Background: an optimization exercise with open tools, aiming at small area. Do not read the settings as production practice. At most, simulation tests tie the RTL to the original design; equivalence was not proved. Not every run is shown, and edits may drop behaviour that the tests do not exercise. Function not checked in run 9: the RTL went through the layout flow alone.

==> flow/design.v <==
module mini_fir_mac (
    input [7:0] i_c0, input [7:0] i_c1, input [7:0] i_c2, input [7:0] i_c3, input [7:0] i_c4, input [7:0] i_c5, input [7:0] i_c6,
    input [7:0] i_x0, input [7:0] i_x1, input [7:0] i_x2, input [7:0] i_x3, input [7:0] i_x4, input [7:0] i_x5, input [7:0] i_x6,
    output [9:0] o_a_n,
    output [9:0] o_b_n,
    output o_c_n
);
wire p0_0_0, p0_0_1, p0_0_2, p0_0_3, p0_0_4, p0_0_5, p0_0_6, p0_0_7, p0_1_0, p0_1_1, p0_1_2, p0_1_3;
wire p0_1_4, p0_1_5, p0_1_6, p0_1_7, p0_2_0, p0_2_1, p0_2_2, p0_2_3, p0_2_4, p0_2_5, p0_2_6, p0_2_7;
wire p0_3_0, p0_3_1, p0_3_2, p0_3_3, p0_3_4, p0_3_5, p0_3_6, p0_3_7, p0_4_0, p0_4_1, p0_4_2, p0_4_3;
wire p0_4_4, p0_4_5, p0_4_6, p0_4_7, p0_5_0, p0_5_1, p0_5_2, p0_5_3, p0_5_4, p0_5_5, p0_5_6, p0_5_7;
wire p0_6_0, p0_6_1, p0_6_2, p0_6_3, p0_6_4, p0_6_5, p0_6_6, p0_6_7, p0_7_0, p0_7_1, p0_7_2, p0_7_3;
wire p0_7_4, p0_7_5, p0_7_6, p0_7_7, p1_0_0, p1_0_1, p1_0_2, p1_0_3, p1_0_4, p1_0_5, p1_0_6, p1_0_7;
wire p1_1_0, p1_1_1, p1_1_2, p1_1_3, p1_1_4, p1_1_5, p1_1_6, p1_1_7, p1_2_0, p1_2_1, p1_2_2, p1_2_3;
wire p1_2_4, p1_2_5, p1_2_6, p1_2_7, p1_3_0, p1_3_1, p1_3_2, p1_3_3, p1_3_4, p1_3_5, p1_3_6, p1_3_7;
wire p1_4_0, p1_4_1, p1_4_2, p1_4_3, p1_4_4, p1_4_5, p1_4_6, p1_4_7, p1_5_0, p1_5_1, p1_5_2, p1_5_3;
wire p1_5_4, p1_5_5, p1_5_6, p1_5_7, p1_6_0, p1_6_1, p1_6_2, p1_6_3, p1_6_4, p1_6_5, p1_6_6, p1_6_7;
wire p1_7_0, p1_7_1, p1_7_2, p1_7_3, p1_7_4, p1_7_5, p1_7_6, p1_7_7, p2_0_0, p2_0_1, p2_0_2, p2_0_3;
wire p2_0_4, p2_0_5, p2_0_6, p2_0_7, p2_1_0, p2_1_1, p2_1_2, p2_1_3, p2_1_4, p2_1_5, p2_1_6, p2_1_7;
wire p2_2_0, p2_2_1, p2_2_2, p2_2_3, p2_2_4, p2_2_5, p2_2_6, p2_2_7, p2_3_0, p2_3_1, p2_3_2, p2_3_3;
wire p2_3_4, p2_3_5, p2_3_6, p2_3_7, p2_4_0, p2_4_1, p2_4_2, p2_4_3, p2_4_4, p2_4_5, p2_4_6, p2_4_7;
wire p2_5_0, p2_5_1, p2_5_2, p2_5_3, p2_5_4, p2_5_5, p2_5_6, p2_5_7, p2_6_0, p2_6_1, p2_6_2, p2_6_3;
wire p2_6_4, p2_6_5, p2_6_6, p2_6_7, p2_7_0, p2_7_1, p2_7_2, p2_7_3, p2_7_4, p2_7_5, p2_7_6, p2_7_7;
wire p3_0_0, p3_0_1, p3_0_2, p3_0_3, p3_0_4, p3_0_5, p3_0_6, p3_0_7, p3_1_0, p3_1_1, p3_1_2, p3_1_3;
wire p3_1_4, p3_1_5, p3_1_6, p3_1_7, p3_2_0, p3_2_1, p3_2_2, p3_2_3, p3_2_4, p3_2_5, p3_2_6, p3_2_7;
wire p3_3_0, p3_3_1, p3_3_2, p3_3_3, p3_3_4, p3_3_5, p3_3_6, p3_3_7, p3_4_0, p3_4_1, p3_4_2, p3_4_3;
wire p3_4_4, p3_4_5, p3_4_6, p3_4_7, p3_5_0, p3_5_1, p3_5_2, p3_5_3, p3_5_4, p3_5_5, p3_5_6, p3_5_7;
wire p3_6_0, p3_6_1, p3_6_2, p3_6_3, p3_6_4, p3_6_5, p3_6_6, p3_6_7, p3_7_0, p3_7_1, p3_7_2, p3_7_3;
wire p3_7_4, p3_7_5, p3_7_6, p3_7_7, p4_0_0, p4_0_1, p4_0_2, p4_0_3, p4_0_4, p4_0_5, p4_0_6, p4_0_7;
wire p4_1_0, p4_1_1, p4_1_2, p4_1_3, p4_1_4, p4_1_5, p4_1_6, p4_1_7, p4_2_0, p4_2_1, p4_2_2, p4_2_3;
wire p4_2_4, p4_2_5, p4_2_6, p4_2_7, p4_3_0, p4_3_1, p4_3_2, p4_3_3, p4_3_4, p4_3_5, p4_3_6, p4_3_7;
wire p4_4_0, p4_4_1, p4_4_2, p4_4_3, p4_4_4, p4_4_5, p4_4_6, p4_4_7, p4_5_0, p4_5_1, p4_5_2, p4_5_3;
wire p4_5_4, p4_5_5, p4_5_6, p4_5_7, p4_6_0, p4_6_1, p4_6_2, p4_6_3, p4_6_4, p4_6_5, p4_6_6, p4_6_7;
wire p4_7_0, p4_7_1, p4_7_2, p4_7_3, p4_7_4, p4_7_5, p4_7_6, p4_7_7, p5_0_0, p5_0_1, p5_0_2, p5_0_3;
wire p5_0_4, p5_0_5, p5_0_6, p5_0_7, p5_1_0, p5_1_1, p5_1_2, p5_1_3, p5_1_4, p5_1_5, p5_1_6, p5_1_7;
wire p5_2_0, p5_2_1, p5_2_2, p5_2_3, p5_2_4, p5_2_5, p5_2_6, p5_2_7, p5_3_0, p5_3_1, p5_3_2, p5_3_3;
wire p5_3_4, p5_3_5, p5_3_6, p5_3_7, p5_4_0, p5_4_1, p5_4_2, p5_4_3, p5_4_4, p5_4_5, p5_4_6, p5_4_7;
wire p5_5_0, p5_5_1, p5_5_2, p5_5_3, p5_5_4, p5_5_5, p5_5_6, p5_5_7, p5_6_0, p5_6_1, p5_6_2, p5_6_3;
wire p5_6_4, p5_6_5, p5_6_6, p5_6_7, p5_7_0, p5_7_1, p5_7_2, p5_7_3, p5_7_4, p5_7_5, p5_7_6, p5_7_7;
wire p6_0_0, p6_0_1, p6_0_2, p6_0_3, p6_0_4, p6_0_5, p6_0_6, p6_0_7, p6_1_0, p6_1_1, p6_1_2, p6_1_3;
wire p6_1_4, p6_1_5, p6_1_6, p6_1_7, p6_2_0, p6_2_1, p6_2_2, p6_2_3, p6_2_4, p6_2_5, p6_2_6, p6_2_7;
wire p6_3_0, p6_3_1, p6_3_2, p6_3_3, p6_3_4, p6_3_5, p6_3_6, p6_3_7, p6_4_0, p6_4_1, p6_4_2, p6_4_3;
wire p6_4_4, p6_4_5, p6_4_6, p6_4_7, p6_5_0, p6_5_1, p6_5_2, p6_5_3, p6_5_4, p6_5_5, p6_5_6, p6_5_7;
wire p6_6_0, p6_6_1, p6_6_2, p6_6_3, p6_6_4, p6_6_5, p6_6_6, p6_6_7, p6_7_0, p6_7_1, p6_7_2, p6_7_3;
wire p6_7_4, p6_7_5, p6_7_6, p6_7_7, fs0, fc0, fs1, fc1, fs2, fc2, fs3, fc3;
wire fs4, fc4, fs5, fc5, fs6, fc6, fs7, fc7, fs8, fc8, fs9, fc9;
wire fs10, fc10, fs11, fc11, fs12, fc12, fs13, fc13, fs14, fc14, fs15, fc15;
wire fs16, fc16, fs17, fc17, fs18, fc18, fs19, fc19, fs20, fc20, fs21, fc21;
wire fs22, fc22, fs23, fc23, fs24, fc24, fs25, fc25, fs26, fc26, fs27, fc27;
wire fs28, fc28, fs29, fc29, fs30, fc30, fs31, fc31, fs32, fc32, fs33, fc33;
wire fs34, fc34, fs35, fc35, fs36, fc36, fs37, fc37, fs38, fc38, fs39, fc39;
wire fs40, fc40, fs41, fc41, fs42, fc42, fs43, fc43, fs44, fc44, fs45, fc45;
wire fs46, fc46, fs47, fc47, fs48, fc48, fs49, fc49, fs50, fc50, fs51, fc51;
wire fs52, fc52, fs53, fc53, fs54, fc54, fs55, fc55, fs56, fc56, fs57, fc57;
wire fs58, fc58, fs59, fc59, fs60, fc60, fs61, fc61, fs62, fc62, fs63, fc63;
wire fs64, fc64, fs65, fc65, fs66, fc66, fs67, fc67, fs68, fc68, fs69, fc69;
wire fs70, fc70, fs71, fc71, fs72, fc72, fs73, fc73, fs74, fc74, fs75, fc75;
wire fs76, fc76, fs77, fc77, fs78, fc78, fs79, fc79, fs80, fc80, fs81, fc81;
wire fs82, fc82, fs83, fc83, fs84, fc84, fs85, fc85, fs86, fc86, fs87, fc87;
wire fs88, fc88, fs89, fc89, fs90, fc90, fs91, fc91, fs92, fc92, fs93, fc93;
wire fs94, fc94, fs95, fc95, fs96, fc96, fs97, fc97, fs98, fc98, fs99, fc99;
wire fs100, fc100, fs101, fc101, fs102, fc102, fs103, fc103, fs104, fc104, fs105, fc105;
wire fs106, fc106, fs107, fc107, fs108, fc108, fs109, fc109, fs110, fc110, fs111, fc111;
wire fs112, fc112, fs113, fc113, fs114, fc114, fs115, fc115, fs116, fc116, fs117, fc117;
wire fs118, fc118, fs119, fc119, fs120, fc120, fs121, fc121, fs122, fc122, fs123, fc123;
wire fs124, fc124, fs125, fc125, fs126, fc126, fs127, fc127, fs128, fc128, fs129, fc129;
wire fs130, fc130, fs131, fc131, fs132, fc132, fs133, fc133, fs134, fc134, fs135, fc135;
wire fs136, fc136, fs137, fc137, fs138, fc138, fs139, fc139, fs140, fc140, fs141, fc141;
wire fs142, fc142, fs143, fc143, fs144, fc144, fs145, fc145, fs146, fc146, fs147, fc147;
wire fs148, fc148, fs149, fc149, fs150, fc150, fs151, fc151, fs152, fc152, fs153, fc153;
wire fs154, fc154, fs155, fc155, fs156, fc156, fs157, fc157, fs158, fc158, fs159, fc159;
wire fs160, fc160, fs161, fc161, fs162, fc162, fs163, fc163, fs164, fc164, fs165, fc165;
wire fs166, fc166, fs167, fc167, fs168, fc168, fs169, fc169, fs170, fc170, fs171, fc171;
wire fs172, fc172, fs173, fc173, fs174, fc174, fs175, fc175, fs176, fc176, fs177, fc177;
wire fs178, fc178, fs179, fc179, fs180, fc180, fs181, fc181, fs182, fc182, fs183, fc183;
wire fs184, fc184, fs185, fc185, fs186, fc186, fs187, fc187, fs188, fc188, fs189, fc189;
wire fs190, fc190, fs191, fc191, fs192, fc192, fs193, fc193, fs194, fc194, fs195, fc195;
wire fs196, fc196, fs197, fc197, fs198, fc198, fs199, fc199, fs200, fc200, fs201, fc201;
wire fs202, fc202, fs203, fc203, fs204, fc204, fs205, fc205, fs206, fc206, fs207, fc207;
wire fs208, fc208, fs209, fc209, fs210, fc210, fs211, fc211, fs212, fc212, fs213, fc213;
wire fs214, fc214, fs215, fc215, fs216, fc216, fs217, fc217, fs218, fc218, fs219, fc219;
wire fs220, fc220, fs221, fc221, fs222, fc222, fs223, fc223, fs224, fc224, fs225, fc225;
wire fs226, fc226, fs227, fc227, fs228, fc228, fs229, fc229, fs230, fc230, fs231, fc231;
wire fs232, fc232, fs233, fc233, fs234, fc234, fs235, fc235, fs236, fc236, fs237, fc237;
wire fs238, fc238, fs239, fc239, fs240, fc240, fs241, fc241, fs242, fc242, fs243, fc243;
wire fs244, fc244, fs245, fc245, fs246, fc246, fs247, fc247, fs248, fc248, fs249, fc249;
wire fs250, fc250, fs251, fc251, fs252, fc252, fs253, fc253, fs254, fc254, fs255, fc255;
wire fs256, fc256, fs257, fc257, fs258, fc258, fs259, fc259, fs260, fc260, fs261, fc261;
wire fs262, fc262, fs263, fc263, fs264, fc264, fs265, fc265, fs266, fc266, fs267, fc267;
wire fs268, fc268, fs269, fc269, fs270, fc270, fs271, fc271, fs272, fc272, fs273, fc273;
wire fs274, fc274, fs275, fc275, fs276, fc276, fs277, fc277, fs278, fc278, fs279, fc279;
wire fs280, fc280, fs281, fc281, fs282, fc282, fs283, fc283, fs284, fc284, fs285, fc285;
wire fs286, fc286, fs287, fc287, fs288, fc288, fs289, fc289, fs290, fc290, fs291, fc291;
wire fs292, fc292, fs293, fc293, fs294, fc294, fs295, fc295, fs296, fc296, fs297, fc297;
wire fs298, fc298, fs299, fc299, fs300, fc300, fs301, fc301, fs302, fc302, fs303, fc303;
wire fs304, fc304, fs305, fc305, fs306, fc306, fs307, fc307, fs308, fc308, fs309, fc309;
wire fs310, fc310, fs311, fc311, fs312, fc312, fs313, fc313, fs314, fc314, fs315, fc315;
wire fs316, fc316, fs317, fc317, fs318, fc318, fs319, fc319, fs320, fc320, fs321, fc321;
wire fs322, fc322, fs323, fc323, fs324, fc324, fs325, fc325, fs326, fc326, fs327, fc327;
wire fs328, fc328, fs329, fc329, fs330, fc330, hs0, hc0, fs331, fc331, fs332, fc332;
wire hs1, hc1, fs333, fc333, fs334, fc334, hs2, hc2, fs335, fc335, fs336, fc336;
wire hs3, hc3, fs337, fc337, fs338, fc338, fs339, fc339, fs340, fc340, fs341, fc341;
wire hs4, hc4, fs342, fc342, fs343, fc343, hs5, hc5, fs344, fc344, fs345, fc345;
wire fs346, fc346, fs347, fc347, fs348, fc348, fs349, fc349, fs350, fc350, fs351, fc351;
wire fs352, fc352, fs353, fc353, fs354, fc354, fs355, fc355, fs356, fc356, fs357, fc357;
wire fs358, fc358, fs359, fc359, fs360, fc360, hs6, hc6, fs361, fc361, fs362, fc362;
wire fs363, fc363, fs364, fc364, fs365, fc365, fs366, fc366, fs367, fc367, fs368, fc368;
wire fs369, fc369, fs370, fc370, fs371, fc371, fs372, fc372, fs373, fc373, fs374, fc374;
wire fs375, fc375, fs376, fc376, fs377, fc377, fs378, fc378, fs379, fc379, fs380, fc380;
wire fs381, fc381, fs382, fc382, fs383, fc383, fs384, fc384, fs385, fc385, fs386, fc386;
wire fs387, fc387, fs388, fc388, fs389, fc389, fs390, fc390, fs391, fc391, fs392, fc392;
wire fs393, fc393, fs394, fc394, fs395, fc395, fs396, fc396, fs397, fc397, fs398, fs399;
wire fc399, hs7, hc7, hs8, hc8, fs400, fc400, fs401, fc401, fs402, fc402, fs403;
wire fc403, fs404, lg0, lp0, lg1, lp1, lg2, lp2, lg3, lp3, lg4, lp4;
wire lg5, lp5, lg6, lp6, lg7, lp7, lc1, lc2, lc3, lc4, lgg, lpp;
mini_fir_pp u_p0_0_0 (.a(i_c0[0]), .b(i_x0[0]), .y(p0_0_0));
mini_fir_pp u_p0_0_1 (.a(i_c0[0]), .b(i_x0[1]), .y(p0_0_1));
mini_fir_pp u_p0_0_2 (.a(i_c0[0]), .b(i_x0[2]), .y(p0_0_2));
mini_fir_pp u_p0_0_3 (.a(i_c0[0]), .b(i_x0[3]), .y(p0_0_3));
mini_fir_pp u_p0_0_4 (.a(i_c0[0]), .b(i_x0[4]), .y(p0_0_4));
mini_fir_pp u_p0_0_5 (.a(i_c0[0]), .b(i_x0[5]), .y(p0_0_5));
mini_fir_pp u_p0_0_6 (.a(i_c0[0]), .b(i_x0[6]), .y(p0_0_6));
mini_fir_pp u_p0_0_7 (.a(i_c0[0]), .b(i_x0[7]), .y(p0_0_7));
mini_fir_pp u_p0_1_0 (.a(i_c0[1]), .b(i_x0[0]), .y(p0_1_0));
mini_fir_pp u_p0_1_1 (.a(i_c0[1]), .b(i_x0[1]), .y(p0_1_1));
mini_fir_pp u_p0_1_2 (.a(i_c0[1]), .b(i_x0[2]), .y(p0_1_2));
mini_fir_pp u_p0_1_3 (.a(i_c0[1]), .b(i_x0[3]), .y(p0_1_3));
mini_fir_pp u_p0_1_4 (.a(i_c0[1]), .b(i_x0[4]), .y(p0_1_4));
mini_fir_pp u_p0_1_5 (.a(i_c0[1]), .b(i_x0[5]), .y(p0_1_5));
mini_fir_pp u_p0_1_6 (.a(i_c0[1]), .b(i_x0[6]), .y(p0_1_6));
mini_fir_pp u_p0_1_7 (.a(i_c0[1]), .b(i_x0[7]), .y(p0_1_7));
mini_fir_pp u_p0_2_0 (.a(i_c0[2]), .b(i_x0[0]), .y(p0_2_0));
mini_fir_pp u_p0_2_1 (.a(i_c0[2]), .b(i_x0[1]), .y(p0_2_1));
mini_fir_pp u_p0_2_2 (.a(i_c0[2]), .b(i_x0[2]), .y(p0_2_2));
mini_fir_pp u_p0_2_3 (.a(i_c0[2]), .b(i_x0[3]), .y(p0_2_3));
mini_fir_pp u_p0_2_4 (.a(i_c0[2]), .b(i_x0[4]), .y(p0_2_4));
mini_fir_pp u_p0_2_5 (.a(i_c0[2]), .b(i_x0[5]), .y(p0_2_5));
mini_fir_pp u_p0_2_6 (.a(i_c0[2]), .b(i_x0[6]), .y(p0_2_6));
mini_fir_pp u_p0_2_7 (.a(i_c0[2]), .b(i_x0[7]), .y(p0_2_7));
mini_fir_pp u_p0_3_0 (.a(i_c0[3]), .b(i_x0[0]), .y(p0_3_0));
mini_fir_pp u_p0_3_1 (.a(i_c0[3]), .b(i_x0[1]), .y(p0_3_1));
mini_fir_pp u_p0_3_2 (.a(i_c0[3]), .b(i_x0[2]), .y(p0_3_2));
mini_fir_pp u_p0_3_3 (.a(i_c0[3]), .b(i_x0[3]), .y(p0_3_3));
mini_fir_pp u_p0_3_4 (.a(i_c0[3]), .b(i_x0[4]), .y(p0_3_4));
mini_fir_pp u_p0_3_5 (.a(i_c0[3]), .b(i_x0[5]), .y(p0_3_5));
mini_fir_pp u_p0_3_6 (.a(i_c0[3]), .b(i_x0[6]), .y(p0_3_6));
mini_fir_pp u_p0_3_7 (.a(i_c0[3]), .b(i_x0[7]), .y(p0_3_7));
mini_fir_pp u_p0_4_0 (.a(i_c0[4]), .b(i_x0[0]), .y(p0_4_0));
mini_fir_pp u_p0_4_1 (.a(i_c0[4]), .b(i_x0[1]), .y(p0_4_1));
mini_fir_pp u_p0_4_2 (.a(i_c0[4]), .b(i_x0[2]), .y(p0_4_2));
mini_fir_pp u_p0_4_3 (.a(i_c0[4]), .b(i_x0[3]), .y(p0_4_3));
mini_fir_pp u_p0_4_4 (.a(i_c0[4]), .b(i_x0[4]), .y(p0_4_4));
mini_fir_pp u_p0_4_5 (.a(i_c0[4]), .b(i_x0[5]), .y(p0_4_5));
mini_fir_pp u_p0_4_6 (.a(i_c0[4]), .b(i_x0[6]), .y(p0_4_6));
mini_fir_pp u_p0_4_7 (.a(i_c0[4]), .b(i_x0[7]), .y(p0_4_7));
mini_fir_pp u_p0_5_0 (.a(i_c0[5]), .b(i_x0[0]), .y(p0_5_0));
mini_fir_pp u_p0_5_1 (.a(i_c0[5]), .b(i_x0[1]), .y(p0_5_1));
mini_fir_pp u_p0_5_2 (.a(i_c0[5]), .b(i_x0[2]), .y(p0_5_2));
mini_fir_pp u_p0_5_3 (.a(i_c0[5]), .b(i_x0[3]), .y(p0_5_3));
mini_fir_pp u_p0_5_4 (.a(i_c0[5]), .b(i_x0[4]), .y(p0_5_4));
mini_fir_pp u_p0_5_5 (.a(i_c0[5]), .b(i_x0[5]), .y(p0_5_5));
mini_fir_pp u_p0_5_6 (.a(i_c0[5]), .b(i_x0[6]), .y(p0_5_6));
mini_fir_pp u_p0_5_7 (.a(i_c0[5]), .b(i_x0[7]), .y(p0_5_7));
mini_fir_pp u_p0_6_0 (.a(i_c0[6]), .b(i_x0[0]), .y(p0_6_0));
mini_fir_pp u_p0_6_1 (.a(i_c0[6]), .b(i_x0[1]), .y(p0_6_1));
mini_fir_pp u_p0_6_2 (.a(i_c0[6]), .b(i_x0[2]), .y(p0_6_2));
mini_fir_pp u_p0_6_3 (.a(i_c0[6]), .b(i_x0[3]), .y(p0_6_3));
mini_fir_pp u_p0_6_4 (.a(i_c0[6]), .b(i_x0[4]), .y(p0_6_4));
mini_fir_pp u_p0_6_5 (.a(i_c0[6]), .b(i_x0[5]), .y(p0_6_5));
mini_fir_pp u_p0_6_6 (.a(i_c0[6]), .b(i_x0[6]), .y(p0_6_6));
mini_fir_pp u_p0_6_7 (.a(i_c0[6]), .b(i_x0[7]), .y(p0_6_7));
mini_fir_pp u_p0_7_0 (.a(i_c0[7]), .b(i_x0[0]), .y(p0_7_0));
mini_fir_pp u_p0_7_1 (.a(i_c0[7]), .b(i_x0[1]), .y(p0_7_1));
mini_fir_pp u_p0_7_2 (.a(i_c0[7]), .b(i_x0[2]), .y(p0_7_2));
mini_fir_pp u_p0_7_3 (.a(i_c0[7]), .b(i_x0[3]), .y(p0_7_3));
mini_fir_pp u_p0_7_4 (.a(i_c0[7]), .b(i_x0[4]), .y(p0_7_4));
mini_fir_pp u_p0_7_5 (.a(i_c0[7]), .b(i_x0[5]), .y(p0_7_5));
mini_fir_pp u_p0_7_6 (.a(i_c0[7]), .b(i_x0[6]), .y(p0_7_6));
mini_fir_pp u_p0_7_7 (.a(i_c0[7]), .b(i_x0[7]), .y(p0_7_7));
mini_fir_pp u_p1_0_0 (.a(i_c1[0]), .b(i_x1[0]), .y(p1_0_0));
mini_fir_pp u_p1_0_1 (.a(i_c1[0]), .b(i_x1[1]), .y(p1_0_1));
mini_fir_pp u_p1_0_2 (.a(i_c1[0]), .b(i_x1[2]), .y(p1_0_2));
mini_fir_pp u_p1_0_3 (.a(i_c1[0]), .b(i_x1[3]), .y(p1_0_3));
mini_fir_pp u_p1_0_4 (.a(i_c1[0]), .b(i_x1[4]), .y(p1_0_4));
mini_fir_pp u_p1_0_5 (.a(i_c1[0]), .b(i_x1[5]), .y(p1_0_5));
mini_fir_pp u_p1_0_6 (.a(i_c1[0]), .b(i_x1[6]), .y(p1_0_6));
mini_fir_pp u_p1_0_7 (.a(i_c1[0]), .b(i_x1[7]), .y(p1_0_7));
mini_fir_pp u_p1_1_0 (.a(i_c1[1]), .b(i_x1[0]), .y(p1_1_0));
mini_fir_pp u_p1_1_1 (.a(i_c1[1]), .b(i_x1[1]), .y(p1_1_1));
mini_fir_pp u_p1_1_2 (.a(i_c1[1]), .b(i_x1[2]), .y(p1_1_2));
mini_fir_pp u_p1_1_3 (.a(i_c1[1]), .b(i_x1[3]), .y(p1_1_3));
mini_fir_pp u_p1_1_4 (.a(i_c1[1]), .b(i_x1[4]), .y(p1_1_4));
mini_fir_pp u_p1_1_5 (.a(i_c1[1]), .b(i_x1[5]), .y(p1_1_5));
mini_fir_pp u_p1_1_6 (.a(i_c1[1]), .b(i_x1[6]), .y(p1_1_6));
mini_fir_pp u_p1_1_7 (.a(i_c1[1]), .b(i_x1[7]), .y(p1_1_7));
mini_fir_pp u_p1_2_0 (.a(i_c1[2]), .b(i_x1[0]), .y(p1_2_0));
mini_fir_pp u_p1_2_1 (.a(i_c1[2]), .b(i_x1[1]), .y(p1_2_1));
mini_fir_pp u_p1_2_2 (.a(i_c1[2]), .b(i_x1[2]), .y(p1_2_2));
mini_fir_pp u_p1_2_3 (.a(i_c1[2]), .b(i_x1[3]), .y(p1_2_3));
mini_fir_pp u_p1_2_4 (.a(i_c1[2]), .b(i_x1[4]), .y(p1_2_4));
mini_fir_pp u_p1_2_5 (.a(i_c1[2]), .b(i_x1[5]), .y(p1_2_5));
mini_fir_pp u_p1_2_6 (.a(i_c1[2]), .b(i_x1[6]), .y(p1_2_6));
mini_fir_pp u_p1_2_7 (.a(i_c1[2]), .b(i_x1[7]), .y(p1_2_7));
mini_fir_pp u_p1_3_0 (.a(i_c1[3]), .b(i_x1[0]), .y(p1_3_0));
mini_fir_pp u_p1_3_1 (.a(i_c1[3]), .b(i_x1[1]), .y(p1_3_1));
mini_fir_pp u_p1_3_2 (.a(i_c1[3]), .b(i_x1[2]), .y(p1_3_2));
mini_fir_pp u_p1_3_3 (.a(i_c1[3]), .b(i_x1[3]), .y(p1_3_3));
mini_fir_pp u_p1_3_4 (.a(i_c1[3]), .b(i_x1[4]), .y(p1_3_4));
mini_fir_pp u_p1_3_5 (.a(i_c1[3]), .b(i_x1[5]), .y(p1_3_5));
mini_fir_pp u_p1_3_6 (.a(i_c1[3]), .b(i_x1[6]), .y(p1_3_6));
mini_fir_pp u_p1_3_7 (.a(i_c1[3]), .b(i_x1[7]), .y(p1_3_7));
mini_fir_pp u_p1_4_0 (.a(i_c1[4]), .b(i_x1[0]), .y(p1_4_0));
mini_fir_pp u_p1_4_1 (.a(i_c1[4]), .b(i_x1[1]), .y(p1_4_1));
mini_fir_pp u_p1_4_2 (.a(i_c1[4]), .b(i_x1[2]), .y(p1_4_2));
mini_fir_pp u_p1_4_3 (.a(i_c1[4]), .b(i_x1[3]), .y(p1_4_3));
mini_fir_pp u_p1_4_4 (.a(i_c1[4]), .b(i_x1[4]), .y(p1_4_4));
mini_fir_pp u_p1_4_5 (.a(i_c1[4]), .b(i_x1[5]), .y(p1_4_5));
mini_fir_pp u_p1_4_6 (.a(i_c1[4]), .b(i_x1[6]), .y(p1_4_6));
mini_fir_pp u_p1_4_7 (.a(i_c1[4]), .b(i_x1[7]), .y(p1_4_7));
mini_fir_pp u_p1_5_0 (.a(i_c1[5]), .b(i_x1[0]), .y(p1_5_0));
mini_fir_pp u_p1_5_1 (.a(i_c1[5]), .b(i_x1[1]), .y(p1_5_1));
mini_fir_pp u_p1_5_2 (.a(i_c1[5]), .b(i_x1[2]), .y(p1_5_2));
mini_fir_pp u_p1_5_3 (.a(i_c1[5]), .b(i_x1[3]), .y(p1_5_3));
mini_fir_pp u_p1_5_4 (.a(i_c1[5]), .b(i_x1[4]), .y(p1_5_4));
mini_fir_pp u_p1_5_5 (.a(i_c1[5]), .b(i_x1[5]), .y(p1_5_5));
mini_fir_pp u_p1_5_6 (.a(i_c1[5]), .b(i_x1[6]), .y(p1_5_6));
mini_fir_pp u_p1_5_7 (.a(i_c1[5]), .b(i_x1[7]), .y(p1_5_7));
mini_fir_pp u_p1_6_0 (.a(i_c1[6]), .b(i_x1[0]), .y(p1_6_0));
mini_fir_pp u_p1_6_1 (.a(i_c1[6]), .b(i_x1[1]), .y(p1_6_1));
mini_fir_pp u_p1_6_2 (.a(i_c1[6]), .b(i_x1[2]), .y(p1_6_2));
mini_fir_pp u_p1_6_3 (.a(i_c1[6]), .b(i_x1[3]), .y(p1_6_3));
mini_fir_pp u_p1_6_4 (.a(i_c1[6]), .b(i_x1[4]), .y(p1_6_4));
mini_fir_pp u_p1_6_5 (.a(i_c1[6]), .b(i_x1[5]), .y(p1_6_5));
mini_fir_pp u_p1_6_6 (.a(i_c1[6]), .b(i_x1[6]), .y(p1_6_6));
mini_fir_pp u_p1_6_7 (.a(i_c1[6]), .b(i_x1[7]), .y(p1_6_7));
mini_fir_pp u_p1_7_0 (.a(i_c1[7]), .b(i_x1[0]), .y(p1_7_0));
mini_fir_pp u_p1_7_1 (.a(i_c1[7]), .b(i_x1[1]), .y(p1_7_1));
mini_fir_pp u_p1_7_2 (.a(i_c1[7]), .b(i_x1[2]), .y(p1_7_2));
mini_fir_pp u_p1_7_3 (.a(i_c1[7]), .b(i_x1[3]), .y(p1_7_3));
mini_fir_pp u_p1_7_4 (.a(i_c1[7]), .b(i_x1[4]), .y(p1_7_4));
mini_fir_pp u_p1_7_5 (.a(i_c1[7]), .b(i_x1[5]), .y(p1_7_5));
mini_fir_pp u_p1_7_6 (.a(i_c1[7]), .b(i_x1[6]), .y(p1_7_6));
mini_fir_pp u_p1_7_7 (.a(i_c1[7]), .b(i_x1[7]), .y(p1_7_7));
mini_fir_pp u_p2_0_0 (.a(i_c2[0]), .b(i_x2[0]), .y(p2_0_0));
mini_fir_pp u_p2_0_1 (.a(i_c2[0]), .b(i_x2[1]), .y(p2_0_1));
mini_fir_pp u_p2_0_2 (.a(i_c2[0]), .b(i_x2[2]), .y(p2_0_2));
mini_fir_pp u_p2_0_3 (.a(i_c2[0]), .b(i_x2[3]), .y(p2_0_3));
mini_fir_pp u_p2_0_4 (.a(i_c2[0]), .b(i_x2[4]), .y(p2_0_4));
mini_fir_pp u_p2_0_5 (.a(i_c2[0]), .b(i_x2[5]), .y(p2_0_5));
mini_fir_pp u_p2_0_6 (.a(i_c2[0]), .b(i_x2[6]), .y(p2_0_6));
mini_fir_pp u_p2_0_7 (.a(i_c2[0]), .b(i_x2[7]), .y(p2_0_7));
mini_fir_pp u_p2_1_0 (.a(i_c2[1]), .b(i_x2[0]), .y(p2_1_0));
mini_fir_pp u_p2_1_1 (.a(i_c2[1]), .b(i_x2[1]), .y(p2_1_1));
mini_fir_pp u_p2_1_2 (.a(i_c2[1]), .b(i_x2[2]), .y(p2_1_2));
mini_fir_pp u_p2_1_3 (.a(i_c2[1]), .b(i_x2[3]), .y(p2_1_3));
mini_fir_pp u_p2_1_4 (.a(i_c2[1]), .b(i_x2[4]), .y(p2_1_4));
mini_fir_pp u_p2_1_5 (.a(i_c2[1]), .b(i_x2[5]), .y(p2_1_5));
mini_fir_pp u_p2_1_6 (.a(i_c2[1]), .b(i_x2[6]), .y(p2_1_6));
mini_fir_pp u_p2_1_7 (.a(i_c2[1]), .b(i_x2[7]), .y(p2_1_7));
mini_fir_pp u_p2_2_0 (.a(i_c2[2]), .b(i_x2[0]), .y(p2_2_0));
mini_fir_pp u_p2_2_1 (.a(i_c2[2]), .b(i_x2[1]), .y(p2_2_1));
mini_fir_pp u_p2_2_2 (.a(i_c2[2]), .b(i_x2[2]), .y(p2_2_2));
mini_fir_pp u_p2_2_3 (.a(i_c2[2]), .b(i_x2[3]), .y(p2_2_3));
mini_fir_pp u_p2_2_4 (.a(i_c2[2]), .b(i_x2[4]), .y(p2_2_4));
mini_fir_pp u_p2_2_5 (.a(i_c2[2]), .b(i_x2[5]), .y(p2_2_5));
mini_fir_pp u_p2_2_6 (.a(i_c2[2]), .b(i_x2[6]), .y(p2_2_6));
mini_fir_pp u_p2_2_7 (.a(i_c2[2]), .b(i_x2[7]), .y(p2_2_7));
mini_fir_pp u_p2_3_0 (.a(i_c2[3]), .b(i_x2[0]), .y(p2_3_0));
mini_fir_pp u_p2_3_1 (.a(i_c2[3]), .b(i_x2[1]), .y(p2_3_1));
mini_fir_pp u_p2_3_2 (.a(i_c2[3]), .b(i_x2[2]), .y(p2_3_2));
mini_fir_pp u_p2_3_3 (.a(i_c2[3]), .b(i_x2[3]), .y(p2_3_3));
mini_fir_pp u_p2_3_4 (.a(i_c2[3]), .b(i_x2[4]), .y(p2_3_4));
mini_fir_pp u_p2_3_5 (.a(i_c2[3]), .b(i_x2[5]), .y(p2_3_5));
mini_fir_pp u_p2_3_6 (.a(i_c2[3]), .b(i_x2[6]), .y(p2_3_6));
mini_fir_pp u_p2_3_7 (.a(i_c2[3]), .b(i_x2[7]), .y(p2_3_7));
mini_fir_pp u_p2_4_0 (.a(i_c2[4]), .b(i_x2[0]), .y(p2_4_0));
mini_fir_pp u_p2_4_1 (.a(i_c2[4]), .b(i_x2[1]), .y(p2_4_1));
mini_fir_pp u_p2_4_2 (.a(i_c2[4]), .b(i_x2[2]), .y(p2_4_2));
mini_fir_pp u_p2_4_3 (.a(i_c2[4]), .b(i_x2[3]), .y(p2_4_3));
mini_fir_pp u_p2_4_4 (.a(i_c2[4]), .b(i_x2[4]), .y(p2_4_4));
mini_fir_pp u_p2_4_5 (.a(i_c2[4]), .b(i_x2[5]), .y(p2_4_5));
mini_fir_pp u_p2_4_6 (.a(i_c2[4]), .b(i_x2[6]), .y(p2_4_6));
mini_fir_pp u_p2_4_7 (.a(i_c2[4]), .b(i_x2[7]), .y(p2_4_7));
mini_fir_pp u_p2_5_0 (.a(i_c2[5]), .b(i_x2[0]), .y(p2_5_0));
mini_fir_pp u_p2_5_1 (.a(i_c2[5]), .b(i_x2[1]), .y(p2_5_1));
mini_fir_pp u_p2_5_2 (.a(i_c2[5]), .b(i_x2[2]), .y(p2_5_2));
mini_fir_pp u_p2_5_3 (.a(i_c2[5]), .b(i_x2[3]), .y(p2_5_3));
mini_fir_pp u_p2_5_4 (.a(i_c2[5]), .b(i_x2[4]), .y(p2_5_4));
mini_fir_pp u_p2_5_5 (.a(i_c2[5]), .b(i_x2[5]), .y(p2_5_5));
mini_fir_pp u_p2_5_6 (.a(i_c2[5]), .b(i_x2[6]), .y(p2_5_6));
mini_fir_pp u_p2_5_7 (.a(i_c2[5]), .b(i_x2[7]), .y(p2_5_7));
mini_fir_pp u_p2_6_0 (.a(i_c2[6]), .b(i_x2[0]), .y(p2_6_0));
mini_fir_pp u_p2_6_1 (.a(i_c2[6]), .b(i_x2[1]), .y(p2_6_1));
mini_fir_pp u_p2_6_2 (.a(i_c2[6]), .b(i_x2[2]), .y(p2_6_2));
mini_fir_pp u_p2_6_3 (.a(i_c2[6]), .b(i_x2[3]), .y(p2_6_3));
mini_fir_pp u_p2_6_4 (.a(i_c2[6]), .b(i_x2[4]), .y(p2_6_4));
mini_fir_pp u_p2_6_5 (.a(i_c2[6]), .b(i_x2[5]), .y(p2_6_5));
mini_fir_pp u_p2_6_6 (.a(i_c2[6]), .b(i_x2[6]), .y(p2_6_6));
mini_fir_pp u_p2_6_7 (.a(i_c2[6]), .b(i_x2[7]), .y(p2_6_7));
mini_fir_pp u_p2_7_0 (.a(i_c2[7]), .b(i_x2[0]), .y(p2_7_0));
mini_fir_pp u_p2_7_1 (.a(i_c2[7]), .b(i_x2[1]), .y(p2_7_1));
mini_fir_pp u_p2_7_2 (.a(i_c2[7]), .b(i_x2[2]), .y(p2_7_2));
mini_fir_pp u_p2_7_3 (.a(i_c2[7]), .b(i_x2[3]), .y(p2_7_3));
mini_fir_pp u_p2_7_4 (.a(i_c2[7]), .b(i_x2[4]), .y(p2_7_4));
mini_fir_pp u_p2_7_5 (.a(i_c2[7]), .b(i_x2[5]), .y(p2_7_5));
mini_fir_pp u_p2_7_6 (.a(i_c2[7]), .b(i_x2[6]), .y(p2_7_6));
mini_fir_pp u_p2_7_7 (.a(i_c2[7]), .b(i_x2[7]), .y(p2_7_7));
mini_fir_pp u_p3_0_0 (.a(i_c3[0]), .b(i_x3[0]), .y(p3_0_0));
mini_fir_pp u_p3_0_1 (.a(i_c3[0]), .b(i_x3[1]), .y(p3_0_1));
mini_fir_pp u_p3_0_2 (.a(i_c3[0]), .b(i_x3[2]), .y(p3_0_2));
mini_fir_pp u_p3_0_3 (.a(i_c3[0]), .b(i_x3[3]), .y(p3_0_3));
mini_fir_pp u_p3_0_4 (.a(i_c3[0]), .b(i_x3[4]), .y(p3_0_4));
mini_fir_pp u_p3_0_5 (.a(i_c3[0]), .b(i_x3[5]), .y(p3_0_5));
mini_fir_pp u_p3_0_6 (.a(i_c3[0]), .b(i_x3[6]), .y(p3_0_6));
mini_fir_pp u_p3_0_7 (.a(i_c3[0]), .b(i_x3[7]), .y(p3_0_7));
mini_fir_pp u_p3_1_0 (.a(i_c3[1]), .b(i_x3[0]), .y(p3_1_0));
mini_fir_pp u_p3_1_1 (.a(i_c3[1]), .b(i_x3[1]), .y(p3_1_1));
mini_fir_pp u_p3_1_2 (.a(i_c3[1]), .b(i_x3[2]), .y(p3_1_2));
mini_fir_pp u_p3_1_3 (.a(i_c3[1]), .b(i_x3[3]), .y(p3_1_3));
mini_fir_pp u_p3_1_4 (.a(i_c3[1]), .b(i_x3[4]), .y(p3_1_4));
mini_fir_pp u_p3_1_5 (.a(i_c3[1]), .b(i_x3[5]), .y(p3_1_5));
mini_fir_pp u_p3_1_6 (.a(i_c3[1]), .b(i_x3[6]), .y(p3_1_6));
mini_fir_pp u_p3_1_7 (.a(i_c3[1]), .b(i_x3[7]), .y(p3_1_7));
mini_fir_pp u_p3_2_0 (.a(i_c3[2]), .b(i_x3[0]), .y(p3_2_0));
mini_fir_pp u_p3_2_1 (.a(i_c3[2]), .b(i_x3[1]), .y(p3_2_1));
mini_fir_pp u_p3_2_2 (.a(i_c3[2]), .b(i_x3[2]), .y(p3_2_2));
mini_fir_pp u_p3_2_3 (.a(i_c3[2]), .b(i_x3[3]), .y(p3_2_3));
mini_fir_pp u_p3_2_4 (.a(i_c3[2]), .b(i_x3[4]), .y(p3_2_4));
mini_fir_pp u_p3_2_5 (.a(i_c3[2]), .b(i_x3[5]), .y(p3_2_5));
mini_fir_pp u_p3_2_6 (.a(i_c3[2]), .b(i_x3[6]), .y(p3_2_6));
mini_fir_pp u_p3_2_7 (.a(i_c3[2]), .b(i_x3[7]), .y(p3_2_7));
mini_fir_pp u_p3_3_0 (.a(i_c3[3]), .b(i_x3[0]), .y(p3_3_0));
mini_fir_pp u_p3_3_1 (.a(i_c3[3]), .b(i_x3[1]), .y(p3_3_1));
mini_fir_pp u_p3_3_2 (.a(i_c3[3]), .b(i_x3[2]), .y(p3_3_2));
mini_fir_pp u_p3_3_3 (.a(i_c3[3]), .b(i_x3[3]), .y(p3_3_3));
mini_fir_pp u_p3_3_4 (.a(i_c3[3]), .b(i_x3[4]), .y(p3_3_4));
mini_fir_pp u_p3_3_5 (.a(i_c3[3]), .b(i_x3[5]), .y(p3_3_5));
mini_fir_pp u_p3_3_6 (.a(i_c3[3]), .b(i_x3[6]), .y(p3_3_6));
mini_fir_pp u_p3_3_7 (.a(i_c3[3]), .b(i_x3[7]), .y(p3_3_7));
mini_fir_pp u_p3_4_0 (.a(i_c3[4]), .b(i_x3[0]), .y(p3_4_0));
mini_fir_pp u_p3_4_1 (.a(i_c3[4]), .b(i_x3[1]), .y(p3_4_1));
mini_fir_pp u_p3_4_2 (.a(i_c3[4]), .b(i_x3[2]), .y(p3_4_2));
mini_fir_pp u_p3_4_3 (.a(i_c3[4]), .b(i_x3[3]), .y(p3_4_3));
mini_fir_pp u_p3_4_4 (.a(i_c3[4]), .b(i_x3[4]), .y(p3_4_4));
mini_fir_pp u_p3_4_5 (.a(i_c3[4]), .b(i_x3[5]), .y(p3_4_5));
mini_fir_pp u_p3_4_6 (.a(i_c3[4]), .b(i_x3[6]), .y(p3_4_6));
mini_fir_pp u_p3_4_7 (.a(i_c3[4]), .b(i_x3[7]), .y(p3_4_7));
mini_fir_pp u_p3_5_0 (.a(i_c3[5]), .b(i_x3[0]), .y(p3_5_0));
mini_fir_pp u_p3_5_1 (.a(i_c3[5]), .b(i_x3[1]), .y(p3_5_1));
mini_fir_pp u_p3_5_2 (.a(i_c3[5]), .b(i_x3[2]), .y(p3_5_2));
mini_fir_pp u_p3_5_3 (.a(i_c3[5]), .b(i_x3[3]), .y(p3_5_3));
mini_fir_pp u_p3_5_4 (.a(i_c3[5]), .b(i_x3[4]), .y(p3_5_4));
mini_fir_pp u_p3_5_5 (.a(i_c3[5]), .b(i_x3[5]), .y(p3_5_5));
mini_fir_pp u_p3_5_6 (.a(i_c3[5]), .b(i_x3[6]), .y(p3_5_6));
mini_fir_pp u_p3_5_7 (.a(i_c3[5]), .b(i_x3[7]), .y(p3_5_7));
mini_fir_pp u_p3_6_0 (.a(i_c3[6]), .b(i_x3[0]), .y(p3_6_0));
mini_fir_pp u_p3_6_1 (.a(i_c3[6]), .b(i_x3[1]), .y(p3_6_1));
mini_fir_pp u_p3_6_2 (.a(i_c3[6]), .b(i_x3[2]), .y(p3_6_2));
mini_fir_pp u_p3_6_3 (.a(i_c3[6]), .b(i_x3[3]), .y(p3_6_3));
mini_fir_pp u_p3_6_4 (.a(i_c3[6]), .b(i_x3[4]), .y(p3_6_4));
mini_fir_pp u_p3_6_5 (.a(i_c3[6]), .b(i_x3[5]), .y(p3_6_5));
mini_fir_pp u_p3_6_6 (.a(i_c3[6]), .b(i_x3[6]), .y(p3_6_6));
mini_fir_pp u_p3_6_7 (.a(i_c3[6]), .b(i_x3[7]), .y(p3_6_7));
mini_fir_pp u_p3_7_0 (.a(i_c3[7]), .b(i_x3[0]), .y(p3_7_0));
mini_fir_pp u_p3_7_1 (.a(i_c3[7]), .b(i_x3[1]), .y(p3_7_1));
mini_fir_pp u_p3_7_2 (.a(i_c3[7]), .b(i_x3[2]), .y(p3_7_2));
mini_fir_pp u_p3_7_3 (.a(i_c3[7]), .b(i_x3[3]), .y(p3_7_3));
mini_fir_pp u_p3_7_4 (.a(i_c3[7]), .b(i_x3[4]), .y(p3_7_4));
mini_fir_pp u_p3_7_5 (.a(i_c3[7]), .b(i_x3[5]), .y(p3_7_5));
mini_fir_pp u_p3_7_6 (.a(i_c3[7]), .b(i_x3[6]), .y(p3_7_6));
mini_fir_pp u_p3_7_7 (.a(i_c3[7]), .b(i_x3[7]), .y(p3_7_7));
mini_fir_pp u_p4_0_0 (.a(i_c4[0]), .b(i_x4[0]), .y(p4_0_0));
mini_fir_pp u_p4_0_1 (.a(i_c4[0]), .b(i_x4[1]), .y(p4_0_1));
mini_fir_pp u_p4_0_2 (.a(i_c4[0]), .b(i_x4[2]), .y(p4_0_2));
mini_fir_pp u_p4_0_3 (.a(i_c4[0]), .b(i_x4[3]), .y(p4_0_3));
mini_fir_pp u_p4_0_4 (.a(i_c4[0]), .b(i_x4[4]), .y(p4_0_4));
mini_fir_pp u_p4_0_5 (.a(i_c4[0]), .b(i_x4[5]), .y(p4_0_5));
mini_fir_pp u_p4_0_6 (.a(i_c4[0]), .b(i_x4[6]), .y(p4_0_6));
mini_fir_pp u_p4_0_7 (.a(i_c4[0]), .b(i_x4[7]), .y(p4_0_7));
mini_fir_pp u_p4_1_0 (.a(i_c4[1]), .b(i_x4[0]), .y(p4_1_0));
mini_fir_pp u_p4_1_1 (.a(i_c4[1]), .b(i_x4[1]), .y(p4_1_1));
mini_fir_pp u_p4_1_2 (.a(i_c4[1]), .b(i_x4[2]), .y(p4_1_2));
mini_fir_pp u_p4_1_3 (.a(i_c4[1]), .b(i_x4[3]), .y(p4_1_3));
mini_fir_pp u_p4_1_4 (.a(i_c4[1]), .b(i_x4[4]), .y(p4_1_4));
mini_fir_pp u_p4_1_5 (.a(i_c4[1]), .b(i_x4[5]), .y(p4_1_5));
mini_fir_pp u_p4_1_6 (.a(i_c4[1]), .b(i_x4[6]), .y(p4_1_6));
mini_fir_pp u_p4_1_7 (.a(i_c4[1]), .b(i_x4[7]), .y(p4_1_7));
mini_fir_pp u_p4_2_0 (.a(i_c4[2]), .b(i_x4[0]), .y(p4_2_0));
mini_fir_pp u_p4_2_1 (.a(i_c4[2]), .b(i_x4[1]), .y(p4_2_1));
mini_fir_pp u_p4_2_2 (.a(i_c4[2]), .b(i_x4[2]), .y(p4_2_2));
mini_fir_pp u_p4_2_3 (.a(i_c4[2]), .b(i_x4[3]), .y(p4_2_3));
mini_fir_pp u_p4_2_4 (.a(i_c4[2]), .b(i_x4[4]), .y(p4_2_4));
mini_fir_pp u_p4_2_5 (.a(i_c4[2]), .b(i_x4[5]), .y(p4_2_5));
mini_fir_pp u_p4_2_6 (.a(i_c4[2]), .b(i_x4[6]), .y(p4_2_6));
mini_fir_pp u_p4_2_7 (.a(i_c4[2]), .b(i_x4[7]), .y(p4_2_7));
mini_fir_pp u_p4_3_0 (.a(i_c4[3]), .b(i_x4[0]), .y(p4_3_0));
mini_fir_pp u_p4_3_1 (.a(i_c4[3]), .b(i_x4[1]), .y(p4_3_1));
mini_fir_pp u_p4_3_2 (.a(i_c4[3]), .b(i_x4[2]), .y(p4_3_2));
mini_fir_pp u_p4_3_3 (.a(i_c4[3]), .b(i_x4[3]), .y(p4_3_3));
mini_fir_pp u_p4_3_4 (.a(i_c4[3]), .b(i_x4[4]), .y(p4_3_4));
mini_fir_pp u_p4_3_5 (.a(i_c4[3]), .b(i_x4[5]), .y(p4_3_5));
mini_fir_pp u_p4_3_6 (.a(i_c4[3]), .b(i_x4[6]), .y(p4_3_6));
mini_fir_pp u_p4_3_7 (.a(i_c4[3]), .b(i_x4[7]), .y(p4_3_7));
mini_fir_pp u_p4_4_0 (.a(i_c4[4]), .b(i_x4[0]), .y(p4_4_0));
mini_fir_pp u_p4_4_1 (.a(i_c4[4]), .b(i_x4[1]), .y(p4_4_1));
mini_fir_pp u_p4_4_2 (.a(i_c4[4]), .b(i_x4[2]), .y(p4_4_2));
mini_fir_pp u_p4_4_3 (.a(i_c4[4]), .b(i_x4[3]), .y(p4_4_3));
mini_fir_pp u_p4_4_4 (.a(i_c4[4]), .b(i_x4[4]), .y(p4_4_4));
mini_fir_pp u_p4_4_5 (.a(i_c4[4]), .b(i_x4[5]), .y(p4_4_5));
mini_fir_pp u_p4_4_6 (.a(i_c4[4]), .b(i_x4[6]), .y(p4_4_6));
mini_fir_pp u_p4_4_7 (.a(i_c4[4]), .b(i_x4[7]), .y(p4_4_7));
mini_fir_pp u_p4_5_0 (.a(i_c4[5]), .b(i_x4[0]), .y(p4_5_0));
mini_fir_pp u_p4_5_1 (.a(i_c4[5]), .b(i_x4[1]), .y(p4_5_1));
mini_fir_pp u_p4_5_2 (.a(i_c4[5]), .b(i_x4[2]), .y(p4_5_2));
mini_fir_pp u_p4_5_3 (.a(i_c4[5]), .b(i_x4[3]), .y(p4_5_3));
mini_fir_pp u_p4_5_4 (.a(i_c4[5]), .b(i_x4[4]), .y(p4_5_4));
mini_fir_pp u_p4_5_5 (.a(i_c4[5]), .b(i_x4[5]), .y(p4_5_5));
mini_fir_pp u_p4_5_6 (.a(i_c4[5]), .b(i_x4[6]), .y(p4_5_6));
mini_fir_pp u_p4_5_7 (.a(i_c4[5]), .b(i_x4[7]), .y(p4_5_7));
mini_fir_pp u_p4_6_0 (.a(i_c4[6]), .b(i_x4[0]), .y(p4_6_0));
mini_fir_pp u_p4_6_1 (.a(i_c4[6]), .b(i_x4[1]), .y(p4_6_1));
mini_fir_pp u_p4_6_2 (.a(i_c4[6]), .b(i_x4[2]), .y(p4_6_2));
mini_fir_pp u_p4_6_3 (.a(i_c4[6]), .b(i_x4[3]), .y(p4_6_3));
mini_fir_pp u_p4_6_4 (.a(i_c4[6]), .b(i_x4[4]), .y(p4_6_4));
mini_fir_pp u_p4_6_5 (.a(i_c4[6]), .b(i_x4[5]), .y(p4_6_5));
mini_fir_pp u_p4_6_6 (.a(i_c4[6]), .b(i_x4[6]), .y(p4_6_6));
mini_fir_pp u_p4_6_7 (.a(i_c4[6]), .b(i_x4[7]), .y(p4_6_7));
mini_fir_pp u_p4_7_0 (.a(i_c4[7]), .b(i_x4[0]), .y(p4_7_0));
mini_fir_pp u_p4_7_1 (.a(i_c4[7]), .b(i_x4[1]), .y(p4_7_1));
mini_fir_pp u_p4_7_2 (.a(i_c4[7]), .b(i_x4[2]), .y(p4_7_2));
mini_fir_pp u_p4_7_3 (.a(i_c4[7]), .b(i_x4[3]), .y(p4_7_3));
mini_fir_pp u_p4_7_4 (.a(i_c4[7]), .b(i_x4[4]), .y(p4_7_4));
mini_fir_pp u_p4_7_5 (.a(i_c4[7]), .b(i_x4[5]), .y(p4_7_5));
mini_fir_pp u_p4_7_6 (.a(i_c4[7]), .b(i_x4[6]), .y(p4_7_6));
mini_fir_pp u_p4_7_7 (.a(i_c4[7]), .b(i_x4[7]), .y(p4_7_7));
mini_fir_pp u_p5_0_0 (.a(i_c5[0]), .b(i_x5[0]), .y(p5_0_0));
mini_fir_pp u_p5_0_1 (.a(i_c5[0]), .b(i_x5[1]), .y(p5_0_1));
mini_fir_pp u_p5_0_2 (.a(i_c5[0]), .b(i_x5[2]), .y(p5_0_2));
mini_fir_pp u_p5_0_3 (.a(i_c5[0]), .b(i_x5[3]), .y(p5_0_3));
mini_fir_pp u_p5_0_4 (.a(i_c5[0]), .b(i_x5[4]), .y(p5_0_4));
mini_fir_pp u_p5_0_5 (.a(i_c5[0]), .b(i_x5[5]), .y(p5_0_5));
mini_fir_pp u_p5_0_6 (.a(i_c5[0]), .b(i_x5[6]), .y(p5_0_6));
mini_fir_pp u_p5_0_7 (.a(i_c5[0]), .b(i_x5[7]), .y(p5_0_7));
mini_fir_pp u_p5_1_0 (.a(i_c5[1]), .b(i_x5[0]), .y(p5_1_0));
mini_fir_pp u_p5_1_1 (.a(i_c5[1]), .b(i_x5[1]), .y(p5_1_1));
mini_fir_pp u_p5_1_2 (.a(i_c5[1]), .b(i_x5[2]), .y(p5_1_2));
mini_fir_pp u_p5_1_3 (.a(i_c5[1]), .b(i_x5[3]), .y(p5_1_3));
mini_fir_pp u_p5_1_4 (.a(i_c5[1]), .b(i_x5[4]), .y(p5_1_4));
mini_fir_pp u_p5_1_5 (.a(i_c5[1]), .b(i_x5[5]), .y(p5_1_5));
mini_fir_pp u_p5_1_6 (.a(i_c5[1]), .b(i_x5[6]), .y(p5_1_6));
mini_fir_pp u_p5_1_7 (.a(i_c5[1]), .b(i_x5[7]), .y(p5_1_7));
mini_fir_pp u_p5_2_0 (.a(i_c5[2]), .b(i_x5[0]), .y(p5_2_0));
mini_fir_pp u_p5_2_1 (.a(i_c5[2]), .b(i_x5[1]), .y(p5_2_1));
mini_fir_pp u_p5_2_2 (.a(i_c5[2]), .b(i_x5[2]), .y(p5_2_2));
mini_fir_pp u_p5_2_3 (.a(i_c5[2]), .b(i_x5[3]), .y(p5_2_3));
mini_fir_pp u_p5_2_4 (.a(i_c5[2]), .b(i_x5[4]), .y(p5_2_4));
mini_fir_pp u_p5_2_5 (.a(i_c5[2]), .b(i_x5[5]), .y(p5_2_5));
mini_fir_pp u_p5_2_6 (.a(i_c5[2]), .b(i_x5[6]), .y(p5_2_6));
mini_fir_pp u_p5_2_7 (.a(i_c5[2]), .b(i_x5[7]), .y(p5_2_7));
mini_fir_pp u_p5_3_0 (.a(i_c5[3]), .b(i_x5[0]), .y(p5_3_0));
mini_fir_pp u_p5_3_1 (.a(i_c5[3]), .b(i_x5[1]), .y(p5_3_1));
mini_fir_pp u_p5_3_2 (.a(i_c5[3]), .b(i_x5[2]), .y(p5_3_2));
mini_fir_pp u_p5_3_3 (.a(i_c5[3]), .b(i_x5[3]), .y(p5_3_3));
mini_fir_pp u_p5_3_4 (.a(i_c5[3]), .b(i_x5[4]), .y(p5_3_4));
mini_fir_pp u_p5_3_5 (.a(i_c5[3]), .b(i_x5[5]), .y(p5_3_5));
mini_fir_pp u_p5_3_6 (.a(i_c5[3]), .b(i_x5[6]), .y(p5_3_6));
mini_fir_pp u_p5_3_7 (.a(i_c5[3]), .b(i_x5[7]), .y(p5_3_7));
mini_fir_pp u_p5_4_0 (.a(i_c5[4]), .b(i_x5[0]), .y(p5_4_0));
mini_fir_pp u_p5_4_1 (.a(i_c5[4]), .b(i_x5[1]), .y(p5_4_1));
mini_fir_pp u_p5_4_2 (.a(i_c5[4]), .b(i_x5[2]), .y(p5_4_2));
mini_fir_pp u_p5_4_3 (.a(i_c5[4]), .b(i_x5[3]), .y(p5_4_3));
mini_fir_pp u_p5_4_4 (.a(i_c5[4]), .b(i_x5[4]), .y(p5_4_4));
mini_fir_pp u_p5_4_5 (.a(i_c5[4]), .b(i_x5[5]), .y(p5_4_5));
mini_fir_pp u_p5_4_6 (.a(i_c5[4]), .b(i_x5[6]), .y(p5_4_6));
mini_fir_pp u_p5_4_7 (.a(i_c5[4]), .b(i_x5[7]), .y(p5_4_7));
mini_fir_pp u_p5_5_0 (.a(i_c5[5]), .b(i_x5[0]), .y(p5_5_0));
mini_fir_pp u_p5_5_1 (.a(i_c5[5]), .b(i_x5[1]), .y(p5_5_1));
mini_fir_pp u_p5_5_2 (.a(i_c5[5]), .b(i_x5[2]), .y(p5_5_2));
mini_fir_pp u_p5_5_3 (.a(i_c5[5]), .b(i_x5[3]), .y(p5_5_3));
mini_fir_pp u_p5_5_4 (.a(i_c5[5]), .b(i_x5[4]), .y(p5_5_4));
mini_fir_pp u_p5_5_5 (.a(i_c5[5]), .b(i_x5[5]), .y(p5_5_5));
mini_fir_pp u_p5_5_6 (.a(i_c5[5]), .b(i_x5[6]), .y(p5_5_6));
mini_fir_pp u_p5_5_7 (.a(i_c5[5]), .b(i_x5[7]), .y(p5_5_7));
mini_fir_pp u_p5_6_0 (.a(i_c5[6]), .b(i_x5[0]), .y(p5_6_0));
mini_fir_pp u_p5_6_1 (.a(i_c5[6]), .b(i_x5[1]), .y(p5_6_1));
mini_fir_pp u_p5_6_2 (.a(i_c5[6]), .b(i_x5[2]), .y(p5_6_2));
mini_fir_pp u_p5_6_3 (.a(i_c5[6]), .b(i_x5[3]), .y(p5_6_3));
mini_fir_pp u_p5_6_4 (.a(i_c5[6]), .b(i_x5[4]), .y(p5_6_4));
mini_fir_pp u_p5_6_5 (.a(i_c5[6]), .b(i_x5[5]), .y(p5_6_5));
mini_fir_pp u_p5_6_6 (.a(i_c5[6]), .b(i_x5[6]), .y(p5_6_6));
mini_fir_pp u_p5_6_7 (.a(i_c5[6]), .b(i_x5[7]), .y(p5_6_7));
mini_fir_pp u_p5_7_0 (.a(i_c5[7]), .b(i_x5[0]), .y(p5_7_0));
mini_fir_pp u_p5_7_1 (.a(i_c5[7]), .b(i_x5[1]), .y(p5_7_1));
mini_fir_pp u_p5_7_2 (.a(i_c5[7]), .b(i_x5[2]), .y(p5_7_2));
mini_fir_pp u_p5_7_3 (.a(i_c5[7]), .b(i_x5[3]), .y(p5_7_3));
mini_fir_pp u_p5_7_4 (.a(i_c5[7]), .b(i_x5[4]), .y(p5_7_4));
mini_fir_pp u_p5_7_5 (.a(i_c5[7]), .b(i_x5[5]), .y(p5_7_5));
mini_fir_pp u_p5_7_6 (.a(i_c5[7]), .b(i_x5[6]), .y(p5_7_6));
mini_fir_pp u_p5_7_7 (.a(i_c5[7]), .b(i_x5[7]), .y(p5_7_7));
mini_fir_pp u_p6_0_0 (.a(i_c6[0]), .b(i_x6[0]), .y(p6_0_0));
mini_fir_pp u_p6_0_1 (.a(i_c6[0]), .b(i_x6[1]), .y(p6_0_1));
mini_fir_pp u_p6_0_2 (.a(i_c6[0]), .b(i_x6[2]), .y(p6_0_2));
mini_fir_pp u_p6_0_3 (.a(i_c6[0]), .b(i_x6[3]), .y(p6_0_3));
mini_fir_pp u_p6_0_4 (.a(i_c6[0]), .b(i_x6[4]), .y(p6_0_4));
mini_fir_pp u_p6_0_5 (.a(i_c6[0]), .b(i_x6[5]), .y(p6_0_5));
mini_fir_pp u_p6_0_6 (.a(i_c6[0]), .b(i_x6[6]), .y(p6_0_6));
mini_fir_pp u_p6_0_7 (.a(i_c6[0]), .b(i_x6[7]), .y(p6_0_7));
mini_fir_pp u_p6_1_0 (.a(i_c6[1]), .b(i_x6[0]), .y(p6_1_0));
mini_fir_pp u_p6_1_1 (.a(i_c6[1]), .b(i_x6[1]), .y(p6_1_1));
mini_fir_pp u_p6_1_2 (.a(i_c6[1]), .b(i_x6[2]), .y(p6_1_2));
mini_fir_pp u_p6_1_3 (.a(i_c6[1]), .b(i_x6[3]), .y(p6_1_3));
mini_fir_pp u_p6_1_4 (.a(i_c6[1]), .b(i_x6[4]), .y(p6_1_4));
mini_fir_pp u_p6_1_5 (.a(i_c6[1]), .b(i_x6[5]), .y(p6_1_5));
mini_fir_pp u_p6_1_6 (.a(i_c6[1]), .b(i_x6[6]), .y(p6_1_6));
mini_fir_pp u_p6_1_7 (.a(i_c6[1]), .b(i_x6[7]), .y(p6_1_7));
mini_fir_pp u_p6_2_0 (.a(i_c6[2]), .b(i_x6[0]), .y(p6_2_0));
mini_fir_pp u_p6_2_1 (.a(i_c6[2]), .b(i_x6[1]), .y(p6_2_1));
mini_fir_pp u_p6_2_2 (.a(i_c6[2]), .b(i_x6[2]), .y(p6_2_2));
mini_fir_pp u_p6_2_3 (.a(i_c6[2]), .b(i_x6[3]), .y(p6_2_3));
mini_fir_pp u_p6_2_4 (.a(i_c6[2]), .b(i_x6[4]), .y(p6_2_4));
mini_fir_pp u_p6_2_5 (.a(i_c6[2]), .b(i_x6[5]), .y(p6_2_5));
mini_fir_pp u_p6_2_6 (.a(i_c6[2]), .b(i_x6[6]), .y(p6_2_6));
mini_fir_pp u_p6_2_7 (.a(i_c6[2]), .b(i_x6[7]), .y(p6_2_7));
mini_fir_pp u_p6_3_0 (.a(i_c6[3]), .b(i_x6[0]), .y(p6_3_0));
mini_fir_pp u_p6_3_1 (.a(i_c6[3]), .b(i_x6[1]), .y(p6_3_1));
mini_fir_pp u_p6_3_2 (.a(i_c6[3]), .b(i_x6[2]), .y(p6_3_2));
mini_fir_pp u_p6_3_3 (.a(i_c6[3]), .b(i_x6[3]), .y(p6_3_3));
mini_fir_pp u_p6_3_4 (.a(i_c6[3]), .b(i_x6[4]), .y(p6_3_4));
mini_fir_pp u_p6_3_5 (.a(i_c6[3]), .b(i_x6[5]), .y(p6_3_5));
mini_fir_pp u_p6_3_6 (.a(i_c6[3]), .b(i_x6[6]), .y(p6_3_6));
mini_fir_pp u_p6_3_7 (.a(i_c6[3]), .b(i_x6[7]), .y(p6_3_7));
mini_fir_pp u_p6_4_0 (.a(i_c6[4]), .b(i_x6[0]), .y(p6_4_0));
mini_fir_pp u_p6_4_1 (.a(i_c6[4]), .b(i_x6[1]), .y(p6_4_1));
mini_fir_pp u_p6_4_2 (.a(i_c6[4]), .b(i_x6[2]), .y(p6_4_2));
mini_fir_pp u_p6_4_3 (.a(i_c6[4]), .b(i_x6[3]), .y(p6_4_3));
mini_fir_pp u_p6_4_4 (.a(i_c6[4]), .b(i_x6[4]), .y(p6_4_4));
mini_fir_pp u_p6_4_5 (.a(i_c6[4]), .b(i_x6[5]), .y(p6_4_5));
mini_fir_pp u_p6_4_6 (.a(i_c6[4]), .b(i_x6[6]), .y(p6_4_6));
mini_fir_pp u_p6_4_7 (.a(i_c6[4]), .b(i_x6[7]), .y(p6_4_7));
mini_fir_pp u_p6_5_0 (.a(i_c6[5]), .b(i_x6[0]), .y(p6_5_0));
mini_fir_pp u_p6_5_1 (.a(i_c6[5]), .b(i_x6[1]), .y(p6_5_1));
mini_fir_pp u_p6_5_2 (.a(i_c6[5]), .b(i_x6[2]), .y(p6_5_2));
mini_fir_pp u_p6_5_3 (.a(i_c6[5]), .b(i_x6[3]), .y(p6_5_3));
mini_fir_pp u_p6_5_4 (.a(i_c6[5]), .b(i_x6[4]), .y(p6_5_4));
mini_fir_pp u_p6_5_5 (.a(i_c6[5]), .b(i_x6[5]), .y(p6_5_5));
mini_fir_pp u_p6_5_6 (.a(i_c6[5]), .b(i_x6[6]), .y(p6_5_6));
mini_fir_pp u_p6_5_7 (.a(i_c6[5]), .b(i_x6[7]), .y(p6_5_7));
mini_fir_pp u_p6_6_0 (.a(i_c6[6]), .b(i_x6[0]), .y(p6_6_0));
mini_fir_pp u_p6_6_1 (.a(i_c6[6]), .b(i_x6[1]), .y(p6_6_1));
mini_fir_pp u_p6_6_2 (.a(i_c6[6]), .b(i_x6[2]), .y(p6_6_2));
mini_fir_pp u_p6_6_3 (.a(i_c6[6]), .b(i_x6[3]), .y(p6_6_3));
mini_fir_pp u_p6_6_4 (.a(i_c6[6]), .b(i_x6[4]), .y(p6_6_4));
mini_fir_pp u_p6_6_5 (.a(i_c6[6]), .b(i_x6[5]), .y(p6_6_5));
mini_fir_pp u_p6_6_6 (.a(i_c6[6]), .b(i_x6[6]), .y(p6_6_6));
mini_fir_pp u_p6_6_7 (.a(i_c6[6]), .b(i_x6[7]), .y(p6_6_7));
mini_fir_pp u_p6_7_0 (.a(i_c6[7]), .b(i_x6[0]), .y(p6_7_0));
mini_fir_pp u_p6_7_1 (.a(i_c6[7]), .b(i_x6[1]), .y(p6_7_1));
mini_fir_pp u_p6_7_2 (.a(i_c6[7]), .b(i_x6[2]), .y(p6_7_2));
mini_fir_pp u_p6_7_3 (.a(i_c6[7]), .b(i_x6[3]), .y(p6_7_3));
mini_fir_pp u_p6_7_4 (.a(i_c6[7]), .b(i_x6[4]), .y(p6_7_4));
mini_fir_pp u_p6_7_5 (.a(i_c6[7]), .b(i_x6[5]), .y(p6_7_5));
mini_fir_pp u_p6_7_6 (.a(i_c6[7]), .b(i_x6[6]), .y(p6_7_6));
mini_fir_pp u_p6_7_7 (.a(i_c6[7]), .b(i_x6[7]), .y(p6_7_7));
mini_fir_fa u_fa0 (.a(p0_0_6), .b(p0_1_5), .c(p0_2_4), .s(fs0), .co(fc0));
mini_fir_fa u_fa1 (.a(p0_3_3), .b(p0_4_2), .c(p0_5_1), .s(fs1), .co(fc1));
mini_fir_fa u_fa2 (.a(p0_6_0), .b(p1_0_6), .c(p1_1_5), .s(fs2), .co(fc2));
mini_fir_fa u_fa3 (.a(p1_2_4), .b(p1_3_3), .c(p1_4_2), .s(fs3), .co(fc3));
mini_fir_fa u_fa4 (.a(p0_0_7), .b(p0_1_6), .c(p0_2_5), .s(fs4), .co(fc4));
mini_fir_fa u_fa5 (.a(p0_3_4), .b(p0_4_3), .c(p0_5_2), .s(fs5), .co(fc5));
mini_fir_fa u_fa6 (.a(p0_6_1), .b(p0_7_0), .c(p1_0_7), .s(fs6), .co(fc6));
mini_fir_fa u_fa7 (.a(p1_1_6), .b(p1_2_5), .c(p1_3_4), .s(fs7), .co(fc7));
mini_fir_fa u_fa8 (.a(p1_4_3), .b(p1_5_2), .c(p1_6_1), .s(fs8), .co(fc8));
mini_fir_fa u_fa9 (.a(p1_7_0), .b(p2_0_7), .c(p2_1_6), .s(fs9), .co(fc9));
mini_fir_fa u_fa10 (.a(p2_2_5), .b(p2_3_4), .c(p2_4_3), .s(fs10), .co(fc10));
mini_fir_fa u_fa11 (.a(p2_5_2), .b(p2_6_1), .c(p2_7_0), .s(fs11), .co(fc11));
mini_fir_fa u_fa12 (.a(p3_0_7), .b(p3_1_6), .c(p3_2_5), .s(fs12), .co(fc12));
mini_fir_fa u_fa13 (.a(p0_1_7), .b(p0_2_6), .c(p0_3_5), .s(fs13), .co(fc13));
mini_fir_fa u_fa14 (.a(p0_4_4), .b(p0_5_3), .c(p0_6_2), .s(fs14), .co(fc14));
mini_fir_fa u_fa15 (.a(p0_7_1), .b(p1_1_7), .c(p1_2_6), .s(fs15), .co(fc15));
mini_fir_fa u_fa16 (.a(p1_3_5), .b(p1_4_4), .c(p1_5_3), .s(fs16), .co(fc16));
mini_fir_fa u_fa17 (.a(p1_6_2), .b(p1_7_1), .c(p2_1_7), .s(fs17), .co(fc17));
mini_fir_fa u_fa18 (.a(p2_2_6), .b(p2_3_5), .c(p2_4_4), .s(fs18), .co(fc18));
mini_fir_fa u_fa19 (.a(p2_5_3), .b(p2_6_2), .c(p2_7_1), .s(fs19), .co(fc19));
mini_fir_fa u_fa20 (.a(p3_1_7), .b(p3_2_6), .c(p3_3_5), .s(fs20), .co(fc20));
mini_fir_fa u_fa21 (.a(p0_2_7), .b(p0_3_6), .c(p0_4_5), .s(fs21), .co(fc21));
mini_fir_fa u_fa22 (.a(p0_5_4), .b(p0_6_3), .c(p0_7_2), .s(fs22), .co(fc22));
mini_fir_fa u_fa23 (.a(p1_2_7), .b(p1_3_6), .c(p1_4_5), .s(fs23), .co(fc23));
mini_fir_fa u_fa24 (.a(p1_5_4), .b(p1_6_3), .c(p1_7_2), .s(fs24), .co(fc24));
mini_fir_fa u_fa25 (.a(p0_0_4), .b(p0_1_3), .c(p0_2_2), .s(fs25), .co(fc25));
mini_fir_fa u_fa26 (.a(p0_3_1), .b(p0_4_0), .c(p1_0_4), .s(fs26), .co(fc26));
mini_fir_fa u_fa27 (.a(p1_1_3), .b(p1_2_2), .c(p1_3_1), .s(fs27), .co(fc27));
mini_fir_fa u_fa28 (.a(p1_4_0), .b(p2_0_4), .c(p2_1_3), .s(fs28), .co(fc28));
mini_fir_fa u_fa29 (.a(p0_0_5), .b(p0_1_4), .c(p0_2_3), .s(fs29), .co(fc29));
mini_fir_fa u_fa30 (.a(p0_3_2), .b(p0_4_1), .c(p0_5_0), .s(fs30), .co(fc30));
mini_fir_fa u_fa31 (.a(p1_0_5), .b(p1_1_4), .c(p1_2_3), .s(fs31), .co(fc31));
mini_fir_fa u_fa32 (.a(p1_3_2), .b(p1_4_1), .c(p1_5_0), .s(fs32), .co(fc32));
mini_fir_fa u_fa33 (.a(p2_0_5), .b(p2_1_4), .c(p2_2_3), .s(fs33), .co(fc33));
mini_fir_fa u_fa34 (.a(p2_3_2), .b(p2_4_1), .c(p2_5_0), .s(fs34), .co(fc34));
mini_fir_fa u_fa35 (.a(p3_0_5), .b(p3_1_4), .c(p3_2_3), .s(fs35), .co(fc35));
mini_fir_fa u_fa36 (.a(p3_3_2), .b(p3_4_1), .c(p3_5_0), .s(fs36), .co(fc36));
mini_fir_fa u_fa37 (.a(p4_0_5), .b(p4_1_4), .c(p4_2_3), .s(fs37), .co(fc37));
mini_fir_fa u_fa38 (.a(p1_5_1), .b(p1_6_0), .c(p2_0_6), .s(fs38), .co(fc38));
mini_fir_fa u_fa39 (.a(p2_1_5), .b(p2_2_4), .c(p2_3_3), .s(fs39), .co(fc39));
mini_fir_fa u_fa40 (.a(p2_4_2), .b(p2_5_1), .c(p2_6_0), .s(fs40), .co(fc40));
mini_fir_fa u_fa41 (.a(p3_0_6), .b(p3_1_5), .c(p3_2_4), .s(fs41), .co(fc41));
mini_fir_fa u_fa42 (.a(p3_3_3), .b(p3_4_2), .c(p3_5_1), .s(fs42), .co(fc42));
mini_fir_fa u_fa43 (.a(p3_6_0), .b(p4_0_6), .c(p4_1_5), .s(fs43), .co(fc43));
mini_fir_fa u_fa44 (.a(p4_2_4), .b(p4_3_3), .c(p4_4_2), .s(fs44), .co(fc44));
mini_fir_fa u_fa45 (.a(p4_5_1), .b(p4_6_0), .c(p5_0_6), .s(fs45), .co(fc45));
mini_fir_fa u_fa46 (.a(p5_1_5), .b(p5_2_4), .c(p5_3_3), .s(fs46), .co(fc46));
mini_fir_fa u_fa47 (.a(p5_4_2), .b(p5_5_1), .c(p5_6_0), .s(fs47), .co(fc47));
mini_fir_fa u_fa48 (.a(p6_0_6), .b(p6_1_5), .c(p6_2_4), .s(fs48), .co(fc48));
mini_fir_fa u_fa49 (.a(p3_3_4), .b(p3_4_3), .c(p3_5_2), .s(fs49), .co(fc49));
mini_fir_fa u_fa50 (.a(p3_6_1), .b(p3_7_0), .c(p4_0_7), .s(fs50), .co(fc50));
mini_fir_fa u_fa51 (.a(p4_1_6), .b(p4_2_5), .c(p4_3_4), .s(fs51), .co(fc51));
mini_fir_fa u_fa52 (.a(p4_4_3), .b(p4_5_2), .c(p4_6_1), .s(fs52), .co(fc52));
mini_fir_fa u_fa53 (.a(p4_7_0), .b(p5_0_7), .c(p5_1_6), .s(fs53), .co(fc53));
mini_fir_fa u_fa54 (.a(p5_2_5), .b(p5_3_4), .c(p5_4_3), .s(fs54), .co(fc54));
mini_fir_fa u_fa55 (.a(p5_5_2), .b(p5_6_1), .c(p5_7_0), .s(fs55), .co(fc55));
mini_fir_fa u_fa56 (.a(p6_0_7), .b(p6_1_6), .c(p6_2_5), .s(fs56), .co(fc56));
mini_fir_fa u_fa57 (.a(p6_3_4), .b(p6_4_3), .c(p6_5_2), .s(fs57), .co(fc57));
mini_fir_fa u_fa58 (.a(p6_6_1), .b(p6_7_0), .c(fc0), .s(fs58), .co(fc58));
mini_fir_fa u_fa59 (.a(fc1), .b(fc2), .c(fc3), .s(fs59), .co(fc59));
mini_fir_fa u_fa60 (.a(fs10), .b(fs11), .c(fs12), .s(fs60), .co(fc60));
mini_fir_fa u_fa61 (.a(fs4), .b(fs5), .c(fs6), .s(fs61), .co(fc61));
mini_fir_fa u_fa62 (.a(p3_4_4), .b(p3_5_3), .c(p3_6_2), .s(fs62), .co(fc62));
mini_fir_fa u_fa63 (.a(p3_7_1), .b(p4_1_7), .c(p4_2_6), .s(fs63), .co(fc63));
mini_fir_fa u_fa64 (.a(p4_3_5), .b(p4_4_4), .c(p4_5_3), .s(fs64), .co(fc64));
mini_fir_fa u_fa65 (.a(p4_6_2), .b(p4_7_1), .c(p5_1_7), .s(fs65), .co(fc65));
mini_fir_fa u_fa66 (.a(p5_2_6), .b(p5_3_5), .c(p5_4_4), .s(fs66), .co(fc66));
mini_fir_fa u_fa67 (.a(p5_5_3), .b(p5_6_2), .c(p5_7_1), .s(fs67), .co(fc67));
mini_fir_fa u_fa68 (.a(p6_1_7), .b(p6_2_6), .c(p6_3_5), .s(fs68), .co(fc68));
mini_fir_fa u_fa69 (.a(p6_4_4), .b(p6_5_3), .c(p6_6_2), .s(fs69), .co(fc69));
mini_fir_fa u_fa70 (.a(p6_7_1), .b(fc10), .c(fc11), .s(fs70), .co(fc70));
mini_fir_fa u_fa71 (.a(fc12), .b(fc4), .c(fc5), .s(fs71), .co(fc71));
mini_fir_fa u_fa72 (.a(fc6), .b(fc7), .c(fc8), .s(fs72), .co(fc72));
mini_fir_fa u_fa73 (.a(fc9), .b(fs13), .c(fs14), .s(fs73), .co(fc73));
mini_fir_fa u_fa74 (.a(fs15), .b(fs16), .c(fs17), .s(fs74), .co(fc74));
mini_fir_fa u_fa75 (.a(fs18), .b(fs19), .c(fs20), .s(fs75), .co(fc75));
mini_fir_fa u_fa76 (.a(p2_2_7), .b(p2_3_6), .c(p2_4_5), .s(fs76), .co(fc76));
mini_fir_fa u_fa77 (.a(p2_5_4), .b(p2_6_3), .c(p2_7_2), .s(fs77), .co(fc77));
mini_fir_fa u_fa78 (.a(p3_2_7), .b(p3_3_6), .c(p3_4_5), .s(fs78), .co(fc78));
mini_fir_fa u_fa79 (.a(p3_5_4), .b(p3_6_3), .c(p3_7_2), .s(fs79), .co(fc79));
mini_fir_fa u_fa80 (.a(p4_2_7), .b(p4_3_6), .c(p4_4_5), .s(fs80), .co(fc80));
mini_fir_fa u_fa81 (.a(p4_5_4), .b(p4_6_3), .c(p4_7_2), .s(fs81), .co(fc81));
mini_fir_fa u_fa82 (.a(p5_2_7), .b(p5_3_6), .c(p5_4_5), .s(fs82), .co(fc82));
mini_fir_fa u_fa83 (.a(p5_5_4), .b(p5_6_3), .c(p5_7_2), .s(fs83), .co(fc83));
mini_fir_fa u_fa84 (.a(p6_2_7), .b(p6_3_6), .c(p6_4_5), .s(fs84), .co(fc84));
mini_fir_fa u_fa85 (.a(p6_5_4), .b(p6_6_3), .c(p6_7_2), .s(fs85), .co(fc85));
mini_fir_fa u_fa86 (.a(fc13), .b(fc14), .c(fc15), .s(fs86), .co(fc86));
mini_fir_fa u_fa87 (.a(fc16), .b(fc17), .c(fc18), .s(fs87), .co(fc87));
mini_fir_fa u_fa88 (.a(fc19), .b(fc20), .c(fs21), .s(fs88), .co(fc88));
mini_fir_fa u_fa89 (.a(fs22), .b(fs23), .c(fs24), .s(fs89), .co(fc89));
mini_fir_fa u_fa90 (.a(p0_3_7), .b(p0_4_6), .c(p0_5_5), .s(fs90), .co(fc90));
mini_fir_fa u_fa91 (.a(p0_6_4), .b(p0_7_3), .c(p1_3_7), .s(fs91), .co(fc91));
mini_fir_fa u_fa92 (.a(p1_4_6), .b(p1_5_5), .c(p1_6_4), .s(fs92), .co(fc92));
mini_fir_fa u_fa93 (.a(p1_7_3), .b(p2_3_7), .c(p2_4_6), .s(fs93), .co(fc93));
mini_fir_fa u_fa94 (.a(p2_5_5), .b(p2_6_4), .c(p2_7_3), .s(fs94), .co(fc94));
mini_fir_fa u_fa95 (.a(p3_3_7), .b(p3_4_6), .c(p3_5_5), .s(fs95), .co(fc95));
mini_fir_fa u_fa96 (.a(p3_6_4), .b(p3_7_3), .c(p4_3_7), .s(fs96), .co(fc96));
mini_fir_fa u_fa97 (.a(p4_4_6), .b(p4_5_5), .c(p4_6_4), .s(fs97), .co(fc97));
mini_fir_fa u_fa98 (.a(p4_7_3), .b(p5_3_7), .c(p5_4_6), .s(fs98), .co(fc98));
mini_fir_fa u_fa99 (.a(p5_5_5), .b(p5_6_4), .c(p5_7_3), .s(fs99), .co(fc99));
mini_fir_fa u_fa100 (.a(p6_3_7), .b(p6_4_6), .c(p6_5_5), .s(fs100), .co(fc100));
mini_fir_fa u_fa101 (.a(p6_6_4), .b(p6_7_3), .c(fc21), .s(fs101), .co(fc101));
mini_fir_fa u_fa102 (.a(fc22), .b(fc23), .c(fc24), .s(fs102), .co(fc102));
mini_fir_fa u_fa103 (.a(p0_4_7), .b(p0_5_6), .c(p0_6_5), .s(fs103), .co(fc103));
mini_fir_fa u_fa104 (.a(p0_7_4), .b(p1_4_7), .c(p1_5_6), .s(fs104), .co(fc104));
mini_fir_fa u_fa105 (.a(p1_6_5), .b(p1_7_4), .c(p2_4_7), .s(fs105), .co(fc105));
mini_fir_fa u_fa106 (.a(p2_5_6), .b(p2_6_5), .c(p2_7_4), .s(fs106), .co(fc106));
mini_fir_fa u_fa107 (.a(p3_4_7), .b(p3_5_6), .c(p3_6_5), .s(fs107), .co(fc107));
mini_fir_fa u_fa108 (.a(p3_7_4), .b(p4_4_7), .c(p4_5_6), .s(fs108), .co(fc108));
mini_fir_fa u_fa109 (.a(p4_6_5), .b(p4_7_4), .c(p5_4_7), .s(fs109), .co(fc109));
mini_fir_fa u_fa110 (.a(p0_0_2), .b(p0_1_1), .c(p0_2_0), .s(fs110), .co(fc110));
mini_fir_fa u_fa111 (.a(p0_0_3), .b(p0_1_2), .c(p0_2_1), .s(fs111), .co(fc111));
mini_fir_fa u_fa112 (.a(p0_3_0), .b(p1_0_3), .c(p1_1_2), .s(fs112), .co(fc112));
mini_fir_fa u_fa113 (.a(p1_2_1), .b(p1_3_0), .c(p2_0_3), .s(fs113), .co(fc113));
mini_fir_fa u_fa114 (.a(p2_1_2), .b(p2_2_1), .c(p2_3_0), .s(fs114), .co(fc114));
mini_fir_fa u_fa115 (.a(p3_0_3), .b(p3_1_2), .c(p3_2_1), .s(fs115), .co(fc115));
mini_fir_fa u_fa116 (.a(p2_2_2), .b(p2_3_1), .c(p2_4_0), .s(fs116), .co(fc116));
mini_fir_fa u_fa117 (.a(p3_0_4), .b(p3_1_3), .c(p3_2_2), .s(fs117), .co(fc117));
mini_fir_fa u_fa118 (.a(p3_3_1), .b(p3_4_0), .c(p4_0_4), .s(fs118), .co(fc118));
mini_fir_fa u_fa119 (.a(p4_1_3), .b(p4_2_2), .c(p4_3_1), .s(fs119), .co(fc119));
mini_fir_fa u_fa120 (.a(p4_4_0), .b(p5_0_4), .c(p5_1_3), .s(fs120), .co(fc120));
mini_fir_fa u_fa121 (.a(p5_2_2), .b(p5_3_1), .c(p5_4_0), .s(fs121), .co(fc121));
mini_fir_fa u_fa122 (.a(p6_0_4), .b(p6_1_3), .c(p6_2_2), .s(fs122), .co(fc122));
mini_fir_fa u_fa123 (.a(p4_3_2), .b(p4_4_1), .c(p4_5_0), .s(fs123), .co(fc123));
mini_fir_fa u_fa124 (.a(p5_0_5), .b(p5_1_4), .c(p5_2_3), .s(fs124), .co(fc124));
mini_fir_fa u_fa125 (.a(p5_3_2), .b(p5_4_1), .c(p5_5_0), .s(fs125), .co(fc125));
mini_fir_fa u_fa126 (.a(p6_0_5), .b(p6_1_4), .c(p6_2_3), .s(fs126), .co(fc126));
mini_fir_fa u_fa127 (.a(p6_3_2), .b(p6_4_1), .c(p6_5_0), .s(fs127), .co(fc127));
mini_fir_fa u_fa128 (.a(fc25), .b(fc26), .c(fc27), .s(fs128), .co(fc128));
mini_fir_fa u_fa129 (.a(fc28), .b(fs29), .c(fs30), .s(fs129), .co(fc129));
mini_fir_fa u_fa130 (.a(fs31), .b(fs32), .c(fs33), .s(fs130), .co(fc130));
mini_fir_fa u_fa131 (.a(p6_3_3), .b(p6_4_2), .c(p6_5_1), .s(fs131), .co(fc131));
mini_fir_fa u_fa132 (.a(p6_6_0), .b(fc29), .c(fc30), .s(fs132), .co(fc132));
mini_fir_fa u_fa133 (.a(fc31), .b(fc32), .c(fc33), .s(fs133), .co(fc133));
mini_fir_fa u_fa134 (.a(fc34), .b(fc35), .c(fc36), .s(fs134), .co(fc134));
mini_fir_fa u_fa135 (.a(fc37), .b(fs0), .c(fs1), .s(fs135), .co(fc135));
mini_fir_fa u_fa136 (.a(fs2), .b(fs3), .c(fs38), .s(fs136), .co(fc136));
mini_fir_fa u_fa137 (.a(fs39), .b(fs40), .c(fs41), .s(fs137), .co(fc137));
mini_fir_fa u_fa138 (.a(fs42), .b(fs43), .c(fs44), .s(fs138), .co(fc138));
mini_fir_fa u_fa139 (.a(fs45), .b(fs46), .c(fs47), .s(fs139), .co(fc139));
mini_fir_fa u_fa140 (.a(fc38), .b(fc39), .c(fc40), .s(fs140), .co(fc140));
mini_fir_fa u_fa141 (.a(fc41), .b(fc42), .c(fc43), .s(fs141), .co(fc141));
mini_fir_fa u_fa142 (.a(fc44), .b(fc45), .c(fc46), .s(fs142), .co(fc142));
mini_fir_fa u_fa143 (.a(fc47), .b(fc48), .c(fs49), .s(fs143), .co(fc143));
mini_fir_fa u_fa144 (.a(fs50), .b(fs51), .c(fs52), .s(fs144), .co(fc144));
mini_fir_fa u_fa145 (.a(fs53), .b(fs54), .c(fs55), .s(fs145), .co(fc145));
mini_fir_fa u_fa146 (.a(fs56), .b(fs57), .c(fs7), .s(fs146), .co(fc146));
mini_fir_fa u_fa147 (.a(fs8), .b(fs9), .c(fs58), .s(fs147), .co(fc147));
mini_fir_fa u_fa148 (.a(fs59), .b(fs60), .c(fs61), .s(fs148), .co(fc148));
mini_fir_fa u_fa149 (.a(fc49), .b(fc50), .c(fc51), .s(fs149), .co(fc149));
mini_fir_fa u_fa150 (.a(fc52), .b(fc53), .c(fc54), .s(fs150), .co(fc150));
mini_fir_fa u_fa151 (.a(fc55), .b(fc56), .c(fc57), .s(fs151), .co(fc151));
mini_fir_fa u_fa152 (.a(fs62), .b(fs63), .c(fs64), .s(fs152), .co(fc152));
mini_fir_fa u_fa153 (.a(fs65), .b(fs66), .c(fs67), .s(fs153), .co(fc153));
mini_fir_fa u_fa154 (.a(fs68), .b(fs69), .c(fc58), .s(fs154), .co(fc154));
mini_fir_fa u_fa155 (.a(fc59), .b(fc60), .c(fc61), .s(fs155), .co(fc155));
mini_fir_fa u_fa156 (.a(fs70), .b(fs71), .c(fs72), .s(fs156), .co(fc156));
mini_fir_fa u_fa157 (.a(fs73), .b(fs74), .c(fs75), .s(fs157), .co(fc157));
mini_fir_fa u_fa158 (.a(fc62), .b(fc63), .c(fc64), .s(fs158), .co(fc158));
mini_fir_fa u_fa159 (.a(fc65), .b(fc66), .c(fc67), .s(fs159), .co(fc159));
mini_fir_fa u_fa160 (.a(fc68), .b(fc69), .c(fs76), .s(fs160), .co(fc160));
mini_fir_fa u_fa161 (.a(fs77), .b(fs78), .c(fs79), .s(fs161), .co(fc161));
mini_fir_fa u_fa162 (.a(fs80), .b(fs81), .c(fs82), .s(fs162), .co(fc162));
mini_fir_fa u_fa163 (.a(fs83), .b(fs84), .c(fs85), .s(fs163), .co(fc163));
mini_fir_fa u_fa164 (.a(fc70), .b(fc71), .c(fc72), .s(fs164), .co(fc164));
mini_fir_fa u_fa165 (.a(fc73), .b(fc74), .c(fc75), .s(fs165), .co(fc165));
mini_fir_fa u_fa166 (.a(fs86), .b(fs87), .c(fs88), .s(fs166), .co(fc166));
mini_fir_fa u_fa167 (.a(fc76), .b(fc77), .c(fc78), .s(fs167), .co(fc167));
mini_fir_fa u_fa168 (.a(fc79), .b(fc80), .c(fc81), .s(fs168), .co(fc168));
mini_fir_fa u_fa169 (.a(fc82), .b(fc83), .c(fc84), .s(fs169), .co(fc169));
mini_fir_fa u_fa170 (.a(fc85), .b(fs100), .c(fs90), .s(fs170), .co(fc170));
mini_fir_fa u_fa171 (.a(fs91), .b(fs92), .c(fs93), .s(fs171), .co(fc171));
mini_fir_fa u_fa172 (.a(fs94), .b(fs95), .c(fs96), .s(fs172), .co(fc172));
mini_fir_fa u_fa173 (.a(fs97), .b(fs98), .c(fs99), .s(fs173), .co(fc173));
mini_fir_fa u_fa174 (.a(fc86), .b(fc87), .c(fc88), .s(fs174), .co(fc174));
mini_fir_fa u_fa175 (.a(fc89), .b(fs101), .c(fs102), .s(fs175), .co(fc175));
mini_fir_fa u_fa176 (.a(p5_5_6), .b(p5_6_5), .c(p5_7_4), .s(fs176), .co(fc176));
mini_fir_fa u_fa177 (.a(p6_4_7), .b(p6_5_6), .c(p6_6_5), .s(fs177), .co(fc177));
mini_fir_fa u_fa178 (.a(p6_7_4), .b(fc100), .c(fc90), .s(fs178), .co(fc178));
mini_fir_fa u_fa179 (.a(fc91), .b(fc92), .c(fc93), .s(fs179), .co(fc179));
mini_fir_fa u_fa180 (.a(fc94), .b(fc95), .c(fc96), .s(fs180), .co(fc180));
mini_fir_fa u_fa181 (.a(fc97), .b(fc98), .c(fc99), .s(fs181), .co(fc181));
mini_fir_fa u_fa182 (.a(fs103), .b(fs104), .c(fs105), .s(fs182), .co(fc182));
mini_fir_fa u_fa183 (.a(fs106), .b(fs107), .c(fs108), .s(fs183), .co(fc183));
mini_fir_fa u_fa184 (.a(fs109), .b(fc101), .c(fc102), .s(fs184), .co(fc184));
mini_fir_fa u_fa185 (.a(p0_5_7), .b(p0_6_6), .c(p0_7_5), .s(fs185), .co(fc185));
mini_fir_fa u_fa186 (.a(p1_5_7), .b(p1_6_6), .c(p1_7_5), .s(fs186), .co(fc186));
mini_fir_fa u_fa187 (.a(p2_5_7), .b(p2_6_6), .c(p2_7_5), .s(fs187), .co(fc187));
mini_fir_fa u_fa188 (.a(p3_5_7), .b(p3_6_6), .c(p3_7_5), .s(fs188), .co(fc188));
mini_fir_fa u_fa189 (.a(p4_5_7), .b(p4_6_6), .c(p4_7_5), .s(fs189), .co(fc189));
mini_fir_fa u_fa190 (.a(p5_5_7), .b(p5_6_6), .c(p5_7_5), .s(fs190), .co(fc190));
mini_fir_fa u_fa191 (.a(p6_5_7), .b(p6_6_6), .c(p6_7_5), .s(fs191), .co(fc191));
mini_fir_fa u_fa192 (.a(fc103), .b(fc104), .c(fc105), .s(fs192), .co(fc192));
mini_fir_fa u_fa193 (.a(fc106), .b(fc107), .c(fc108), .s(fs193), .co(fc193));
mini_fir_fa u_fa194 (.a(p0_6_7), .b(p0_7_6), .c(p1_6_7), .s(fs194), .co(fc194));
mini_fir_fa u_fa195 (.a(p1_7_6), .b(p2_6_7), .c(p2_7_6), .s(fs195), .co(fc195));
mini_fir_fa u_fa196 (.a(p0_0_1), .b(p0_1_0), .c(p1_0_1), .s(fs196), .co(fc196));
mini_fir_fa u_fa197 (.a(p1_0_2), .b(p1_1_1), .c(p1_2_0), .s(fs197), .co(fc197));
mini_fir_fa u_fa198 (.a(p2_0_2), .b(p2_1_1), .c(p2_2_0), .s(fs198), .co(fc198));
mini_fir_fa u_fa199 (.a(p3_0_2), .b(p3_1_1), .c(p3_2_0), .s(fs199), .co(fc199));
mini_fir_fa u_fa200 (.a(p4_0_2), .b(p4_1_1), .c(p4_2_0), .s(fs200), .co(fc200));
mini_fir_fa u_fa201 (.a(p3_3_0), .b(p4_0_3), .c(p4_1_2), .s(fs201), .co(fc201));
mini_fir_fa u_fa202 (.a(p4_2_1), .b(p4_3_0), .c(p5_0_3), .s(fs202), .co(fc202));
mini_fir_fa u_fa203 (.a(p5_1_2), .b(p5_2_1), .c(p5_3_0), .s(fs203), .co(fc203));
mini_fir_fa u_fa204 (.a(p6_0_3), .b(p6_1_2), .c(p6_2_1), .s(fs204), .co(fc204));
mini_fir_fa u_fa205 (.a(p6_3_0), .b(fc110), .c(fs111), .s(fs205), .co(fc205));
mini_fir_fa u_fa206 (.a(p6_3_1), .b(p6_4_0), .c(fc111), .s(fs206), .co(fc206));
mini_fir_fa u_fa207 (.a(fc112), .b(fc113), .c(fc114), .s(fs207), .co(fc207));
mini_fir_fa u_fa208 (.a(fc115), .b(fs116), .c(fs117), .s(fs208), .co(fc208));
mini_fir_fa u_fa209 (.a(fs118), .b(fs119), .c(fs120), .s(fs209), .co(fc209));
mini_fir_fa u_fa210 (.a(fs121), .b(fs122), .c(fs25), .s(fs210), .co(fc210));
mini_fir_fa u_fa211 (.a(fc116), .b(fc117), .c(fc118), .s(fs211), .co(fc211));
mini_fir_fa u_fa212 (.a(fc119), .b(fc120), .c(fc121), .s(fs212), .co(fc212));
mini_fir_fa u_fa213 (.a(fc122), .b(fs123), .c(fs124), .s(fs213), .co(fc213));
mini_fir_fa u_fa214 (.a(fs125), .b(fs126), .c(fs127), .s(fs214), .co(fc214));
mini_fir_fa u_fa215 (.a(fs34), .b(fs35), .c(fs36), .s(fs215), .co(fc215));
mini_fir_fa u_fa216 (.a(fs37), .b(fs128), .c(fs129), .s(fs216), .co(fc216));
mini_fir_fa u_fa217 (.a(fc123), .b(fc124), .c(fc125), .s(fs217), .co(fc217));
mini_fir_fa u_fa218 (.a(fc126), .b(fc127), .c(fs131), .s(fs218), .co(fc218));
mini_fir_fa u_fa219 (.a(fs48), .b(fc128), .c(fc129), .s(fs219), .co(fc219));
mini_fir_fa u_fa220 (.a(fc130), .b(fs132), .c(fs133), .s(fs220), .co(fc220));
mini_fir_fa u_fa221 (.a(fs134), .b(fs135), .c(fs136), .s(fs221), .co(fc221));
mini_fir_fa u_fa222 (.a(fs137), .b(fs138), .c(fs139), .s(fs222), .co(fc222));
mini_fir_fa u_fa223 (.a(fc131), .b(fc132), .c(fc133), .s(fs223), .co(fc223));
mini_fir_fa u_fa224 (.a(fc134), .b(fc135), .c(fc136), .s(fs224), .co(fc224));
mini_fir_fa u_fa225 (.a(fc137), .b(fc138), .c(fc139), .s(fs225), .co(fc225));
mini_fir_fa u_fa226 (.a(fs140), .b(fs141), .c(fs142), .s(fs226), .co(fc226));
mini_fir_fa u_fa227 (.a(fs143), .b(fs144), .c(fs145), .s(fs227), .co(fc227));
mini_fir_fa u_fa228 (.a(fs146), .b(fs147), .c(fs148), .s(fs228), .co(fc228));
mini_fir_fa u_fa229 (.a(fc140), .b(fc141), .c(fc142), .s(fs229), .co(fc229));
mini_fir_fa u_fa230 (.a(fc143), .b(fc144), .c(fc145), .s(fs230), .co(fc230));
mini_fir_fa u_fa231 (.a(fc146), .b(fs149), .c(fs150), .s(fs231), .co(fc231));
mini_fir_fa u_fa232 (.a(fs151), .b(fs152), .c(fs153), .s(fs232), .co(fc232));
mini_fir_fa u_fa233 (.a(fc147), .b(fs154), .c(fc148), .s(fs233), .co(fc233));
mini_fir_fa u_fa234 (.a(fs155), .b(fs156), .c(fs157), .s(fs234), .co(fc234));
mini_fir_fa u_fa235 (.a(fc149), .b(fc150), .c(fc151), .s(fs235), .co(fc235));
mini_fir_fa u_fa236 (.a(fc152), .b(fc153), .c(fs158), .s(fs236), .co(fc236));
mini_fir_fa u_fa237 (.a(fs159), .b(fs160), .c(fs161), .s(fs237), .co(fc237));
mini_fir_fa u_fa238 (.a(fs162), .b(fs163), .c(fs89), .s(fs238), .co(fc238));
mini_fir_fa u_fa239 (.a(fc154), .b(fc155), .c(fc156), .s(fs239), .co(fc239));
mini_fir_fa u_fa240 (.a(fs164), .b(fc157), .c(fs165), .s(fs240), .co(fc240));
mini_fir_fa u_fa241 (.a(fc158), .b(fc159), .c(fc160), .s(fs241), .co(fc241));
mini_fir_fa u_fa242 (.a(fc161), .b(fc162), .c(fc163), .s(fs242), .co(fc242));
mini_fir_fa u_fa243 (.a(fs167), .b(fs168), .c(fs169), .s(fs243), .co(fc243));
mini_fir_fa u_fa244 (.a(fs170), .b(fs171), .c(fs172), .s(fs244), .co(fc244));
mini_fir_fa u_fa245 (.a(fs173), .b(fc164), .c(fc165), .s(fs245), .co(fc245));
mini_fir_fa u_fa246 (.a(fc166), .b(fs174), .c(fs175), .s(fs246), .co(fc246));
mini_fir_fa u_fa247 (.a(fs176), .b(fs177), .c(fc167), .s(fs247), .co(fc247));
mini_fir_fa u_fa248 (.a(fc168), .b(fc169), .c(fc170), .s(fs248), .co(fc248));
mini_fir_fa u_fa249 (.a(fc171), .b(fc172), .c(fc173), .s(fs249), .co(fc249));
mini_fir_fa u_fa250 (.a(fs178), .b(fs179), .c(fs180), .s(fs250), .co(fc250));
mini_fir_fa u_fa251 (.a(fs181), .b(fs182), .c(fs183), .s(fs251), .co(fc251));
mini_fir_fa u_fa252 (.a(fc174), .b(fc175), .c(fs184), .s(fs252), .co(fc252));
mini_fir_fa u_fa253 (.a(fc109), .b(fc176), .c(fc177), .s(fs253), .co(fc253));
mini_fir_fa u_fa254 (.a(fs185), .b(fs186), .c(fs187), .s(fs254), .co(fc254));
mini_fir_fa u_fa255 (.a(fs188), .b(fs189), .c(fs190), .s(fs255), .co(fc255));
mini_fir_fa u_fa256 (.a(fs191), .b(fc178), .c(fc179), .s(fs256), .co(fc256));
mini_fir_fa u_fa257 (.a(fc180), .b(fc181), .c(fc182), .s(fs257), .co(fc257));
mini_fir_fa u_fa258 (.a(fc183), .b(fs192), .c(fs193), .s(fs258), .co(fc258));
mini_fir_fa u_fa259 (.a(p3_6_7), .b(p3_7_6), .c(p4_6_7), .s(fs259), .co(fc259));
mini_fir_fa u_fa260 (.a(p4_7_6), .b(p5_6_7), .c(p5_7_6), .s(fs260), .co(fc260));
mini_fir_fa u_fa261 (.a(p6_6_7), .b(p6_7_6), .c(fc185), .s(fs261), .co(fc261));
mini_fir_fa u_fa262 (.a(fc186), .b(fc187), .c(fc188), .s(fs262), .co(fc262));
mini_fir_fa u_fa263 (.a(fc189), .b(fc190), .c(fc191), .s(fs263), .co(fc263));
mini_fir_fa u_fa264 (.a(fs194), .b(fs195), .c(fc192), .s(fs264), .co(fc264));
mini_fir_fa u_fa265 (.a(p0_7_7), .b(p1_7_7), .c(p2_7_7), .s(fs265), .co(fc265));
mini_fir_fa u_fa266 (.a(p1_1_0), .b(p2_0_1), .c(p2_1_0), .s(fs266), .co(fc266));
mini_fir_fa u_fa267 (.a(p3_0_1), .b(p3_1_0), .c(p4_0_1), .s(fs267), .co(fc267));
mini_fir_fa u_fa268 (.a(p5_0_2), .b(p5_1_1), .c(p5_2_0), .s(fs268), .co(fc268));
mini_fir_fa u_fa269 (.a(p6_0_2), .b(p6_1_1), .c(p6_2_0), .s(fs269), .co(fc269));
mini_fir_fa u_fa270 (.a(fc196), .b(fs110), .c(fs197), .s(fs270), .co(fc270));
mini_fir_fa u_fa271 (.a(fc197), .b(fc198), .c(fc199), .s(fs271), .co(fc271));
mini_fir_fa u_fa272 (.a(fc200), .b(fs112), .c(fs113), .s(fs272), .co(fc272));
mini_fir_fa u_fa273 (.a(fs114), .b(fs115), .c(fs201), .s(fs273), .co(fc273));
mini_fir_fa u_fa274 (.a(fs202), .b(fs203), .c(fs204), .s(fs274), .co(fc274));
mini_fir_fa u_fa275 (.a(fc201), .b(fc202), .c(fc203), .s(fs275), .co(fc275));
mini_fir_fa u_fa276 (.a(fc204), .b(fs26), .c(fs27), .s(fs276), .co(fc276));
mini_fir_fa u_fa277 (.a(fs28), .b(fc205), .c(fs206), .s(fs277), .co(fc277));
mini_fir_fa u_fa278 (.a(fs207), .b(fs208), .c(fs209), .s(fs278), .co(fc278));
mini_fir_fa u_fa279 (.a(fc206), .b(fc207), .c(fc208), .s(fs279), .co(fc279));
mini_fir_fa u_fa280 (.a(fc209), .b(fc210), .c(fs211), .s(fs280), .co(fc280));
mini_fir_fa u_fa281 (.a(fs212), .b(fs130), .c(fs213), .s(fs281), .co(fc281));
mini_fir_fa u_fa282 (.a(fs214), .b(fs215), .c(fs216), .s(fs282), .co(fc282));
mini_fir_fa u_fa283 (.a(fc211), .b(fc212), .c(fc213), .s(fs283), .co(fc283));
mini_fir_fa u_fa284 (.a(fc214), .b(fc215), .c(fs217), .s(fs284), .co(fc284));
mini_fir_fa u_fa285 (.a(fs218), .b(fc216), .c(fs219), .s(fs285), .co(fc285));
mini_fir_fa u_fa286 (.a(fs220), .b(fs221), .c(fs222), .s(fs286), .co(fc286));
mini_fir_fa u_fa287 (.a(fc217), .b(fc218), .c(fc219), .s(fs287), .co(fc287));
mini_fir_fa u_fa288 (.a(fc220), .b(fs223), .c(fc221), .s(fs288), .co(fc288));
mini_fir_fa u_fa289 (.a(fc222), .b(fs224), .c(fs225), .s(fs289), .co(fc289));
mini_fir_fa u_fa290 (.a(fs226), .b(fs227), .c(fs228), .s(fs290), .co(fc290));
mini_fir_fa u_fa291 (.a(fc223), .b(fc224), .c(fc225), .s(fs291), .co(fc291));
mini_fir_fa u_fa292 (.a(fc226), .b(fs229), .c(fc227), .s(fs292), .co(fc292));
mini_fir_fa u_fa293 (.a(fs230), .b(fs231), .c(fs232), .s(fs293), .co(fc293));
mini_fir_fa u_fa294 (.a(fc228), .b(fs233), .c(fs234), .s(fs294), .co(fc294));
mini_fir_fa u_fa295 (.a(fc229), .b(fc230), .c(fc231), .s(fs295), .co(fc295));
mini_fir_fa u_fa296 (.a(fs235), .b(fc232), .c(fs236), .s(fs296), .co(fc296));
mini_fir_fa u_fa297 (.a(fs166), .b(fs237), .c(fs238), .s(fs297), .co(fc297));
mini_fir_fa u_fa298 (.a(fs239), .b(fc233), .c(fc234), .s(fs298), .co(fc298));
mini_fir_fa u_fa299 (.a(fc235), .b(fc236), .c(fc237), .s(fs299), .co(fc299));
mini_fir_fa u_fa300 (.a(fc238), .b(fs241), .c(fs242), .s(fs300), .co(fc300));
mini_fir_fa u_fa301 (.a(fs243), .b(fs244), .c(fc239), .s(fs301), .co(fc301));
mini_fir_fa u_fa302 (.a(fs245), .b(fc240), .c(fs246), .s(fs302), .co(fc302));
mini_fir_fa u_fa303 (.a(fc241), .b(fc242), .c(fc243), .s(fs303), .co(fc303));
mini_fir_fa u_fa304 (.a(fs247), .b(fc244), .c(fs248), .s(fs304), .co(fc304));
mini_fir_fa u_fa305 (.a(fs249), .b(fs250), .c(fs251), .s(fs305), .co(fc305));
mini_fir_fa u_fa306 (.a(fc245), .b(fs252), .c(fc246), .s(fs306), .co(fc306));
mini_fir_fa u_fa307 (.a(fs253), .b(fs254), .c(fs255), .s(fs307), .co(fc307));
mini_fir_fa u_fa308 (.a(fc184), .b(fc247), .c(fc248), .s(fs308), .co(fc308));
mini_fir_fa u_fa309 (.a(fc249), .b(fc250), .c(fs256), .s(fs309), .co(fc309));
mini_fir_fa u_fa310 (.a(fc251), .b(fs257), .c(fs258), .s(fs310), .co(fc310));
mini_fir_fa u_fa311 (.a(fs259), .b(fs260), .c(fc193), .s(fs311), .co(fc311));
mini_fir_fa u_fa312 (.a(fc253), .b(fc254), .c(fc255), .s(fs312), .co(fc312));
mini_fir_fa u_fa313 (.a(fs261), .b(fs262), .c(fs263), .s(fs313), .co(fc313));
mini_fir_fa u_fa314 (.a(fc256), .b(fc257), .c(fc258), .s(fs314), .co(fc314));
mini_fir_fa u_fa315 (.a(p3_7_7), .b(p4_7_7), .c(p5_7_7), .s(fs315), .co(fc315));
mini_fir_fa u_fa316 (.a(p6_7_7), .b(fc194), .c(fc195), .s(fs316), .co(fc316));
mini_fir_fa u_fa317 (.a(fc259), .b(fc260), .c(fs265), .s(fs317), .co(fc317));
mini_fir_fa u_fa318 (.a(fc261), .b(fc262), .c(fc263), .s(fs318), .co(fc318));
mini_fir_fa u_fa319 (.a(p0_0_0), .b(p1_0_0), .c(p2_0_0), .s(fs319), .co(fc319));
mini_fir_fa u_fa320 (.a(p4_1_0), .b(p5_0_1), .c(p5_1_0), .s(fs320), .co(fc320));
mini_fir_fa u_fa321 (.a(p6_0_1), .b(p6_1_0), .c(fs196), .s(fs321), .co(fc321));
mini_fir_fa u_fa322 (.a(fc266), .b(fc267), .c(fs198), .s(fs322), .co(fc322));
mini_fir_fa u_fa323 (.a(fs199), .b(fs200), .c(fs268), .s(fs323), .co(fc323));
mini_fir_fa u_fa324 (.a(fc268), .b(fc269), .c(fc270), .s(fs324), .co(fc324));
mini_fir_fa u_fa325 (.a(fs271), .b(fs205), .c(fs272), .s(fs325), .co(fc325));
mini_fir_fa u_fa326 (.a(fc271), .b(fc272), .c(fc273), .s(fs326), .co(fc326));
mini_fir_fa u_fa327 (.a(fc274), .b(fs275), .c(fs210), .s(fs327), .co(fc327));
mini_fir_fa u_fa328 (.a(fs276), .b(fs277), .c(fs278), .s(fs328), .co(fc328));
mini_fir_fa u_fa329 (.a(fc275), .b(fc276), .c(fc277), .s(fs329), .co(fc329));
mini_fir_fa u_fa330 (.a(fc278), .b(fs279), .c(fs280), .s(fs330), .co(fc330));
mini_fir_fa u_ha0 (.a(fs281), .b(fs282), .c(1'b1), .s(hs0), .co(hc0));
mini_fir_fa u_fa331 (.a(fc279), .b(fc280), .c(fc281), .s(fs331), .co(fc331));
mini_fir_fa u_fa332 (.a(fs283), .b(fs284), .c(fc282), .s(fs332), .co(fc332));
mini_fir_fa u_ha1 (.a(fs285), .b(fs286), .c(1'b1), .s(hs1), .co(hc1));
mini_fir_fa u_fa333 (.a(fc283), .b(fc284), .c(fs287), .s(fs333), .co(fc333));
mini_fir_fa u_fa334 (.a(fc285), .b(fc286), .c(fs288), .s(fs334), .co(fc334));
mini_fir_fa u_ha2 (.a(fs289), .b(fs290), .c(1'b1), .s(hs2), .co(hc2));
mini_fir_fa u_fa335 (.a(fc287), .b(fs291), .c(fc288), .s(fs335), .co(fc335));
mini_fir_fa u_fa336 (.a(fc289), .b(fs292), .c(fs293), .s(fs336), .co(fc336));
mini_fir_fa u_ha3 (.a(fc290), .b(fs294), .c(1'b1), .s(hs3), .co(hc3));
mini_fir_fa u_fa337 (.a(fc291), .b(fs295), .c(fc292), .s(fs337), .co(fc337));
mini_fir_fa u_fa338 (.a(fc293), .b(fs240), .c(fs296), .s(fs338), .co(fc338));
mini_fir_fa u_fa339 (.a(fs297), .b(fc294), .c(fs298), .s(fs339), .co(fc339));
mini_fir_fa u_fa340 (.a(fc295), .b(fc296), .c(fc297), .s(fs340), .co(fc340));
mini_fir_fa u_fa341 (.a(fs299), .b(fs300), .c(fs301), .s(fs341), .co(fc341));
mini_fir_fa u_ha4 (.a(fc298), .b(fs302), .c(1'b1), .s(hs4), .co(hc4));
mini_fir_fa u_fa342 (.a(fs303), .b(fc299), .c(fc300), .s(fs342), .co(fc342));
mini_fir_fa u_fa343 (.a(fs304), .b(fc301), .c(fs305), .s(fs343), .co(fc343));
mini_fir_fa u_ha5 (.a(fc302), .b(fs306), .c(1'b1), .s(hs5), .co(hc5));
mini_fir_fa u_fa344 (.a(fs307), .b(fc252), .c(fc303), .s(fs344), .co(fc344));
mini_fir_fa u_fa345 (.a(fs308), .b(fs309), .c(fc304), .s(fs345), .co(fc345));
mini_fir_fa u_fa346 (.a(fc305), .b(fs310), .c(fc306), .s(fs346), .co(fc346));
mini_fir_fa u_fa347 (.a(fs264), .b(fs311), .c(fc307), .s(fs347), .co(fc347));
mini_fir_fa u_fa348 (.a(fs312), .b(fs313), .c(fc308), .s(fs348), .co(fc348));
mini_fir_fa u_fa349 (.a(fc309), .b(fs314), .c(fc310), .s(fs349), .co(fc349));
mini_fir_fa u_fa350 (.a(fs315), .b(fs316), .c(fs317), .s(fs350), .co(fc350));
mini_fir_fa u_fa351 (.a(fc264), .b(fc311), .c(fc312), .s(fs351), .co(fc351));
mini_fir_fa u_fa352 (.a(fc313), .b(fs318), .c(fc314), .s(fs352), .co(fc352));
mini_fir_fa u_fa353 (.a(fc265), .b(fc315), .c(fc316), .s(fs353), .co(fc353));
mini_fir_fa u_fa354 (.a(p3_0_0), .b(p4_0_0), .c(p5_0_0), .s(fs354), .co(fc354));
mini_fir_fa u_fa355 (.a(fc319), .b(fs266), .c(fs267), .s(fs355), .co(fc355));
mini_fir_fa u_fa356 (.a(fc320), .b(fs269), .c(fc321), .s(fs356), .co(fc356));
mini_fir_fa u_fa357 (.a(fs270), .b(fs322), .c(fs323), .s(fs357), .co(fc357));
mini_fir_fa u_fa358 (.a(fc322), .b(fc323), .c(fs273), .s(fs358), .co(fc358));
mini_fir_fa u_fa359 (.a(fs274), .b(fs324), .c(fs325), .s(fs359), .co(fc359));
mini_fir_fa u_fa360 (.a(fc324), .b(fc325), .c(fs326), .s(fs360), .co(fc360));
mini_fir_fa u_ha6 (.a(fs327), .b(fs328), .c(1'b1), .s(hs6), .co(hc6));
mini_fir_fa u_fa361 (.a(fc326), .b(fc327), .c(fs329), .s(fs361), .co(fc361));
mini_fir_fa u_fa362 (.a(fc328), .b(fs330), .c(hs0), .s(fs362), .co(fc362));
mini_fir_fa u_fa363 (.a(fc329), .b(fc330), .c(fs331), .s(fs363), .co(fc363));
mini_fir_fa u_fa364 (.a(fs332), .b(hc0), .c(hs1), .s(fs364), .co(fc364));
mini_fir_fa u_fa365 (.a(fc331), .b(fc332), .c(fs333), .s(fs365), .co(fc365));
mini_fir_fa u_fa366 (.a(fs334), .b(hc1), .c(hs2), .s(fs366), .co(fc366));
mini_fir_fa u_fa367 (.a(fc333), .b(fc334), .c(fs335), .s(fs367), .co(fc367));
mini_fir_fa u_fa368 (.a(fs336), .b(hc2), .c(hs3), .s(fs368), .co(fc368));
mini_fir_fa u_fa369 (.a(fc335), .b(fs337), .c(fc336), .s(fs369), .co(fc369));
mini_fir_fa u_fa370 (.a(fs338), .b(fs339), .c(hc3), .s(fs370), .co(fc370));
mini_fir_fa u_fa371 (.a(fc337), .b(fc338), .c(fs340), .s(fs371), .co(fc371));
mini_fir_fa u_fa372 (.a(fs341), .b(fc339), .c(hs4), .s(fs372), .co(fc372));
mini_fir_fa u_fa373 (.a(fc340), .b(fs342), .c(fc341), .s(fs373), .co(fc373));
mini_fir_fa u_fa374 (.a(fs343), .b(hc4), .c(hs5), .s(fs374), .co(fc374));
mini_fir_fa u_fa375 (.a(fs344), .b(fc342), .c(fs345), .s(fs375), .co(fc375));
mini_fir_fa u_fa376 (.a(fc343), .b(fs346), .c(hc5), .s(fs376), .co(fc376));
mini_fir_fa u_fa377 (.a(fs347), .b(fc344), .c(fs348), .s(fs377), .co(fc377));
mini_fir_fa u_fa378 (.a(fc345), .b(fs349), .c(fc346), .s(fs378), .co(fc378));
mini_fir_fa u_fa379 (.a(fs350), .b(fs351), .c(fc347), .s(fs379), .co(fc379));
mini_fir_fa u_fa380 (.a(fc348), .b(fs352), .c(fc349), .s(fs380), .co(fc380));
mini_fir_fa u_fa381 (.a(fc317), .b(fc318), .c(fs353), .s(fs381), .co(fc381));
mini_fir_fa u_fa382 (.a(fc350), .b(fc351), .c(fc352), .s(fs382), .co(fc382));
mini_fir_fa u_fa383 (.a(fc354), .b(fs320), .c(fs321), .s(fs383), .co(fc383));
mini_fir_fa u_fa384 (.a(fc355), .b(fs356), .c(fs357), .s(fs384), .co(fc384));
mini_fir_fa u_fa385 (.a(fc356), .b(fc357), .c(fs358), .s(fs385), .co(fc385));
mini_fir_fa u_fa386 (.a(fc358), .b(fc359), .c(fs360), .s(fs386), .co(fc386));
mini_fir_fa u_fa387 (.a(fc360), .b(fs361), .c(hc6), .s(fs387), .co(fc387));
mini_fir_fa u_fa388 (.a(fc361), .b(fs363), .c(fc362), .s(fs388), .co(fc388));
mini_fir_fa u_fa389 (.a(fc363), .b(fs365), .c(fc364), .s(fs389), .co(fc389));
mini_fir_fa u_fa390 (.a(fc365), .b(fs367), .c(fc366), .s(fs390), .co(fc390));
mini_fir_fa u_fa391 (.a(fc367), .b(fs369), .c(fc368), .s(fs391), .co(fc391));
mini_fir_fa u_fa392 (.a(fc369), .b(fs371), .c(fc370), .s(fs392), .co(fc392));
mini_fir_fa u_fa393 (.a(fc371), .b(fs373), .c(fc372), .s(fs393), .co(fc393));
mini_fir_fa u_fa394 (.a(fs375), .b(fc373), .c(fc374), .s(fs394), .co(fc394));
mini_fir_fa u_fa395 (.a(fs377), .b(fc375), .c(fc376), .s(fs395), .co(fc395));
mini_fir_fa u_fa396 (.a(fs379), .b(fc377), .c(fs380), .s(fs396), .co(fc396));
mini_fir_fa u_fa397 (.a(fs381), .b(fc379), .c(fs382), .s(fs397), .co(fc397));
mini_fir_fa u_fa398 (.a(fc353), .b(fc381), .c(fc382), .s(fs398), .co(o_b_n[9]));
mini_fir_fa u_fa399 (.a(p6_0_0), .b(fs319), .c(fs354), .s(fs399), .co(fc399));
mini_fir_fa u_ha7 (.a(fs355), .b(fs383), .c(1'b1), .s(hs7), .co(hc7));
mini_fir_fa u_ha8 (.a(fc383), .b(fs384), .c(1'b1), .s(hs8), .co(hc8));
mini_fir_fa u_fa400 (.a(fc384), .b(fs359), .c(fs385), .s(fs400), .co(fc400));
mini_fir_fa u_fa401 (.a(fc385), .b(fs386), .c(hs6), .s(fs401), .co(fc401));
mini_fir_fa u_fa402 (.a(fc386), .b(fs387), .c(fs362), .s(fs402), .co(fc402));
mini_fir_fa u_fa403 (.a(fc387), .b(fs364), .c(fs388), .s(fs403), .co(fc403));
mini_fir_fa u_fa404 (.a(fc388), .b(fs389), .c(fs366), .s(fs404), .co(o_a_n[0]));
mini_fir_fa u_fa405 (.a(fc389), .b(fs368), .c(fs390), .s(o_b_n[0]), .co(o_a_n[1]));
mini_fir_fa u_fa406 (.a(fs370), .b(fc390), .c(fs391), .s(o_b_n[1]), .co(o_a_n[2]));
mini_fir_fa u_fa407 (.a(fs372), .b(fc391), .c(fs392), .s(o_b_n[2]), .co(o_a_n[3]));
mini_fir_fa u_fa408 (.a(fs374), .b(fc392), .c(fs393), .s(o_b_n[3]), .co(o_a_n[4]));
mini_fir_fa u_fa409 (.a(fs376), .b(fc393), .c(fs394), .s(o_b_n[4]), .co(o_a_n[5]));
mini_fir_fa u_fa410 (.a(fs378), .b(fc394), .c(fs395), .s(o_b_n[5]), .co(o_a_n[6]));
mini_fir_fa u_fa411 (.a(fc378), .b(fs396), .c(fc395), .s(o_b_n[6]), .co(o_a_n[7]));
mini_fir_fa u_fa412 (.a(fc380), .b(fs397), .c(fc396), .s(o_b_n[7]), .co(o_a_n[8]));
mini_fir_fa u_ha9 (.a(fc397), .b(fs398), .c(1'b1), .s(o_b_n[8]), .co(o_a_n[9]));
assign lg0 = 1'b0;
assign lp0 = ~fs399;
assign lg1 = (~fc399 & ~hs7);
assign lp1 = (~fc399 | ~hs7);
assign lg2 = (~hc7 & ~hs8);
assign lp2 = (~hc7 | ~hs8);
assign lg3 = (~hc8 & ~fs400);
assign lp3 = (~hc8 | ~fs400);
assign lg4 = (~fc400 & ~fs401);
assign lp4 = (~fc400 | ~fs401);
assign lg5 = (~fc401 & ~fs402);
assign lp5 = (~fc401 | ~fs402);
assign lg6 = (~fc402 & ~fs403);
assign lp6 = (~fc402 | ~fs403);
assign lg7 = (~fc403 & ~fs404);
assign lp7 = (~fc403 | ~fs404);
assign lc1 = lg0;
assign lc2 = lg1 | (lp1 & lc1);
assign lc3 = lg2 | (lp2 & lc2);
assign lc4 = lg3 | (lp3 & lc3);
assign lgg = (lg4 & lp5 & lp6 & lp7) | (lg5 & lp6 & lp7) | (lg6 & lp7) | (lg7);
assign lpp = lp4 & lp5 & lp6 & lp7;
assign o_c_n = ~(lgg | (lpp & lc4));
endmodule
module mini_fir_cpa (
    input  [9:0] i_a_n,
    input  [9:0] i_b_n,
    input         i_c_n,
    output [10:0] o_sum
);
wire [10:0] c_n;
wire [9:0] s_n;
assign c_n[0] = i_c_n;
genvar i;
generate
    for (i = 0; i < 10; i = i + 1) begin : g_rip
        mini_fir_fa u_fa (.a(i_a_n[i]), .b(i_b_n[i]), .c(c_n[i]), .s(s_n[i]), .co(c_n[i+1]));
    end
endgenerate
assign o_sum = ~{c_n[10], s_n};
endmodule
module mini_fir_pp (input a, input b, output y);
assign y = ~(a & b);
endmodule
module mini_fir_fa (input a, input b, input c, output s, output co);
assign s  = a ^ b ^ c;
assign co = (a & b) | (c & (a ^ b));
endmodule
module mini_fir_iha (input a, input b, output s, output co);
mini_fir_xnor2 u_s (.a(a), .b(b), .y(s));
mini_fir_or2 u_co (.a(a), .b(b), .y(co));
endmodule
module mini_fir_xnor2 (input a, input b, output y);
assign y = ~(a ^ b);
endmodule
module mini_fir_or2 (input a, input b, output y);
assign y = a | b;
endmodule
module mini_fir_dp (
    input        clk,
    input  [7:0] i_coeff_00,
    input  [7:0] i_coeff_01,
    input  [7:0] i_coeff_02,
    input  [7:0] i_coeff_03,
    input  [7:0] i_coeff_04,
    input  [7:0] i_coeff_05,
    input  [7:0] i_coeff_06,
    input  [7:0] i_din,
    output [7:0] o_dout
);
reg [55:0] x_d;
always @(posedge clk)
    x_d <= {x_d[47:0], i_din};
wire [9:0] a_n, b_n;
wire       c_n;
mini_fir_mac u_mac (
    .i_c0(i_coeff_00), .i_c1(i_coeff_01), .i_c2(i_coeff_02), .i_c3(i_coeff_03),
    .i_c4(i_coeff_04), .i_c5(i_coeff_05), .i_c6(i_coeff_06),
    .i_x0(x_d[55:48]), .i_x1(x_d[47:40]), .i_x2(x_d[39:32]), .i_x3(x_d[31:24]),
    .i_x4(x_d[23:16]), .i_x5(x_d[15:8]), .i_x6(x_d[7:0]),
    .o_a_n(a_n), .o_b_n(b_n), .o_c_n(c_n)
);
reg [9:0] sa_n, sb_n;
reg       sc_n;
always @(posedge clk) begin
    sa_n <= a_n;
    sb_n <= b_n;
    sc_n <= c_n;
end
wire [10:0] sum;
mini_fir_cpa u_cpa (.i_a_n(sa_n), .i_b_n(sb_n), .i_c_n(sc_n), .o_sum(sum));
assign o_dout = (|sum[10:8]) ? 8'hff : sum[7:0];
endmodule
module mini_fir_ctrl (
    input        clk,
    input        rst_n,
    input  [3:0] i_addr,
    input  [7:0] i_data_wr,
    input        i_wr,
    input        i_rd,
    output     [7:0] o_data_rd,
    output reg [7:0] o_fir_ctrl,
    output reg [7:0] o_coeff_00,
    output reg [7:0] o_coeff_01,
    output reg [7:0] o_coeff_02,
    output reg [7:0] o_coeff_03,
    output reg [7:0] o_coeff_04,
    output reg [7:0] o_coeff_05,
    output reg [7:0] o_coeff_06
);
wire [7:0] hit;
assign hit[0] = (i_addr == 4'h0);
assign hit[1] = (i_addr == 4'h1);
assign hit[2] = (i_addr == 4'h2);
assign hit[3] = (i_addr == 4'h3);
assign hit[4] = (i_addr == 4'h4);
assign hit[5] = (i_addr == 4'h5);
assign hit[6] = (i_addr == 4'h6);
assign hit[7] = (i_addr == 4'hf);
wire [7:0] we_n = ~({8{i_wr}} & hit);
wire [7:0] rd   = {8{i_rd}} & hit;
wire [7:0] d_n  = ~i_data_wr;
wire [63:0] q = {o_fir_ctrl, o_coeff_06, o_coeff_05, o_coeff_04,
                 o_coeff_03, o_coeff_02, o_coeff_01, o_coeff_00};
wire [63:0] nxt;
genvar k, b;
generate
    for (k = 0; k < 8; k = k + 1) begin : g_reg
        for (b = 0; b < 8; b = b + 1) begin : g_bit
            mini_fir_hold u_hold (.d_n(d_n[b]), .we_n(we_n[k]), .q(q[8*k+b]), .y(nxt[8*k+b]));
        end
    end
    for (b = 0; b < 8; b = b + 1) begin : g_rd
        mini_fir_rdbit u_rd (
            .sel(rd),
            .d({q[56+b], q[48+b], q[40+b], q[32+b], q[24+b], q[16+b], q[8+b], q[b]}),
            .y(o_data_rd[b])
        );
    end
endgenerate
always @(posedge clk or negedge rst_n) begin
    if (~rst_n) begin
        o_coeff_00 <= 8'h00;
        o_coeff_01 <= 8'h00;
        o_coeff_02 <= 8'h00;
        o_coeff_03 <= 8'h00;
        o_coeff_04 <= 8'h00;
        o_coeff_05 <= 8'h00;
        o_coeff_06 <= 8'h00;
        o_fir_ctrl <= 8'h00;
    end else begin
        {o_fir_ctrl, o_coeff_06, o_coeff_05, o_coeff_04,
         o_coeff_03, o_coeff_02, o_coeff_01, o_coeff_00} <= nxt;
    end
end
endmodule
module mini_fir_hold (input d_n, input we_n, input q, output y);
assign y = ~((d_n | we_n) & ~(we_n & q));
endmodule
module mini_fir_rdbit (input [7:0] sel, input [7:0] d, output y);
wire [3:0] t_n;
mini_fir_aoi22 u_t0 (.a(sel[0]), .b(d[0]), .c(sel[1]), .d(d[1]), .y(t_n[0]));
mini_fir_aoi22 u_t1 (.a(sel[2]), .b(d[2]), .c(sel[3]), .d(d[3]), .y(t_n[1]));
mini_fir_aoi22 u_t2 (.a(sel[4]), .b(d[4]), .c(sel[5]), .d(d[5]), .y(t_n[2]));
mini_fir_aoi22 u_t3 (.a(sel[6]), .b(d[6]), .c(sel[7]), .d(d[7]), .y(t_n[3]));
mini_fir_nand4 u_or (.a(t_n[0]), .b(t_n[1]), .c(t_n[2]), .d(t_n[3]), .y(y));
endmodule
module mini_fir_aoi22 (input a, input b, input c, input d, output y);
assign y = ~((a & b) | (c & d));
endmodule
module mini_fir_nand4 (input a, input b, input c, input d, output y);
assign y = ~(a & b & c & d);
endmodule
module mini_fir #(
    parameter NUM = 1
)(
    input        clk,
    input        rst_n,
    input  [3:0] i_addr,
    input  [7:0] i_data_wr,
    input        i_wr,
    input        i_rd,
    output [7:0] o_data_rd,
    input  [7:0] i_din,
    output reg [7:0] o_dout
);
wire [7:0] fir_ctrl;
wire [7:0] coeff_00, coeff_01, coeff_02, coeff_03, coeff_04, coeff_05, coeff_06;
wire [7:0] fir_out;
mini_fir_ctrl u_fir_ctrl (
    .clk        (clk),
    .rst_n      (rst_n),
    .i_addr     (i_addr),
    .i_data_wr  (i_data_wr),
    .i_wr       (i_wr),
    .i_rd       (i_rd),
    .o_data_rd  (o_data_rd),
    .o_fir_ctrl (fir_ctrl),
    .o_coeff_00 (coeff_00),
    .o_coeff_01 (coeff_01),
    .o_coeff_02 (coeff_02),
    .o_coeff_03 (coeff_03),
    .o_coeff_04 (coeff_04),
    .o_coeff_05 (coeff_05),
    .o_coeff_06 (coeff_06)
);
mini_fir_dp u_fir_dp (
    .clk        (clk),
    .i_coeff_00 (coeff_00),
    .i_coeff_01 (coeff_01),
    .i_coeff_02 (coeff_02),
    .i_coeff_03 (coeff_03),
    .i_coeff_04 (coeff_04),
    .i_coeff_05 (coeff_05),
    .i_coeff_06 (coeff_06),
    .i_din      (i_din),
    .o_dout     (fir_out)
);
always @(posedge clk or negedge rst_n) begin
    if (~rst_n)
        o_dout <= 8'd0;
    else if (fir_ctrl[0])
        o_dout <= fir_out;
    else
        o_dout <= i_din;
end
endmodule
==> flow/flow/run.sh <==
#!/bin/bash
# The standard layout, except that the port buffers are the smallest buffer
# (sky130_fd_sc_hd__buf_1) instead of ORFS's default choice.
set -euo pipefail
bash standard.sh "BUFFER_PORTS_ARGS=-buffer_cell sky130_fd_sc_hd__buf_1" finish > standard.log 2>&1
==> flow/standard.sh <==
#!/bin/bash
# synth_recipe.tcl (not shown) runs the flow's synth.tcl, then flattens the netlist and writes it again
# the make line also repeats each setting of config.mk as NAME=value (left out here)
make -C /OpenROAD-flow-scripts/flow DESIGN_CONFIG=/design/flow/config.mk WORK_HOME=/design/flow/orfs CLKGATE_MAP_FILE= SYNTH_SCRIPT=/design/flow/synth_recipe.tcl "${@:-finish}"
==> flow/config.mk <==
export PLATFORM = sky130hd
export DESIGN_NAME = mini_fir
export DESIGN_NICKNAME = mini_fir
export VERILOG_FILES = /design/flow/design.v
export SDC_FILE = /design/flow/constraint.sdc
export NUM_CORES = 4
export LEC_CHECK = 0
export CAP_MARGIN = 20
export CORE_MARGIN = 2
export CORE_UTILIZATION = 65
export CTS_BUF_LIST = sky130_fd_sc_hd__clkbuf_8
export CTS_CLUSTER_DIAMETER = 30
export GPL_TIMING_DRIVEN = 0
export SLEW_MARGIN = 20
export SYNTH_HIERARCHICAL = 1
==> flow/constraint.sdc <==
create_clock -name core_clock -period 5.5 [get_ports {clk}]
set_input_delay 1.1000 -clock core_clock [delete_from_list [all_inputs] [get_ports {clk}]]
set_output_delay 1.1000 -clock core_clock [all_outputs]
set_load 0.01 [all_outputs]
Figure 1. Floorplan with the power grid (run 1).
Pins as bars on the die edge.
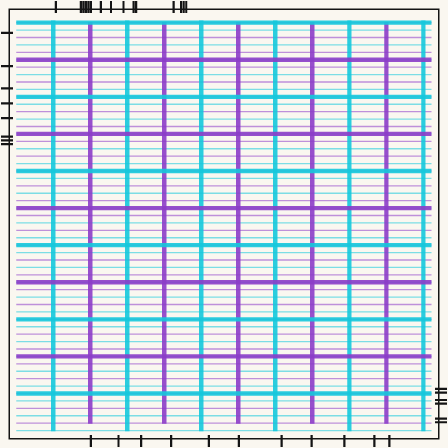
Key: purple = VDD; cyan = VSS
The core has 55 rows. 40 signal pins sit on the boundary. 11 straps on met4.

Figure 2. Cells coloured by class (run 1).
Bar = 50 um.
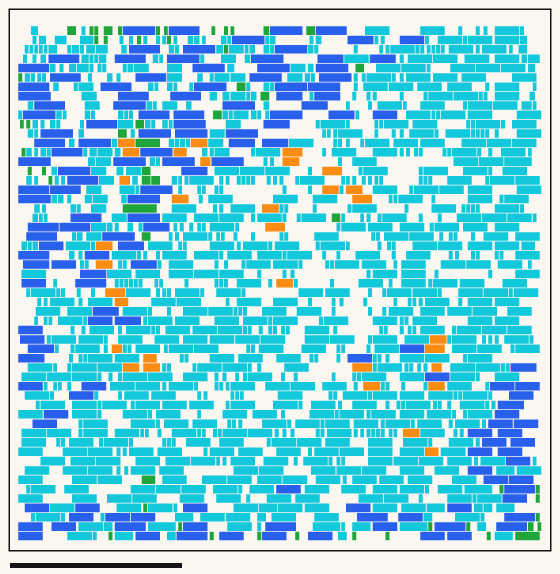
Key: green = remaining buffers and delay cells [cells 56]; blue = registers [cells 149]; cyan = remaining logic cells [cells 1133]; orange = clock drivers and dummy loads [cells 32]

==> flow_summary.json, run 1 <==
{
  "status": "no timing/DRC/antenna violations",
  "place_worst_setup_slack_ns": -0.0837,
  "ctsLongestPathBuffers": 2,
  "critical_path_peak_fanout": 7,
  "std_cell_rows": 55,
  "floorplan.io_pins": 40,
  "non_clock_buffer_count": 56,
  "use_met3_pct": 10.4,
  "multi_input_comb_area_um2": 11800,
  "timing.critical_path.required_ns": 5.86,
  "finClkSkew_ns": 0.0320,
  "wl_met1_um": 16600,
  "layout.cells.non_filler": 1685,
  "largest_cell_class": "multi-input gates",
  "synth.ff_latch_count": 149,
  "routed-wl-met3_um": 4970,
  "num_vias": 10652,
  "synth.area.mux_share_pct": 0.790,
  "cp-end-kind": "register",
  "worst-endpoint-arrival_ns": 5.71,
  "layout.clock.cell_area_share_pct": 2.60,
  "detail-route-antenna-nets": 0,
  "synth_seq_area_share_pct": 22.0,
  "dr.pass1.iters": 5
}
Figure 3. Clock wires, drivers and flops (run 1).
Bar = 50 um.
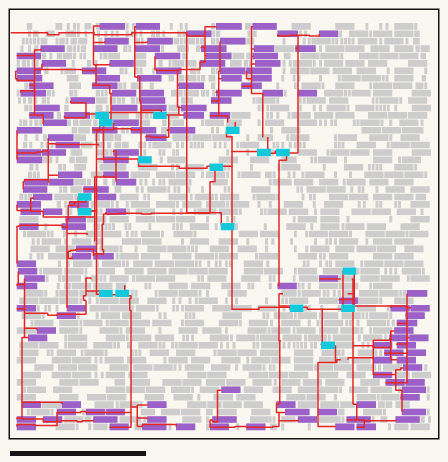
Key: cyan = clock-net drivers [count 17]; red = clock wires [length 2170 um]; purple = flip-flops [count 149]
There are 18 routed clock nets.

Figure 4. Wiring by layer (run 1).
Only two layers are drawn.
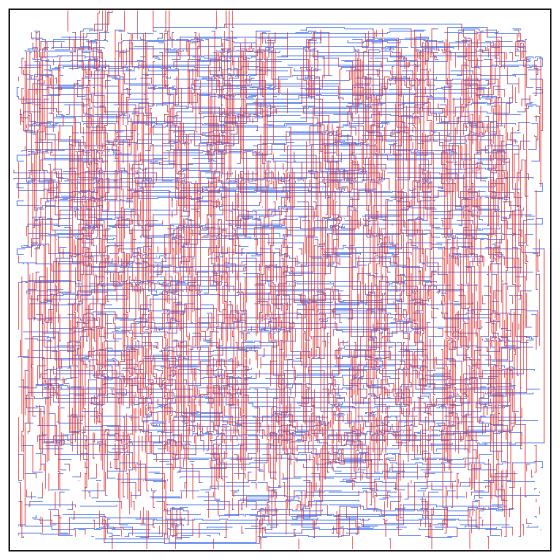
Key: red = M2 [wire length 21.4 mm]; blue = M1 [wire length 16600 um]

-- run 1: synthesized netlist by cell type, drive strengths merged --
library cell	n	area, um2
a211oi	1	7.51
nand2	520	1950
nor3b	1	7.51
nor3	2	15.0
mux2	8	120
dfxtp	77	1540
and3b	1	10.0
or4	8	60.1
nand2b	2	12.5
a22oi	32	400
or3b	1	11.3
nor2b	2	12.5
inv	21	78.8
nand4	9	56.3
o21ai	65	325
a222oi	1	10.0
a21oi	1	5.00
dfrtp	72	1800
conb	1	3.75
or2	1	6.26
maj3	1	11.3
nand3	1	5.00
nand3b	1	7.51
buf	3	26.3
o22ai	2	12.5
fa	433	8670
nor2	8	30.0
a22o	1	8.76
-- run 1: worst max-delay path: stages, from the launching register on --
cell                      delay [ns]
sky130_fd_sc_hd__dfrtp_2        0.48
sky130_fd_sc_hd__buf_4          0.18
sky130_fd_sc_hd__nand2_1        0.08
sky130_fd_sc_hd__fa_1           0.57
sky130_fd_sc_hd__fa_1           0.46
sky130_fd_sc_hd__fa_1           0.55
sky130_fd_sc_hd__fa_1           0.48
sky130_fd_sc_hd__fa_1           0.54
sky130_fd_sc_hd__fa_2           0.51
sky130_fd_sc_hd__fa_1           0.41
sky130_fd_sc_hd__fa_1           0.55
sky130_fd_sc_hd__fa_1           0.41
-- run 1: what timing repair did --
item                                    CTS  global route
pin swaps                                 0             3
endpoints found under the setup margin    9            13
gates cloned                              0             0
buffers inserted                          0            12
gates resized for setup                  11            54
-- run 1: Yosys stat by module (local to each module, per instance), excerpt --
module	cells	flip-flops and latches	copies in the design
mini_fir_hold	2	0	64
mini_fir_pp	1	0	448
mini_fir_mac	11	0	1
mini_fir_ctrl	103	64	1
mini_fir_fa	1	0	433
mini_fir	17	8	1
mini_fir_dp	85	77	1
mini_fir_aoi22	1	0	32
mini_fir_nand4	1	0	8
mini_fir_cpa	11	0	1
Figure 5. Clock tree branches (run 1).
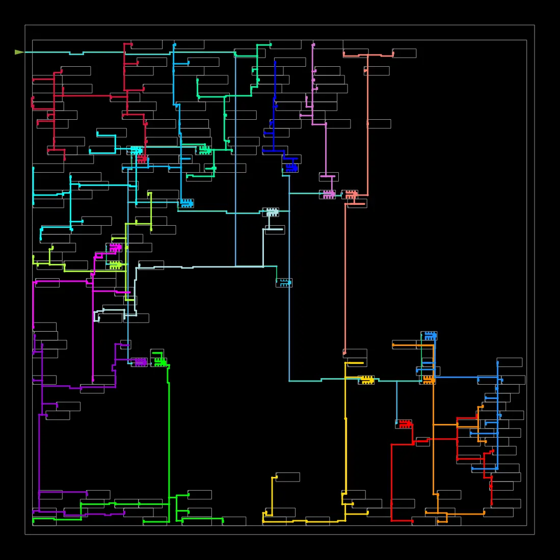

## Run 2: what changed since run 1
--- a/flow/design.v
+++ b/flow/design.v
@@ -1012,18 +1012,19 @@
     input  [9:0] i_a_n,
     input  [9:0] i_b_n,
     input         i_c_n,
-    output [10:0] o_sum
+    output [10:0] o_sum_n
 );
-wire [10:0] c_n;
-wire [9:0] s_n;
-assign c_n[0] = i_c_n;
-genvar i;
-generate
-    for (i = 0; i < 10; i = i + 1) begin : g_rip
-        mini_fir_fa u_fa (.a(i_a_n[i]), .b(i_b_n[i]), .c(c_n[i]), .s(s_n[i]), .co(c_n[i+1]));
-    end
-endgenerate
-assign o_sum = ~{c_n[10], s_n};
+wire [9:1] c_n;
+mini_fir_fa u_fa0 (.a(i_a_n[0]), .b(i_b_n[0]), .c(i_c_n), .s(o_sum_n[0]), .co(c_n[1]));
+mini_fir_fa u_fa1 (.a(i_a_n[1]), .b(i_b_n[1]), .c(c_n[1]), .s(o_sum_n[1]), .co(c_n[2]));
+mini_fir_fa u_fa2 (.a(i_a_n[2]), .b(i_b_n[2]), .c(c_n[2]), .s(o_sum_n[2]), .co(c_n[3]));
+mini_fir_fa u_fa3 (.a(i_a_n[3]), .b(i_b_n[3]), .c(c_n[3]), .s(o_sum_n[3]), .co(c_n[4]));
+mini_fir_fa u_fa4 (.a(i_a_n[4]), .b(i_b_n[4]), .c(c_n[4]), .s(o_sum_n[4]), .co(c_n[5]));
+mini_fir_fa u_fa5 (.a(i_a_n[5]), .b(i_b_n[5]), .c(c_n[5]), .s(o_sum_n[5]), .co(c_n[6]));
+mini_fir_fa u_fa6 (.a(i_a_n[6]), .b(i_b_n[6]), .c(c_n[6]), .s(o_sum_n[6]), .co(c_n[7]));
+mini_fir_fa u_fa7 (.a(i_a_n[7]), .b(i_b_n[7]), .c(c_n[7]), .s(o_sum_n[7]), .co(c_n[8]));
+mini_fir_fa u_fa8 (.a(i_a_n[8]), .b(i_b_n[8]), .c(c_n[8]), .s(o_sum_n[8]), .co(c_n[9]));
+mini_fir_fa u_fa9 (.a(i_a_n[9]), .b(i_b_n[9]), .c(c_n[9]), .s(o_sum_n[9]), .co(o_sum_n[10]));
 endmodule
 module mini_fir_pp (input a, input b, output y);
 assign y = ~(a & b);
@@ -1052,7 +1053,8 @@
     input  [7:0] i_coeff_05,
     input  [7:0] i_coeff_06,
     input  [7:0] i_din,
-    output [7:0] o_dout
+    output [7:0] o_sum_n,     
+    output       o_ok         
 );
 reg [55:0] x_d;
 always @(posedge clk)
@@ -1073,9 +1075,10 @@
     sb_n <= b_n;
     sc_n <= c_n;
 end
-wire [10:0] sum;
-mini_fir_cpa u_cpa (.i_a_n(sa_n), .i_b_n(sb_n), .i_c_n(sc_n), .o_sum(sum));
-assign o_dout = (|sum[10:8]) ? 8'hff : sum[7:0];
+wire [10:0] sum_n;
+mini_fir_cpa u_cpa (.i_a_n(sa_n), .i_b_n(sb_n), .i_c_n(sc_n), .o_sum_n(sum_n));
+assign o_sum_n = sum_n[7:0];
+assign o_ok    = &sum_n[10:8];
 endmodule
 module mini_fir_ctrl (
     input        clk,
@@ -1144,18 +1147,20 @@
 assign y = ~((d_n | we_n) & ~(we_n & q));
 endmodule
 module mini_fir_rdbit (input [7:0] sel, input [7:0] d, output y);
-wire [3:0] t_n;
-mini_fir_aoi22 u_t0 (.a(sel[0]), .b(d[0]), .c(sel[1]), .d(d[1]), .y(t_n[0]));
-mini_fir_aoi22 u_t1 (.a(sel[2]), .b(d[2]), .c(sel[3]), .d(d[3]), .y(t_n[1]));
-mini_fir_aoi22 u_t2 (.a(sel[4]), .b(d[4]), .c(sel[5]), .d(d[5]), .y(t_n[2]));
-mini_fir_aoi22 u_t3 (.a(sel[6]), .b(d[6]), .c(sel[7]), .d(d[7]), .y(t_n[3]));
-mini_fir_nand4 u_or (.a(t_n[0]), .b(t_n[1]), .c(t_n[2]), .d(t_n[3]), .y(y));
+wire [2:0] t_n;
+mini_fir_aoi222 u_t0 (.a(sel[0]), .b(d[0]), .c(sel[1]), .d(d[1]), .e(sel[2]), .f(d[2]), .y(t_n[0]));
+mini_fir_aoi222 u_t1 (.a(sel[3]), .b(d[3]), .c(sel[4]), .d(d[4]), .e(sel[5]), .f(d[5]), .y(t_n[1]));
+mini_fir_aoi22 u_t2 (.a(sel[6]), .b(d[6]), .c(sel[7]), .d(d[7]), .y(t_n[2]));
+mini_fir_nand3 u_or (.a(t_n[0]), .b(t_n[1]), .c(t_n[2]), .y(y));
+endmodule
+module mini_fir_aoi222 (input a, input b, input c, input d, input e, input f, output y);
+assign y = ~((a & b) | (c & d) | (e & f));
 endmodule
 module mini_fir_aoi22 (input a, input b, input c, input d, output y);
 assign y = ~((a & b) | (c & d));
 endmodule
-module mini_fir_nand4 (input a, input b, input c, input d, output y);
-assign y = ~(a & b & c & d);
+module mini_fir_nand3 (input a, input b, input c, output y);
+assign y = ~(a & b & c);
 endmodule
 module mini_fir #(
     parameter NUM = 1
@@ -1172,7 +1177,8 @@
 );
 wire [7:0] fir_ctrl;
 wire [7:0] coeff_00, coeff_01, coeff_02, coeff_03, coeff_04, coeff_05, coeff_06;
-wire [7:0] fir_out;
+wire [7:0] sum_n;
+wire       ok;
 mini_fir_ctrl u_fir_ctrl (
     .clk        (clk),
     .rst_n      (rst_n),
@@ -1200,14 +1206,28 @@
     .i_coeff_05 (coeff_05),
     .i_coeff_06 (coeff_06),
     .i_din      (i_din),
-    .o_dout     (fir_out)
+    .o_sum_n    (sum_n),
+    .o_ok       (ok)
 );
+wire [7:0] dout_nxt, filt;
+wire       en_n = ~fir_ctrl[0];
+genvar b;
+generate
+    for (b = 0; b < 8; b = b + 1) begin : g_out
+        mini_fir_a21oi u_filt (.a1(ok), .a2(sum_n[b]), .b1(en_n), .y(filt[b]));
+        mini_fir_a21o  u_mux  (.a1(en_n), .a2(i_din[b]), .b1(filt[b]), .x(dout_nxt[b]));
+    end
+endgenerate
 always @(posedge clk or negedge rst_n) begin
     if (~rst_n)
         o_dout <= 8'd0;
-    else if (fir_ctrl[0])
-        o_dout <= fir_out;
     else
-        o_dout <= i_din;
+        o_dout <= dout_nxt;
 end
 endmodule
+module mini_fir_a21oi (input a1, input a2, input b1, output y);
+assign y = ~((a1 & a2) | b1);
+endmodule
+module mini_fir_a21o (input a1, input a2, input b1, output x);
+assign x = (a1 & a2) | b1;
+endmodule
--- a/flow/config.mk
+++ b/flow/config.mk
@@ -7,7 +7,7 @@
 export LEC_CHECK = 0
 export CAP_MARGIN = 20
 export CORE_MARGIN = 2
-export CORE_UTILIZATION = 65
+export CORE_UTILIZATION = 72
 export CTS_BUF_LIST = sky130_fd_sc_hd__clkbuf_8
 export CTS_CLUSTER_DIAMETER = 30
 export GPL_TIMING_DRIVEN = 0
Figure 6. Clock tree branches (run 2).
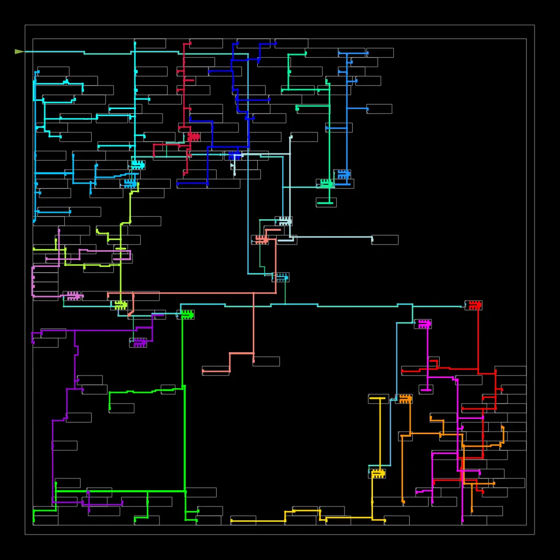
TritonCTS buffer count: 17
CTS H-Tree Depth: 4
number of sinks handled by clock tree synthesis: 149
cell at the root of the clock tree: sky130_fd_sc_hd__clkbuf_8
sequential cell count: 149

Figure 7. Cells coloured by class (run 2).
Bar = 50 um.
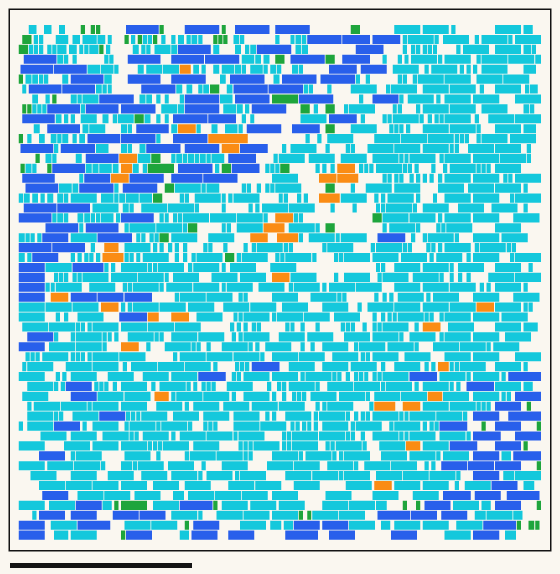
Key: green = remaining buffers and delay cells [cells 61]; cyan = remaining logic cells [cells 1116]; blue = registers [cells 149]; orange = clock drivers and dummy loads [cells 32]

==> run 2 against run 1 <==
  * Area after synthesis down 1.6%
  * Still clean on timing, DRC and antenna
  * Synthesized cell count down 1.4%
==> flow_summary.json, run 2 <==
{
  "status": "no timing/DRC/antenna violations",
  "cp_slowest_cell": "sky130_fd_sc_hd__dfxtp_1",
  "async_flop_share_pct": 48.3,
  "cts_setup_buffers": 0,
  "main_flop_type_after_synthesis": "sky130_fd_sc_hd__dfxtp_1",
  "dr.pass1.iters": 9,
  "detail-route-antenna-nets": 0,
  "finClkSkew_ns": 0.0233,
  "number_of_cells_upsized_or_downsized_after_cts": 4,
  "critPathMostFrequentCell": "sky130_fd_sc_hd__fa_1",
  "netlist_top_cells_count": "520 x sky130_fd_sc_hd__nand2_1, 433 x sky130_fd_sc_hd__fa_1, 77 x sky130_fd_sc_hd__dfxtp_1",
  "cp-end-kind": "register",
  "ctsLongestPathBuffers": 2,
  "synthMostInstantiatedCell": "sky130_fd_sc_hd__nand2_1",
  "synth.area.mux_share_pct": 0,
  "floorplan.io_pins": 40,
  "max_stage_delay_ns": 0.66,
  "layout.cells.non_filler": 1630,
  "synth-edff-count": 0
}
==> run 2: cell count changes in the layout (fill, tap and decap cells not counted), sizes merged, moves of 8 or more <==
cell and change:
a21o +8, a21oi +8, a222oi +16, a22oi -24, inv -12, mux2 -8
nand3 +8, nand4 -8, or4 -8
==> run 2: worst max-delay path: cells and delay by family (launching register included) <==
family,cells,cell delay [ns]
simple gates,2,0.30
compound gates,2,0.36
flops,1,0.66
fa+ha+maj,8,4.02
==> run 2: final cells by class <==
type	count	area, um2	share of cell area (%)
Multi-Input combinational cell	1105	11600	71.6
Sequential cell	149	3420	21.1
Timing Repair Buffer	59	343	2.11
Tap cell	270	338	2.08
Clock buffer	17	234	1.44
Clock inverter	15	208	1.28
Inverter	11	41.3	0.255
Buffer	2	15.0	0.0926
Antenna cell	2	5.00	0.0309
==> run 2: logic make-up after synthesis <==
| kind of cell | count (synthesis) |
|---|---|
| compound gates | 111 |
| fa+ha+maj | 434 |
| buf+inv | 13 |
| flops | 149 |
| other cells | 1 |
| simple gates | 550 |
==> run 2: routing by layer <==
metal	vias up	wire length (um)	track usage (%)
li1	4160	-	-
met1	5617	14800	58.8
met2	1150	21500	70.0
met3	405	7650	18.5
met4	0	4590	30.2
met5	-	0	0
==> run 2: final timing paths <==
kind,startpoint,to,slack [ns]
worst max-delay path,u_fir_dp.x_d[37]$_DFF_P_,u_fir_dp.sc_n$_DFF_P_,0.06
worst min-delay path,u_fir_dp.x_d[44]$_DFF_P_,u_fir_dp.x_d[52]$_DFF_P_,0.46
worst max register to register,u_fir_dp.x_d[37]$_DFF_P_,u_fir_dp.sc_n$_DFF_P_,0.06
worst min register to register,u_fir_dp.x_d[44]$_DFF_P_,u_fir_dp.x_d[52]$_DFF_P_,0.46
max in group asynchronous,rst_n,u_fir_ctrl.o_coeff_01[0]$_DFF_PN0_,4.23
min in group asynchronous,rst_n,o_dout[6]$_DFF_PN0_,0.49
==> run 2: Yosys stat by module (local to each module, per instance), excerpt <==
module | cell area, um2 | cells
mini_fir_aoi222 | 10.0 | 1
mini_fir_aoi22 | 12.5 | 1
mini_fir | 204 | 9
mini_fir_fa | 20.0 | 1
mini_fir_pp | 3.75 | 1
mini_fir_dp | 1550 | 78
mini_fir_mac | 71.3 | 11
mini_fir_a21o | 7.51 | 1
mini_fir_hold | 8.76 | 2
mini_fir_a21oi | 8.76 | 1
Figure 8. Floorplan with the power grid (run 2).
Pins as bars on the die edge.
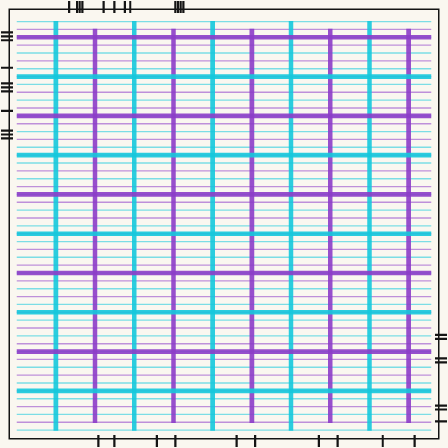

## Run 3: what changed since run 2
--- a/flow/config.mk
+++ b/flow/config.mk
@@ -7,7 +7,7 @@
 export LEC_CHECK = 0
 export CAP_MARGIN = 20
 export CORE_MARGIN = 2
-export CORE_UTILIZATION = 72
+export CORE_UTILIZATION = 65
 export CTS_BUF_LIST = sky130_fd_sc_hd__clkbuf_8
 export CTS_CLUSTER_DIAMETER = 30
 export GPL_TIMING_DRIVEN = 0
Figure 9. Floorplan with the power grid (run 3).
Pins as bars on the die edge.
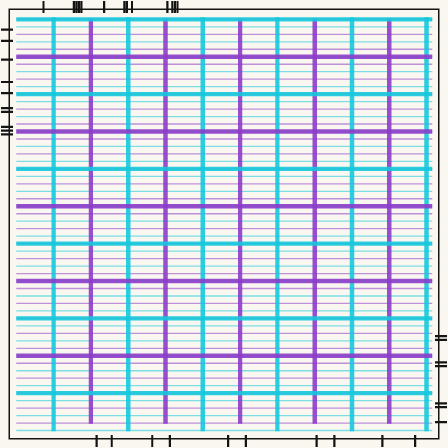
Key: purple = VDD; cyan = VSS
The core has 55 rows. 11 straps on met4. 11 straps on met5.

==> run 3 against run 2 <==
  * Wire length down 8.9%
  * Critical path depth up 1
  * Clock skew up 0.0062 ns
  * Die area up 10%
  * Utilization down 9.2 points
  * Design area down 1.3%
==> flow_summary.json, run 3 <==
{
  "status": "no timing/DRC/antenna violations",
  "async_flop_share_pct": 48.3,
  "layout.clock.cell_area_share_pct": 2.67,
  "synth.top_cells.by_area": "sky130_fd_sc_hd__fa_1 58%, sky130_fd_sc_hd__nand2_1 13%, sky130_fd_sc_hd__dfrtp_1 12%",
  "busiest_layer": "met2",
  "largest_cell_class": "multi-input gates",
  "synth.ff_latch_count": 149,
  "synth_seq_area_share_pct": 22.3,
  "grt_util_met2_pct": 61.6,
  "cp-endpoint": "u_fir_dp.sc_n$_DFF_P_",
  "use_met3_pct": 10.2,
  "nonClkBufAreaFrac_pct": 1.31,
  "timing.hold.worst_endpoint": "u_fir_dp.x_d[51]$_DFF_P_",
  "r2r-end": "u_fir_dp.sc_n$_DFF_P_",
  "std_cell_rows": 55,
  "main_flop_type_after_synthesis": "sky130_fd_sc_hd__dfxtp_1",
  "routed-wl-met3_um": 4800,
  "synthMostInstantiatedCell": "sky130_fd_sc_hd__nand2_1",
  "floorplan.io_pins": 40,
  "worst-endpoint-arrival_ns": 5.76,
  "cts_made_buffers": 17,
  "netlist_top_cells_count": "520 x sky130_fd_sc_hd__nand2_1, 433 x sky130_fd_sc_hd__fa_1, 77 x sky130_fd_sc_hd__dfxtp_1",
  "clock_sink_count": 149,
  "detail-route-antenna-nets": 0,
  "synth_top_area_cell": "sky130_fd_sc_hd__fa_1"
}
Figure 10. Clock tree branches (run 3).
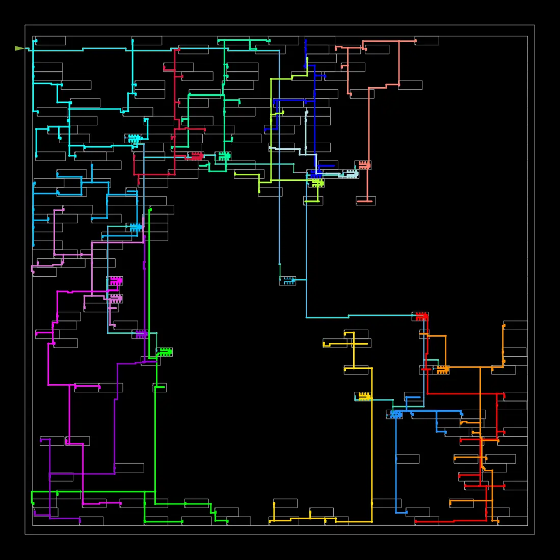

## run 3: cell types whose count changed in the layout (fill, tap and decap cells not counted), moves of 2 or more
| cell | previous run | this run |
|---|---|---|
| sky130_fd_sc_hd__dfrtp_1 | 38 | 58 |
| sky130_fd_sc_hd__dfrtp_2 | 34 | 14 |
| sky130_fd_sc_hd__dfxtp_1 | 52 | 70 |
| sky130_fd_sc_hd__buf_4 | 21 | 4 |
| sky130_fd_sc_hd__dfxtp_2 | 23 | 7 |
| sky130_fd_sc_hd__dfxtp_4 | 2 | 0 |
## run 3: per-module statistics from Yosys (local to each module, per instance), a selection
module	cells inside	flops+latches	area (um2)	times used
mini_fir_aoi222	1	0	10.0	16
mini_fir_nand3	1	0	5.00	8
mini_fir_a21o	1	0	7.51	8
mini_fir_a21oi	1	0	8.76	8
mini_fir_hold	2	0	8.76	64
mini_fir_ctrl	103	64	1800	1
mini_fir_mac	11	0	71.3	1
mini_fir_pp	1	0	3.75	448
mini_fir	9	8	204	1
mini_fir_aoi22	1	0	12.5	8
mini_fir_dp	78	77	1550	1
## run 3: cell families after synthesis
group / after synthesis / synth area share [%]
buffers and inverters: 13 / 0.376
AOI/OAI and AO/OA: 111 / 5.08
DFF: 149 / 22.3
other: 1 / 0.0251
adders and majority gates: 434 / 58.0
and+or+nand+nor: 550 / 14.2
## run 3: worst max-delay path: stages, from the launching register on
cell,delay [ns]
sky130_fd_sc_hd__dfxtp_1,0.66
sky130_fd_sc_hd__nand2_1,0.13
sky130_fd_sc_hd__fa_1,0.43
sky130_fd_sc_hd__fa_1,0.56
sky130_fd_sc_hd__fa_1,0.47
sky130_fd_sc_hd__fa_1,0.55
sky130_fd_sc_hd__fa_1,0.44
sky130_fd_sc_hd__fa_1,0.39
sky130_fd_sc_hd__fa_1,0.51
sky130_fd_sc_hd__fa_1,0.44
sky130_fd_sc_hd__nor2_1,0.12
sky130_fd_sc_hd__a21oi_1,0.05
sky130_fd_sc_hd__a22o_1,0.22
sky130_fd_sc_hd__maj3_2,0.32
## run 3: repair_timing
item,in CTS,in global routing
hold buffers,0,0
setup endpoints to repair,7,2
buffers inserted,0,2
hold endpoints to repair,0,0
gates resized for setup,1,21
Figure 11. Clock wires, drivers and flops (run 3).
Bar = 50 um.
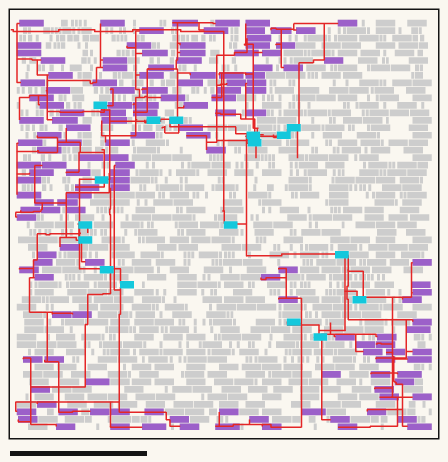

## Run 4: what changed since run 3
==> flow/flow/run.sh (replaced) <==
#!/bin/bash
# The standard layout, with two changes:
# - the port buffers are the smallest buffer (sky130_fd_sc_hd__buf_1) instead
#   of ORFS's default choice;
# - clock tree synthesis adds no dummy loads to balance the tree's leaves
#   (the other CTS arguments are the ones ORFS builds from config.mk).
set -euo pipefail
bash standard.sh \
  "BUFFER_PORTS_ARGS=-buffer_cell sky130_fd_sc_hd__buf_1" \
  "CTS_ARGS=-sink_clustering_enable -repair_clock_nets -sink_clustering_max_diameter 30 -buf_list sky130_fd_sc_hd__clkbuf_8 -dont_use_dummy_load" \
  finish > standard.log 2>&1
Figure 12. Clock wires, drivers and flops (run 4).
Bar = 50 um.
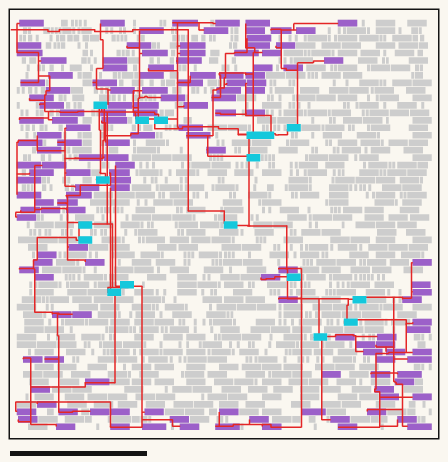
Key: cyan = clock-net drivers [count 17]; red = clock wires [length 2230 um]; purple = flip-flops [count 149]
Position of the flops: all over the die. There are 18 routed clock nets.

==> run 4 against run 3 <==
  * First-iteration DRC count is 13% lower
  * Global-route usage hardly changed
  * Synthesized cell count stayed put
  * Register-to-register slack hardly changed
  * Worst setup slack better by 0.0036 ns
  * Critical path type unchanged
  * Critical endpoint unchanged
==> flow_summary.json, run 4 <==
{
  "status": "no timing/DRC/antenna violations",
  "timing.critical_path.required_ns": 5.84,
  "critical_path.startpoint": "u_fir_dp.x_d[44]$_DFF_P_",
  "cts_made_buffers": 17,
  "layout.cells.non_filler": 1610,
  "r2r-end": "u_fir_dp.sc_n$_DFF_P_",
  "worst_hold_path.num_cells": 0,
  "crit_path_cell_trace": "nand2_1 -> fa_1 -> fa_1 -> fa_1 -> fa_1 -> fa_1 -> fa_1 -> fa_1 -> fa_1 -> nor2_1 -> a21oi_1 -> a22o_1 -> maj3_2",
  "detail-route-antenna-nets": 0,
  "std_cell_rows": 55,
  "main_flop_type_after_synthesis": "sky130_fd_sc_hd__dfxtp_1",
  "globalRouteTotalUtil_pct": 39.8,
  "crit_buf_inv": 0,
  "cp-end-kind": "register",
  "antenna-diode-count": 0,
  "launch_instance_of_the_worst_register_to_register_path": "u_fir_dp.x_d[44]$_DFF_P_",
  "critPathMostFrequentCell": "sky130_fd_sc_hd__fa_1",
  "synthMostInstantiatedCell": "sky130_fd_sc_hd__nand2_1",
  "cp-endpoint": "u_fir_dp.sc_n$_DFF_P_",
  "max_stage_delay_ns": 0.60,
  "synth_top_area_cell": "sky130_fd_sc_hd__fa_1",
  "dr.pass1.iters": 8,
  "place_worst_setup_slack_ns": -0.00848,
  "timing.hold.worst_endpoint": "u_fir_dp.x_d[48]$_DFF_P_",
  "area_growth_pct": 5.69,
  "worstSetupStartpointType": "register",
  "cp_slowest_cell": "sky130_fd_sc_hd__dfxtp_1",
  "yosysTopAreaCellShare_pct": 57.9,
  "finClkSkew_ns": 0.0558,
  "clock_sink_count": 149,
  "timing.critical_path.depth": 13,
  "starting_density_of_the_core_pct": 66.1,
  "cts_root_buf": "sky130_fd_sc_hd__clkbuf_8",
  "synth_seq_area_share_pct": 22.3,
  "num_vias": 10389,
  "ctsLongestPathBuffers": 2,
  "fraction_of_layout_cells_with_a_size_suffix_above_1_pct": 5.13,
  "async_flop_share_pct": 48.3,
  "cts-hold-fix-buffers": 0,
  "setup_slack_of_the_worst_register_to_register_path_ns": 0.12,
  "synth-edff-count": 0,
  "hold_startpoint": "u_fir_dp.x_d[40]$_DFF_P_",
  "cts_h_tree_depth": 4,
  "timing.critical_path.max_delay_family": "adder cells",
  "floorplan.io_pins": 40,
  "synth.top_cells.by_area": "sky130_fd_sc_hd__fa_1 58%, sky130_fd_sc_hd__nand2_1 13%, sky130_fd_sc_hd__dfrtp_1 12%"
}
Figure 13. Wiring by layer (run 4).
Only two layers are drawn.
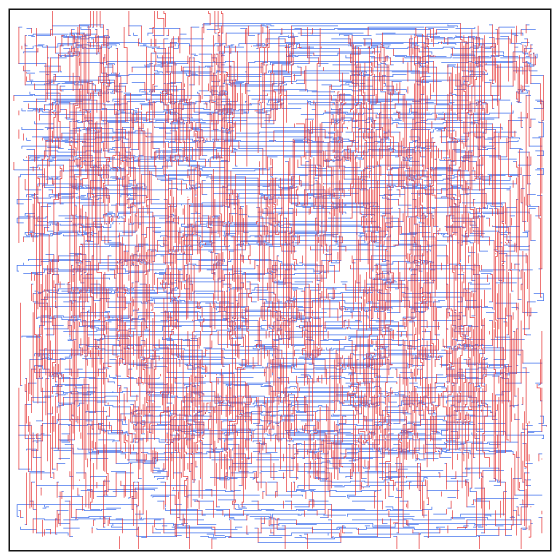
Key: red = M2 [wire length 20.2 mm]; blue = M1 [wire length 15700 um]

-- run 4: cell counts after synthesis --
No cell type changed its count.
-- run 4: area by class of cell --
| type | count | area [um2] |
|---|---|---|
| Multi-Input combinational cell | 1105 | 11600 |
| Fill cell | 1677 | 6820 |
| Sequential cell | 149 | 3370 |
| Tap cell | 285 | 357 |
| Clock buffer | 17 | 234 |
| Timing Repair Buffer | 41 | 195 |
| Inverter | 11 | 41.3 |
| Buffer | 2 | 15.0 |
-- run 4: kinds of logic after synthesis --
family / count (synthesis) / share of synthesized area [%]
buf+inv: 13 / 0.376
flops: 149 / 22.3
other cells: 1 / 0.0251
compound gates: 111 / 5.08
simple gates: 550 / 14.2
fa+ha+maj: 434 / 58.0
-- run 4: layer usage --
metal | part of all wire, % | up-vias | GRT usage (%)
met1 | 36 | 5293 | 52.6
met4 | 7.1 | 0 | 22.1
met3 | 11 | 211 | 10.9
met5 | 0 | - | 0
met2 | 46 | 772 | 60.9
li1 | - | 4113 | -
-- run 4: per-module statistics from Yosys (local to each module, per instance), a selection --
module           flops+latches  cells
mini_fir_ctrl               64    103
mini_fir                     8      9
mini_fir_mac                 0     11
mini_fir_fa                  0      1
mini_fir_aoi22               0      1
mini_fir_aoi222              0      1
mini_fir_a21oi               0      1
mini_fir_hold                0      2
mini_fir_a21o                0      1
mini_fir_nand3               0      1
mini_fir_pp                  0      1
-- run 4: through the flow --
stage                     instance area (um2)  setup TNS, ns  hold WS, ns
after global placement                  15500              0        0.490
after CTS                               15800              0        0.511
after global routing                    15800       -0.00166        0.468
after detailed placement                15500       -0.00848        0.495
after floorplan                         15000              0        0.424
final                                   15800              0        0.469
-- run 4: repair_timing --
| item | CTS | global route |
|---|---|---|
| buffers inserted | 0 | 2 |
| resized for setup | 3 | 19 |
| setup endpoints to repair | 8 | 3 |
| gates cloned | 0 | 0 |
Figure 14. Routing congestion map (run 4).
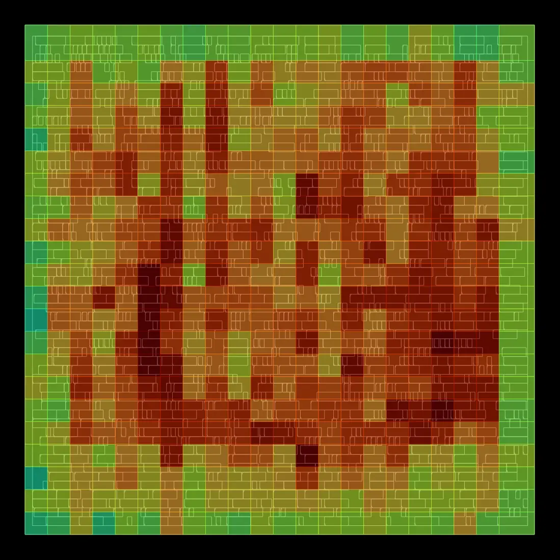

## Run 5: what changed since run 4
--- a/flow/design.v
+++ b/flow/design.v
@@ -892,25 +892,25 @@
 mini_fir_fa u_fa328 (.a(fs276), .b(fs277), .c(fs278), .s(fs328), .co(fc328));
 mini_fir_fa u_fa329 (.a(fc275), .b(fc276), .c(fc277), .s(fs329), .co(fc329));
 mini_fir_fa u_fa330 (.a(fc278), .b(fs279), .c(fs280), .s(fs330), .co(fc330));
-mini_fir_fa u_ha0 (.a(fs281), .b(fs282), .c(1'b1), .s(hs0), .co(hc0));
+mini_fir_iha u_ha0 (.a(fs281), .b(fs282), .s(hs0), .co(hc0));
 mini_fir_fa u_fa331 (.a(fc279), .b(fc280), .c(fc281), .s(fs331), .co(fc331));
 mini_fir_fa u_fa332 (.a(fs283), .b(fs284), .c(fc282), .s(fs332), .co(fc332));
-mini_fir_fa u_ha1 (.a(fs285), .b(fs286), .c(1'b1), .s(hs1), .co(hc1));
+mini_fir_iha u_ha1 (.a(fs285), .b(fs286), .s(hs1), .co(hc1));
 mini_fir_fa u_fa333 (.a(fc283), .b(fc284), .c(fs287), .s(fs333), .co(fc333));
 mini_fir_fa u_fa334 (.a(fc285), .b(fc286), .c(fs288), .s(fs334), .co(fc334));
-mini_fir_fa u_ha2 (.a(fs289), .b(fs290), .c(1'b1), .s(hs2), .co(hc2));
+mini_fir_iha u_ha2 (.a(fs289), .b(fs290), .s(hs2), .co(hc2));
 mini_fir_fa u_fa335 (.a(fc287), .b(fs291), .c(fc288), .s(fs335), .co(fc335));
 mini_fir_fa u_fa336 (.a(fc289), .b(fs292), .c(fs293), .s(fs336), .co(fc336));
-mini_fir_fa u_ha3 (.a(fc290), .b(fs294), .c(1'b1), .s(hs3), .co(hc3));
+mini_fir_iha u_ha3 (.a(fc290), .b(fs294), .s(hs3), .co(hc3));
 mini_fir_fa u_fa337 (.a(fc291), .b(fs295), .c(fc292), .s(fs337), .co(fc337));
 mini_fir_fa u_fa338 (.a(fc293), .b(fs240), .c(fs296), .s(fs338), .co(fc338));
 mini_fir_fa u_fa339 (.a(fs297), .b(fc294), .c(fs298), .s(fs339), .co(fc339));
 mini_fir_fa u_fa340 (.a(fc295), .b(fc296), .c(fc297), .s(fs340), .co(fc340));
 mini_fir_fa u_fa341 (.a(fs299), .b(fs300), .c(fs301), .s(fs341), .co(fc341));
-mini_fir_fa u_ha4 (.a(fc298), .b(fs302), .c(1'b1), .s(hs4), .co(hc4));
+mini_fir_iha u_ha4 (.a(fc298), .b(fs302), .s(hs4), .co(hc4));
 mini_fir_fa u_fa342 (.a(fs303), .b(fc299), .c(fc300), .s(fs342), .co(fc342));
 mini_fir_fa u_fa343 (.a(fs304), .b(fc301), .c(fs305), .s(fs343), .co(fc343));
-mini_fir_fa u_ha5 (.a(fc302), .b(fs306), .c(1'b1), .s(hs5), .co(hc5));
+mini_fir_iha u_ha5 (.a(fc302), .b(fs306), .s(hs5), .co(hc5));
 mini_fir_fa u_fa344 (.a(fs307), .b(fc252), .c(fc303), .s(fs344), .co(fc344));
 mini_fir_fa u_fa345 (.a(fs308), .b(fs309), .c(fc304), .s(fs345), .co(fc345));
 mini_fir_fa u_fa346 (.a(fc305), .b(fs310), .c(fc306), .s(fs346), .co(fc346));
@@ -928,7 +928,7 @@
 mini_fir_fa u_fa358 (.a(fc322), .b(fc323), .c(fs273), .s(fs358), .co(fc358));
 mini_fir_fa u_fa359 (.a(fs274), .b(fs324), .c(fs325), .s(fs359), .co(fc359));
 mini_fir_fa u_fa360 (.a(fc324), .b(fc325), .c(fs326), .s(fs360), .co(fc360));
-mini_fir_fa u_ha6 (.a(fs327), .b(fs328), .c(1'b1), .s(hs6), .co(hc6));
+mini_fir_iha u_ha6 (.a(fs327), .b(fs328), .s(hs6), .co(hc6));
 mini_fir_fa u_fa361 (.a(fc326), .b(fc327), .c(fs329), .s(fs361), .co(fc361));
 mini_fir_fa u_fa362 (.a(fc328), .b(fs330), .c(hs0), .s(fs362), .co(fc362));
 mini_fir_fa u_fa363 (.a(fc329), .b(fc330), .c(fs331), .s(fs363), .co(fc363));
@@ -968,8 +968,8 @@
 mini_fir_fa u_fa397 (.a(fs381), .b(fc379), .c(fs382), .s(fs397), .co(fc397));
 mini_fir_fa u_fa398 (.a(fc353), .b(fc381), .c(fc382), .s(fs398), .co(o_b_n[9]));
 mini_fir_fa u_fa399 (.a(p6_0_0), .b(fs319), .c(fs354), .s(fs399), .co(fc399));
-mini_fir_fa u_ha7 (.a(fs355), .b(fs383), .c(1'b1), .s(hs7), .co(hc7));
-mini_fir_fa u_ha8 (.a(fc383), .b(fs384), .c(1'b1), .s(hs8), .co(hc8));
+mini_fir_iha u_ha7 (.a(fs355), .b(fs383), .s(hs7), .co(hc7));
+mini_fir_iha u_ha8 (.a(fc383), .b(fs384), .s(hs8), .co(hc8));
 mini_fir_fa u_fa400 (.a(fc384), .b(fs359), .c(fs385), .s(fs400), .co(fc400));
 mini_fir_fa u_fa401 (.a(fc385), .b(fs386), .c(hs6), .s(fs401), .co(fc401));
 mini_fir_fa u_fa402 (.a(fc386), .b(fs387), .c(fs362), .s(fs402), .co(fc402));
@@ -983,7 +983,7 @@
 mini_fir_fa u_fa410 (.a(fs378), .b(fc394), .c(fs395), .s(o_b_n[5]), .co(o_a_n[6]));
 mini_fir_fa u_fa411 (.a(fc378), .b(fs396), .c(fc395), .s(o_b_n[6]), .co(o_a_n[7]));
 mini_fir_fa u_fa412 (.a(fc380), .b(fs397), .c(fc396), .s(o_b_n[7]), .co(o_a_n[8]));
-mini_fir_fa u_ha9 (.a(fc397), .b(fs398), .c(1'b1), .s(o_b_n[8]), .co(o_a_n[9]));
+mini_fir_iha u_ha9 (.a(fc397), .b(fs398), .s(o_b_n[8]), .co(o_a_n[9]));
 assign lg0 = 1'b0;
 assign lp0 = ~fs399;
 assign lg1 = (~fc399 & ~hs7);
--- a/flow/config.mk
+++ b/flow/config.mk
@@ -5,11 +5,11 @@
 export SDC_FILE = /design/flow/constraint.sdc
 export NUM_CORES = 4
 export LEC_CHECK = 0
-export CAP_MARGIN = 20
+export CAP_MARGIN = 5
 export CORE_MARGIN = 2
 export CORE_UTILIZATION = 65
 export CTS_BUF_LIST = sky130_fd_sc_hd__clkbuf_8
 export CTS_CLUSTER_DIAMETER = 30
 export GPL_TIMING_DRIVEN = 0
-export SLEW_MARGIN = 20
+export SLEW_MARGIN = 5
 export SYNTH_HIERARCHICAL = 1
Figure 15. Routing congestion map (run 5).
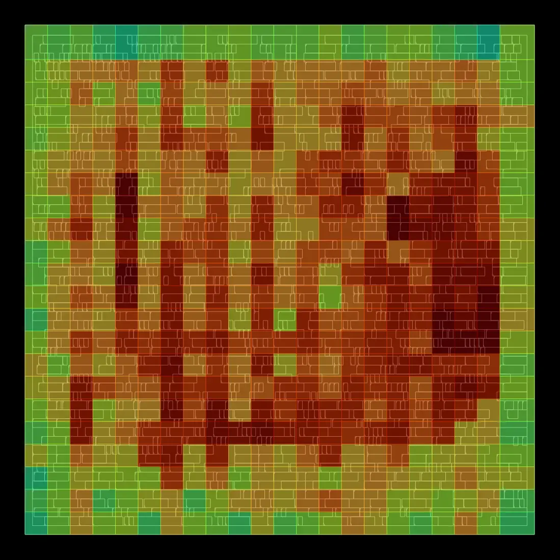
GRT Overall Usage: 39.9%
met2 GRT Util: 61.8%
per-cell routed wire length: 27.7 um
met3 track demand over resource: 10.8%
met1 track utilization from global routing: 52.5%

==> run 5 against run 4 <==
  * Via count up 0.51%
  * Global-route usage is 0.079 points higher
  * Die area shrank 0.35%
  * Non-clock buffer count fell by 2
  * Final cell count down 0.12%
  * First-iteration DRC count up 12%
  * Register-to-register slack better by 0.03 ns
==> flow_summary.json, run 5 <==
{
  "status": "no timing/DRC/antenna violations",
  "postLayoutCoreUtil_pct": 69.5,
  "worstSetupStartpointType": "register",
  "finClkSkew_ns": 0.0412,
  "async_flop_share_pct": 48.3,
  "layout.cells.non_filler": 1608,
  "max_stage_delay_ns": 0.66,
  "floorplan.io_pins": 40,
  "detail-route-antenna-nets": 0,
  "clock_sink_count": 149,
  "timing.critical_path.required_ns": 5.81,
  "launch_instance_of_the_worst_register_to_register_path": "u_fir_ctrl.o_coeff_00[3]$_DFF_PN0_",
  "synthMostInstantiatedCell": "sky130_fd_sc_hd__nand2_1",
  "crit_buf_inv": 0,
  "cts_root_buf": "sky130_fd_sc_hd__clkbuf_8",
  "crit_path_cell_trace": "nand2_1 -> fa_1 -> fa_1 -> fa_1 -> fa_1 -> fa_1 -> fa_1 -> fa_1 -> fa_1 -> fa_1",
  "cp_slowest_cell": "sky130_fd_sc_hd__dfrtp_1",
  "antenna-diode-count": 0,
  "ctsLongestPathBuffers": 2,
  "placed_cell_area_um2": 15400,
  "main_flop_type_after_synthesis": "sky130_fd_sc_hd__dfxtp_1",
  "ff_latch_area_um2": 3340,
  "cp-end-kind": "register",
  "critPathMostFrequentCell": "sky130_fd_sc_hd__fa_1",
  "timing.critical_path.max_delay_family": "adder cells",
  "place_worst_setup_slack_ns": -0.0823,
  "r2r-end": "u_fir_dp.sb_n[3]$_DFF_P_",
  "cts_setup_buffers": 0,
  "cts_h_tree_depth": 4,
  "setup_slack_of_the_worst_register_to_register_path_ns": 0.15,
  "synth.top_cells.by_area": "sky130_fd_sc_hd__fa_1 57%, sky130_fd_sc_hd__nand2_1 13%, sky130_fd_sc_hd__dfrtp_1 12%",
  "area_growth_pct": 5.20,
  "worst-endpoint-arrival_ns": 5.66,
  "cts-hold-fix-buffers": 0,
  "fraction_of_layout_cells_with_a_size_suffix_above_1_pct": 3.33,
  "layout.cell_area.non_filler_um2": 15700,
  "synth_top_area_cell": "sky130_fd_sc_hd__fa_1",
  "synth_seq_area_share_pct": 22.4,
  "busiest_layer": "met2",
  "std_cell_rows": 55,
  "dr.pass1.iters": 6
}
Figure 16. Clock tree branches (run 5).
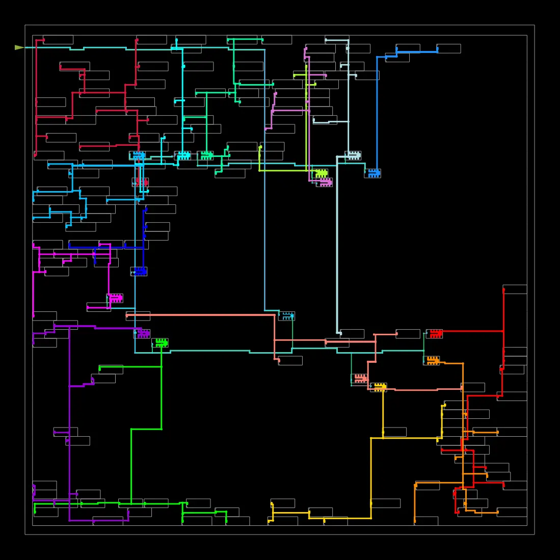

run 5: cell count changes after synthesis, sizes merged:
cell   delta
fa       -10
conb      -1
xnor2    +10
or2      +10
run 5: final cells by class:
type,count,area share (%)
inverters,11,0.263
well taps,285,2.27
flip-flops and latches,149,21.3
multi-input cells,1105,73.4
clock buffers,17,1.49
repair buffers,39,1.15
plain buffers,2,0.0957
run 5: cell families after synthesis:
logic type / share of synthesized area (%)
AOI/OAI and AO/OA: 5.09
buffers and inverters: 0.378
DFF: 22.4
xor gates and xnor gates: 0.587
adders and majority gates: 56.9
and+or+nand+nor: 14.7
run 5: how the worst max path moves through the flow:
stage | endpoint | slack, ns | start | cells after the start
2_1_floorplan | o_dout[0]$_DFF_PN0_ | 0.52 | u_fir_dp.sa_n[0]$_DFF_P_ | 13
6_report | u_fir_dp.sb_n[3]$_DFF_P_ | 0.15 | u_fir_ctrl.o_coeff_00[3]$_DFF_PN0_ | 10
3_3_place_gp | o_dout[1]$_DFF_PN0_ | -0.001 | u_fir_dp.sa_n[0]$_DFF_P_ | 13
5_1_grt | u_fir_dp.sb_n[2]$_DFF_P_ | 0.03 | u_fir_ctrl.o_coeff_00[3]$_DFF_PN0_ | 10
4_1_cts | o_dout[3]$_DFF_PN0_ | 0.1 | u_fir_dp.sa_n[0]$_DFF_P_ | 13
3_5_place_dp | o_dout[3]$_DFF_PN0_ | -0.08 | u_fir_dp.sa_n[0]$_DFF_P_ | 13
run 5: Yosys stat by module, one instance, submodules excluded, excerpt:
module | cell area [um2] | times used
mini_fir_dp | 1550 | 1
mini_fir_fa | 20.0 | 423
mini_fir_xnor2 | 8.76 | 10
mini_fir_pp | 3.75 | 448
mini_fir_aoi22 | 12.5 | 8
mini_fir_a21oi | 8.76 | 8
mini_fir_aoi222 | 10.0 | 16
mini_fir_ctrl | 1800 | 1
mini_fir_or2 | 6.26 | 10
run 5: repair_timing:
action | CTS | global route
gates resized for setup | 1 | 1
endpoints found under the setup margin | 8 | 2
hold endpoints to repair | 0 | 0
run 5: metal layers:
metal	part of all wire, %	routed length [um]
met5	0	0
met2	46	20600
met3	12	5310
met1	35	15600
met4	6.6	2940
run 5: per-stage QoR:
stage | hold slack [ns]
floorplan | 0.424
global placement | 0.488
detailed placement | 0.495
CTS | 0.432
global route | 0.421
finish | 0.453
Figure 17. Cells coloured by class (run 5).
Bar = 50 um.
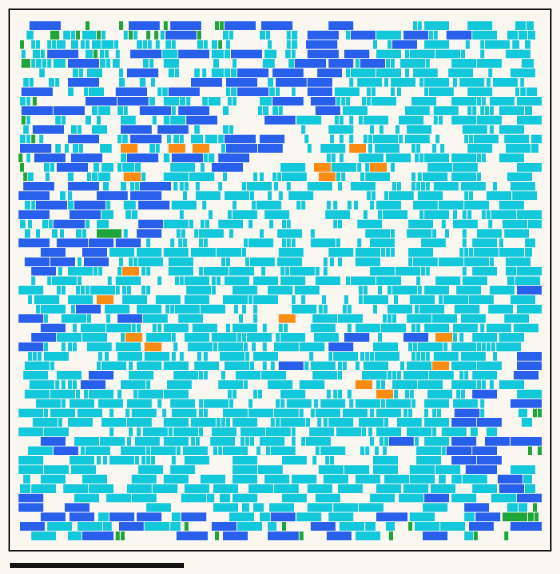

## Run 6: what changed since run 5
--- a/flow/config.mk
+++ b/flow/config.mk
@@ -5,11 +5,12 @@
 export SDC_FILE = /design/flow/constraint.sdc
 export NUM_CORES = 4
 export LEC_CHECK = 0
-export CAP_MARGIN = 5
+export CAP_MARGIN = 20
 export CORE_MARGIN = 2
 export CORE_UTILIZATION = 65
 export CTS_BUF_LIST = sky130_fd_sc_hd__clkbuf_8
 export CTS_CLUSTER_DIAMETER = 30
 export GPL_TIMING_DRIVEN = 0
-export SLEW_MARGIN = 5
+export PLACE_DENSITY = 0.75
+export SLEW_MARGIN = 20
 export SYNTH_HIERARCHICAL = 1
Figure 18. Cells coloured by class (run 6).
Bar = 50 um.
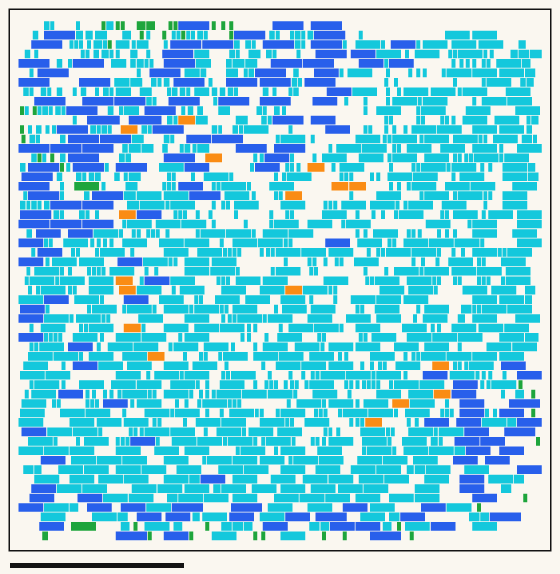
Key: green = remaining buffers and delay cells [cells 41]; orange = clock-net drivers [cells 17]; blue = registers [cells 149]; cyan = remaining logic cells [cells 1116]

==> run 6 against run 5 <==
  * Still clean on timing, DRC and antenna
  * Synthesized cell count unchanged
  * Clock-buffer cell count is the same
  * First-iteration DRC count shrank 4.3%
  * Register-to-register slack got worse by 0.04 ns
  * Area after synthesis stayed put
  * Worst hold slack better by 0.048 ns
  * Critical endpoint is now u_fir_dp.sb_n[2]$_DFF_P_
==> flow_summary.json, run 6 <==
{
  "synth_top_area_cell": "sky130_fd_sc_hd__fa_1",
  "status": "no timing/DRC/antenna violations",
  "cts_made_buffers": 17,
  "initialDrtViolationCount": 1122,
  "floorplan.io_pins": 40,
  "worst-endpoint-arrival_ns": 5.71,
  "cts_h_tree_depth": 4,
  "critical_path.startpoint": "u_fir_ctrl.o_coeff_00[7]$_DFF_PN0_",
  "number_of_cells_upsized_or_downsized_after_cts": 0,
  "starting_density_of_the_core_pct": 66.1,
  "synth_cell_type_count": 31,
  "crit_buf_inv": 0,
  "crit_path_cell_trace": "nand2_1 -> fa_1 -> fa_1 -> fa_1 -> fa_1 -> fa_1 -> fa_1 -> fa_1 -> fa_1 -> fa_1",
  "synthMostInstantiatedCell": "sky130_fd_sc_hd__nand2_1",
  "whs_ns": 0.501,
  "synth.top_cells.by_area": "sky130_fd_sc_hd__fa_1 57%, sky130_fd_sc_hd__nand2_1 13%, sky130_fd_sc_hd__dfrtp_1 12%",
  "fraction_of_layout_cells_with_a_size_suffix_above_1_pct": 3.55,
  "cts_root_buf": "sky130_fd_sc_hd__clkbuf_8",
  "cp-end-kind": "register",
  "netlist_top_cells_count": "520 x sky130_fd_sc_hd__nand2_1, 423 x sky130_fd_sc_hd__fa_1, 77 x sky130_fd_sc_hd__dfxtp_1",
  "timing.critical_path.max_delay_family": "adder cells",
  "max_stage_delay_ns": 0.70,
  "timing.critical_path.required_ns": 5.82,
  "r2r-end": "u_fir_dp.sb_n[2]$_DFF_P_",
  "placeable_area_um2": 22600,
  "postSynthAreaPerCell_um2": 11.8,
  "area_growth_pct": 5.24,
  "critical_path_peak_fanout": 10,
  "synth.ff_latch_count": 149,
  "cp_slowest_cell": "sky130_fd_sc_hd__dfrtp_1",
  "setup_slack_of_the_worst_register_to_register_path_ns": 0.11,
  "async_flop_share_pct": 48.3,
  "synth_seq_area_share_pct": 22.4,
  "clock_sink_count": 149,
  "cts_setup_buffers": 0,
  "synth-edff-count": 0,
  "ctsLongestPathBuffers": 2,
  "tritoncts": "built",
  "detail-route-antenna-nets": 0,
  "place_worst_setup_slack_ns": 0.0146,
  "dr.pass1.iters": 9,
  "std_cell_rows": 55,
  "finClkSkew_ns": 0.0418,
  "cts-hold-fix-buffers": 0,
  "yosysTopAreaCellShare_pct": 56.8,
  "launch_instance_of_the_worst_register_to_register_path": "u_fir_ctrl.o_coeff_00[7]$_DFF_PN0_",
  "critPathMostFrequentCell": "sky130_fd_sc_hd__fa_1"
}
Figure 19. Routing congestion map (run 6).
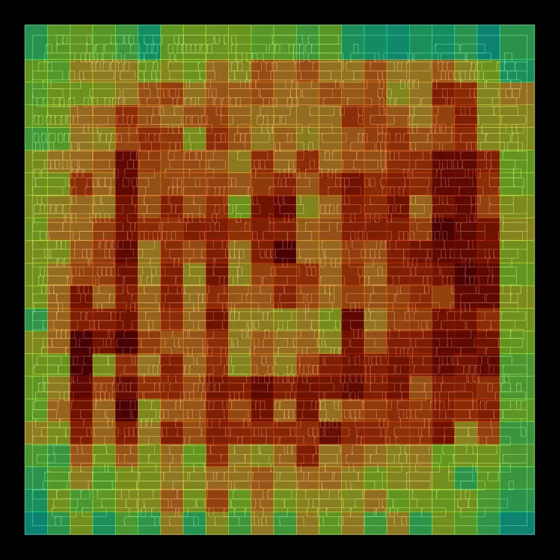
global routing's busiest layer: met2
met1 track utilization from global routing: 53.6%
met3 track demand over resource: 9.44%
per-cell routed wire length: 27.8 um
met2 GRT Util: 61.7%

[run 6: routing by layer]
metal	part of all wire (%)	wire [um]	GRT usage (%)
met1	35	15700	53.6
met2	47	20900	61.7
met3	12	5200	9.44
met4	6.6	2960	22.0
met5	0	0	0
[run 6: cell families (layout without fill, tap and decap cells)]
family          after synthesis  count (layout)  synth area share, %
compound gates              111             111                 5.09
xor+xnor                     10              10                0.587
fa+ha+maj                   424             424                 56.9
buf+inv                      13              69                0.378
flops                       149             149                 22.4
other cells                   0               1                    0
simple gates                560             560                 14.7
[run 6: stage by stage]
stage / util, % / instance area [um2] / TNS (ns) / instances
after detailed placement: 68.4 / 15400 / 0 / 1591
after floorplan: - / 14900 / 0 / 1267
after CTS: 69.5 / 15700 / 0 / 1608
after global routing: 69.5 / 15700 / -0.00124 / 1608
final: 69.5 / 15700 / 0 / 1609
after global placement: 68.3 / 15400 / 0 / 1589
[run 6: area by class of cell]
class | count | area, um2
repair buffers | 39 | 180
diodes | 1 | 2.50
clock buffers | 17 | 234
inverters | 11 | 41.3
fillers | 1691 | 6880
well taps | 285 | 357
multi-input cells | 1105 | 11500
plain buffers | 2 | 15.0
flip-flops and latches | 149 | 3350
[run 6: worst reg2reg max path, delay by kind of cell, from the launching register on]
kind / cells / cell delay (ns)
and+or+nand+nor: 1 / 0.16
adders and majority gates: 9 / 4.37
DFF: 1 / 0.70
[run 6: modules after synthesis, one instance, submodules excluded, a selection]
module	cells	cell area, um2	flip-flops and latches	copies in the design
mini_fir_a21oi	1	8.76	0	8
mini_fir_aoi22	1	12.5	0	8
mini_fir_aoi222	1	10.0	0	16
mini_fir_ctrl	103	1800	64	1
mini_fir_dp	78	1550	77	1
mini_fir_hold	2	8.76	0	64
mini_fir_mac	10	67.6	0	1
mini_fir_nand3	1	5.00	0	8
mini_fir_or2	1	6.26	0	10
mini_fir_pp	1	3.75	0	448
mini_fir_xnor2	1	8.76	0	10
Figure 20. Clock wires, drivers and flops (run 6).
Bar = 50 um.
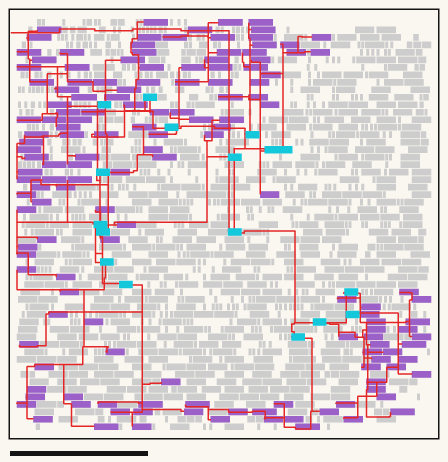

## Run 7: what changed since run 6
--- a/flow/config.mk
+++ b/flow/config.mk
@@ -11,6 +11,5 @@
 export CTS_BUF_LIST = sky130_fd_sc_hd__clkbuf_8
 export CTS_CLUSTER_DIAMETER = 30
 export GPL_TIMING_DRIVEN = 0
-export PLACE_DENSITY = 0.75
 export SLEW_MARGIN = 20
 export SYNTH_HIERARCHICAL = 1
Figure 21. Clock wires, drivers and flops (run 7).
Bar = 50 um.
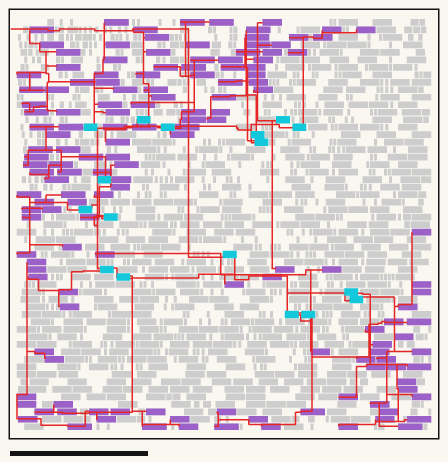
Key: cyan = clock-net drivers [count 17]; red = clock wires [length 2150 um]; purple = flip-flops [count 149]
Position of the flops: all over the die. There are 18 routed clock nets.

Figure 22. Wiring by layer (run 7).
Only two layers are drawn.
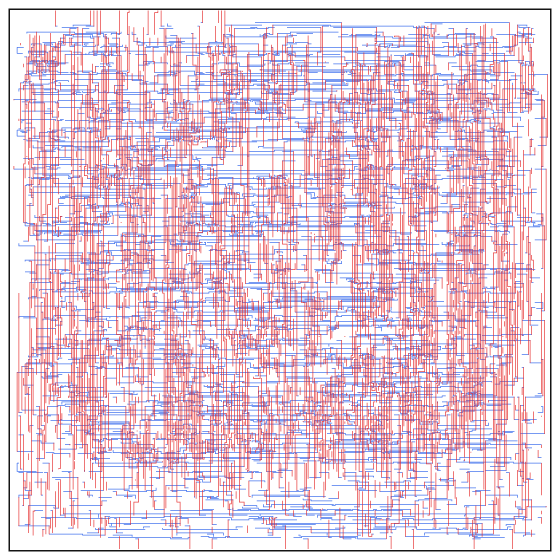
Key: blue = M1 [wire length 15700 um]; red = M2 [wire length 20.8 mm]

==> run 7 against run 6 <==
  * Non-clock buffer count up 1
  * Worst setup slack better by 0.039 ns
  * Highest routed layer unchanged
==> flow_summary.json, run 7 <==
{
  "main_flop_type_after_synthesis": "sky130_fd_sc_hd__dfxtp_1",
  "finClkSkew_ns": 0.0356,
  "cts-hold-fix-buffers": 0,
  "setup_slack_of_the_worst_register_to_register_path_ns": 0.15,
  "status": "no timing/DRC/antenna violations",
  "met2_length_um": 20800,
  "synth_seq_area_share_pct": 22.4,
  "synth_cell_type_count": 31,
  "starting_density_of_the_core_pct": 66.1,
  "clock_sink_count": 149,
  "worstSetupStartpointType": "register",
  "timing.hold.worst_endpoint": "u_fir_ctrl.o_fir_ctrl[7]$_DFF_PN0_",
  "dp.cells": 1592,
  "detail-route-antenna-nets": 0,
  "cts_root_buf": "sky130_fd_sc_hd__clkbuf_8",
  "synth.ff_latch_count": 149,
  "timing.critical_path.max_delay_family": "adder cells",
  "grtUsageMet1_pct": 53.0,
  "synth.top_cells.by_area": "sky130_fd_sc_hd__fa_1 57%, sky130_fd_sc_hd__nand2_1 13%, sky130_fd_sc_hd__dfrtp_1 12%",
  "layout.cell_area.non_filler_um2": 15700,
  "netlist_top_cells_count": "520 x sky130_fd_sc_hd__nand2_1, 423 x sky130_fd_sc_hd__fa_1, 77 x sky130_fd_sc_hd__dfxtp_1",
  "yosysTopAreaCellShare_pct": 56.8,
  "crit_buf_inv": 0,
  "top_layer": "met4",
  "initialDrtViolationCount": 1160,
  "critPathMostFrequentCell": "sky130_fd_sc_hd__fa_1",
  "wl_met1_um": 15700,
  "cp-end-kind": "register",
  "cp_slowest_cell": "sky130_fd_sc_hd__dfrtp_1",
  "floorplan.io_pins": 40,
  "async_flop_share_pct": 48.3,
  "cts_h_tree_depth": 4,
  "cts_made_buffers": 17,
  "grt_util_met2_pct": 61.9,
  "num_vias": 10415,
  "yosys.area_share.simple_pct": 14.7,
  "globalRouteTotalUtil_pct": 40.2,
  "critical_path.startpoint": "u_fir_ctrl.o_coeff_02[2]$_DFF_PN0_",
  "synth_compound_area_share_pct": 5.09,
  "ctsLongestPathBuffers": 2,
  "max_stage_delay_ns": 0.70,
  "crit_path_cell_trace": "nand2_1 -> fa_1 -> fa_1 -> fa_1 -> fa_1 -> fa_1 -> fa_1 -> fa_1 -> fa_1 -> fa_1",
  "cts_setup_buffers": 0,
  "std_cell_rows": 55,
  "tritoncts": "built",
  "routed-wl-met3_um": 5260,
  "timing.critical_path.required_ns": 5.82
}
-- run 7: cell counts after synthesis --
No cell type changed its count.
-- run 7: kinds of logic (layout without fill, tap and decap cells) --
family,count (synthesis),count (layout)
compound gates,111,111
buf+inv,13,70
simple gates,560,560
flops,149,149
fa+ha+maj,424,424
xor+xnor,10,10
-- run 7: worst min-delay path: stages, from the launching register on --
cell and delay [ns]:
sky130_fd_sc_hd__dfrtp_1 0.38, sky130_fd_sc_hd__nand2_1 0.05, sky130_fd_sc_hd__o21ai_1 0.06
-- run 7: through the flow --
step / hold slack, ns / setup TNS (ns) / setup WS (ns)
after global routing: 0.541 / 0 / 0.0327
after global placement: 0.488 / -0.00134 / -0.00134
after detailed placement: 0.495 / -0.622 / -0.0855
after floorplan: 0.424 / 0 / 0.517
final: 0.517 / 0 / 0.152
after CTS: 0.521 / 0 / 0.108
-- run 7: final cells by class --
class | count | area [um2]
Tap cell | 285 | 357
Multi-Input combinational cell | 1105 | 11500
Timing Repair Buffer | 40 | 185
Buffer | 2 | 15.0
Clock buffer | 17 | 234
Fill cell | 1720 | 6880
Sequential cell | 149 | 3340
Inverter | 11 | 41.3
-- run 7: Yosys stat by module (local to each module, per instance), a selection --
module | times used | flip-flops and latches | cells
mini_fir | 1 | 8 | 9
mini_fir_a21o | 8 | 0 | 1
mini_fir_aoi22 | 8 | 0 | 1
mini_fir_aoi222 | 16 | 0 | 1
mini_fir_ctrl | 1 | 64 | 103
mini_fir_dp | 1 | 77 | 78
mini_fir_nand3 | 8 | 0 | 1
mini_fir_pp | 448 | 0 | 1
-- run 7: worst max-delay path by stage --
stage	end	slack, ns	cells after the start
2_1_floorplan	o_dout[0]$_DFF_PN0_	0.52	13
3_3_place_gp	o_dout[1]$_DFF_PN0_	-0.001	13
3_5_place_dp	o_dout[1]$_DFF_PN0_	-0.09	13
4_1_cts	o_dout[1]$_DFF_PN0_	0.11	13
5_1_grt	u_fir_dp.sb_n[2]$_DFF_P_	0.03	10
6_report	u_fir_dp.sb_n[3]$_DFF_P_	0.15	10
Figure 23. Cells coloured by class (run 7).
Bar = 50 um.
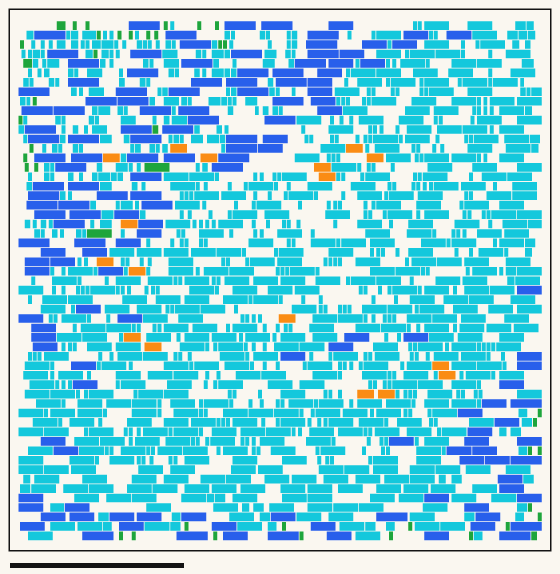

## Run 8: what changed since run 7
--- a/flow/design.v
+++ b/flow/design.v
@@ -1147,20 +1147,21 @@
 assign y = ~((d_n | we_n) & ~(we_n & q));
 endmodule
 module mini_fir_rdbit (input [7:0] sel, input [7:0] d, output y);
-wire [2:0] t_n;
+wire [1:0] t_n;
+wire       u;
 mini_fir_aoi222 u_t0 (.a(sel[0]), .b(d[0]), .c(sel[1]), .d(d[1]), .e(sel[2]), .f(d[2]), .y(t_n[0]));
 mini_fir_aoi222 u_t1 (.a(sel[3]), .b(d[3]), .c(sel[4]), .d(d[4]), .e(sel[5]), .f(d[5]), .y(t_n[1]));
-mini_fir_aoi22 u_t2 (.a(sel[6]), .b(d[6]), .c(sel[7]), .d(d[7]), .y(t_n[2]));
-mini_fir_nand3 u_or (.a(t_n[0]), .b(t_n[1]), .c(t_n[2]), .y(y));
+mini_fir_nand2 u_u (.a(t_n[0]), .b(t_n[1]), .y(u));
+mini_fir_a221o u_y (.a1(sel[6]), .a2(d[6]), .b1(sel[7]), .b2(d[7]), .c1(u), .x(y));
 endmodule
 module mini_fir_aoi222 (input a, input b, input c, input d, input e, input f, output y);
 assign y = ~((a & b) | (c & d) | (e & f));
 endmodule
-module mini_fir_aoi22 (input a, input b, input c, input d, output y);
-assign y = ~((a & b) | (c & d));
+module mini_fir_nand2 (input a, input b, output y);
+assign y = ~(a & b);
 endmodule
-module mini_fir_nand3 (input a, input b, input c, output y);
-assign y = ~(a & b & c);
+module mini_fir_a221o (input a1, input a2, input b1, input b2, input c1, output x);
+assign x = (a1 & a2) | (b1 & b2) | c1;
 endmodule
 module mini_fir #(
     parameter NUM = 1
@@ -1214,8 +1215,8 @@
 genvar b;
 generate
     for (b = 0; b < 8; b = b + 1) begin : g_out
-        mini_fir_a21oi u_filt (.a1(ok), .a2(sum_n[b]), .b1(en_n), .y(filt[b]));
-        mini_fir_a21o  u_mux  (.a1(en_n), .a2(i_din[b]), .b1(filt[b]), .x(dout_nxt[b]));
+        mini_fir_nand2 u_filt (.a(ok), .b(sum_n[b]), .y(filt[b]));
+        mini_fir_a22o  u_mux  (.a1(fir_ctrl[0]), .a2(filt[b]), .b1(en_n), .b2(i_din[b]), .x(dout_nxt[b]));
     end
 endgenerate
 always @(posedge clk or negedge rst_n) begin
@@ -1225,9 +1226,6 @@
         o_dout <= dout_nxt;
 end
 endmodule
-module mini_fir_a21oi (input a1, input a2, input b1, output y);
-assign y = ~((a1 & a2) | b1);
-endmodule
-module mini_fir_a21o (input a1, input a2, input b1, output x);
-assign x = (a1 & a2) | b1;
+module mini_fir_a22o (input a1, input a2, input b1, input b2, output x);
+assign x = (a1 & a2) | (b1 & b2);
 endmodule
Figure 24. Cells coloured by class (run 8).
Bar = 50 um.
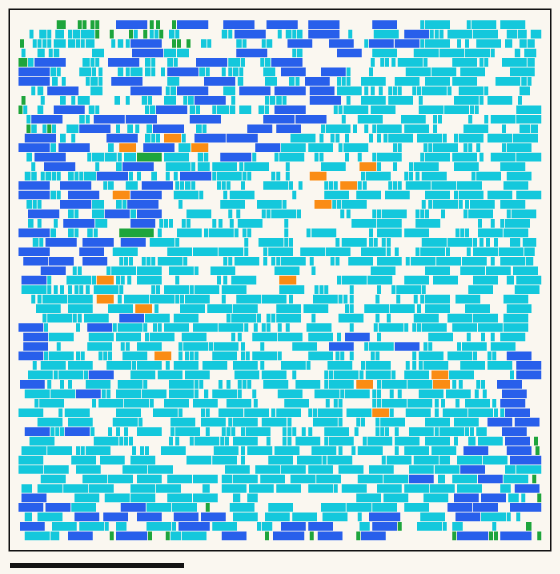
Key: green = remaining buffers and delay cells [cells 41]; cyan = remaining logic cells [cells 1116]; blue = registers [cells 149]; orange = clock-net drivers [cells 17]

==> run 8 against run 7 <==
  * Still clean
  * Utilization is essentially flat
  * Area after synthesis is 0.40% lower
  * Critical path depth did not move
  * Flip-flop and latch count stayed put
  * Clock-buffer cell count stayed put
  * Wire length about the same
  * Worst setup slack got worse by 0.042 ns
  * Critical endpoint is now u_fir_dp.sb_n[2]$_DFF_P_
==> flow_summary.json, run 8 <==
{
  "placeable_area_um2": 22500,
  "async_flop_share_pct": 48.3,
  "synth-edff-count": 0,
  "synth.top_cells.by_area": "sky130_fd_sc_hd__fa_1 57%, sky130_fd_sc_hd__nand2_1 14%, sky130_fd_sc_hd__dfrtp_1 12%",
  "synth_cell_type_count": 29,
  "critPathMostFrequentCell": "sky130_fd_sc_hd__fa_1",
  "initialDrtViolationCount": 1256,
  "finClkSkew_ns": 0.0360,
  "number_of_cells_upsized_or_downsized_after_cts": 0,
  "netlist_top_cells_count": "536 x sky130_fd_sc_hd__nand2_1, 423 x sky130_fd_sc_hd__fa_1, 77 x sky130_fd_sc_hd__dfxtp_1",
  "status": "no timing/DRC/antenna violations",
  "std_cell_rows": 55,
  "yosysTopAreaCellShare_pct": 57.0,
  "critical_path.startpoint": "u_fir_ctrl.o_coeff_00[5]$_DFF_PN0_",
  "synthMostInstantiatedCell": "sky130_fd_sc_hd__nand2_1",
  "cp_slowest_cell": "sky130_fd_sc_hd__dfrtp_1",
  "timing.critical_path.required_ns": 5.82,
  "crit_path_cell_trace": "nand2_1 -> fa_1 -> fa_1 -> fa_1 -> fa_1 -> fa_1 -> fa_1 -> fa_1 -> fa_1 -> fa_1",
  "synth_top_area_cell": "sky130_fd_sc_hd__fa_1",
  "max_stage_delay_ns": 0.73,
  "worstSetupStartpointType": "register",
  "cts_h_tree_depth": 4,
  "tns_ns": 0,
  "synth.ff_latch_count": 149
}
Figure 25. Routing congestion map (run 8).
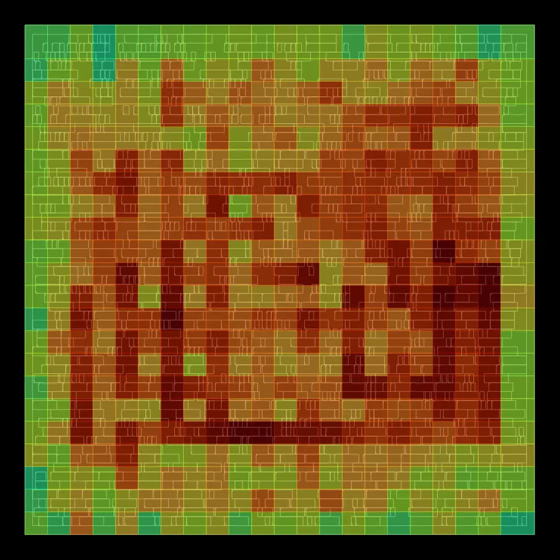
GRT Overall Usage: 39.8%
met2 GRT Util: 61.4%
per-cell routed wire length: 27.7 um
met1 track utilization from global routing: 53.0%

-- run 8: cell count changes after synthesis --
| cell | change |
|---|---|
| sky130_fd_sc_hd__a221o_1 | +8 |
| sky130_fd_sc_hd__a21o_1 | -8 |
| sky130_fd_sc_hd__a22oi_2 | -8 |
| sky130_fd_sc_hd__a22o_1 | +8 |
| sky130_fd_sc_hd__a21oi_2 | -8 |
| sky130_fd_sc_hd__nand3_1 | -8 |
| sky130_fd_sc_hd__nand2_1 | +16 |
-- run 8: worst paths after layout --
path / end / depth (start not counted)
worst min register to register: u_fir_ctrl.o_fir_ctrl[4]$_DFF_PN0_ / 2
worst min-delay path: u_fir_ctrl.o_fir_ctrl[4]$_DFF_PN0_ / 2
min in group asynchronous: o_dout[0]$_DFF_PN0_ / 1
worst max-delay path: u_fir_dp.sb_n[2]$_DFF_P_ / 10
worst max register to register: u_fir_dp.sb_n[2]$_DFF_P_ / 10
max in group asynchronous: u_fir_ctrl.o_coeff_03[1]$_DFF_PN0_ / 2
-- run 8: cell families after synthesis --
family | after synthesis | share of synthesized area [%]
DFF | 149 | 22.5
xor gates and xnor gates | 10 | 0.590
and+or+nand+nor | 568 | 14.8
AOI/OAI and AO/OA | 103 | 4.57
buffers and inverters | 13 | 0.379
adders and majority gates | 424 | 57.1
-- run 8: stage by stage --
step / setup slack [ns] / cells / hold slack [ns] / cell area, um2
2_1_floorplan: 0.635 / 1267 / 0.424 / 14900
3_3_place_gp: 0.186 / 1589 / 0.470 / 15300
3_5_place_dp: 0.115 / 1591 / 0.477 / 15400
4_1_cts: 0.130 / 1608 / 0.504 / 15600
5_1_grt: 0.0326 / 1608 / 0.538 / 15600
6_report: 0.109 / 1608 / 0.501 / 15600
-- run 8: routing by layer --
| layer | share of wire, % | GRT usage [%] | vias up |
|---|---|---|---|
| li1 | - | - | 4140 |
| met1 | 36 | 53.0 | 5395 |
| met2 | 47 | 61.4 | 706 |
| met3 | 11 | 10.9 | 166 |
| met4 | 6.0 | 20.3 | 0 |
| met5 | 0 | 0.621 | - |
-- run 8: layout make-up --
cell class              count  area, um2
plain buffers               2       15.0
clock buffers              17        234
fillers                  1702       6870
inverters                  11       41.3
multi-input cells        1105      11500
flip-flops and latches    149       3340
well taps                 285        357
repair buffers             39        188
Figure 26. Wiring by layer (run 8).
Only two layers are drawn.
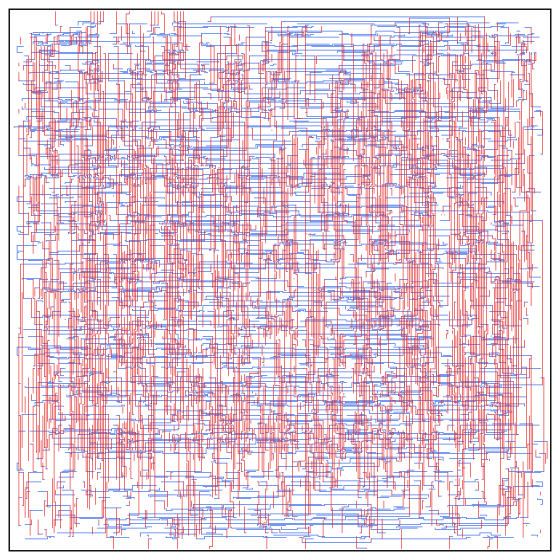

## Run 9: what changed since run 8
--- a/flow/design.v
+++ b/flow/design.v
@@ -1,9 +1,10 @@
 module mini_fir_mac (
     input [7:0] i_c0, input [7:0] i_c1, input [7:0] i_c2, input [7:0] i_c3, input [7:0] i_c4, input [7:0] i_c5, input [7:0] i_c6,
     input [7:0] i_x0, input [7:0] i_x1, input [7:0] i_x2, input [7:0] i_x3, input [7:0] i_x4, input [7:0] i_x5, input [7:0] i_x6,
-    output [9:0] o_a_n,
-    output [9:0] o_b_n,
-    output o_c_n
+    output [7:0] o_a_n,
+    output [7:0] o_b_n,
+    output o_c_n,
+    output o_hz
 );
 wire p0_0_0, p0_0_1, p0_0_2, p0_0_3, p0_0_4, p0_0_5, p0_0_6, p0_0_7, p0_1_0, p0_1_1, p0_1_2, p0_1_3;
 wire p0_1_4, p0_1_5, p0_1_6, p0_1_7, p0_2_0, p0_2_1, p0_2_2, p0_2_3, p0_2_4, p0_2_5, p0_2_6, p0_2_7;
@@ -109,10 +110,11 @@
 wire fs375, fc375, fs376, fc376, fs377, fc377, fs378, fc378, fs379, fc379, fs380, fc380;
 wire fs381, fc381, fs382, fc382, fs383, fc383, fs384, fc384, fs385, fc385, fs386, fc386;
 wire fs387, fc387, fs388, fc388, fs389, fc389, fs390, fc390, fs391, fc391, fs392, fc392;
-wire fs393, fc393, fs394, fc394, fs395, fc395, fs396, fc396, fs397, fc397, fs398, fs399;
-wire fc399, hs7, hc7, hs8, hc8, fs400, fc400, fs401, fc401, fs402, fc402, fs403;
-wire fc403, fs404, lg0, lp0, lg1, lp1, lg2, lp2, lg3, lp3, lg4, lp4;
-wire lg5, lp5, lg6, lp6, lg7, lp7, lc1, lc2, lc3, lc4, lgg, lpp;
+wire fs393, fc393, fs394, fc394, fs395, fc395, fs396, fc396, fs397, fc397, fs398, fc398;
+wire fs399, fc399, hs7, hc7, hs8, hc8, fs400, fc400, fs401, fc401, fs402, fc402;
+wire fs403, fc403, fs404, fc412, hs9, hc9, lg0, lp0, lg1, lp1, lg2, lp2;
+wire lg3, lp3, lg4, lp4, lg5, lp5, lg6, lp6, lg7, lp7, lc1, lc2;
+wire lc3, lc4, lgg, lpp;
 mini_fir_pp u_p0_0_0 (.a(i_c0[0]), .b(i_x0[0]), .y(p0_0_0));
 mini_fir_pp u_p0_0_1 (.a(i_c0[0]), .b(i_x0[1]), .y(p0_0_1));
 mini_fir_pp u_p0_0_2 (.a(i_c0[0]), .b(i_x0[2]), .y(p0_0_2));
@@ -966,7 +968,7 @@
 mini_fir_fa u_fa395 (.a(fs377), .b(fc375), .c(fc376), .s(fs395), .co(fc395));
 mini_fir_fa u_fa396 (.a(fs379), .b(fc377), .c(fs380), .s(fs396), .co(fc396));
 mini_fir_fa u_fa397 (.a(fs381), .b(fc379), .c(fs382), .s(fs397), .co(fc397));
-mini_fir_fa u_fa398 (.a(fc353), .b(fc381), .c(fc382), .s(fs398), .co(o_b_n[9]));
+mini_fir_fa u_fa398 (.a(fc353), .b(fc381), .c(fc382), .s(fs398), .co(fc398));
 mini_fir_fa u_fa399 (.a(p6_0_0), .b(fs319), .c(fs354), .s(fs399), .co(fc399));
 mini_fir_iha u_ha7 (.a(fs355), .b(fs383), .s(hs7), .co(hc7));
 mini_fir_iha u_ha8 (.a(fc383), .b(fs384), .s(hs8), .co(hc8));
@@ -982,8 +984,8 @@
 mini_fir_fa u_fa409 (.a(fs376), .b(fc393), .c(fs394), .s(o_b_n[4]), .co(o_a_n[5]));
 mini_fir_fa u_fa410 (.a(fs378), .b(fc394), .c(fs395), .s(o_b_n[5]), .co(o_a_n[6]));
 mini_fir_fa u_fa411 (.a(fc378), .b(fs396), .c(fc395), .s(o_b_n[6]), .co(o_a_n[7]));
-mini_fir_fa u_fa412 (.a(fc380), .b(fs397), .c(fc396), .s(o_b_n[7]), .co(o_a_n[8]));
-mini_fir_iha u_ha9 (.a(fc397), .b(fs398), .s(o_b_n[8]), .co(o_a_n[9]));
+mini_fir_fa u_fa412 (.a(fc380), .b(fs397), .c(fc396), .s(o_b_n[7]), .co(fc412));
+mini_fir_iha u_ha9 (.a(fc397), .b(fs398), .s(hs9), .co(hc9));
 assign lg0 = 1'b0;
 assign lp0 = ~fs399;
 assign lg1 = (~fc399 & ~hs7);
@@ -1007,14 +1009,15 @@
 assign lgg = (lg4 & lp5 & lp6 & lp7) | (lg5 & lp6 & lp7) | (lg6 & lp7) | (lg7);
 assign lpp = lp4 & lp5 & lp6 & lp7;
 assign o_c_n = ~(lgg | (lpp & lc4));
+assign o_hz = fc412 & hs9 & hc9 & fc398;
 endmodule
 module mini_fir_cpa (
-    input  [9:0] i_a_n,
-    input  [9:0] i_b_n,
+    input  [7:0] i_a_n,
+    input  [7:0] i_b_n,
     input         i_c_n,
-    output [10:0] o_sum_n
+    output [8:0] o_sum_n
 );
-wire [9:1] c_n;
+wire [7:1] c_n;
 mini_fir_fa u_fa0 (.a(i_a_n[0]), .b(i_b_n[0]), .c(i_c_n), .s(o_sum_n[0]), .co(c_n[1]));
 mini_fir_fa u_fa1 (.a(i_a_n[1]), .b(i_b_n[1]), .c(c_n[1]), .s(o_sum_n[1]), .co(c_n[2]));
 mini_fir_fa u_fa2 (.a(i_a_n[2]), .b(i_b_n[2]), .c(c_n[2]), .s(o_sum_n[2]), .co(c_n[3]));
@@ -1022,9 +1025,7 @@
 mini_fir_fa u_fa4 (.a(i_a_n[4]), .b(i_b_n[4]), .c(c_n[4]), .s(o_sum_n[4]), .co(c_n[5]));
 mini_fir_fa u_fa5 (.a(i_a_n[5]), .b(i_b_n[5]), .c(c_n[5]), .s(o_sum_n[5]), .co(c_n[6]));
 mini_fir_fa u_fa6 (.a(i_a_n[6]), .b(i_b_n[6]), .c(c_n[6]), .s(o_sum_n[6]), .co(c_n[7]));
-mini_fir_fa u_fa7 (.a(i_a_n[7]), .b(i_b_n[7]), .c(c_n[7]), .s(o_sum_n[7]), .co(c_n[8]));
-mini_fir_fa u_fa8 (.a(i_a_n[8]), .b(i_b_n[8]), .c(c_n[8]), .s(o_sum_n[8]), .co(c_n[9]));
-mini_fir_fa u_fa9 (.a(i_a_n[9]), .b(i_b_n[9]), .c(c_n[9]), .s(o_sum_n[9]), .co(o_sum_n[10]));
+mini_fir_fa u_fa7 (.a(i_a_n[7]), .b(i_b_n[7]), .c(c_n[7]), .s(o_sum_n[7]), .co(o_sum_n[8]));
 endmodule
 module mini_fir_pp (input a, input b, output y);
 assign y = ~(a & b);
@@ -1059,26 +1060,27 @@
 reg [55:0] x_d;
 always @(posedge clk)
     x_d <= {x_d[47:0], i_din};
-wire [9:0] a_n, b_n;
-wire       c_n;
+wire [7:0] a_n, b_n;
+wire       c_n, hz;
 mini_fir_mac u_mac (
     .i_c0(i_coeff_00), .i_c1(i_coeff_01), .i_c2(i_coeff_02), .i_c3(i_coeff_03),
     .i_c4(i_coeff_04), .i_c5(i_coeff_05), .i_c6(i_coeff_06),
     .i_x0(x_d[55:48]), .i_x1(x_d[47:40]), .i_x2(x_d[39:32]), .i_x3(x_d[31:24]),
     .i_x4(x_d[23:16]), .i_x5(x_d[15:8]), .i_x6(x_d[7:0]),
-    .o_a_n(a_n), .o_b_n(b_n), .o_c_n(c_n)
+    .o_a_n(a_n), .o_b_n(b_n), .o_c_n(c_n), .o_hz(hz)
 );
-reg [9:0] sa_n, sb_n;
-reg       sc_n;
+reg [7:0] sa_n, sb_n;
+reg       sc_n, shz;
 always @(posedge clk) begin
     sa_n <= a_n;
     sb_n <= b_n;
     sc_n <= c_n;
+    shz  <= hz;
 end
-wire [10:0] sum_n;
+wire [8:0] sum_n;      
 mini_fir_cpa u_cpa (.i_a_n(sa_n), .i_b_n(sb_n), .i_c_n(sc_n), .o_sum_n(sum_n));
 assign o_sum_n = sum_n[7:0];
-assign o_ok    = &sum_n[10:8];
+assign o_ok    = shz & sum_n[8];
 endmodule
 module mini_fir_ctrl (
     input        clk,
Figure 27. Wiring by layer (run 9).
Only two layers are drawn.
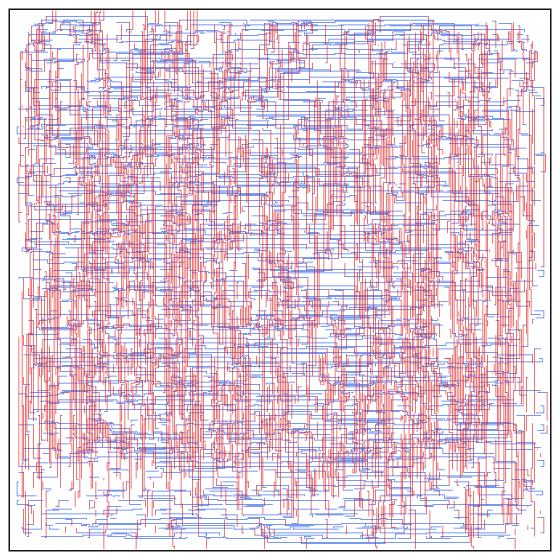
Key: blue = M1 [wire length 16300 um]; red = M2 [wire length 20.8 mm]

==> run 9 against run 8 <==
  * Still clean
  * Utilization fell by 0.11 points
  * Sequential share of layout area fell by 0.29 points
  * Flip-flop and latch count fell by 3
  * Global-route usage rose by 0.92 points
  * Critical path depth did not move
  * Final cell count fell by 0.19%
  * Clock skew fell by 0.0022 ns
  * Via count fell by 0.45%
  * Non-clock buffer count rose by 1
  * Worst hold slack got worse by 0.056 ns
  * Critical path type unchanged
  * Largest cell class unchanged
==> flow_summary.json, run 9 <==
{
  "main_flop_type_after_synthesis": "sky130_fd_sc_hd__dfxtp_1",
  "cp_slowest_cell": "sky130_fd_sc_hd__dfrtp_1",
  "timing.critical_path.required_ns": 5.82,
  "finClkSkew_ns": 0.0339,
  "synthMostInstantiatedCell": "sky130_fd_sc_hd__nand2_1",
  "cts_root_buf": "sky130_fd_sc_hd__clkbuf_8",
  "std_cell_rows": 55,
  "number_of_cells_upsized_or_downsized_after_cts": 0,
  "globalRouteTotalUtil_pct": 40.7,
  "reg2regPathDepth": 10,
  "max_stage_delay_ns": 0.67,
  "area_growth_pct": 5.44,
  "synth_cell_type_count": 30,
  "timing.critical_path.max_delay_family": "adder cells",
  "timing.critical_path.depth": 10,
  "postSynthAreaPerCell_um2": 11.7,
  "multi_input_comb_area_um2": 11400,
  "critical_path_peak_fanout": 10,
  "crit_buf_inv": 0,
  "ff_latch_area_um2": 3280,
  "cts_h_tree_depth": 4,
  "tritoncts": "built",
  "critical_path.startpoint": "u_fir_ctrl.o_coeff_00[7]$_DFF_PN0_",
  "detail-route-antenna-nets": 0,
  "status": "no timing/DRC/antenna violations",
  "cp-endpoint": "u_fir_dp.sb_n[3]$_DFF_P_",
  "wl_per_cell_um": 28.0,
  "critPathMostFrequentCell": "sky130_fd_sc_hd__fa_1",
  "synth.ff_latch_count": 146,
  "clock_sink_count": 146,
  "fraction_of_layout_cells_with_a_size_suffix_above_1_pct": 2.20,
  "floorplan.io_pins": 40
}
Figure 28. Clock wires, drivers and flops (run 9).
Bar = 50 um.
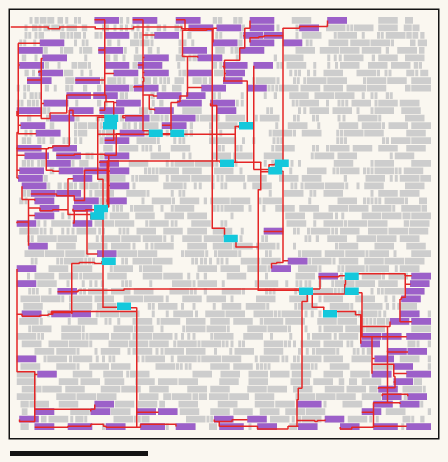
Key: purple = flip-flops [count 146]; red = clock wires [length 2220 um]; cyan = clock-net drivers [count 17]
Position of the flops: all over the die. There are 18 routed clock nets.

==> run 9: cell count changes after synthesis, sizes merged <==
cell / delta
and4: +1
fa: -2
dfxtp: -3
and2: +1
and3: -1
==> run 9: area by class of cell <==
class / count / area share [%]
Clock buffer: 17 / 1.50
Timing Repair Buffer: 40 / 1.33
Multi-Input combinational cell: 1104 / 73.4
Tap cell: 285 / 2.29
Inverter: 11 / 0.265
Buffer: 2 / 0.0965
Sequential cell: 146 / 21.1
==> run 9: routing by layer <==
metal / track usage (%) / share of wire, % / up-vias
met5: 0 / 0 / -
met2: 62.3 / 46 / 733
met4: 20.7 / 6.1 / 0
met1: 55.0 / 36 / 5329
li1: - / - / 4125
met3: 10.7 / 11 / 173
==> run 9: metrics by stage <==
step	instance area [um2]	cells	setup WS [ns]	hold WS [ns]	utilization, %
floorplan	14800	1263	0.665	0.424	-
global placement	15300	1585	0.220	0.471	68.0
detailed placement	15300	1588	0.195	0.479	68.3
CTS	15600	1605	0.151	0.436	69.4
global route	15600	1605	0.0162	0.438	69.4
finish	15600	1605	0.141	0.444	69.4
==> run 9: Yosys stat by module, one instance, submodules excluded, excerpt <==
module | cells inside | flip-flops and latches
mini_fir_mac | 11 | 0
mini_fir_pp | 1 | 0
mini_fir_nand2 | 1 | 0
mini_fir_fa | 1 | 0
mini_fir | 9 | 8
mini_fir_xnor2 | 1 | 0
mini_fir_a22o | 1 | 0
mini_fir_ctrl | 103 | 64
mini_fir_a221o | 1 | 0
mini_fir_dp | 75 | 74
mini_fir_or2 | 1 | 0
==> run 9: logic make-up (layout without fill, tap and decap cells) <==
group	count (synthesis)	after routing	share of synthesized area, %
buffers and inverters	13	70	0.381
AO/OA/AOI/OAI	103	103	4.60
XOR/XNOR	10	10	0.593
adder cells (fa/ha/maj)	422	422	57.2
AND/OR/NAND/NOR	569	569	15.0
flip-flops	146	146	22.2
Figure 29. Cells coloured by class (run 9).
Bar = 50 um.
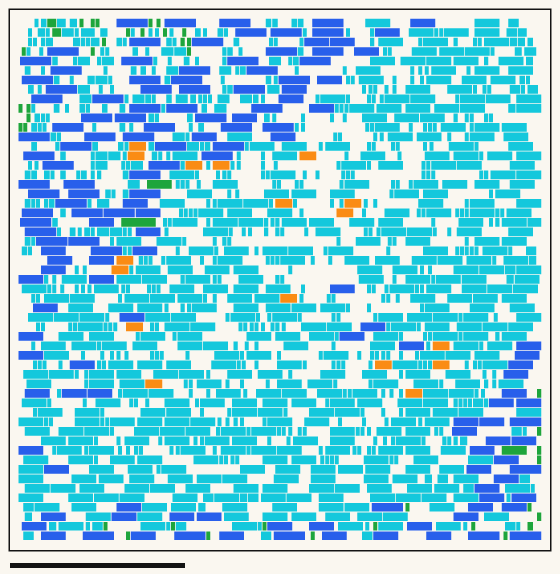

## Run 10: what changed since run 9
--- a/flow/design.v
+++ b/flow/design.v
@@ -111,10 +111,9 @@
 wire fs381, fc381, fs382, fc382, fs383, fc383, fs384, fc384, fs385, fc385, fs386, fc386;
 wire fs387, fc387, fs388, fc388, fs389, fc389, fs390, fc390, fs391, fc391, fs392, fc392;
 wire fs393, fc393, fs394, fc394, fs395, fc395, fs396, fc396, fs397, fc397, fs398, fc398;
-wire fs399, fc399, hs7, hc7, hs8, hc8, fs400, fc400, fs401, fc401, fs402, fc402;
-wire fs403, fc403, fs404, fc412, hs9, hc9, lg0, lp0, lg1, lp1, lg2, lp2;
-wire lg3, lp3, lg4, lp4, lg5, lp5, lg6, lp6, lg7, lp7, lc1, lc2;
-wire lc3, lc4, lgg, lpp;
+wire hs7, hc7, hs8, hc8, fs399, fc399, fs400, fc400, fs401, fc401, fs402, fc402;
+wire fs403, fc411, lg0, lp0, lg1, lp1, lg2, lp2, lg3, lp3, lg4, lp4;
+wire lg5, lp5, lg6, lp6, lg7, lp7, lc1, lc2, lc3, lc4, lgg, lpp;
 mini_fir_pp u_p0_0_0 (.a(i_c0[0]), .b(i_x0[0]), .y(p0_0_0));
 mini_fir_pp u_p0_0_1 (.a(i_c0[0]), .b(i_x0[1]), .y(p0_0_1));
 mini_fir_pp u_p0_0_2 (.a(i_c0[0]), .b(i_x0[2]), .y(p0_0_2));
@@ -968,40 +967,38 @@
 mini_fir_fa u_fa395 (.a(fs377), .b(fc375), .c(fc376), .s(fs395), .co(fc395));
 mini_fir_fa u_fa396 (.a(fs379), .b(fc377), .c(fs380), .s(fs396), .co(fc396));
 mini_fir_fa u_fa397 (.a(fs381), .b(fc379), .c(fs382), .s(fs397), .co(fc397));
-mini_fir_fa u_fa398 (.a(fc353), .b(fc381), .c(fc382), .s(fs398), .co(fc398));
-mini_fir_fa u_fa399 (.a(p6_0_0), .b(fs319), .c(fs354), .s(fs399), .co(fc399));
+mini_fir_fa u_fa398 (.a(p6_0_0), .b(fs319), .c(fs354), .s(fs398), .co(fc398));
 mini_fir_iha u_ha7 (.a(fs355), .b(fs383), .s(hs7), .co(hc7));
 mini_fir_iha u_ha8 (.a(fc383), .b(fs384), .s(hs8), .co(hc8));
-mini_fir_fa u_fa400 (.a(fc384), .b(fs359), .c(fs385), .s(fs400), .co(fc400));
-mini_fir_fa u_fa401 (.a(fc385), .b(fs386), .c(hs6), .s(fs401), .co(fc401));
-mini_fir_fa u_fa402 (.a(fc386), .b(fs387), .c(fs362), .s(fs402), .co(fc402));
-mini_fir_fa u_fa403 (.a(fc387), .b(fs364), .c(fs388), .s(fs403), .co(fc403));
-mini_fir_fa u_fa404 (.a(fc388), .b(fs389), .c(fs366), .s(fs404), .co(o_a_n[0]));
-mini_fir_fa u_fa405 (.a(fc389), .b(fs368), .c(fs390), .s(o_b_n[0]), .co(o_a_n[1]));
-mini_fir_fa u_fa406 (.a(fs370), .b(fc390), .c(fs391), .s(o_b_n[1]), .co(o_a_n[2]));
-mini_fir_fa u_fa407 (.a(fs372), .b(fc391), .c(fs392), .s(o_b_n[2]), .co(o_a_n[3]));
-mini_fir_fa u_fa408 (.a(fs374), .b(fc392), .c(fs393), .s(o_b_n[3]), .co(o_a_n[4]));
-mini_fir_fa u_fa409 (.a(fs376), .b(fc393), .c(fs394), .s(o_b_n[4]), .co(o_a_n[5]));
-mini_fir_fa u_fa410 (.a(fs378), .b(fc394), .c(fs395), .s(o_b_n[5]), .co(o_a_n[6]));
-mini_fir_fa u_fa411 (.a(fc378), .b(fs396), .c(fc395), .s(o_b_n[6]), .co(o_a_n[7]));
-mini_fir_fa u_fa412 (.a(fc380), .b(fs397), .c(fc396), .s(o_b_n[7]), .co(fc412));
-mini_fir_iha u_ha9 (.a(fc397), .b(fs398), .s(hs9), .co(hc9));
+mini_fir_fa u_fa399 (.a(fc384), .b(fs359), .c(fs385), .s(fs399), .co(fc399));
+mini_fir_fa u_fa400 (.a(fc385), .b(fs386), .c(hs6), .s(fs400), .co(fc400));
+mini_fir_fa u_fa401 (.a(fc386), .b(fs387), .c(fs362), .s(fs401), .co(fc401));
+mini_fir_fa u_fa402 (.a(fc387), .b(fs364), .c(fs388), .s(fs402), .co(fc402));
+mini_fir_fa u_fa403 (.a(fc388), .b(fs389), .c(fs366), .s(fs403), .co(o_a_n[0]));
+mini_fir_fa u_fa404 (.a(fc389), .b(fs368), .c(fs390), .s(o_b_n[0]), .co(o_a_n[1]));
+mini_fir_fa u_fa405 (.a(fs370), .b(fc390), .c(fs391), .s(o_b_n[1]), .co(o_a_n[2]));
+mini_fir_fa u_fa406 (.a(fs372), .b(fc391), .c(fs392), .s(o_b_n[2]), .co(o_a_n[3]));
+mini_fir_fa u_fa407 (.a(fs374), .b(fc392), .c(fs393), .s(o_b_n[3]), .co(o_a_n[4]));
+mini_fir_fa u_fa408 (.a(fs376), .b(fc393), .c(fs394), .s(o_b_n[4]), .co(o_a_n[5]));
+mini_fir_fa u_fa409 (.a(fs378), .b(fc394), .c(fs395), .s(o_b_n[5]), .co(o_a_n[6]));
+mini_fir_fa u_fa410 (.a(fc378), .b(fs396), .c(fc395), .s(o_b_n[6]), .co(o_a_n[7]));
+mini_fir_fa u_fa411 (.a(fc380), .b(fs397), .c(fc396), .s(o_b_n[7]), .co(fc411));
 assign lg0 = 1'b0;
-assign lp0 = ~fs399;
-assign lg1 = (~fc399 & ~hs7);
-assign lp1 = (~fc399 | ~hs7);
+assign lp0 = ~fs398;
+assign lg1 = (~fc398 & ~hs7);
+assign lp1 = (~fc398 | ~hs7);
 assign lg2 = (~hc7 & ~hs8);
 assign lp2 = (~hc7 | ~hs8);
-assign lg3 = (~hc8 & ~fs400);
-assign lp3 = (~hc8 | ~fs400);
-assign lg4 = (~fc400 & ~fs401);
-assign lp4 = (~fc400 | ~fs401);
-assign lg5 = (~fc401 & ~fs402);
-assign lp5 = (~fc401 | ~fs402);
-assign lg6 = (~fc402 & ~fs403);
-assign lp6 = (~fc402 | ~fs403);
-assign lg7 = (~fc403 & ~fs404);
-assign lp7 = (~fc403 | ~fs404);
+assign lg3 = (~hc8 & ~fs399);
+assign lp3 = (~hc8 | ~fs399);
+assign lg4 = (~fc399 & ~fs400);
+assign lp4 = (~fc399 | ~fs400);
+assign lg5 = (~fc400 & ~fs401);
+assign lp5 = (~fc400 | ~fs401);
+assign lg6 = (~fc401 & ~fs402);
+assign lp6 = (~fc401 | ~fs402);
+assign lg7 = (~fc402 & ~fs403);
+assign lp7 = (~fc402 | ~fs403);
 assign lc1 = lg0;
 assign lc2 = lg1 | (lp1 & lc1);
 assign lc3 = lg2 | (lp2 & lc2);
@@ -1009,7 +1006,7 @@
 assign lgg = (lg4 & lp5 & lp6 & lp7) | (lg5 & lp6 & lp7) | (lg6 & lp7) | (lg7);
 assign lpp = lp4 & lp5 & lp6 & lp7;
 assign o_c_n = ~(lgg | (lpp & lc4));
-assign o_hz = fc412 & hs9 & hc9 & fc398;
+assign o_hz = fc411 & fc353 & fc381 & fc382 & fc397;
 endmodule
 module mini_fir_cpa (
     input  [7:0] i_a_n,
--- a/flow/config.mk
+++ b/flow/config.mk
@@ -7,7 +7,7 @@
 export LEC_CHECK = 0
 export CAP_MARGIN = 20
 export CORE_MARGIN = 2
-export CORE_UTILIZATION = 65
+export CORE_UTILIZATION = 68
 export CTS_BUF_LIST = sky130_fd_sc_hd__clkbuf_8
 export CTS_CLUSTER_DIAMETER = 30
 export GPL_TIMING_DRIVEN = 0
Figure 30. Cells coloured by class (run 10).
Bar = 50 um.
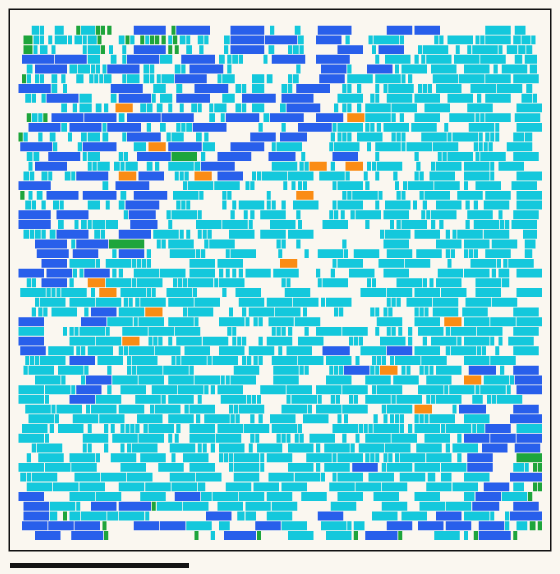
Key: blue = registers [cells 146]; green = remaining buffers and delay cells [cells 42]; orange = clock-net drivers [cells 17]; cyan = remaining logic cells [cells 1114]

Figure 31. Routing congestion map (run 10).
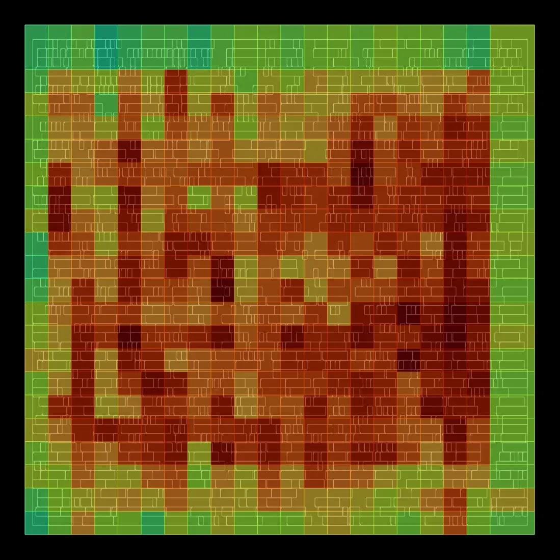
met3 track demand over resource: 14.2%
met1 track utilization from global routing: 55.3%
per-cell routed wire length: 28.7 um
Post-Route Utilization: 73.6%
met2 GRT Util: 63.9%

==> run 10 against run 9 <==
  * Still clean on timing, DRC and antenna
  * Via count grew 3.4%
  * Design area is essentially flat
  * Utilization grew 4.2 points
  * Non-clock buffer count is the same
  * Register-to-register slack is essentially flat
==> flow_summary.json, run 10 <==
{
  "status": "no timing/DRC/antenna violations",
  "cp-endpoint": "u_fir_dp.sb_n[2]$_DFF_P_",
  "setup_slack_of_the_worst_register_to_register_path_ns": 0.13,
  "finalWorstSetupSlack_ns": 0.135,
  "yosysTopAreaCellShare_pct": 57.1,
  "synth.ff_latch_count": 146,
  "tritoncts": "built",
  "globalRouteTotalUtil_pct": 43.4,
  "layout.cells.non_filler": 1594,
  "launch_instance_of_the_worst_register_to_register_path": "u_fir_ctrl.o_coeff_02[5]$_DFF_PN0_",
  "critPathMostFrequentCell": "sky130_fd_sc_hd__fa_1",
  "worst-endpoint-arrival_ns": 5.69,
  "clock_sink_count": 146,
  "crit_buf_inv": 0,
  "synth_seq_area_share_pct": 22.3,
  "timing.critical_path.depth": 10,
  "worstSetupStartpointType": "register",
  "cp_slowest_cell": "sky130_fd_sc_hd__dfrtp_1",
  "cts-hold-fix-buffers": 0,
  "detail-route-antenna-nets": 0,
  "async_flop_share_pct": 49.3,
  "synth_cell_type_count": 29,
  "placed_cell_area_um2": 15300,
  "std_cell_rows": 53,
  "tns_ns": 0,
  "cp-end-kind": "register",
  "timing.critical_path.max_delay_family": "adder cells",
  "floorplan.io_pins": 40,
  "synth.top_cells.by_area": "sky130_fd_sc_hd__fa_1 57%, sky130_fd_sc_hd__nand2_1 14%, sky130_fd_sc_hd__dfrtp_1 12%",
  "area_growth_pct": 5.72,
  "fraction_of_layout_cells_with_a_size_suffix_above_1_pct": 5.31,
  "ctsLongestPathBuffers": 2,
  "fillerInstances": 1469,
  "reg2regPathDepth": 10,
  "synth-edff-count": 0,
  "dr.pass1.iters": 5,
  "critical_path_peak_fanout": 10,
  "timing.critical_path.required_ns": 5.83,
  "place_worst_setup_slack_ns": 0.200,
  "cts_root_buf": "sky130_fd_sc_hd__clkbuf_8",
  "synth_top_area_cell": "sky130_fd_sc_hd__fa_1",
  "r2r-end": "u_fir_dp.sb_n[2]$_DFF_P_",
  "number_of_cells_upsized_or_downsized_after_cts": 0,
  "cts_made_buffers": 17,
  "whs_ns": 0.444,
  "finClkSkew_ns": 0.0431,
  "critical_path.startpoint": "u_fir_ctrl.o_coeff_02[5]$_DFF_PN0_",
  "cts_setup_buffers": 0,
  "initialDrtViolationCount": 1244
}
[run 10: logic make-up (layout without fill, tap and decap cells)]
| family | after synthesis | after routing | share of synthesized area [%] |
|---|---|---|---|
| AND/OR/NAND/NOR | 570 | 570 | 15.0 |
| adder cells (fa/ha/maj) | 421 | 421 | 57.2 |
| flip-flops | 146 | 146 | 22.3 |
| AO/OA/AOI/OAI | 103 | 103 | 4.61 |
| buffers and inverters | 13 | 70 | 0.382 |
| XOR/XNOR | 9 | 9 | 0.535 |
[run 10: routing by layer]
| layer | GRT usage (%) | vias to the layer above | part of all wire (%) | wire length (um) |
|---|---|---|---|---|
| li1 | - | 4116 | - | - |
| met1 | 55.3 | 5441 | 34 | 15400 |
| met2 | 63.9 | 876 | 45 | 20500 |
| met3 | 14.2 | 276 | 13 | 6060 |
| met4 | 30.0 | 0 | 8.5 | 3910 |
| met5 | 0 | - | 0 | 0 |
[run 10: layout make-up]
| type | count | area, um2 | share of cell area [%] |
|---|---|---|---|
| Buffer | 2 | 15.0 | 0.0964 |
| Clock buffer | 17 | 234 | 1.50 |
| Inverter | 11 | 41.3 | 0.265 |
| Multi-Input combinational cell | 1103 | 11400 | 73.2 |
| Sequential cell | 146 | 3330 | 21.4 |
| Tap cell | 275 | 344 | 2.21 |
| Timing Repair Buffer | 40 | 208 | 1.33 |
[run 10: Yosys stat by module, one instance, submodules excluded, a selection]
| module | cells inside | times used |
|---|---|---|
| mini_fir_ctrl | 103 | 1 |
| mini_fir_dp | 75 | 1 |
| mini_fir | 9 | 1 |
| mini_fir_mac | 13 | 1 |
| mini_fir_fa | 1 | 420 |
| mini_fir_a221o | 1 | 8 |
| mini_fir_aoi222 | 1 | 16 |
| mini_fir_a22o | 1 | 8 |
| mini_fir_hold | 2 | 64 |
| mini_fir_xnor2 | 1 | 9 |
| mini_fir_or2 | 1 | 9 |
| mini_fir_nand2 | 1 | 16 |
| mini_fir_pp | 1 | 448 |
Figure 32. Clock wires, drivers and flops (run 10).
Bar = 50 um.
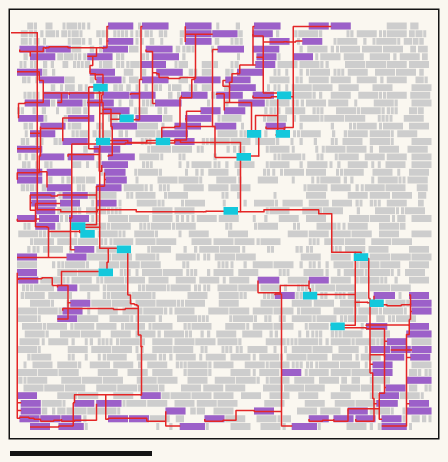

## Run 11: what changed since run 10
--- a/flow/config.mk
+++ b/flow/config.mk
@@ -7,7 +7,7 @@
 export LEC_CHECK = 0
 export CAP_MARGIN = 20
 export CORE_MARGIN = 2
-export CORE_UTILIZATION = 68
+export CORE_UTILIZATION = 62
 export CTS_BUF_LIST = sky130_fd_sc_hd__clkbuf_8
 export CTS_CLUSTER_DIAMETER = 30
 export GPL_TIMING_DRIVEN = 0
Figure 33. Clock wires, drivers and flops (run 11).
Bar = 50 um.
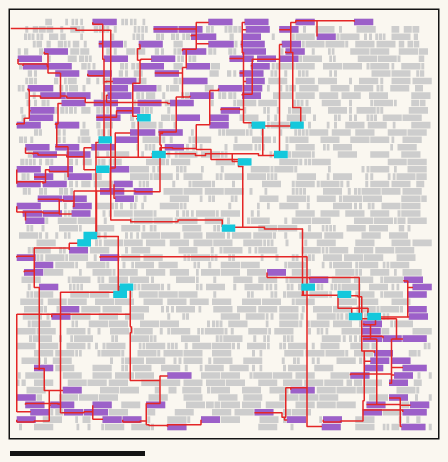
Key: red = clock wires [length 2260 um]; cyan = clock-net drivers [count 17]; purple = flip-flops [count 146]
There are 18 routed clock nets.

Figure 34. Floorplan with the power grid (run 11).
Pins as bars on the die edge.
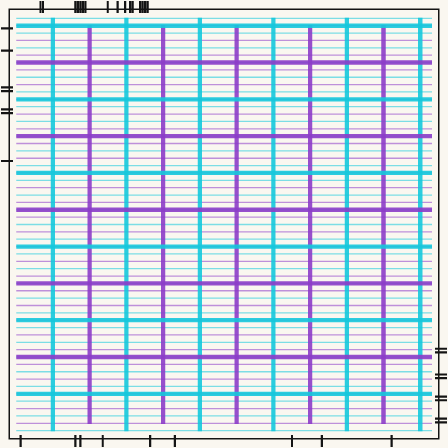
Key: purple = VDD; cyan = VSS
The core has 56 rows. 11 straps on met5. 57 met1 rails follow the rows. 11 straps on met4.

==> run 11 against run 10 <==
  * Area after synthesis did not move
  * Still clean
  * Critical path depth did not move
  * Maximum frequency decreased by 0.17%
  * Largest cell class unchanged
  * Clock skew fell by 0.0081 ns
==> flow_summary.json, run 11 <==
{
  "max_stage_delay_ns": 0.69,
  "globalRouteTotalUtil_pct": 39.9,
  "synth_top_area_cell": "sky130_fd_sc_hd__fa_1",
  "critPathMostFrequentCell": "sky130_fd_sc_hd__fa_1",
  "antenna-diode-count": 0,
  "fillerInstances": 1871,
  "place_worst_setup_slack_ns": 0.136,
  "dp.cells": 1620,
  "synth-edff-count": 0,
  "cp-end-kind": "register",
  "postLayoutCoreUtil_pct": 66.5,
  "starting_density_of_the_core_pct": 62.9,
  "async_flop_share_pct": 49.3,
  "layout.cells.non_filler": 1637,
  "cts_root_buf": "sky130_fd_sc_hd__clkbuf_8",
  "std_cell_rows": 56,
  "setup_slack_of_the_worst_register_to_register_path_ns": 0.13,
  "netlist_top_cells_count": "537 x sky130_fd_sc_hd__nand2_1, 420 x sky130_fd_sc_hd__fa_1, 74 x sky130_fd_sc_hd__dfxtp_1",
  "timing.hold.worst_endpoint": "u_fir_ctrl.o_fir_ctrl[6]$_DFF_PN0_",
  "timing.critical_path.max_delay_family": "adder cells",
  "critical_path_peak_fanout": 10,
  "synth.ff_latch_count": 146,
  "cp_slowest_cell": "sky130_fd_sc_hd__dfrtp_1",
  "ctsLongestPathBuffers": 2,
  "detail-route-antenna-nets": 0,
  "synthMostInstantiatedCell": "sky130_fd_sc_hd__nand2_1",
  "wl_per_cell_um": 27.8,
  "whs_ns": 0.499,
  "placed_cell_area_um2": 15300,
  "finalWorstSetupSlack_ns": 0.126,
  "synth_cell_type_count": 29,
  "postSynthAreaPerCell_um2": 11.7,
  "tns_ns": 0,
  "hold_startpoint": "u_fir_ctrl.o_fir_ctrl[6]$_DFF_PN0_",
  "timing.critical_path.required_ns": 5.82,
  "area_growth_pct": 5.61,
  "layout.cell_area.non_filler_um2": 15600,
  "status": "no timing/DRC/antenna violations",
  "cts_setup_buffers": 0,
  "yosysTopAreaCellShare_pct": 57.1,
  "main_flop_type_after_synthesis": "sky130_fd_sc_hd__dfxtp_1",
  "r2r-end": "u_fir_dp.sb_n[2]$_DFF_P_",
  "initialDrtViolationCount": 1112,
  "cts_made_buffers": 17,
  "worst_hold_path.num_cells": 2,
  "dr.pass1.iters": 6,
  "tritoncts": "built",
  "finClkSkew_ns": 0.0350,
  "clock_sink_count": 146,
  "reg2regPathDepth": 10,
  "number_of_cells_upsized_or_downsized_after_cts": 0,
  "num_vias": 10452
}
## run 11: cell count changes in the layout (fill, tap and decap cells not counted), sizes merged
| cell | delta |
|---|---|
| buf | -1 |
## run 11: routing by layer
layer / track usage [%] / up-vias / routed length [um]
met5: 0 / - / 0
met4: 22.1 / 0 / 2790
met3: 10.3 / 204 / 4890
met2: 60.5 / 700 / 21100
met1: 53.3 / 5435 / 16600
li1: - / 4113 / -
## run 11: layout make-up
class                      instances  area (um2)  area share [%]
buffer                             2        15.0          0.0965
sequential                       146        3290            21.2
timing repair buffer              39         180            1.16
multi-input combinational       1103       11400            73.3
tap                              319         399            2.57
inverter                          11        41.3           0.265
clock buffer                      17         234            1.50
## run 11: how the worst max path moves through the flow
stage | from | to | slack [ns] | cells past startpoint
after global routing | u_fir_ctrl.o_coeff_01[6]$_DFF_PN0_ | u_fir_dp.sb_n[2]$_DFF_P_ | 0.004 | 10
after floorplan | u_fir_ctrl.o_coeff_00[1]$_DFF_PN0_ | u_fir_dp.sb_n[2]$_DFF_P_ | 0.66 | 10
after CTS | u_fir_ctrl.o_coeff_00[6]$_DFF_PN0_ | u_fir_dp.sb_n[2]$_DFF_P_ | 0.09 | 10
final | u_fir_ctrl.o_coeff_01[6]$_DFF_PN0_ | u_fir_dp.sb_n[2]$_DFF_P_ | 0.13 | 10
after detailed placement | u_fir_ctrl.o_coeff_02[2]$_DFF_PN0_ | u_fir_dp.sb_n[2]$_DFF_P_ | 0.14 | 10
after global placement | u_fir_ctrl.o_coeff_02[2]$_DFF_PN0_ | u_fir_dp.sb_n[3]$_DFF_P_ | 0.22 | 10
## run 11: kinds of logic after synthesis
family | Yosys count | share of synthesized area, %
AOI/OAI and AO/OA | 103 | 4.61
xor gates and xnor gates | 9 | 0.535
adders and majority gates | 421 | 57.2
buffers and inverters | 13 | 0.382
DFF | 146 | 22.3
and+or+nand+nor | 570 | 15.0
Figure 35. Wiring by layer (run 11).
Only two layers are drawn.
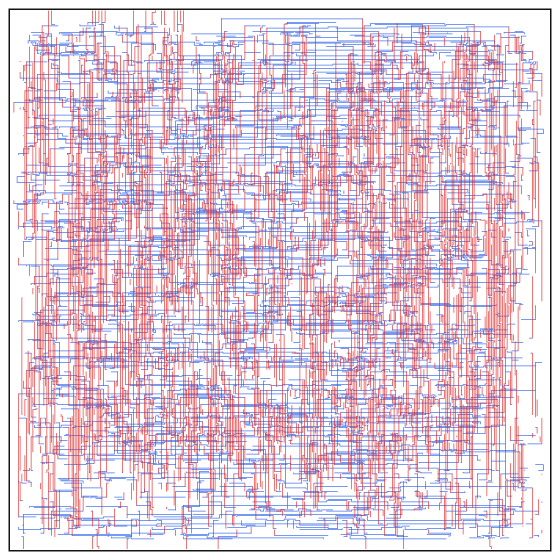

## Run 12: what changed since run 11
--- a/flow/config.mk
+++ b/flow/config.mk
@@ -7,7 +7,7 @@
 export LEC_CHECK = 0
 export CAP_MARGIN = 20
 export CORE_MARGIN = 2
-export CORE_UTILIZATION = 62
+export CORE_UTILIZATION = 65
 export CTS_BUF_LIST = sky130_fd_sc_hd__clkbuf_8
 export CTS_CLUSTER_DIAMETER = 30
 export GPL_TIMING_DRIVEN = 0
Figure 36. Wiring by layer (run 12).
Only two layers are drawn.
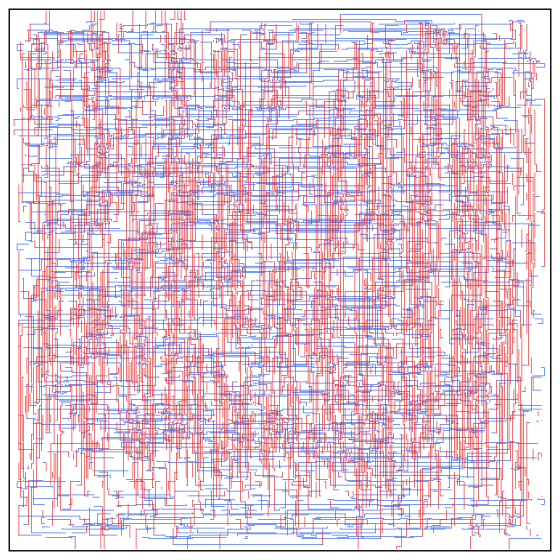
Key: red = M2 [wire length 20.9 mm]; blue = M1 [wire length 16000 um]

==> run 12 against run 11 <==
  * Non-clock buffer count unchanged
  * Die area down 4.5%
==> flow_summary.json, run 12 <==
{
  "clock_sink_count": 146,
  "routed-wl-met3_um": 4930,
  "area_growth_pct": 5.29,
  "finClkSkew_ns": 0.0410,
  "timing.critical_path.required_ns": 5.80,
  "cts-hold-fix-buffers": 0,
  "tns_ns": 0,
  "synth.ff_latch_count": 146,
  "cp-end-kind": "register",
  "initialDrtViolationCount": 1209,
  "multi_input_comb_area_um2": 11400,
  "postLayoutCoreUtil_pct": 69.1,
  "wl_per_cell_um": 27.6,
  "whs_ns": 0.493,
  "synth_seq_area_share_pct": 22.3,
  "cts_made_buffers": 17,
  "floorplan.io_pins": 40,
  "cp_slowest_cell": "sky130_fd_sc_hd__dfrtp_1",
  "synthMostInstantiatedCell": "sky130_fd_sc_hd__nand2_1",
  "finalWorstSetupSlack_ns": 0.161,
  "netlist_top_cells_count": "537 x sky130_fd_sc_hd__nand2_1, 420 x sky130_fd_sc_hd__fa_1, 74 x sky130_fd_sc_hd__dfxtp_1",
  "dp.cells": 1586,
  "dr.pass1.iters": 6,
  "num_vias": 10326,
  "ff_latch_area_um2": 3280,
  "wl_met1_um": 16000,
  "synth_cell_type_count": 29,
  "layout.cell_area.non_filler_um2": 15500,
  "fillerInstances": 1694,
  "worstSetupStartpointType": "register",
  "fraction_of_layout_cells_with_a_size_suffix_above_1_pct": 2.20,
  "ctsLongestPathBuffers": 2,
  "std_cell_rows": 55,
  "tritoncts": "built",
  "starting_density_of_the_core_pct": 65.6,
  "placeable_area_um2": 22400,
  "cts_root_buf": "sky130_fd_sc_hd__clkbuf_8",
  "worst-endpoint-arrival_ns": 5.64,
  "cts_setup_buffers": 0,
  "placed_cell_area_um2": 15300,
  "yosysTopAreaCellShare_pct": 57.1,
  "async_flop_share_pct": 49.3,
  "globalRouteTotalUtil_pct": 40.9,
  "crit_path_cell_trace": "nand2_1 -> fa_1 -> fa_1 -> fa_1 -> fa_1 -> fa_1 -> fa_1 -> fa_1 -> fa_1 -> fa_1",
  "detail-route-antenna-nets": 0,
  "met2_length_um": 20900,
  "cts_h_tree_depth": 4,
  "synth-edff-count": 0,
  "postSynthAreaPerCell_um2": 11.7,
  "critical_path_peak_fanout": 10,
  "status": "no timing/DRC/antenna violations",
  "place_worst_setup_slack_ns": 0.191,
  "synth_top_area_cell": "sky130_fd_sc_hd__fa_1"
}
Figure 37. Clock wires, drivers and flops (run 12).
Bar = 50 um.
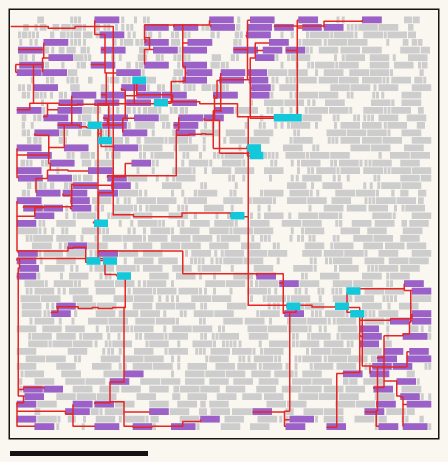
Key: cyan = clock-net drivers [count 17]; red = clock wires [length 2050 um]; purple = flip-flops [count 146]
There are 18 routed clock nets. Position of the flops: all over the die.

-- run 12: changes by cell type in the layout (fill, tap and decap cells not counted), sizes merged --
cell,before,now
diode,0,1
-- run 12: cell type report --
class,instances,area share [%]
antenna,1,0.0161
multi-input combinational,1103,73.5
sequential,146,21.2
buffer,2,0.0968
clock buffer,17,1.51
timing repair buffer,39,1.16
inverter,11,0.266
tap,285,2.30
-- run 12: cells by family after synthesis --
kind of cell	Yosys count	synth area share, %
AND/OR/NAND/NOR	570	15.0
buffers and inverters	13	0.382
AO/OA/AOI/OAI	103	4.61
adder cells (fa/ha/maj)	421	57.2
XOR/XNOR	9	0.535
flip-flops	146	22.3
-- run 12: path summary, 6_finish.rpt --
kind | from | to | slack [ns] | depth (start not counted)
max | u_fir_ctrl.o_coeff_02[5]$_DFF_PN0_ | u_fir_dp.sb_n[2]$_DFF_P_ | 0.16 | 10
min | u_fir_ctrl.o_fir_ctrl[3]$_DFF_PN0_ | u_fir_ctrl.o_fir_ctrl[3]$_DFF_PN0_ | 0.49 | 2
max reg2reg | u_fir_ctrl.o_coeff_02[5]$_DFF_PN0_ | u_fir_dp.sb_n[2]$_DFF_P_ | 0.16 | 10
min reg2reg | u_fir_ctrl.o_fir_ctrl[3]$_DFF_PN0_ | u_fir_ctrl.o_fir_ctrl[3]$_DFF_PN0_ | 0.49 | 2
max in group asynchronous | rst_n | u_fir_ctrl.o_coeff_05[3]$_DFF_PN0_ | 4.22 | 3
min in group asynchronous | rst_n | o_dout[6]$_DFF_PN0_ | 0.52 | 1
-- run 12: routing by layer --
metal / track usage (%) / vias to the layer above
li1: - / 4117
met1: 56.0 / 5331
met2: 63.1 / 716
met3: 9.89 / 162
met4: 19.8 / 0
met5: 0 / -
-- run 12: critical path, delay by kind of cell (launching register included) --
kind | cells | cell delay [ns]
adder cells (fa/ha/maj) | 9 | 4.35
flip-flops | 1 | 0.67
AND/OR/NAND/NOR | 1 | 0.16

-- static timing again, ports no longer ideal --
The results above use ideal ports. As a check the final layouts listed here were re-extracted and re-timed, cells and wires unchanged. Step 1 sets driving cells, clkbuf_16 on the clock port and buf_2 on the other inputs (assumed; they add their load-dependent delay and slew). Step 2 moves the port delays by t, midway between the first and last clock arrival at a register: inputs arrive t later, outputs are due t later. That takes back most of the time a late clock gives input paths. Three values: ideal, step 1, step 2; two values: the first two.
run	t (ns)	setup WS [ns]	hold slack, ns	worst slew at a driven data input, ns	pins driven straight from the clock port
run 1	0.513	0.151 / 0.151 / 0.151	0.413 / 0.390 / 0.457	0.03	1
run 2	0.524	0.063 / 0.063 / 0.063	0.458 / 0.458 / 0.458	0.05	1
run 3	0.516	0.116 / 0.116 / 0.116	0.466 / 0.466 / 0.466	0.03	1
run 4	0.490	0.119 / 0.119 / 0.119	0.469 / 0.469 / 0.469	0.03	1
run 5	0.491	0.153 / 0.153 / 0.153	0.453 / 0.430 / 0.517	0.03	1
run 6	0.499	0.113 / 0.113 / 0.113	0.501 / 0.473 / 0.528	0.03	1
run 7	0.495	0.152 / 0.152 / 0.152	0.517 / 0.517 / 0.517	0.03	1
run 8	0.493	0.109 / 0.109 / 0.109	0.501 / 0.501 / 0.501	0.03	1
run 9	0.497	0.141 / 0.141 / 0.141	0.444 / 0.420 / 0.499	0.03	1
run 10	0.506	0.135 / 0.135 / 0.135	0.444 / 0.419 / 0.484	0.03	1
run 11	0.501	0.126 / 0.126 / 0.126	0.499 / 0.499 / 0.499	0.03	1
run 12	0.485	0.161 / 0.161 / 0.161	0.493 / 0.493 / 0.493	0.04	1
After both steps every run listed still meets setup and hold.
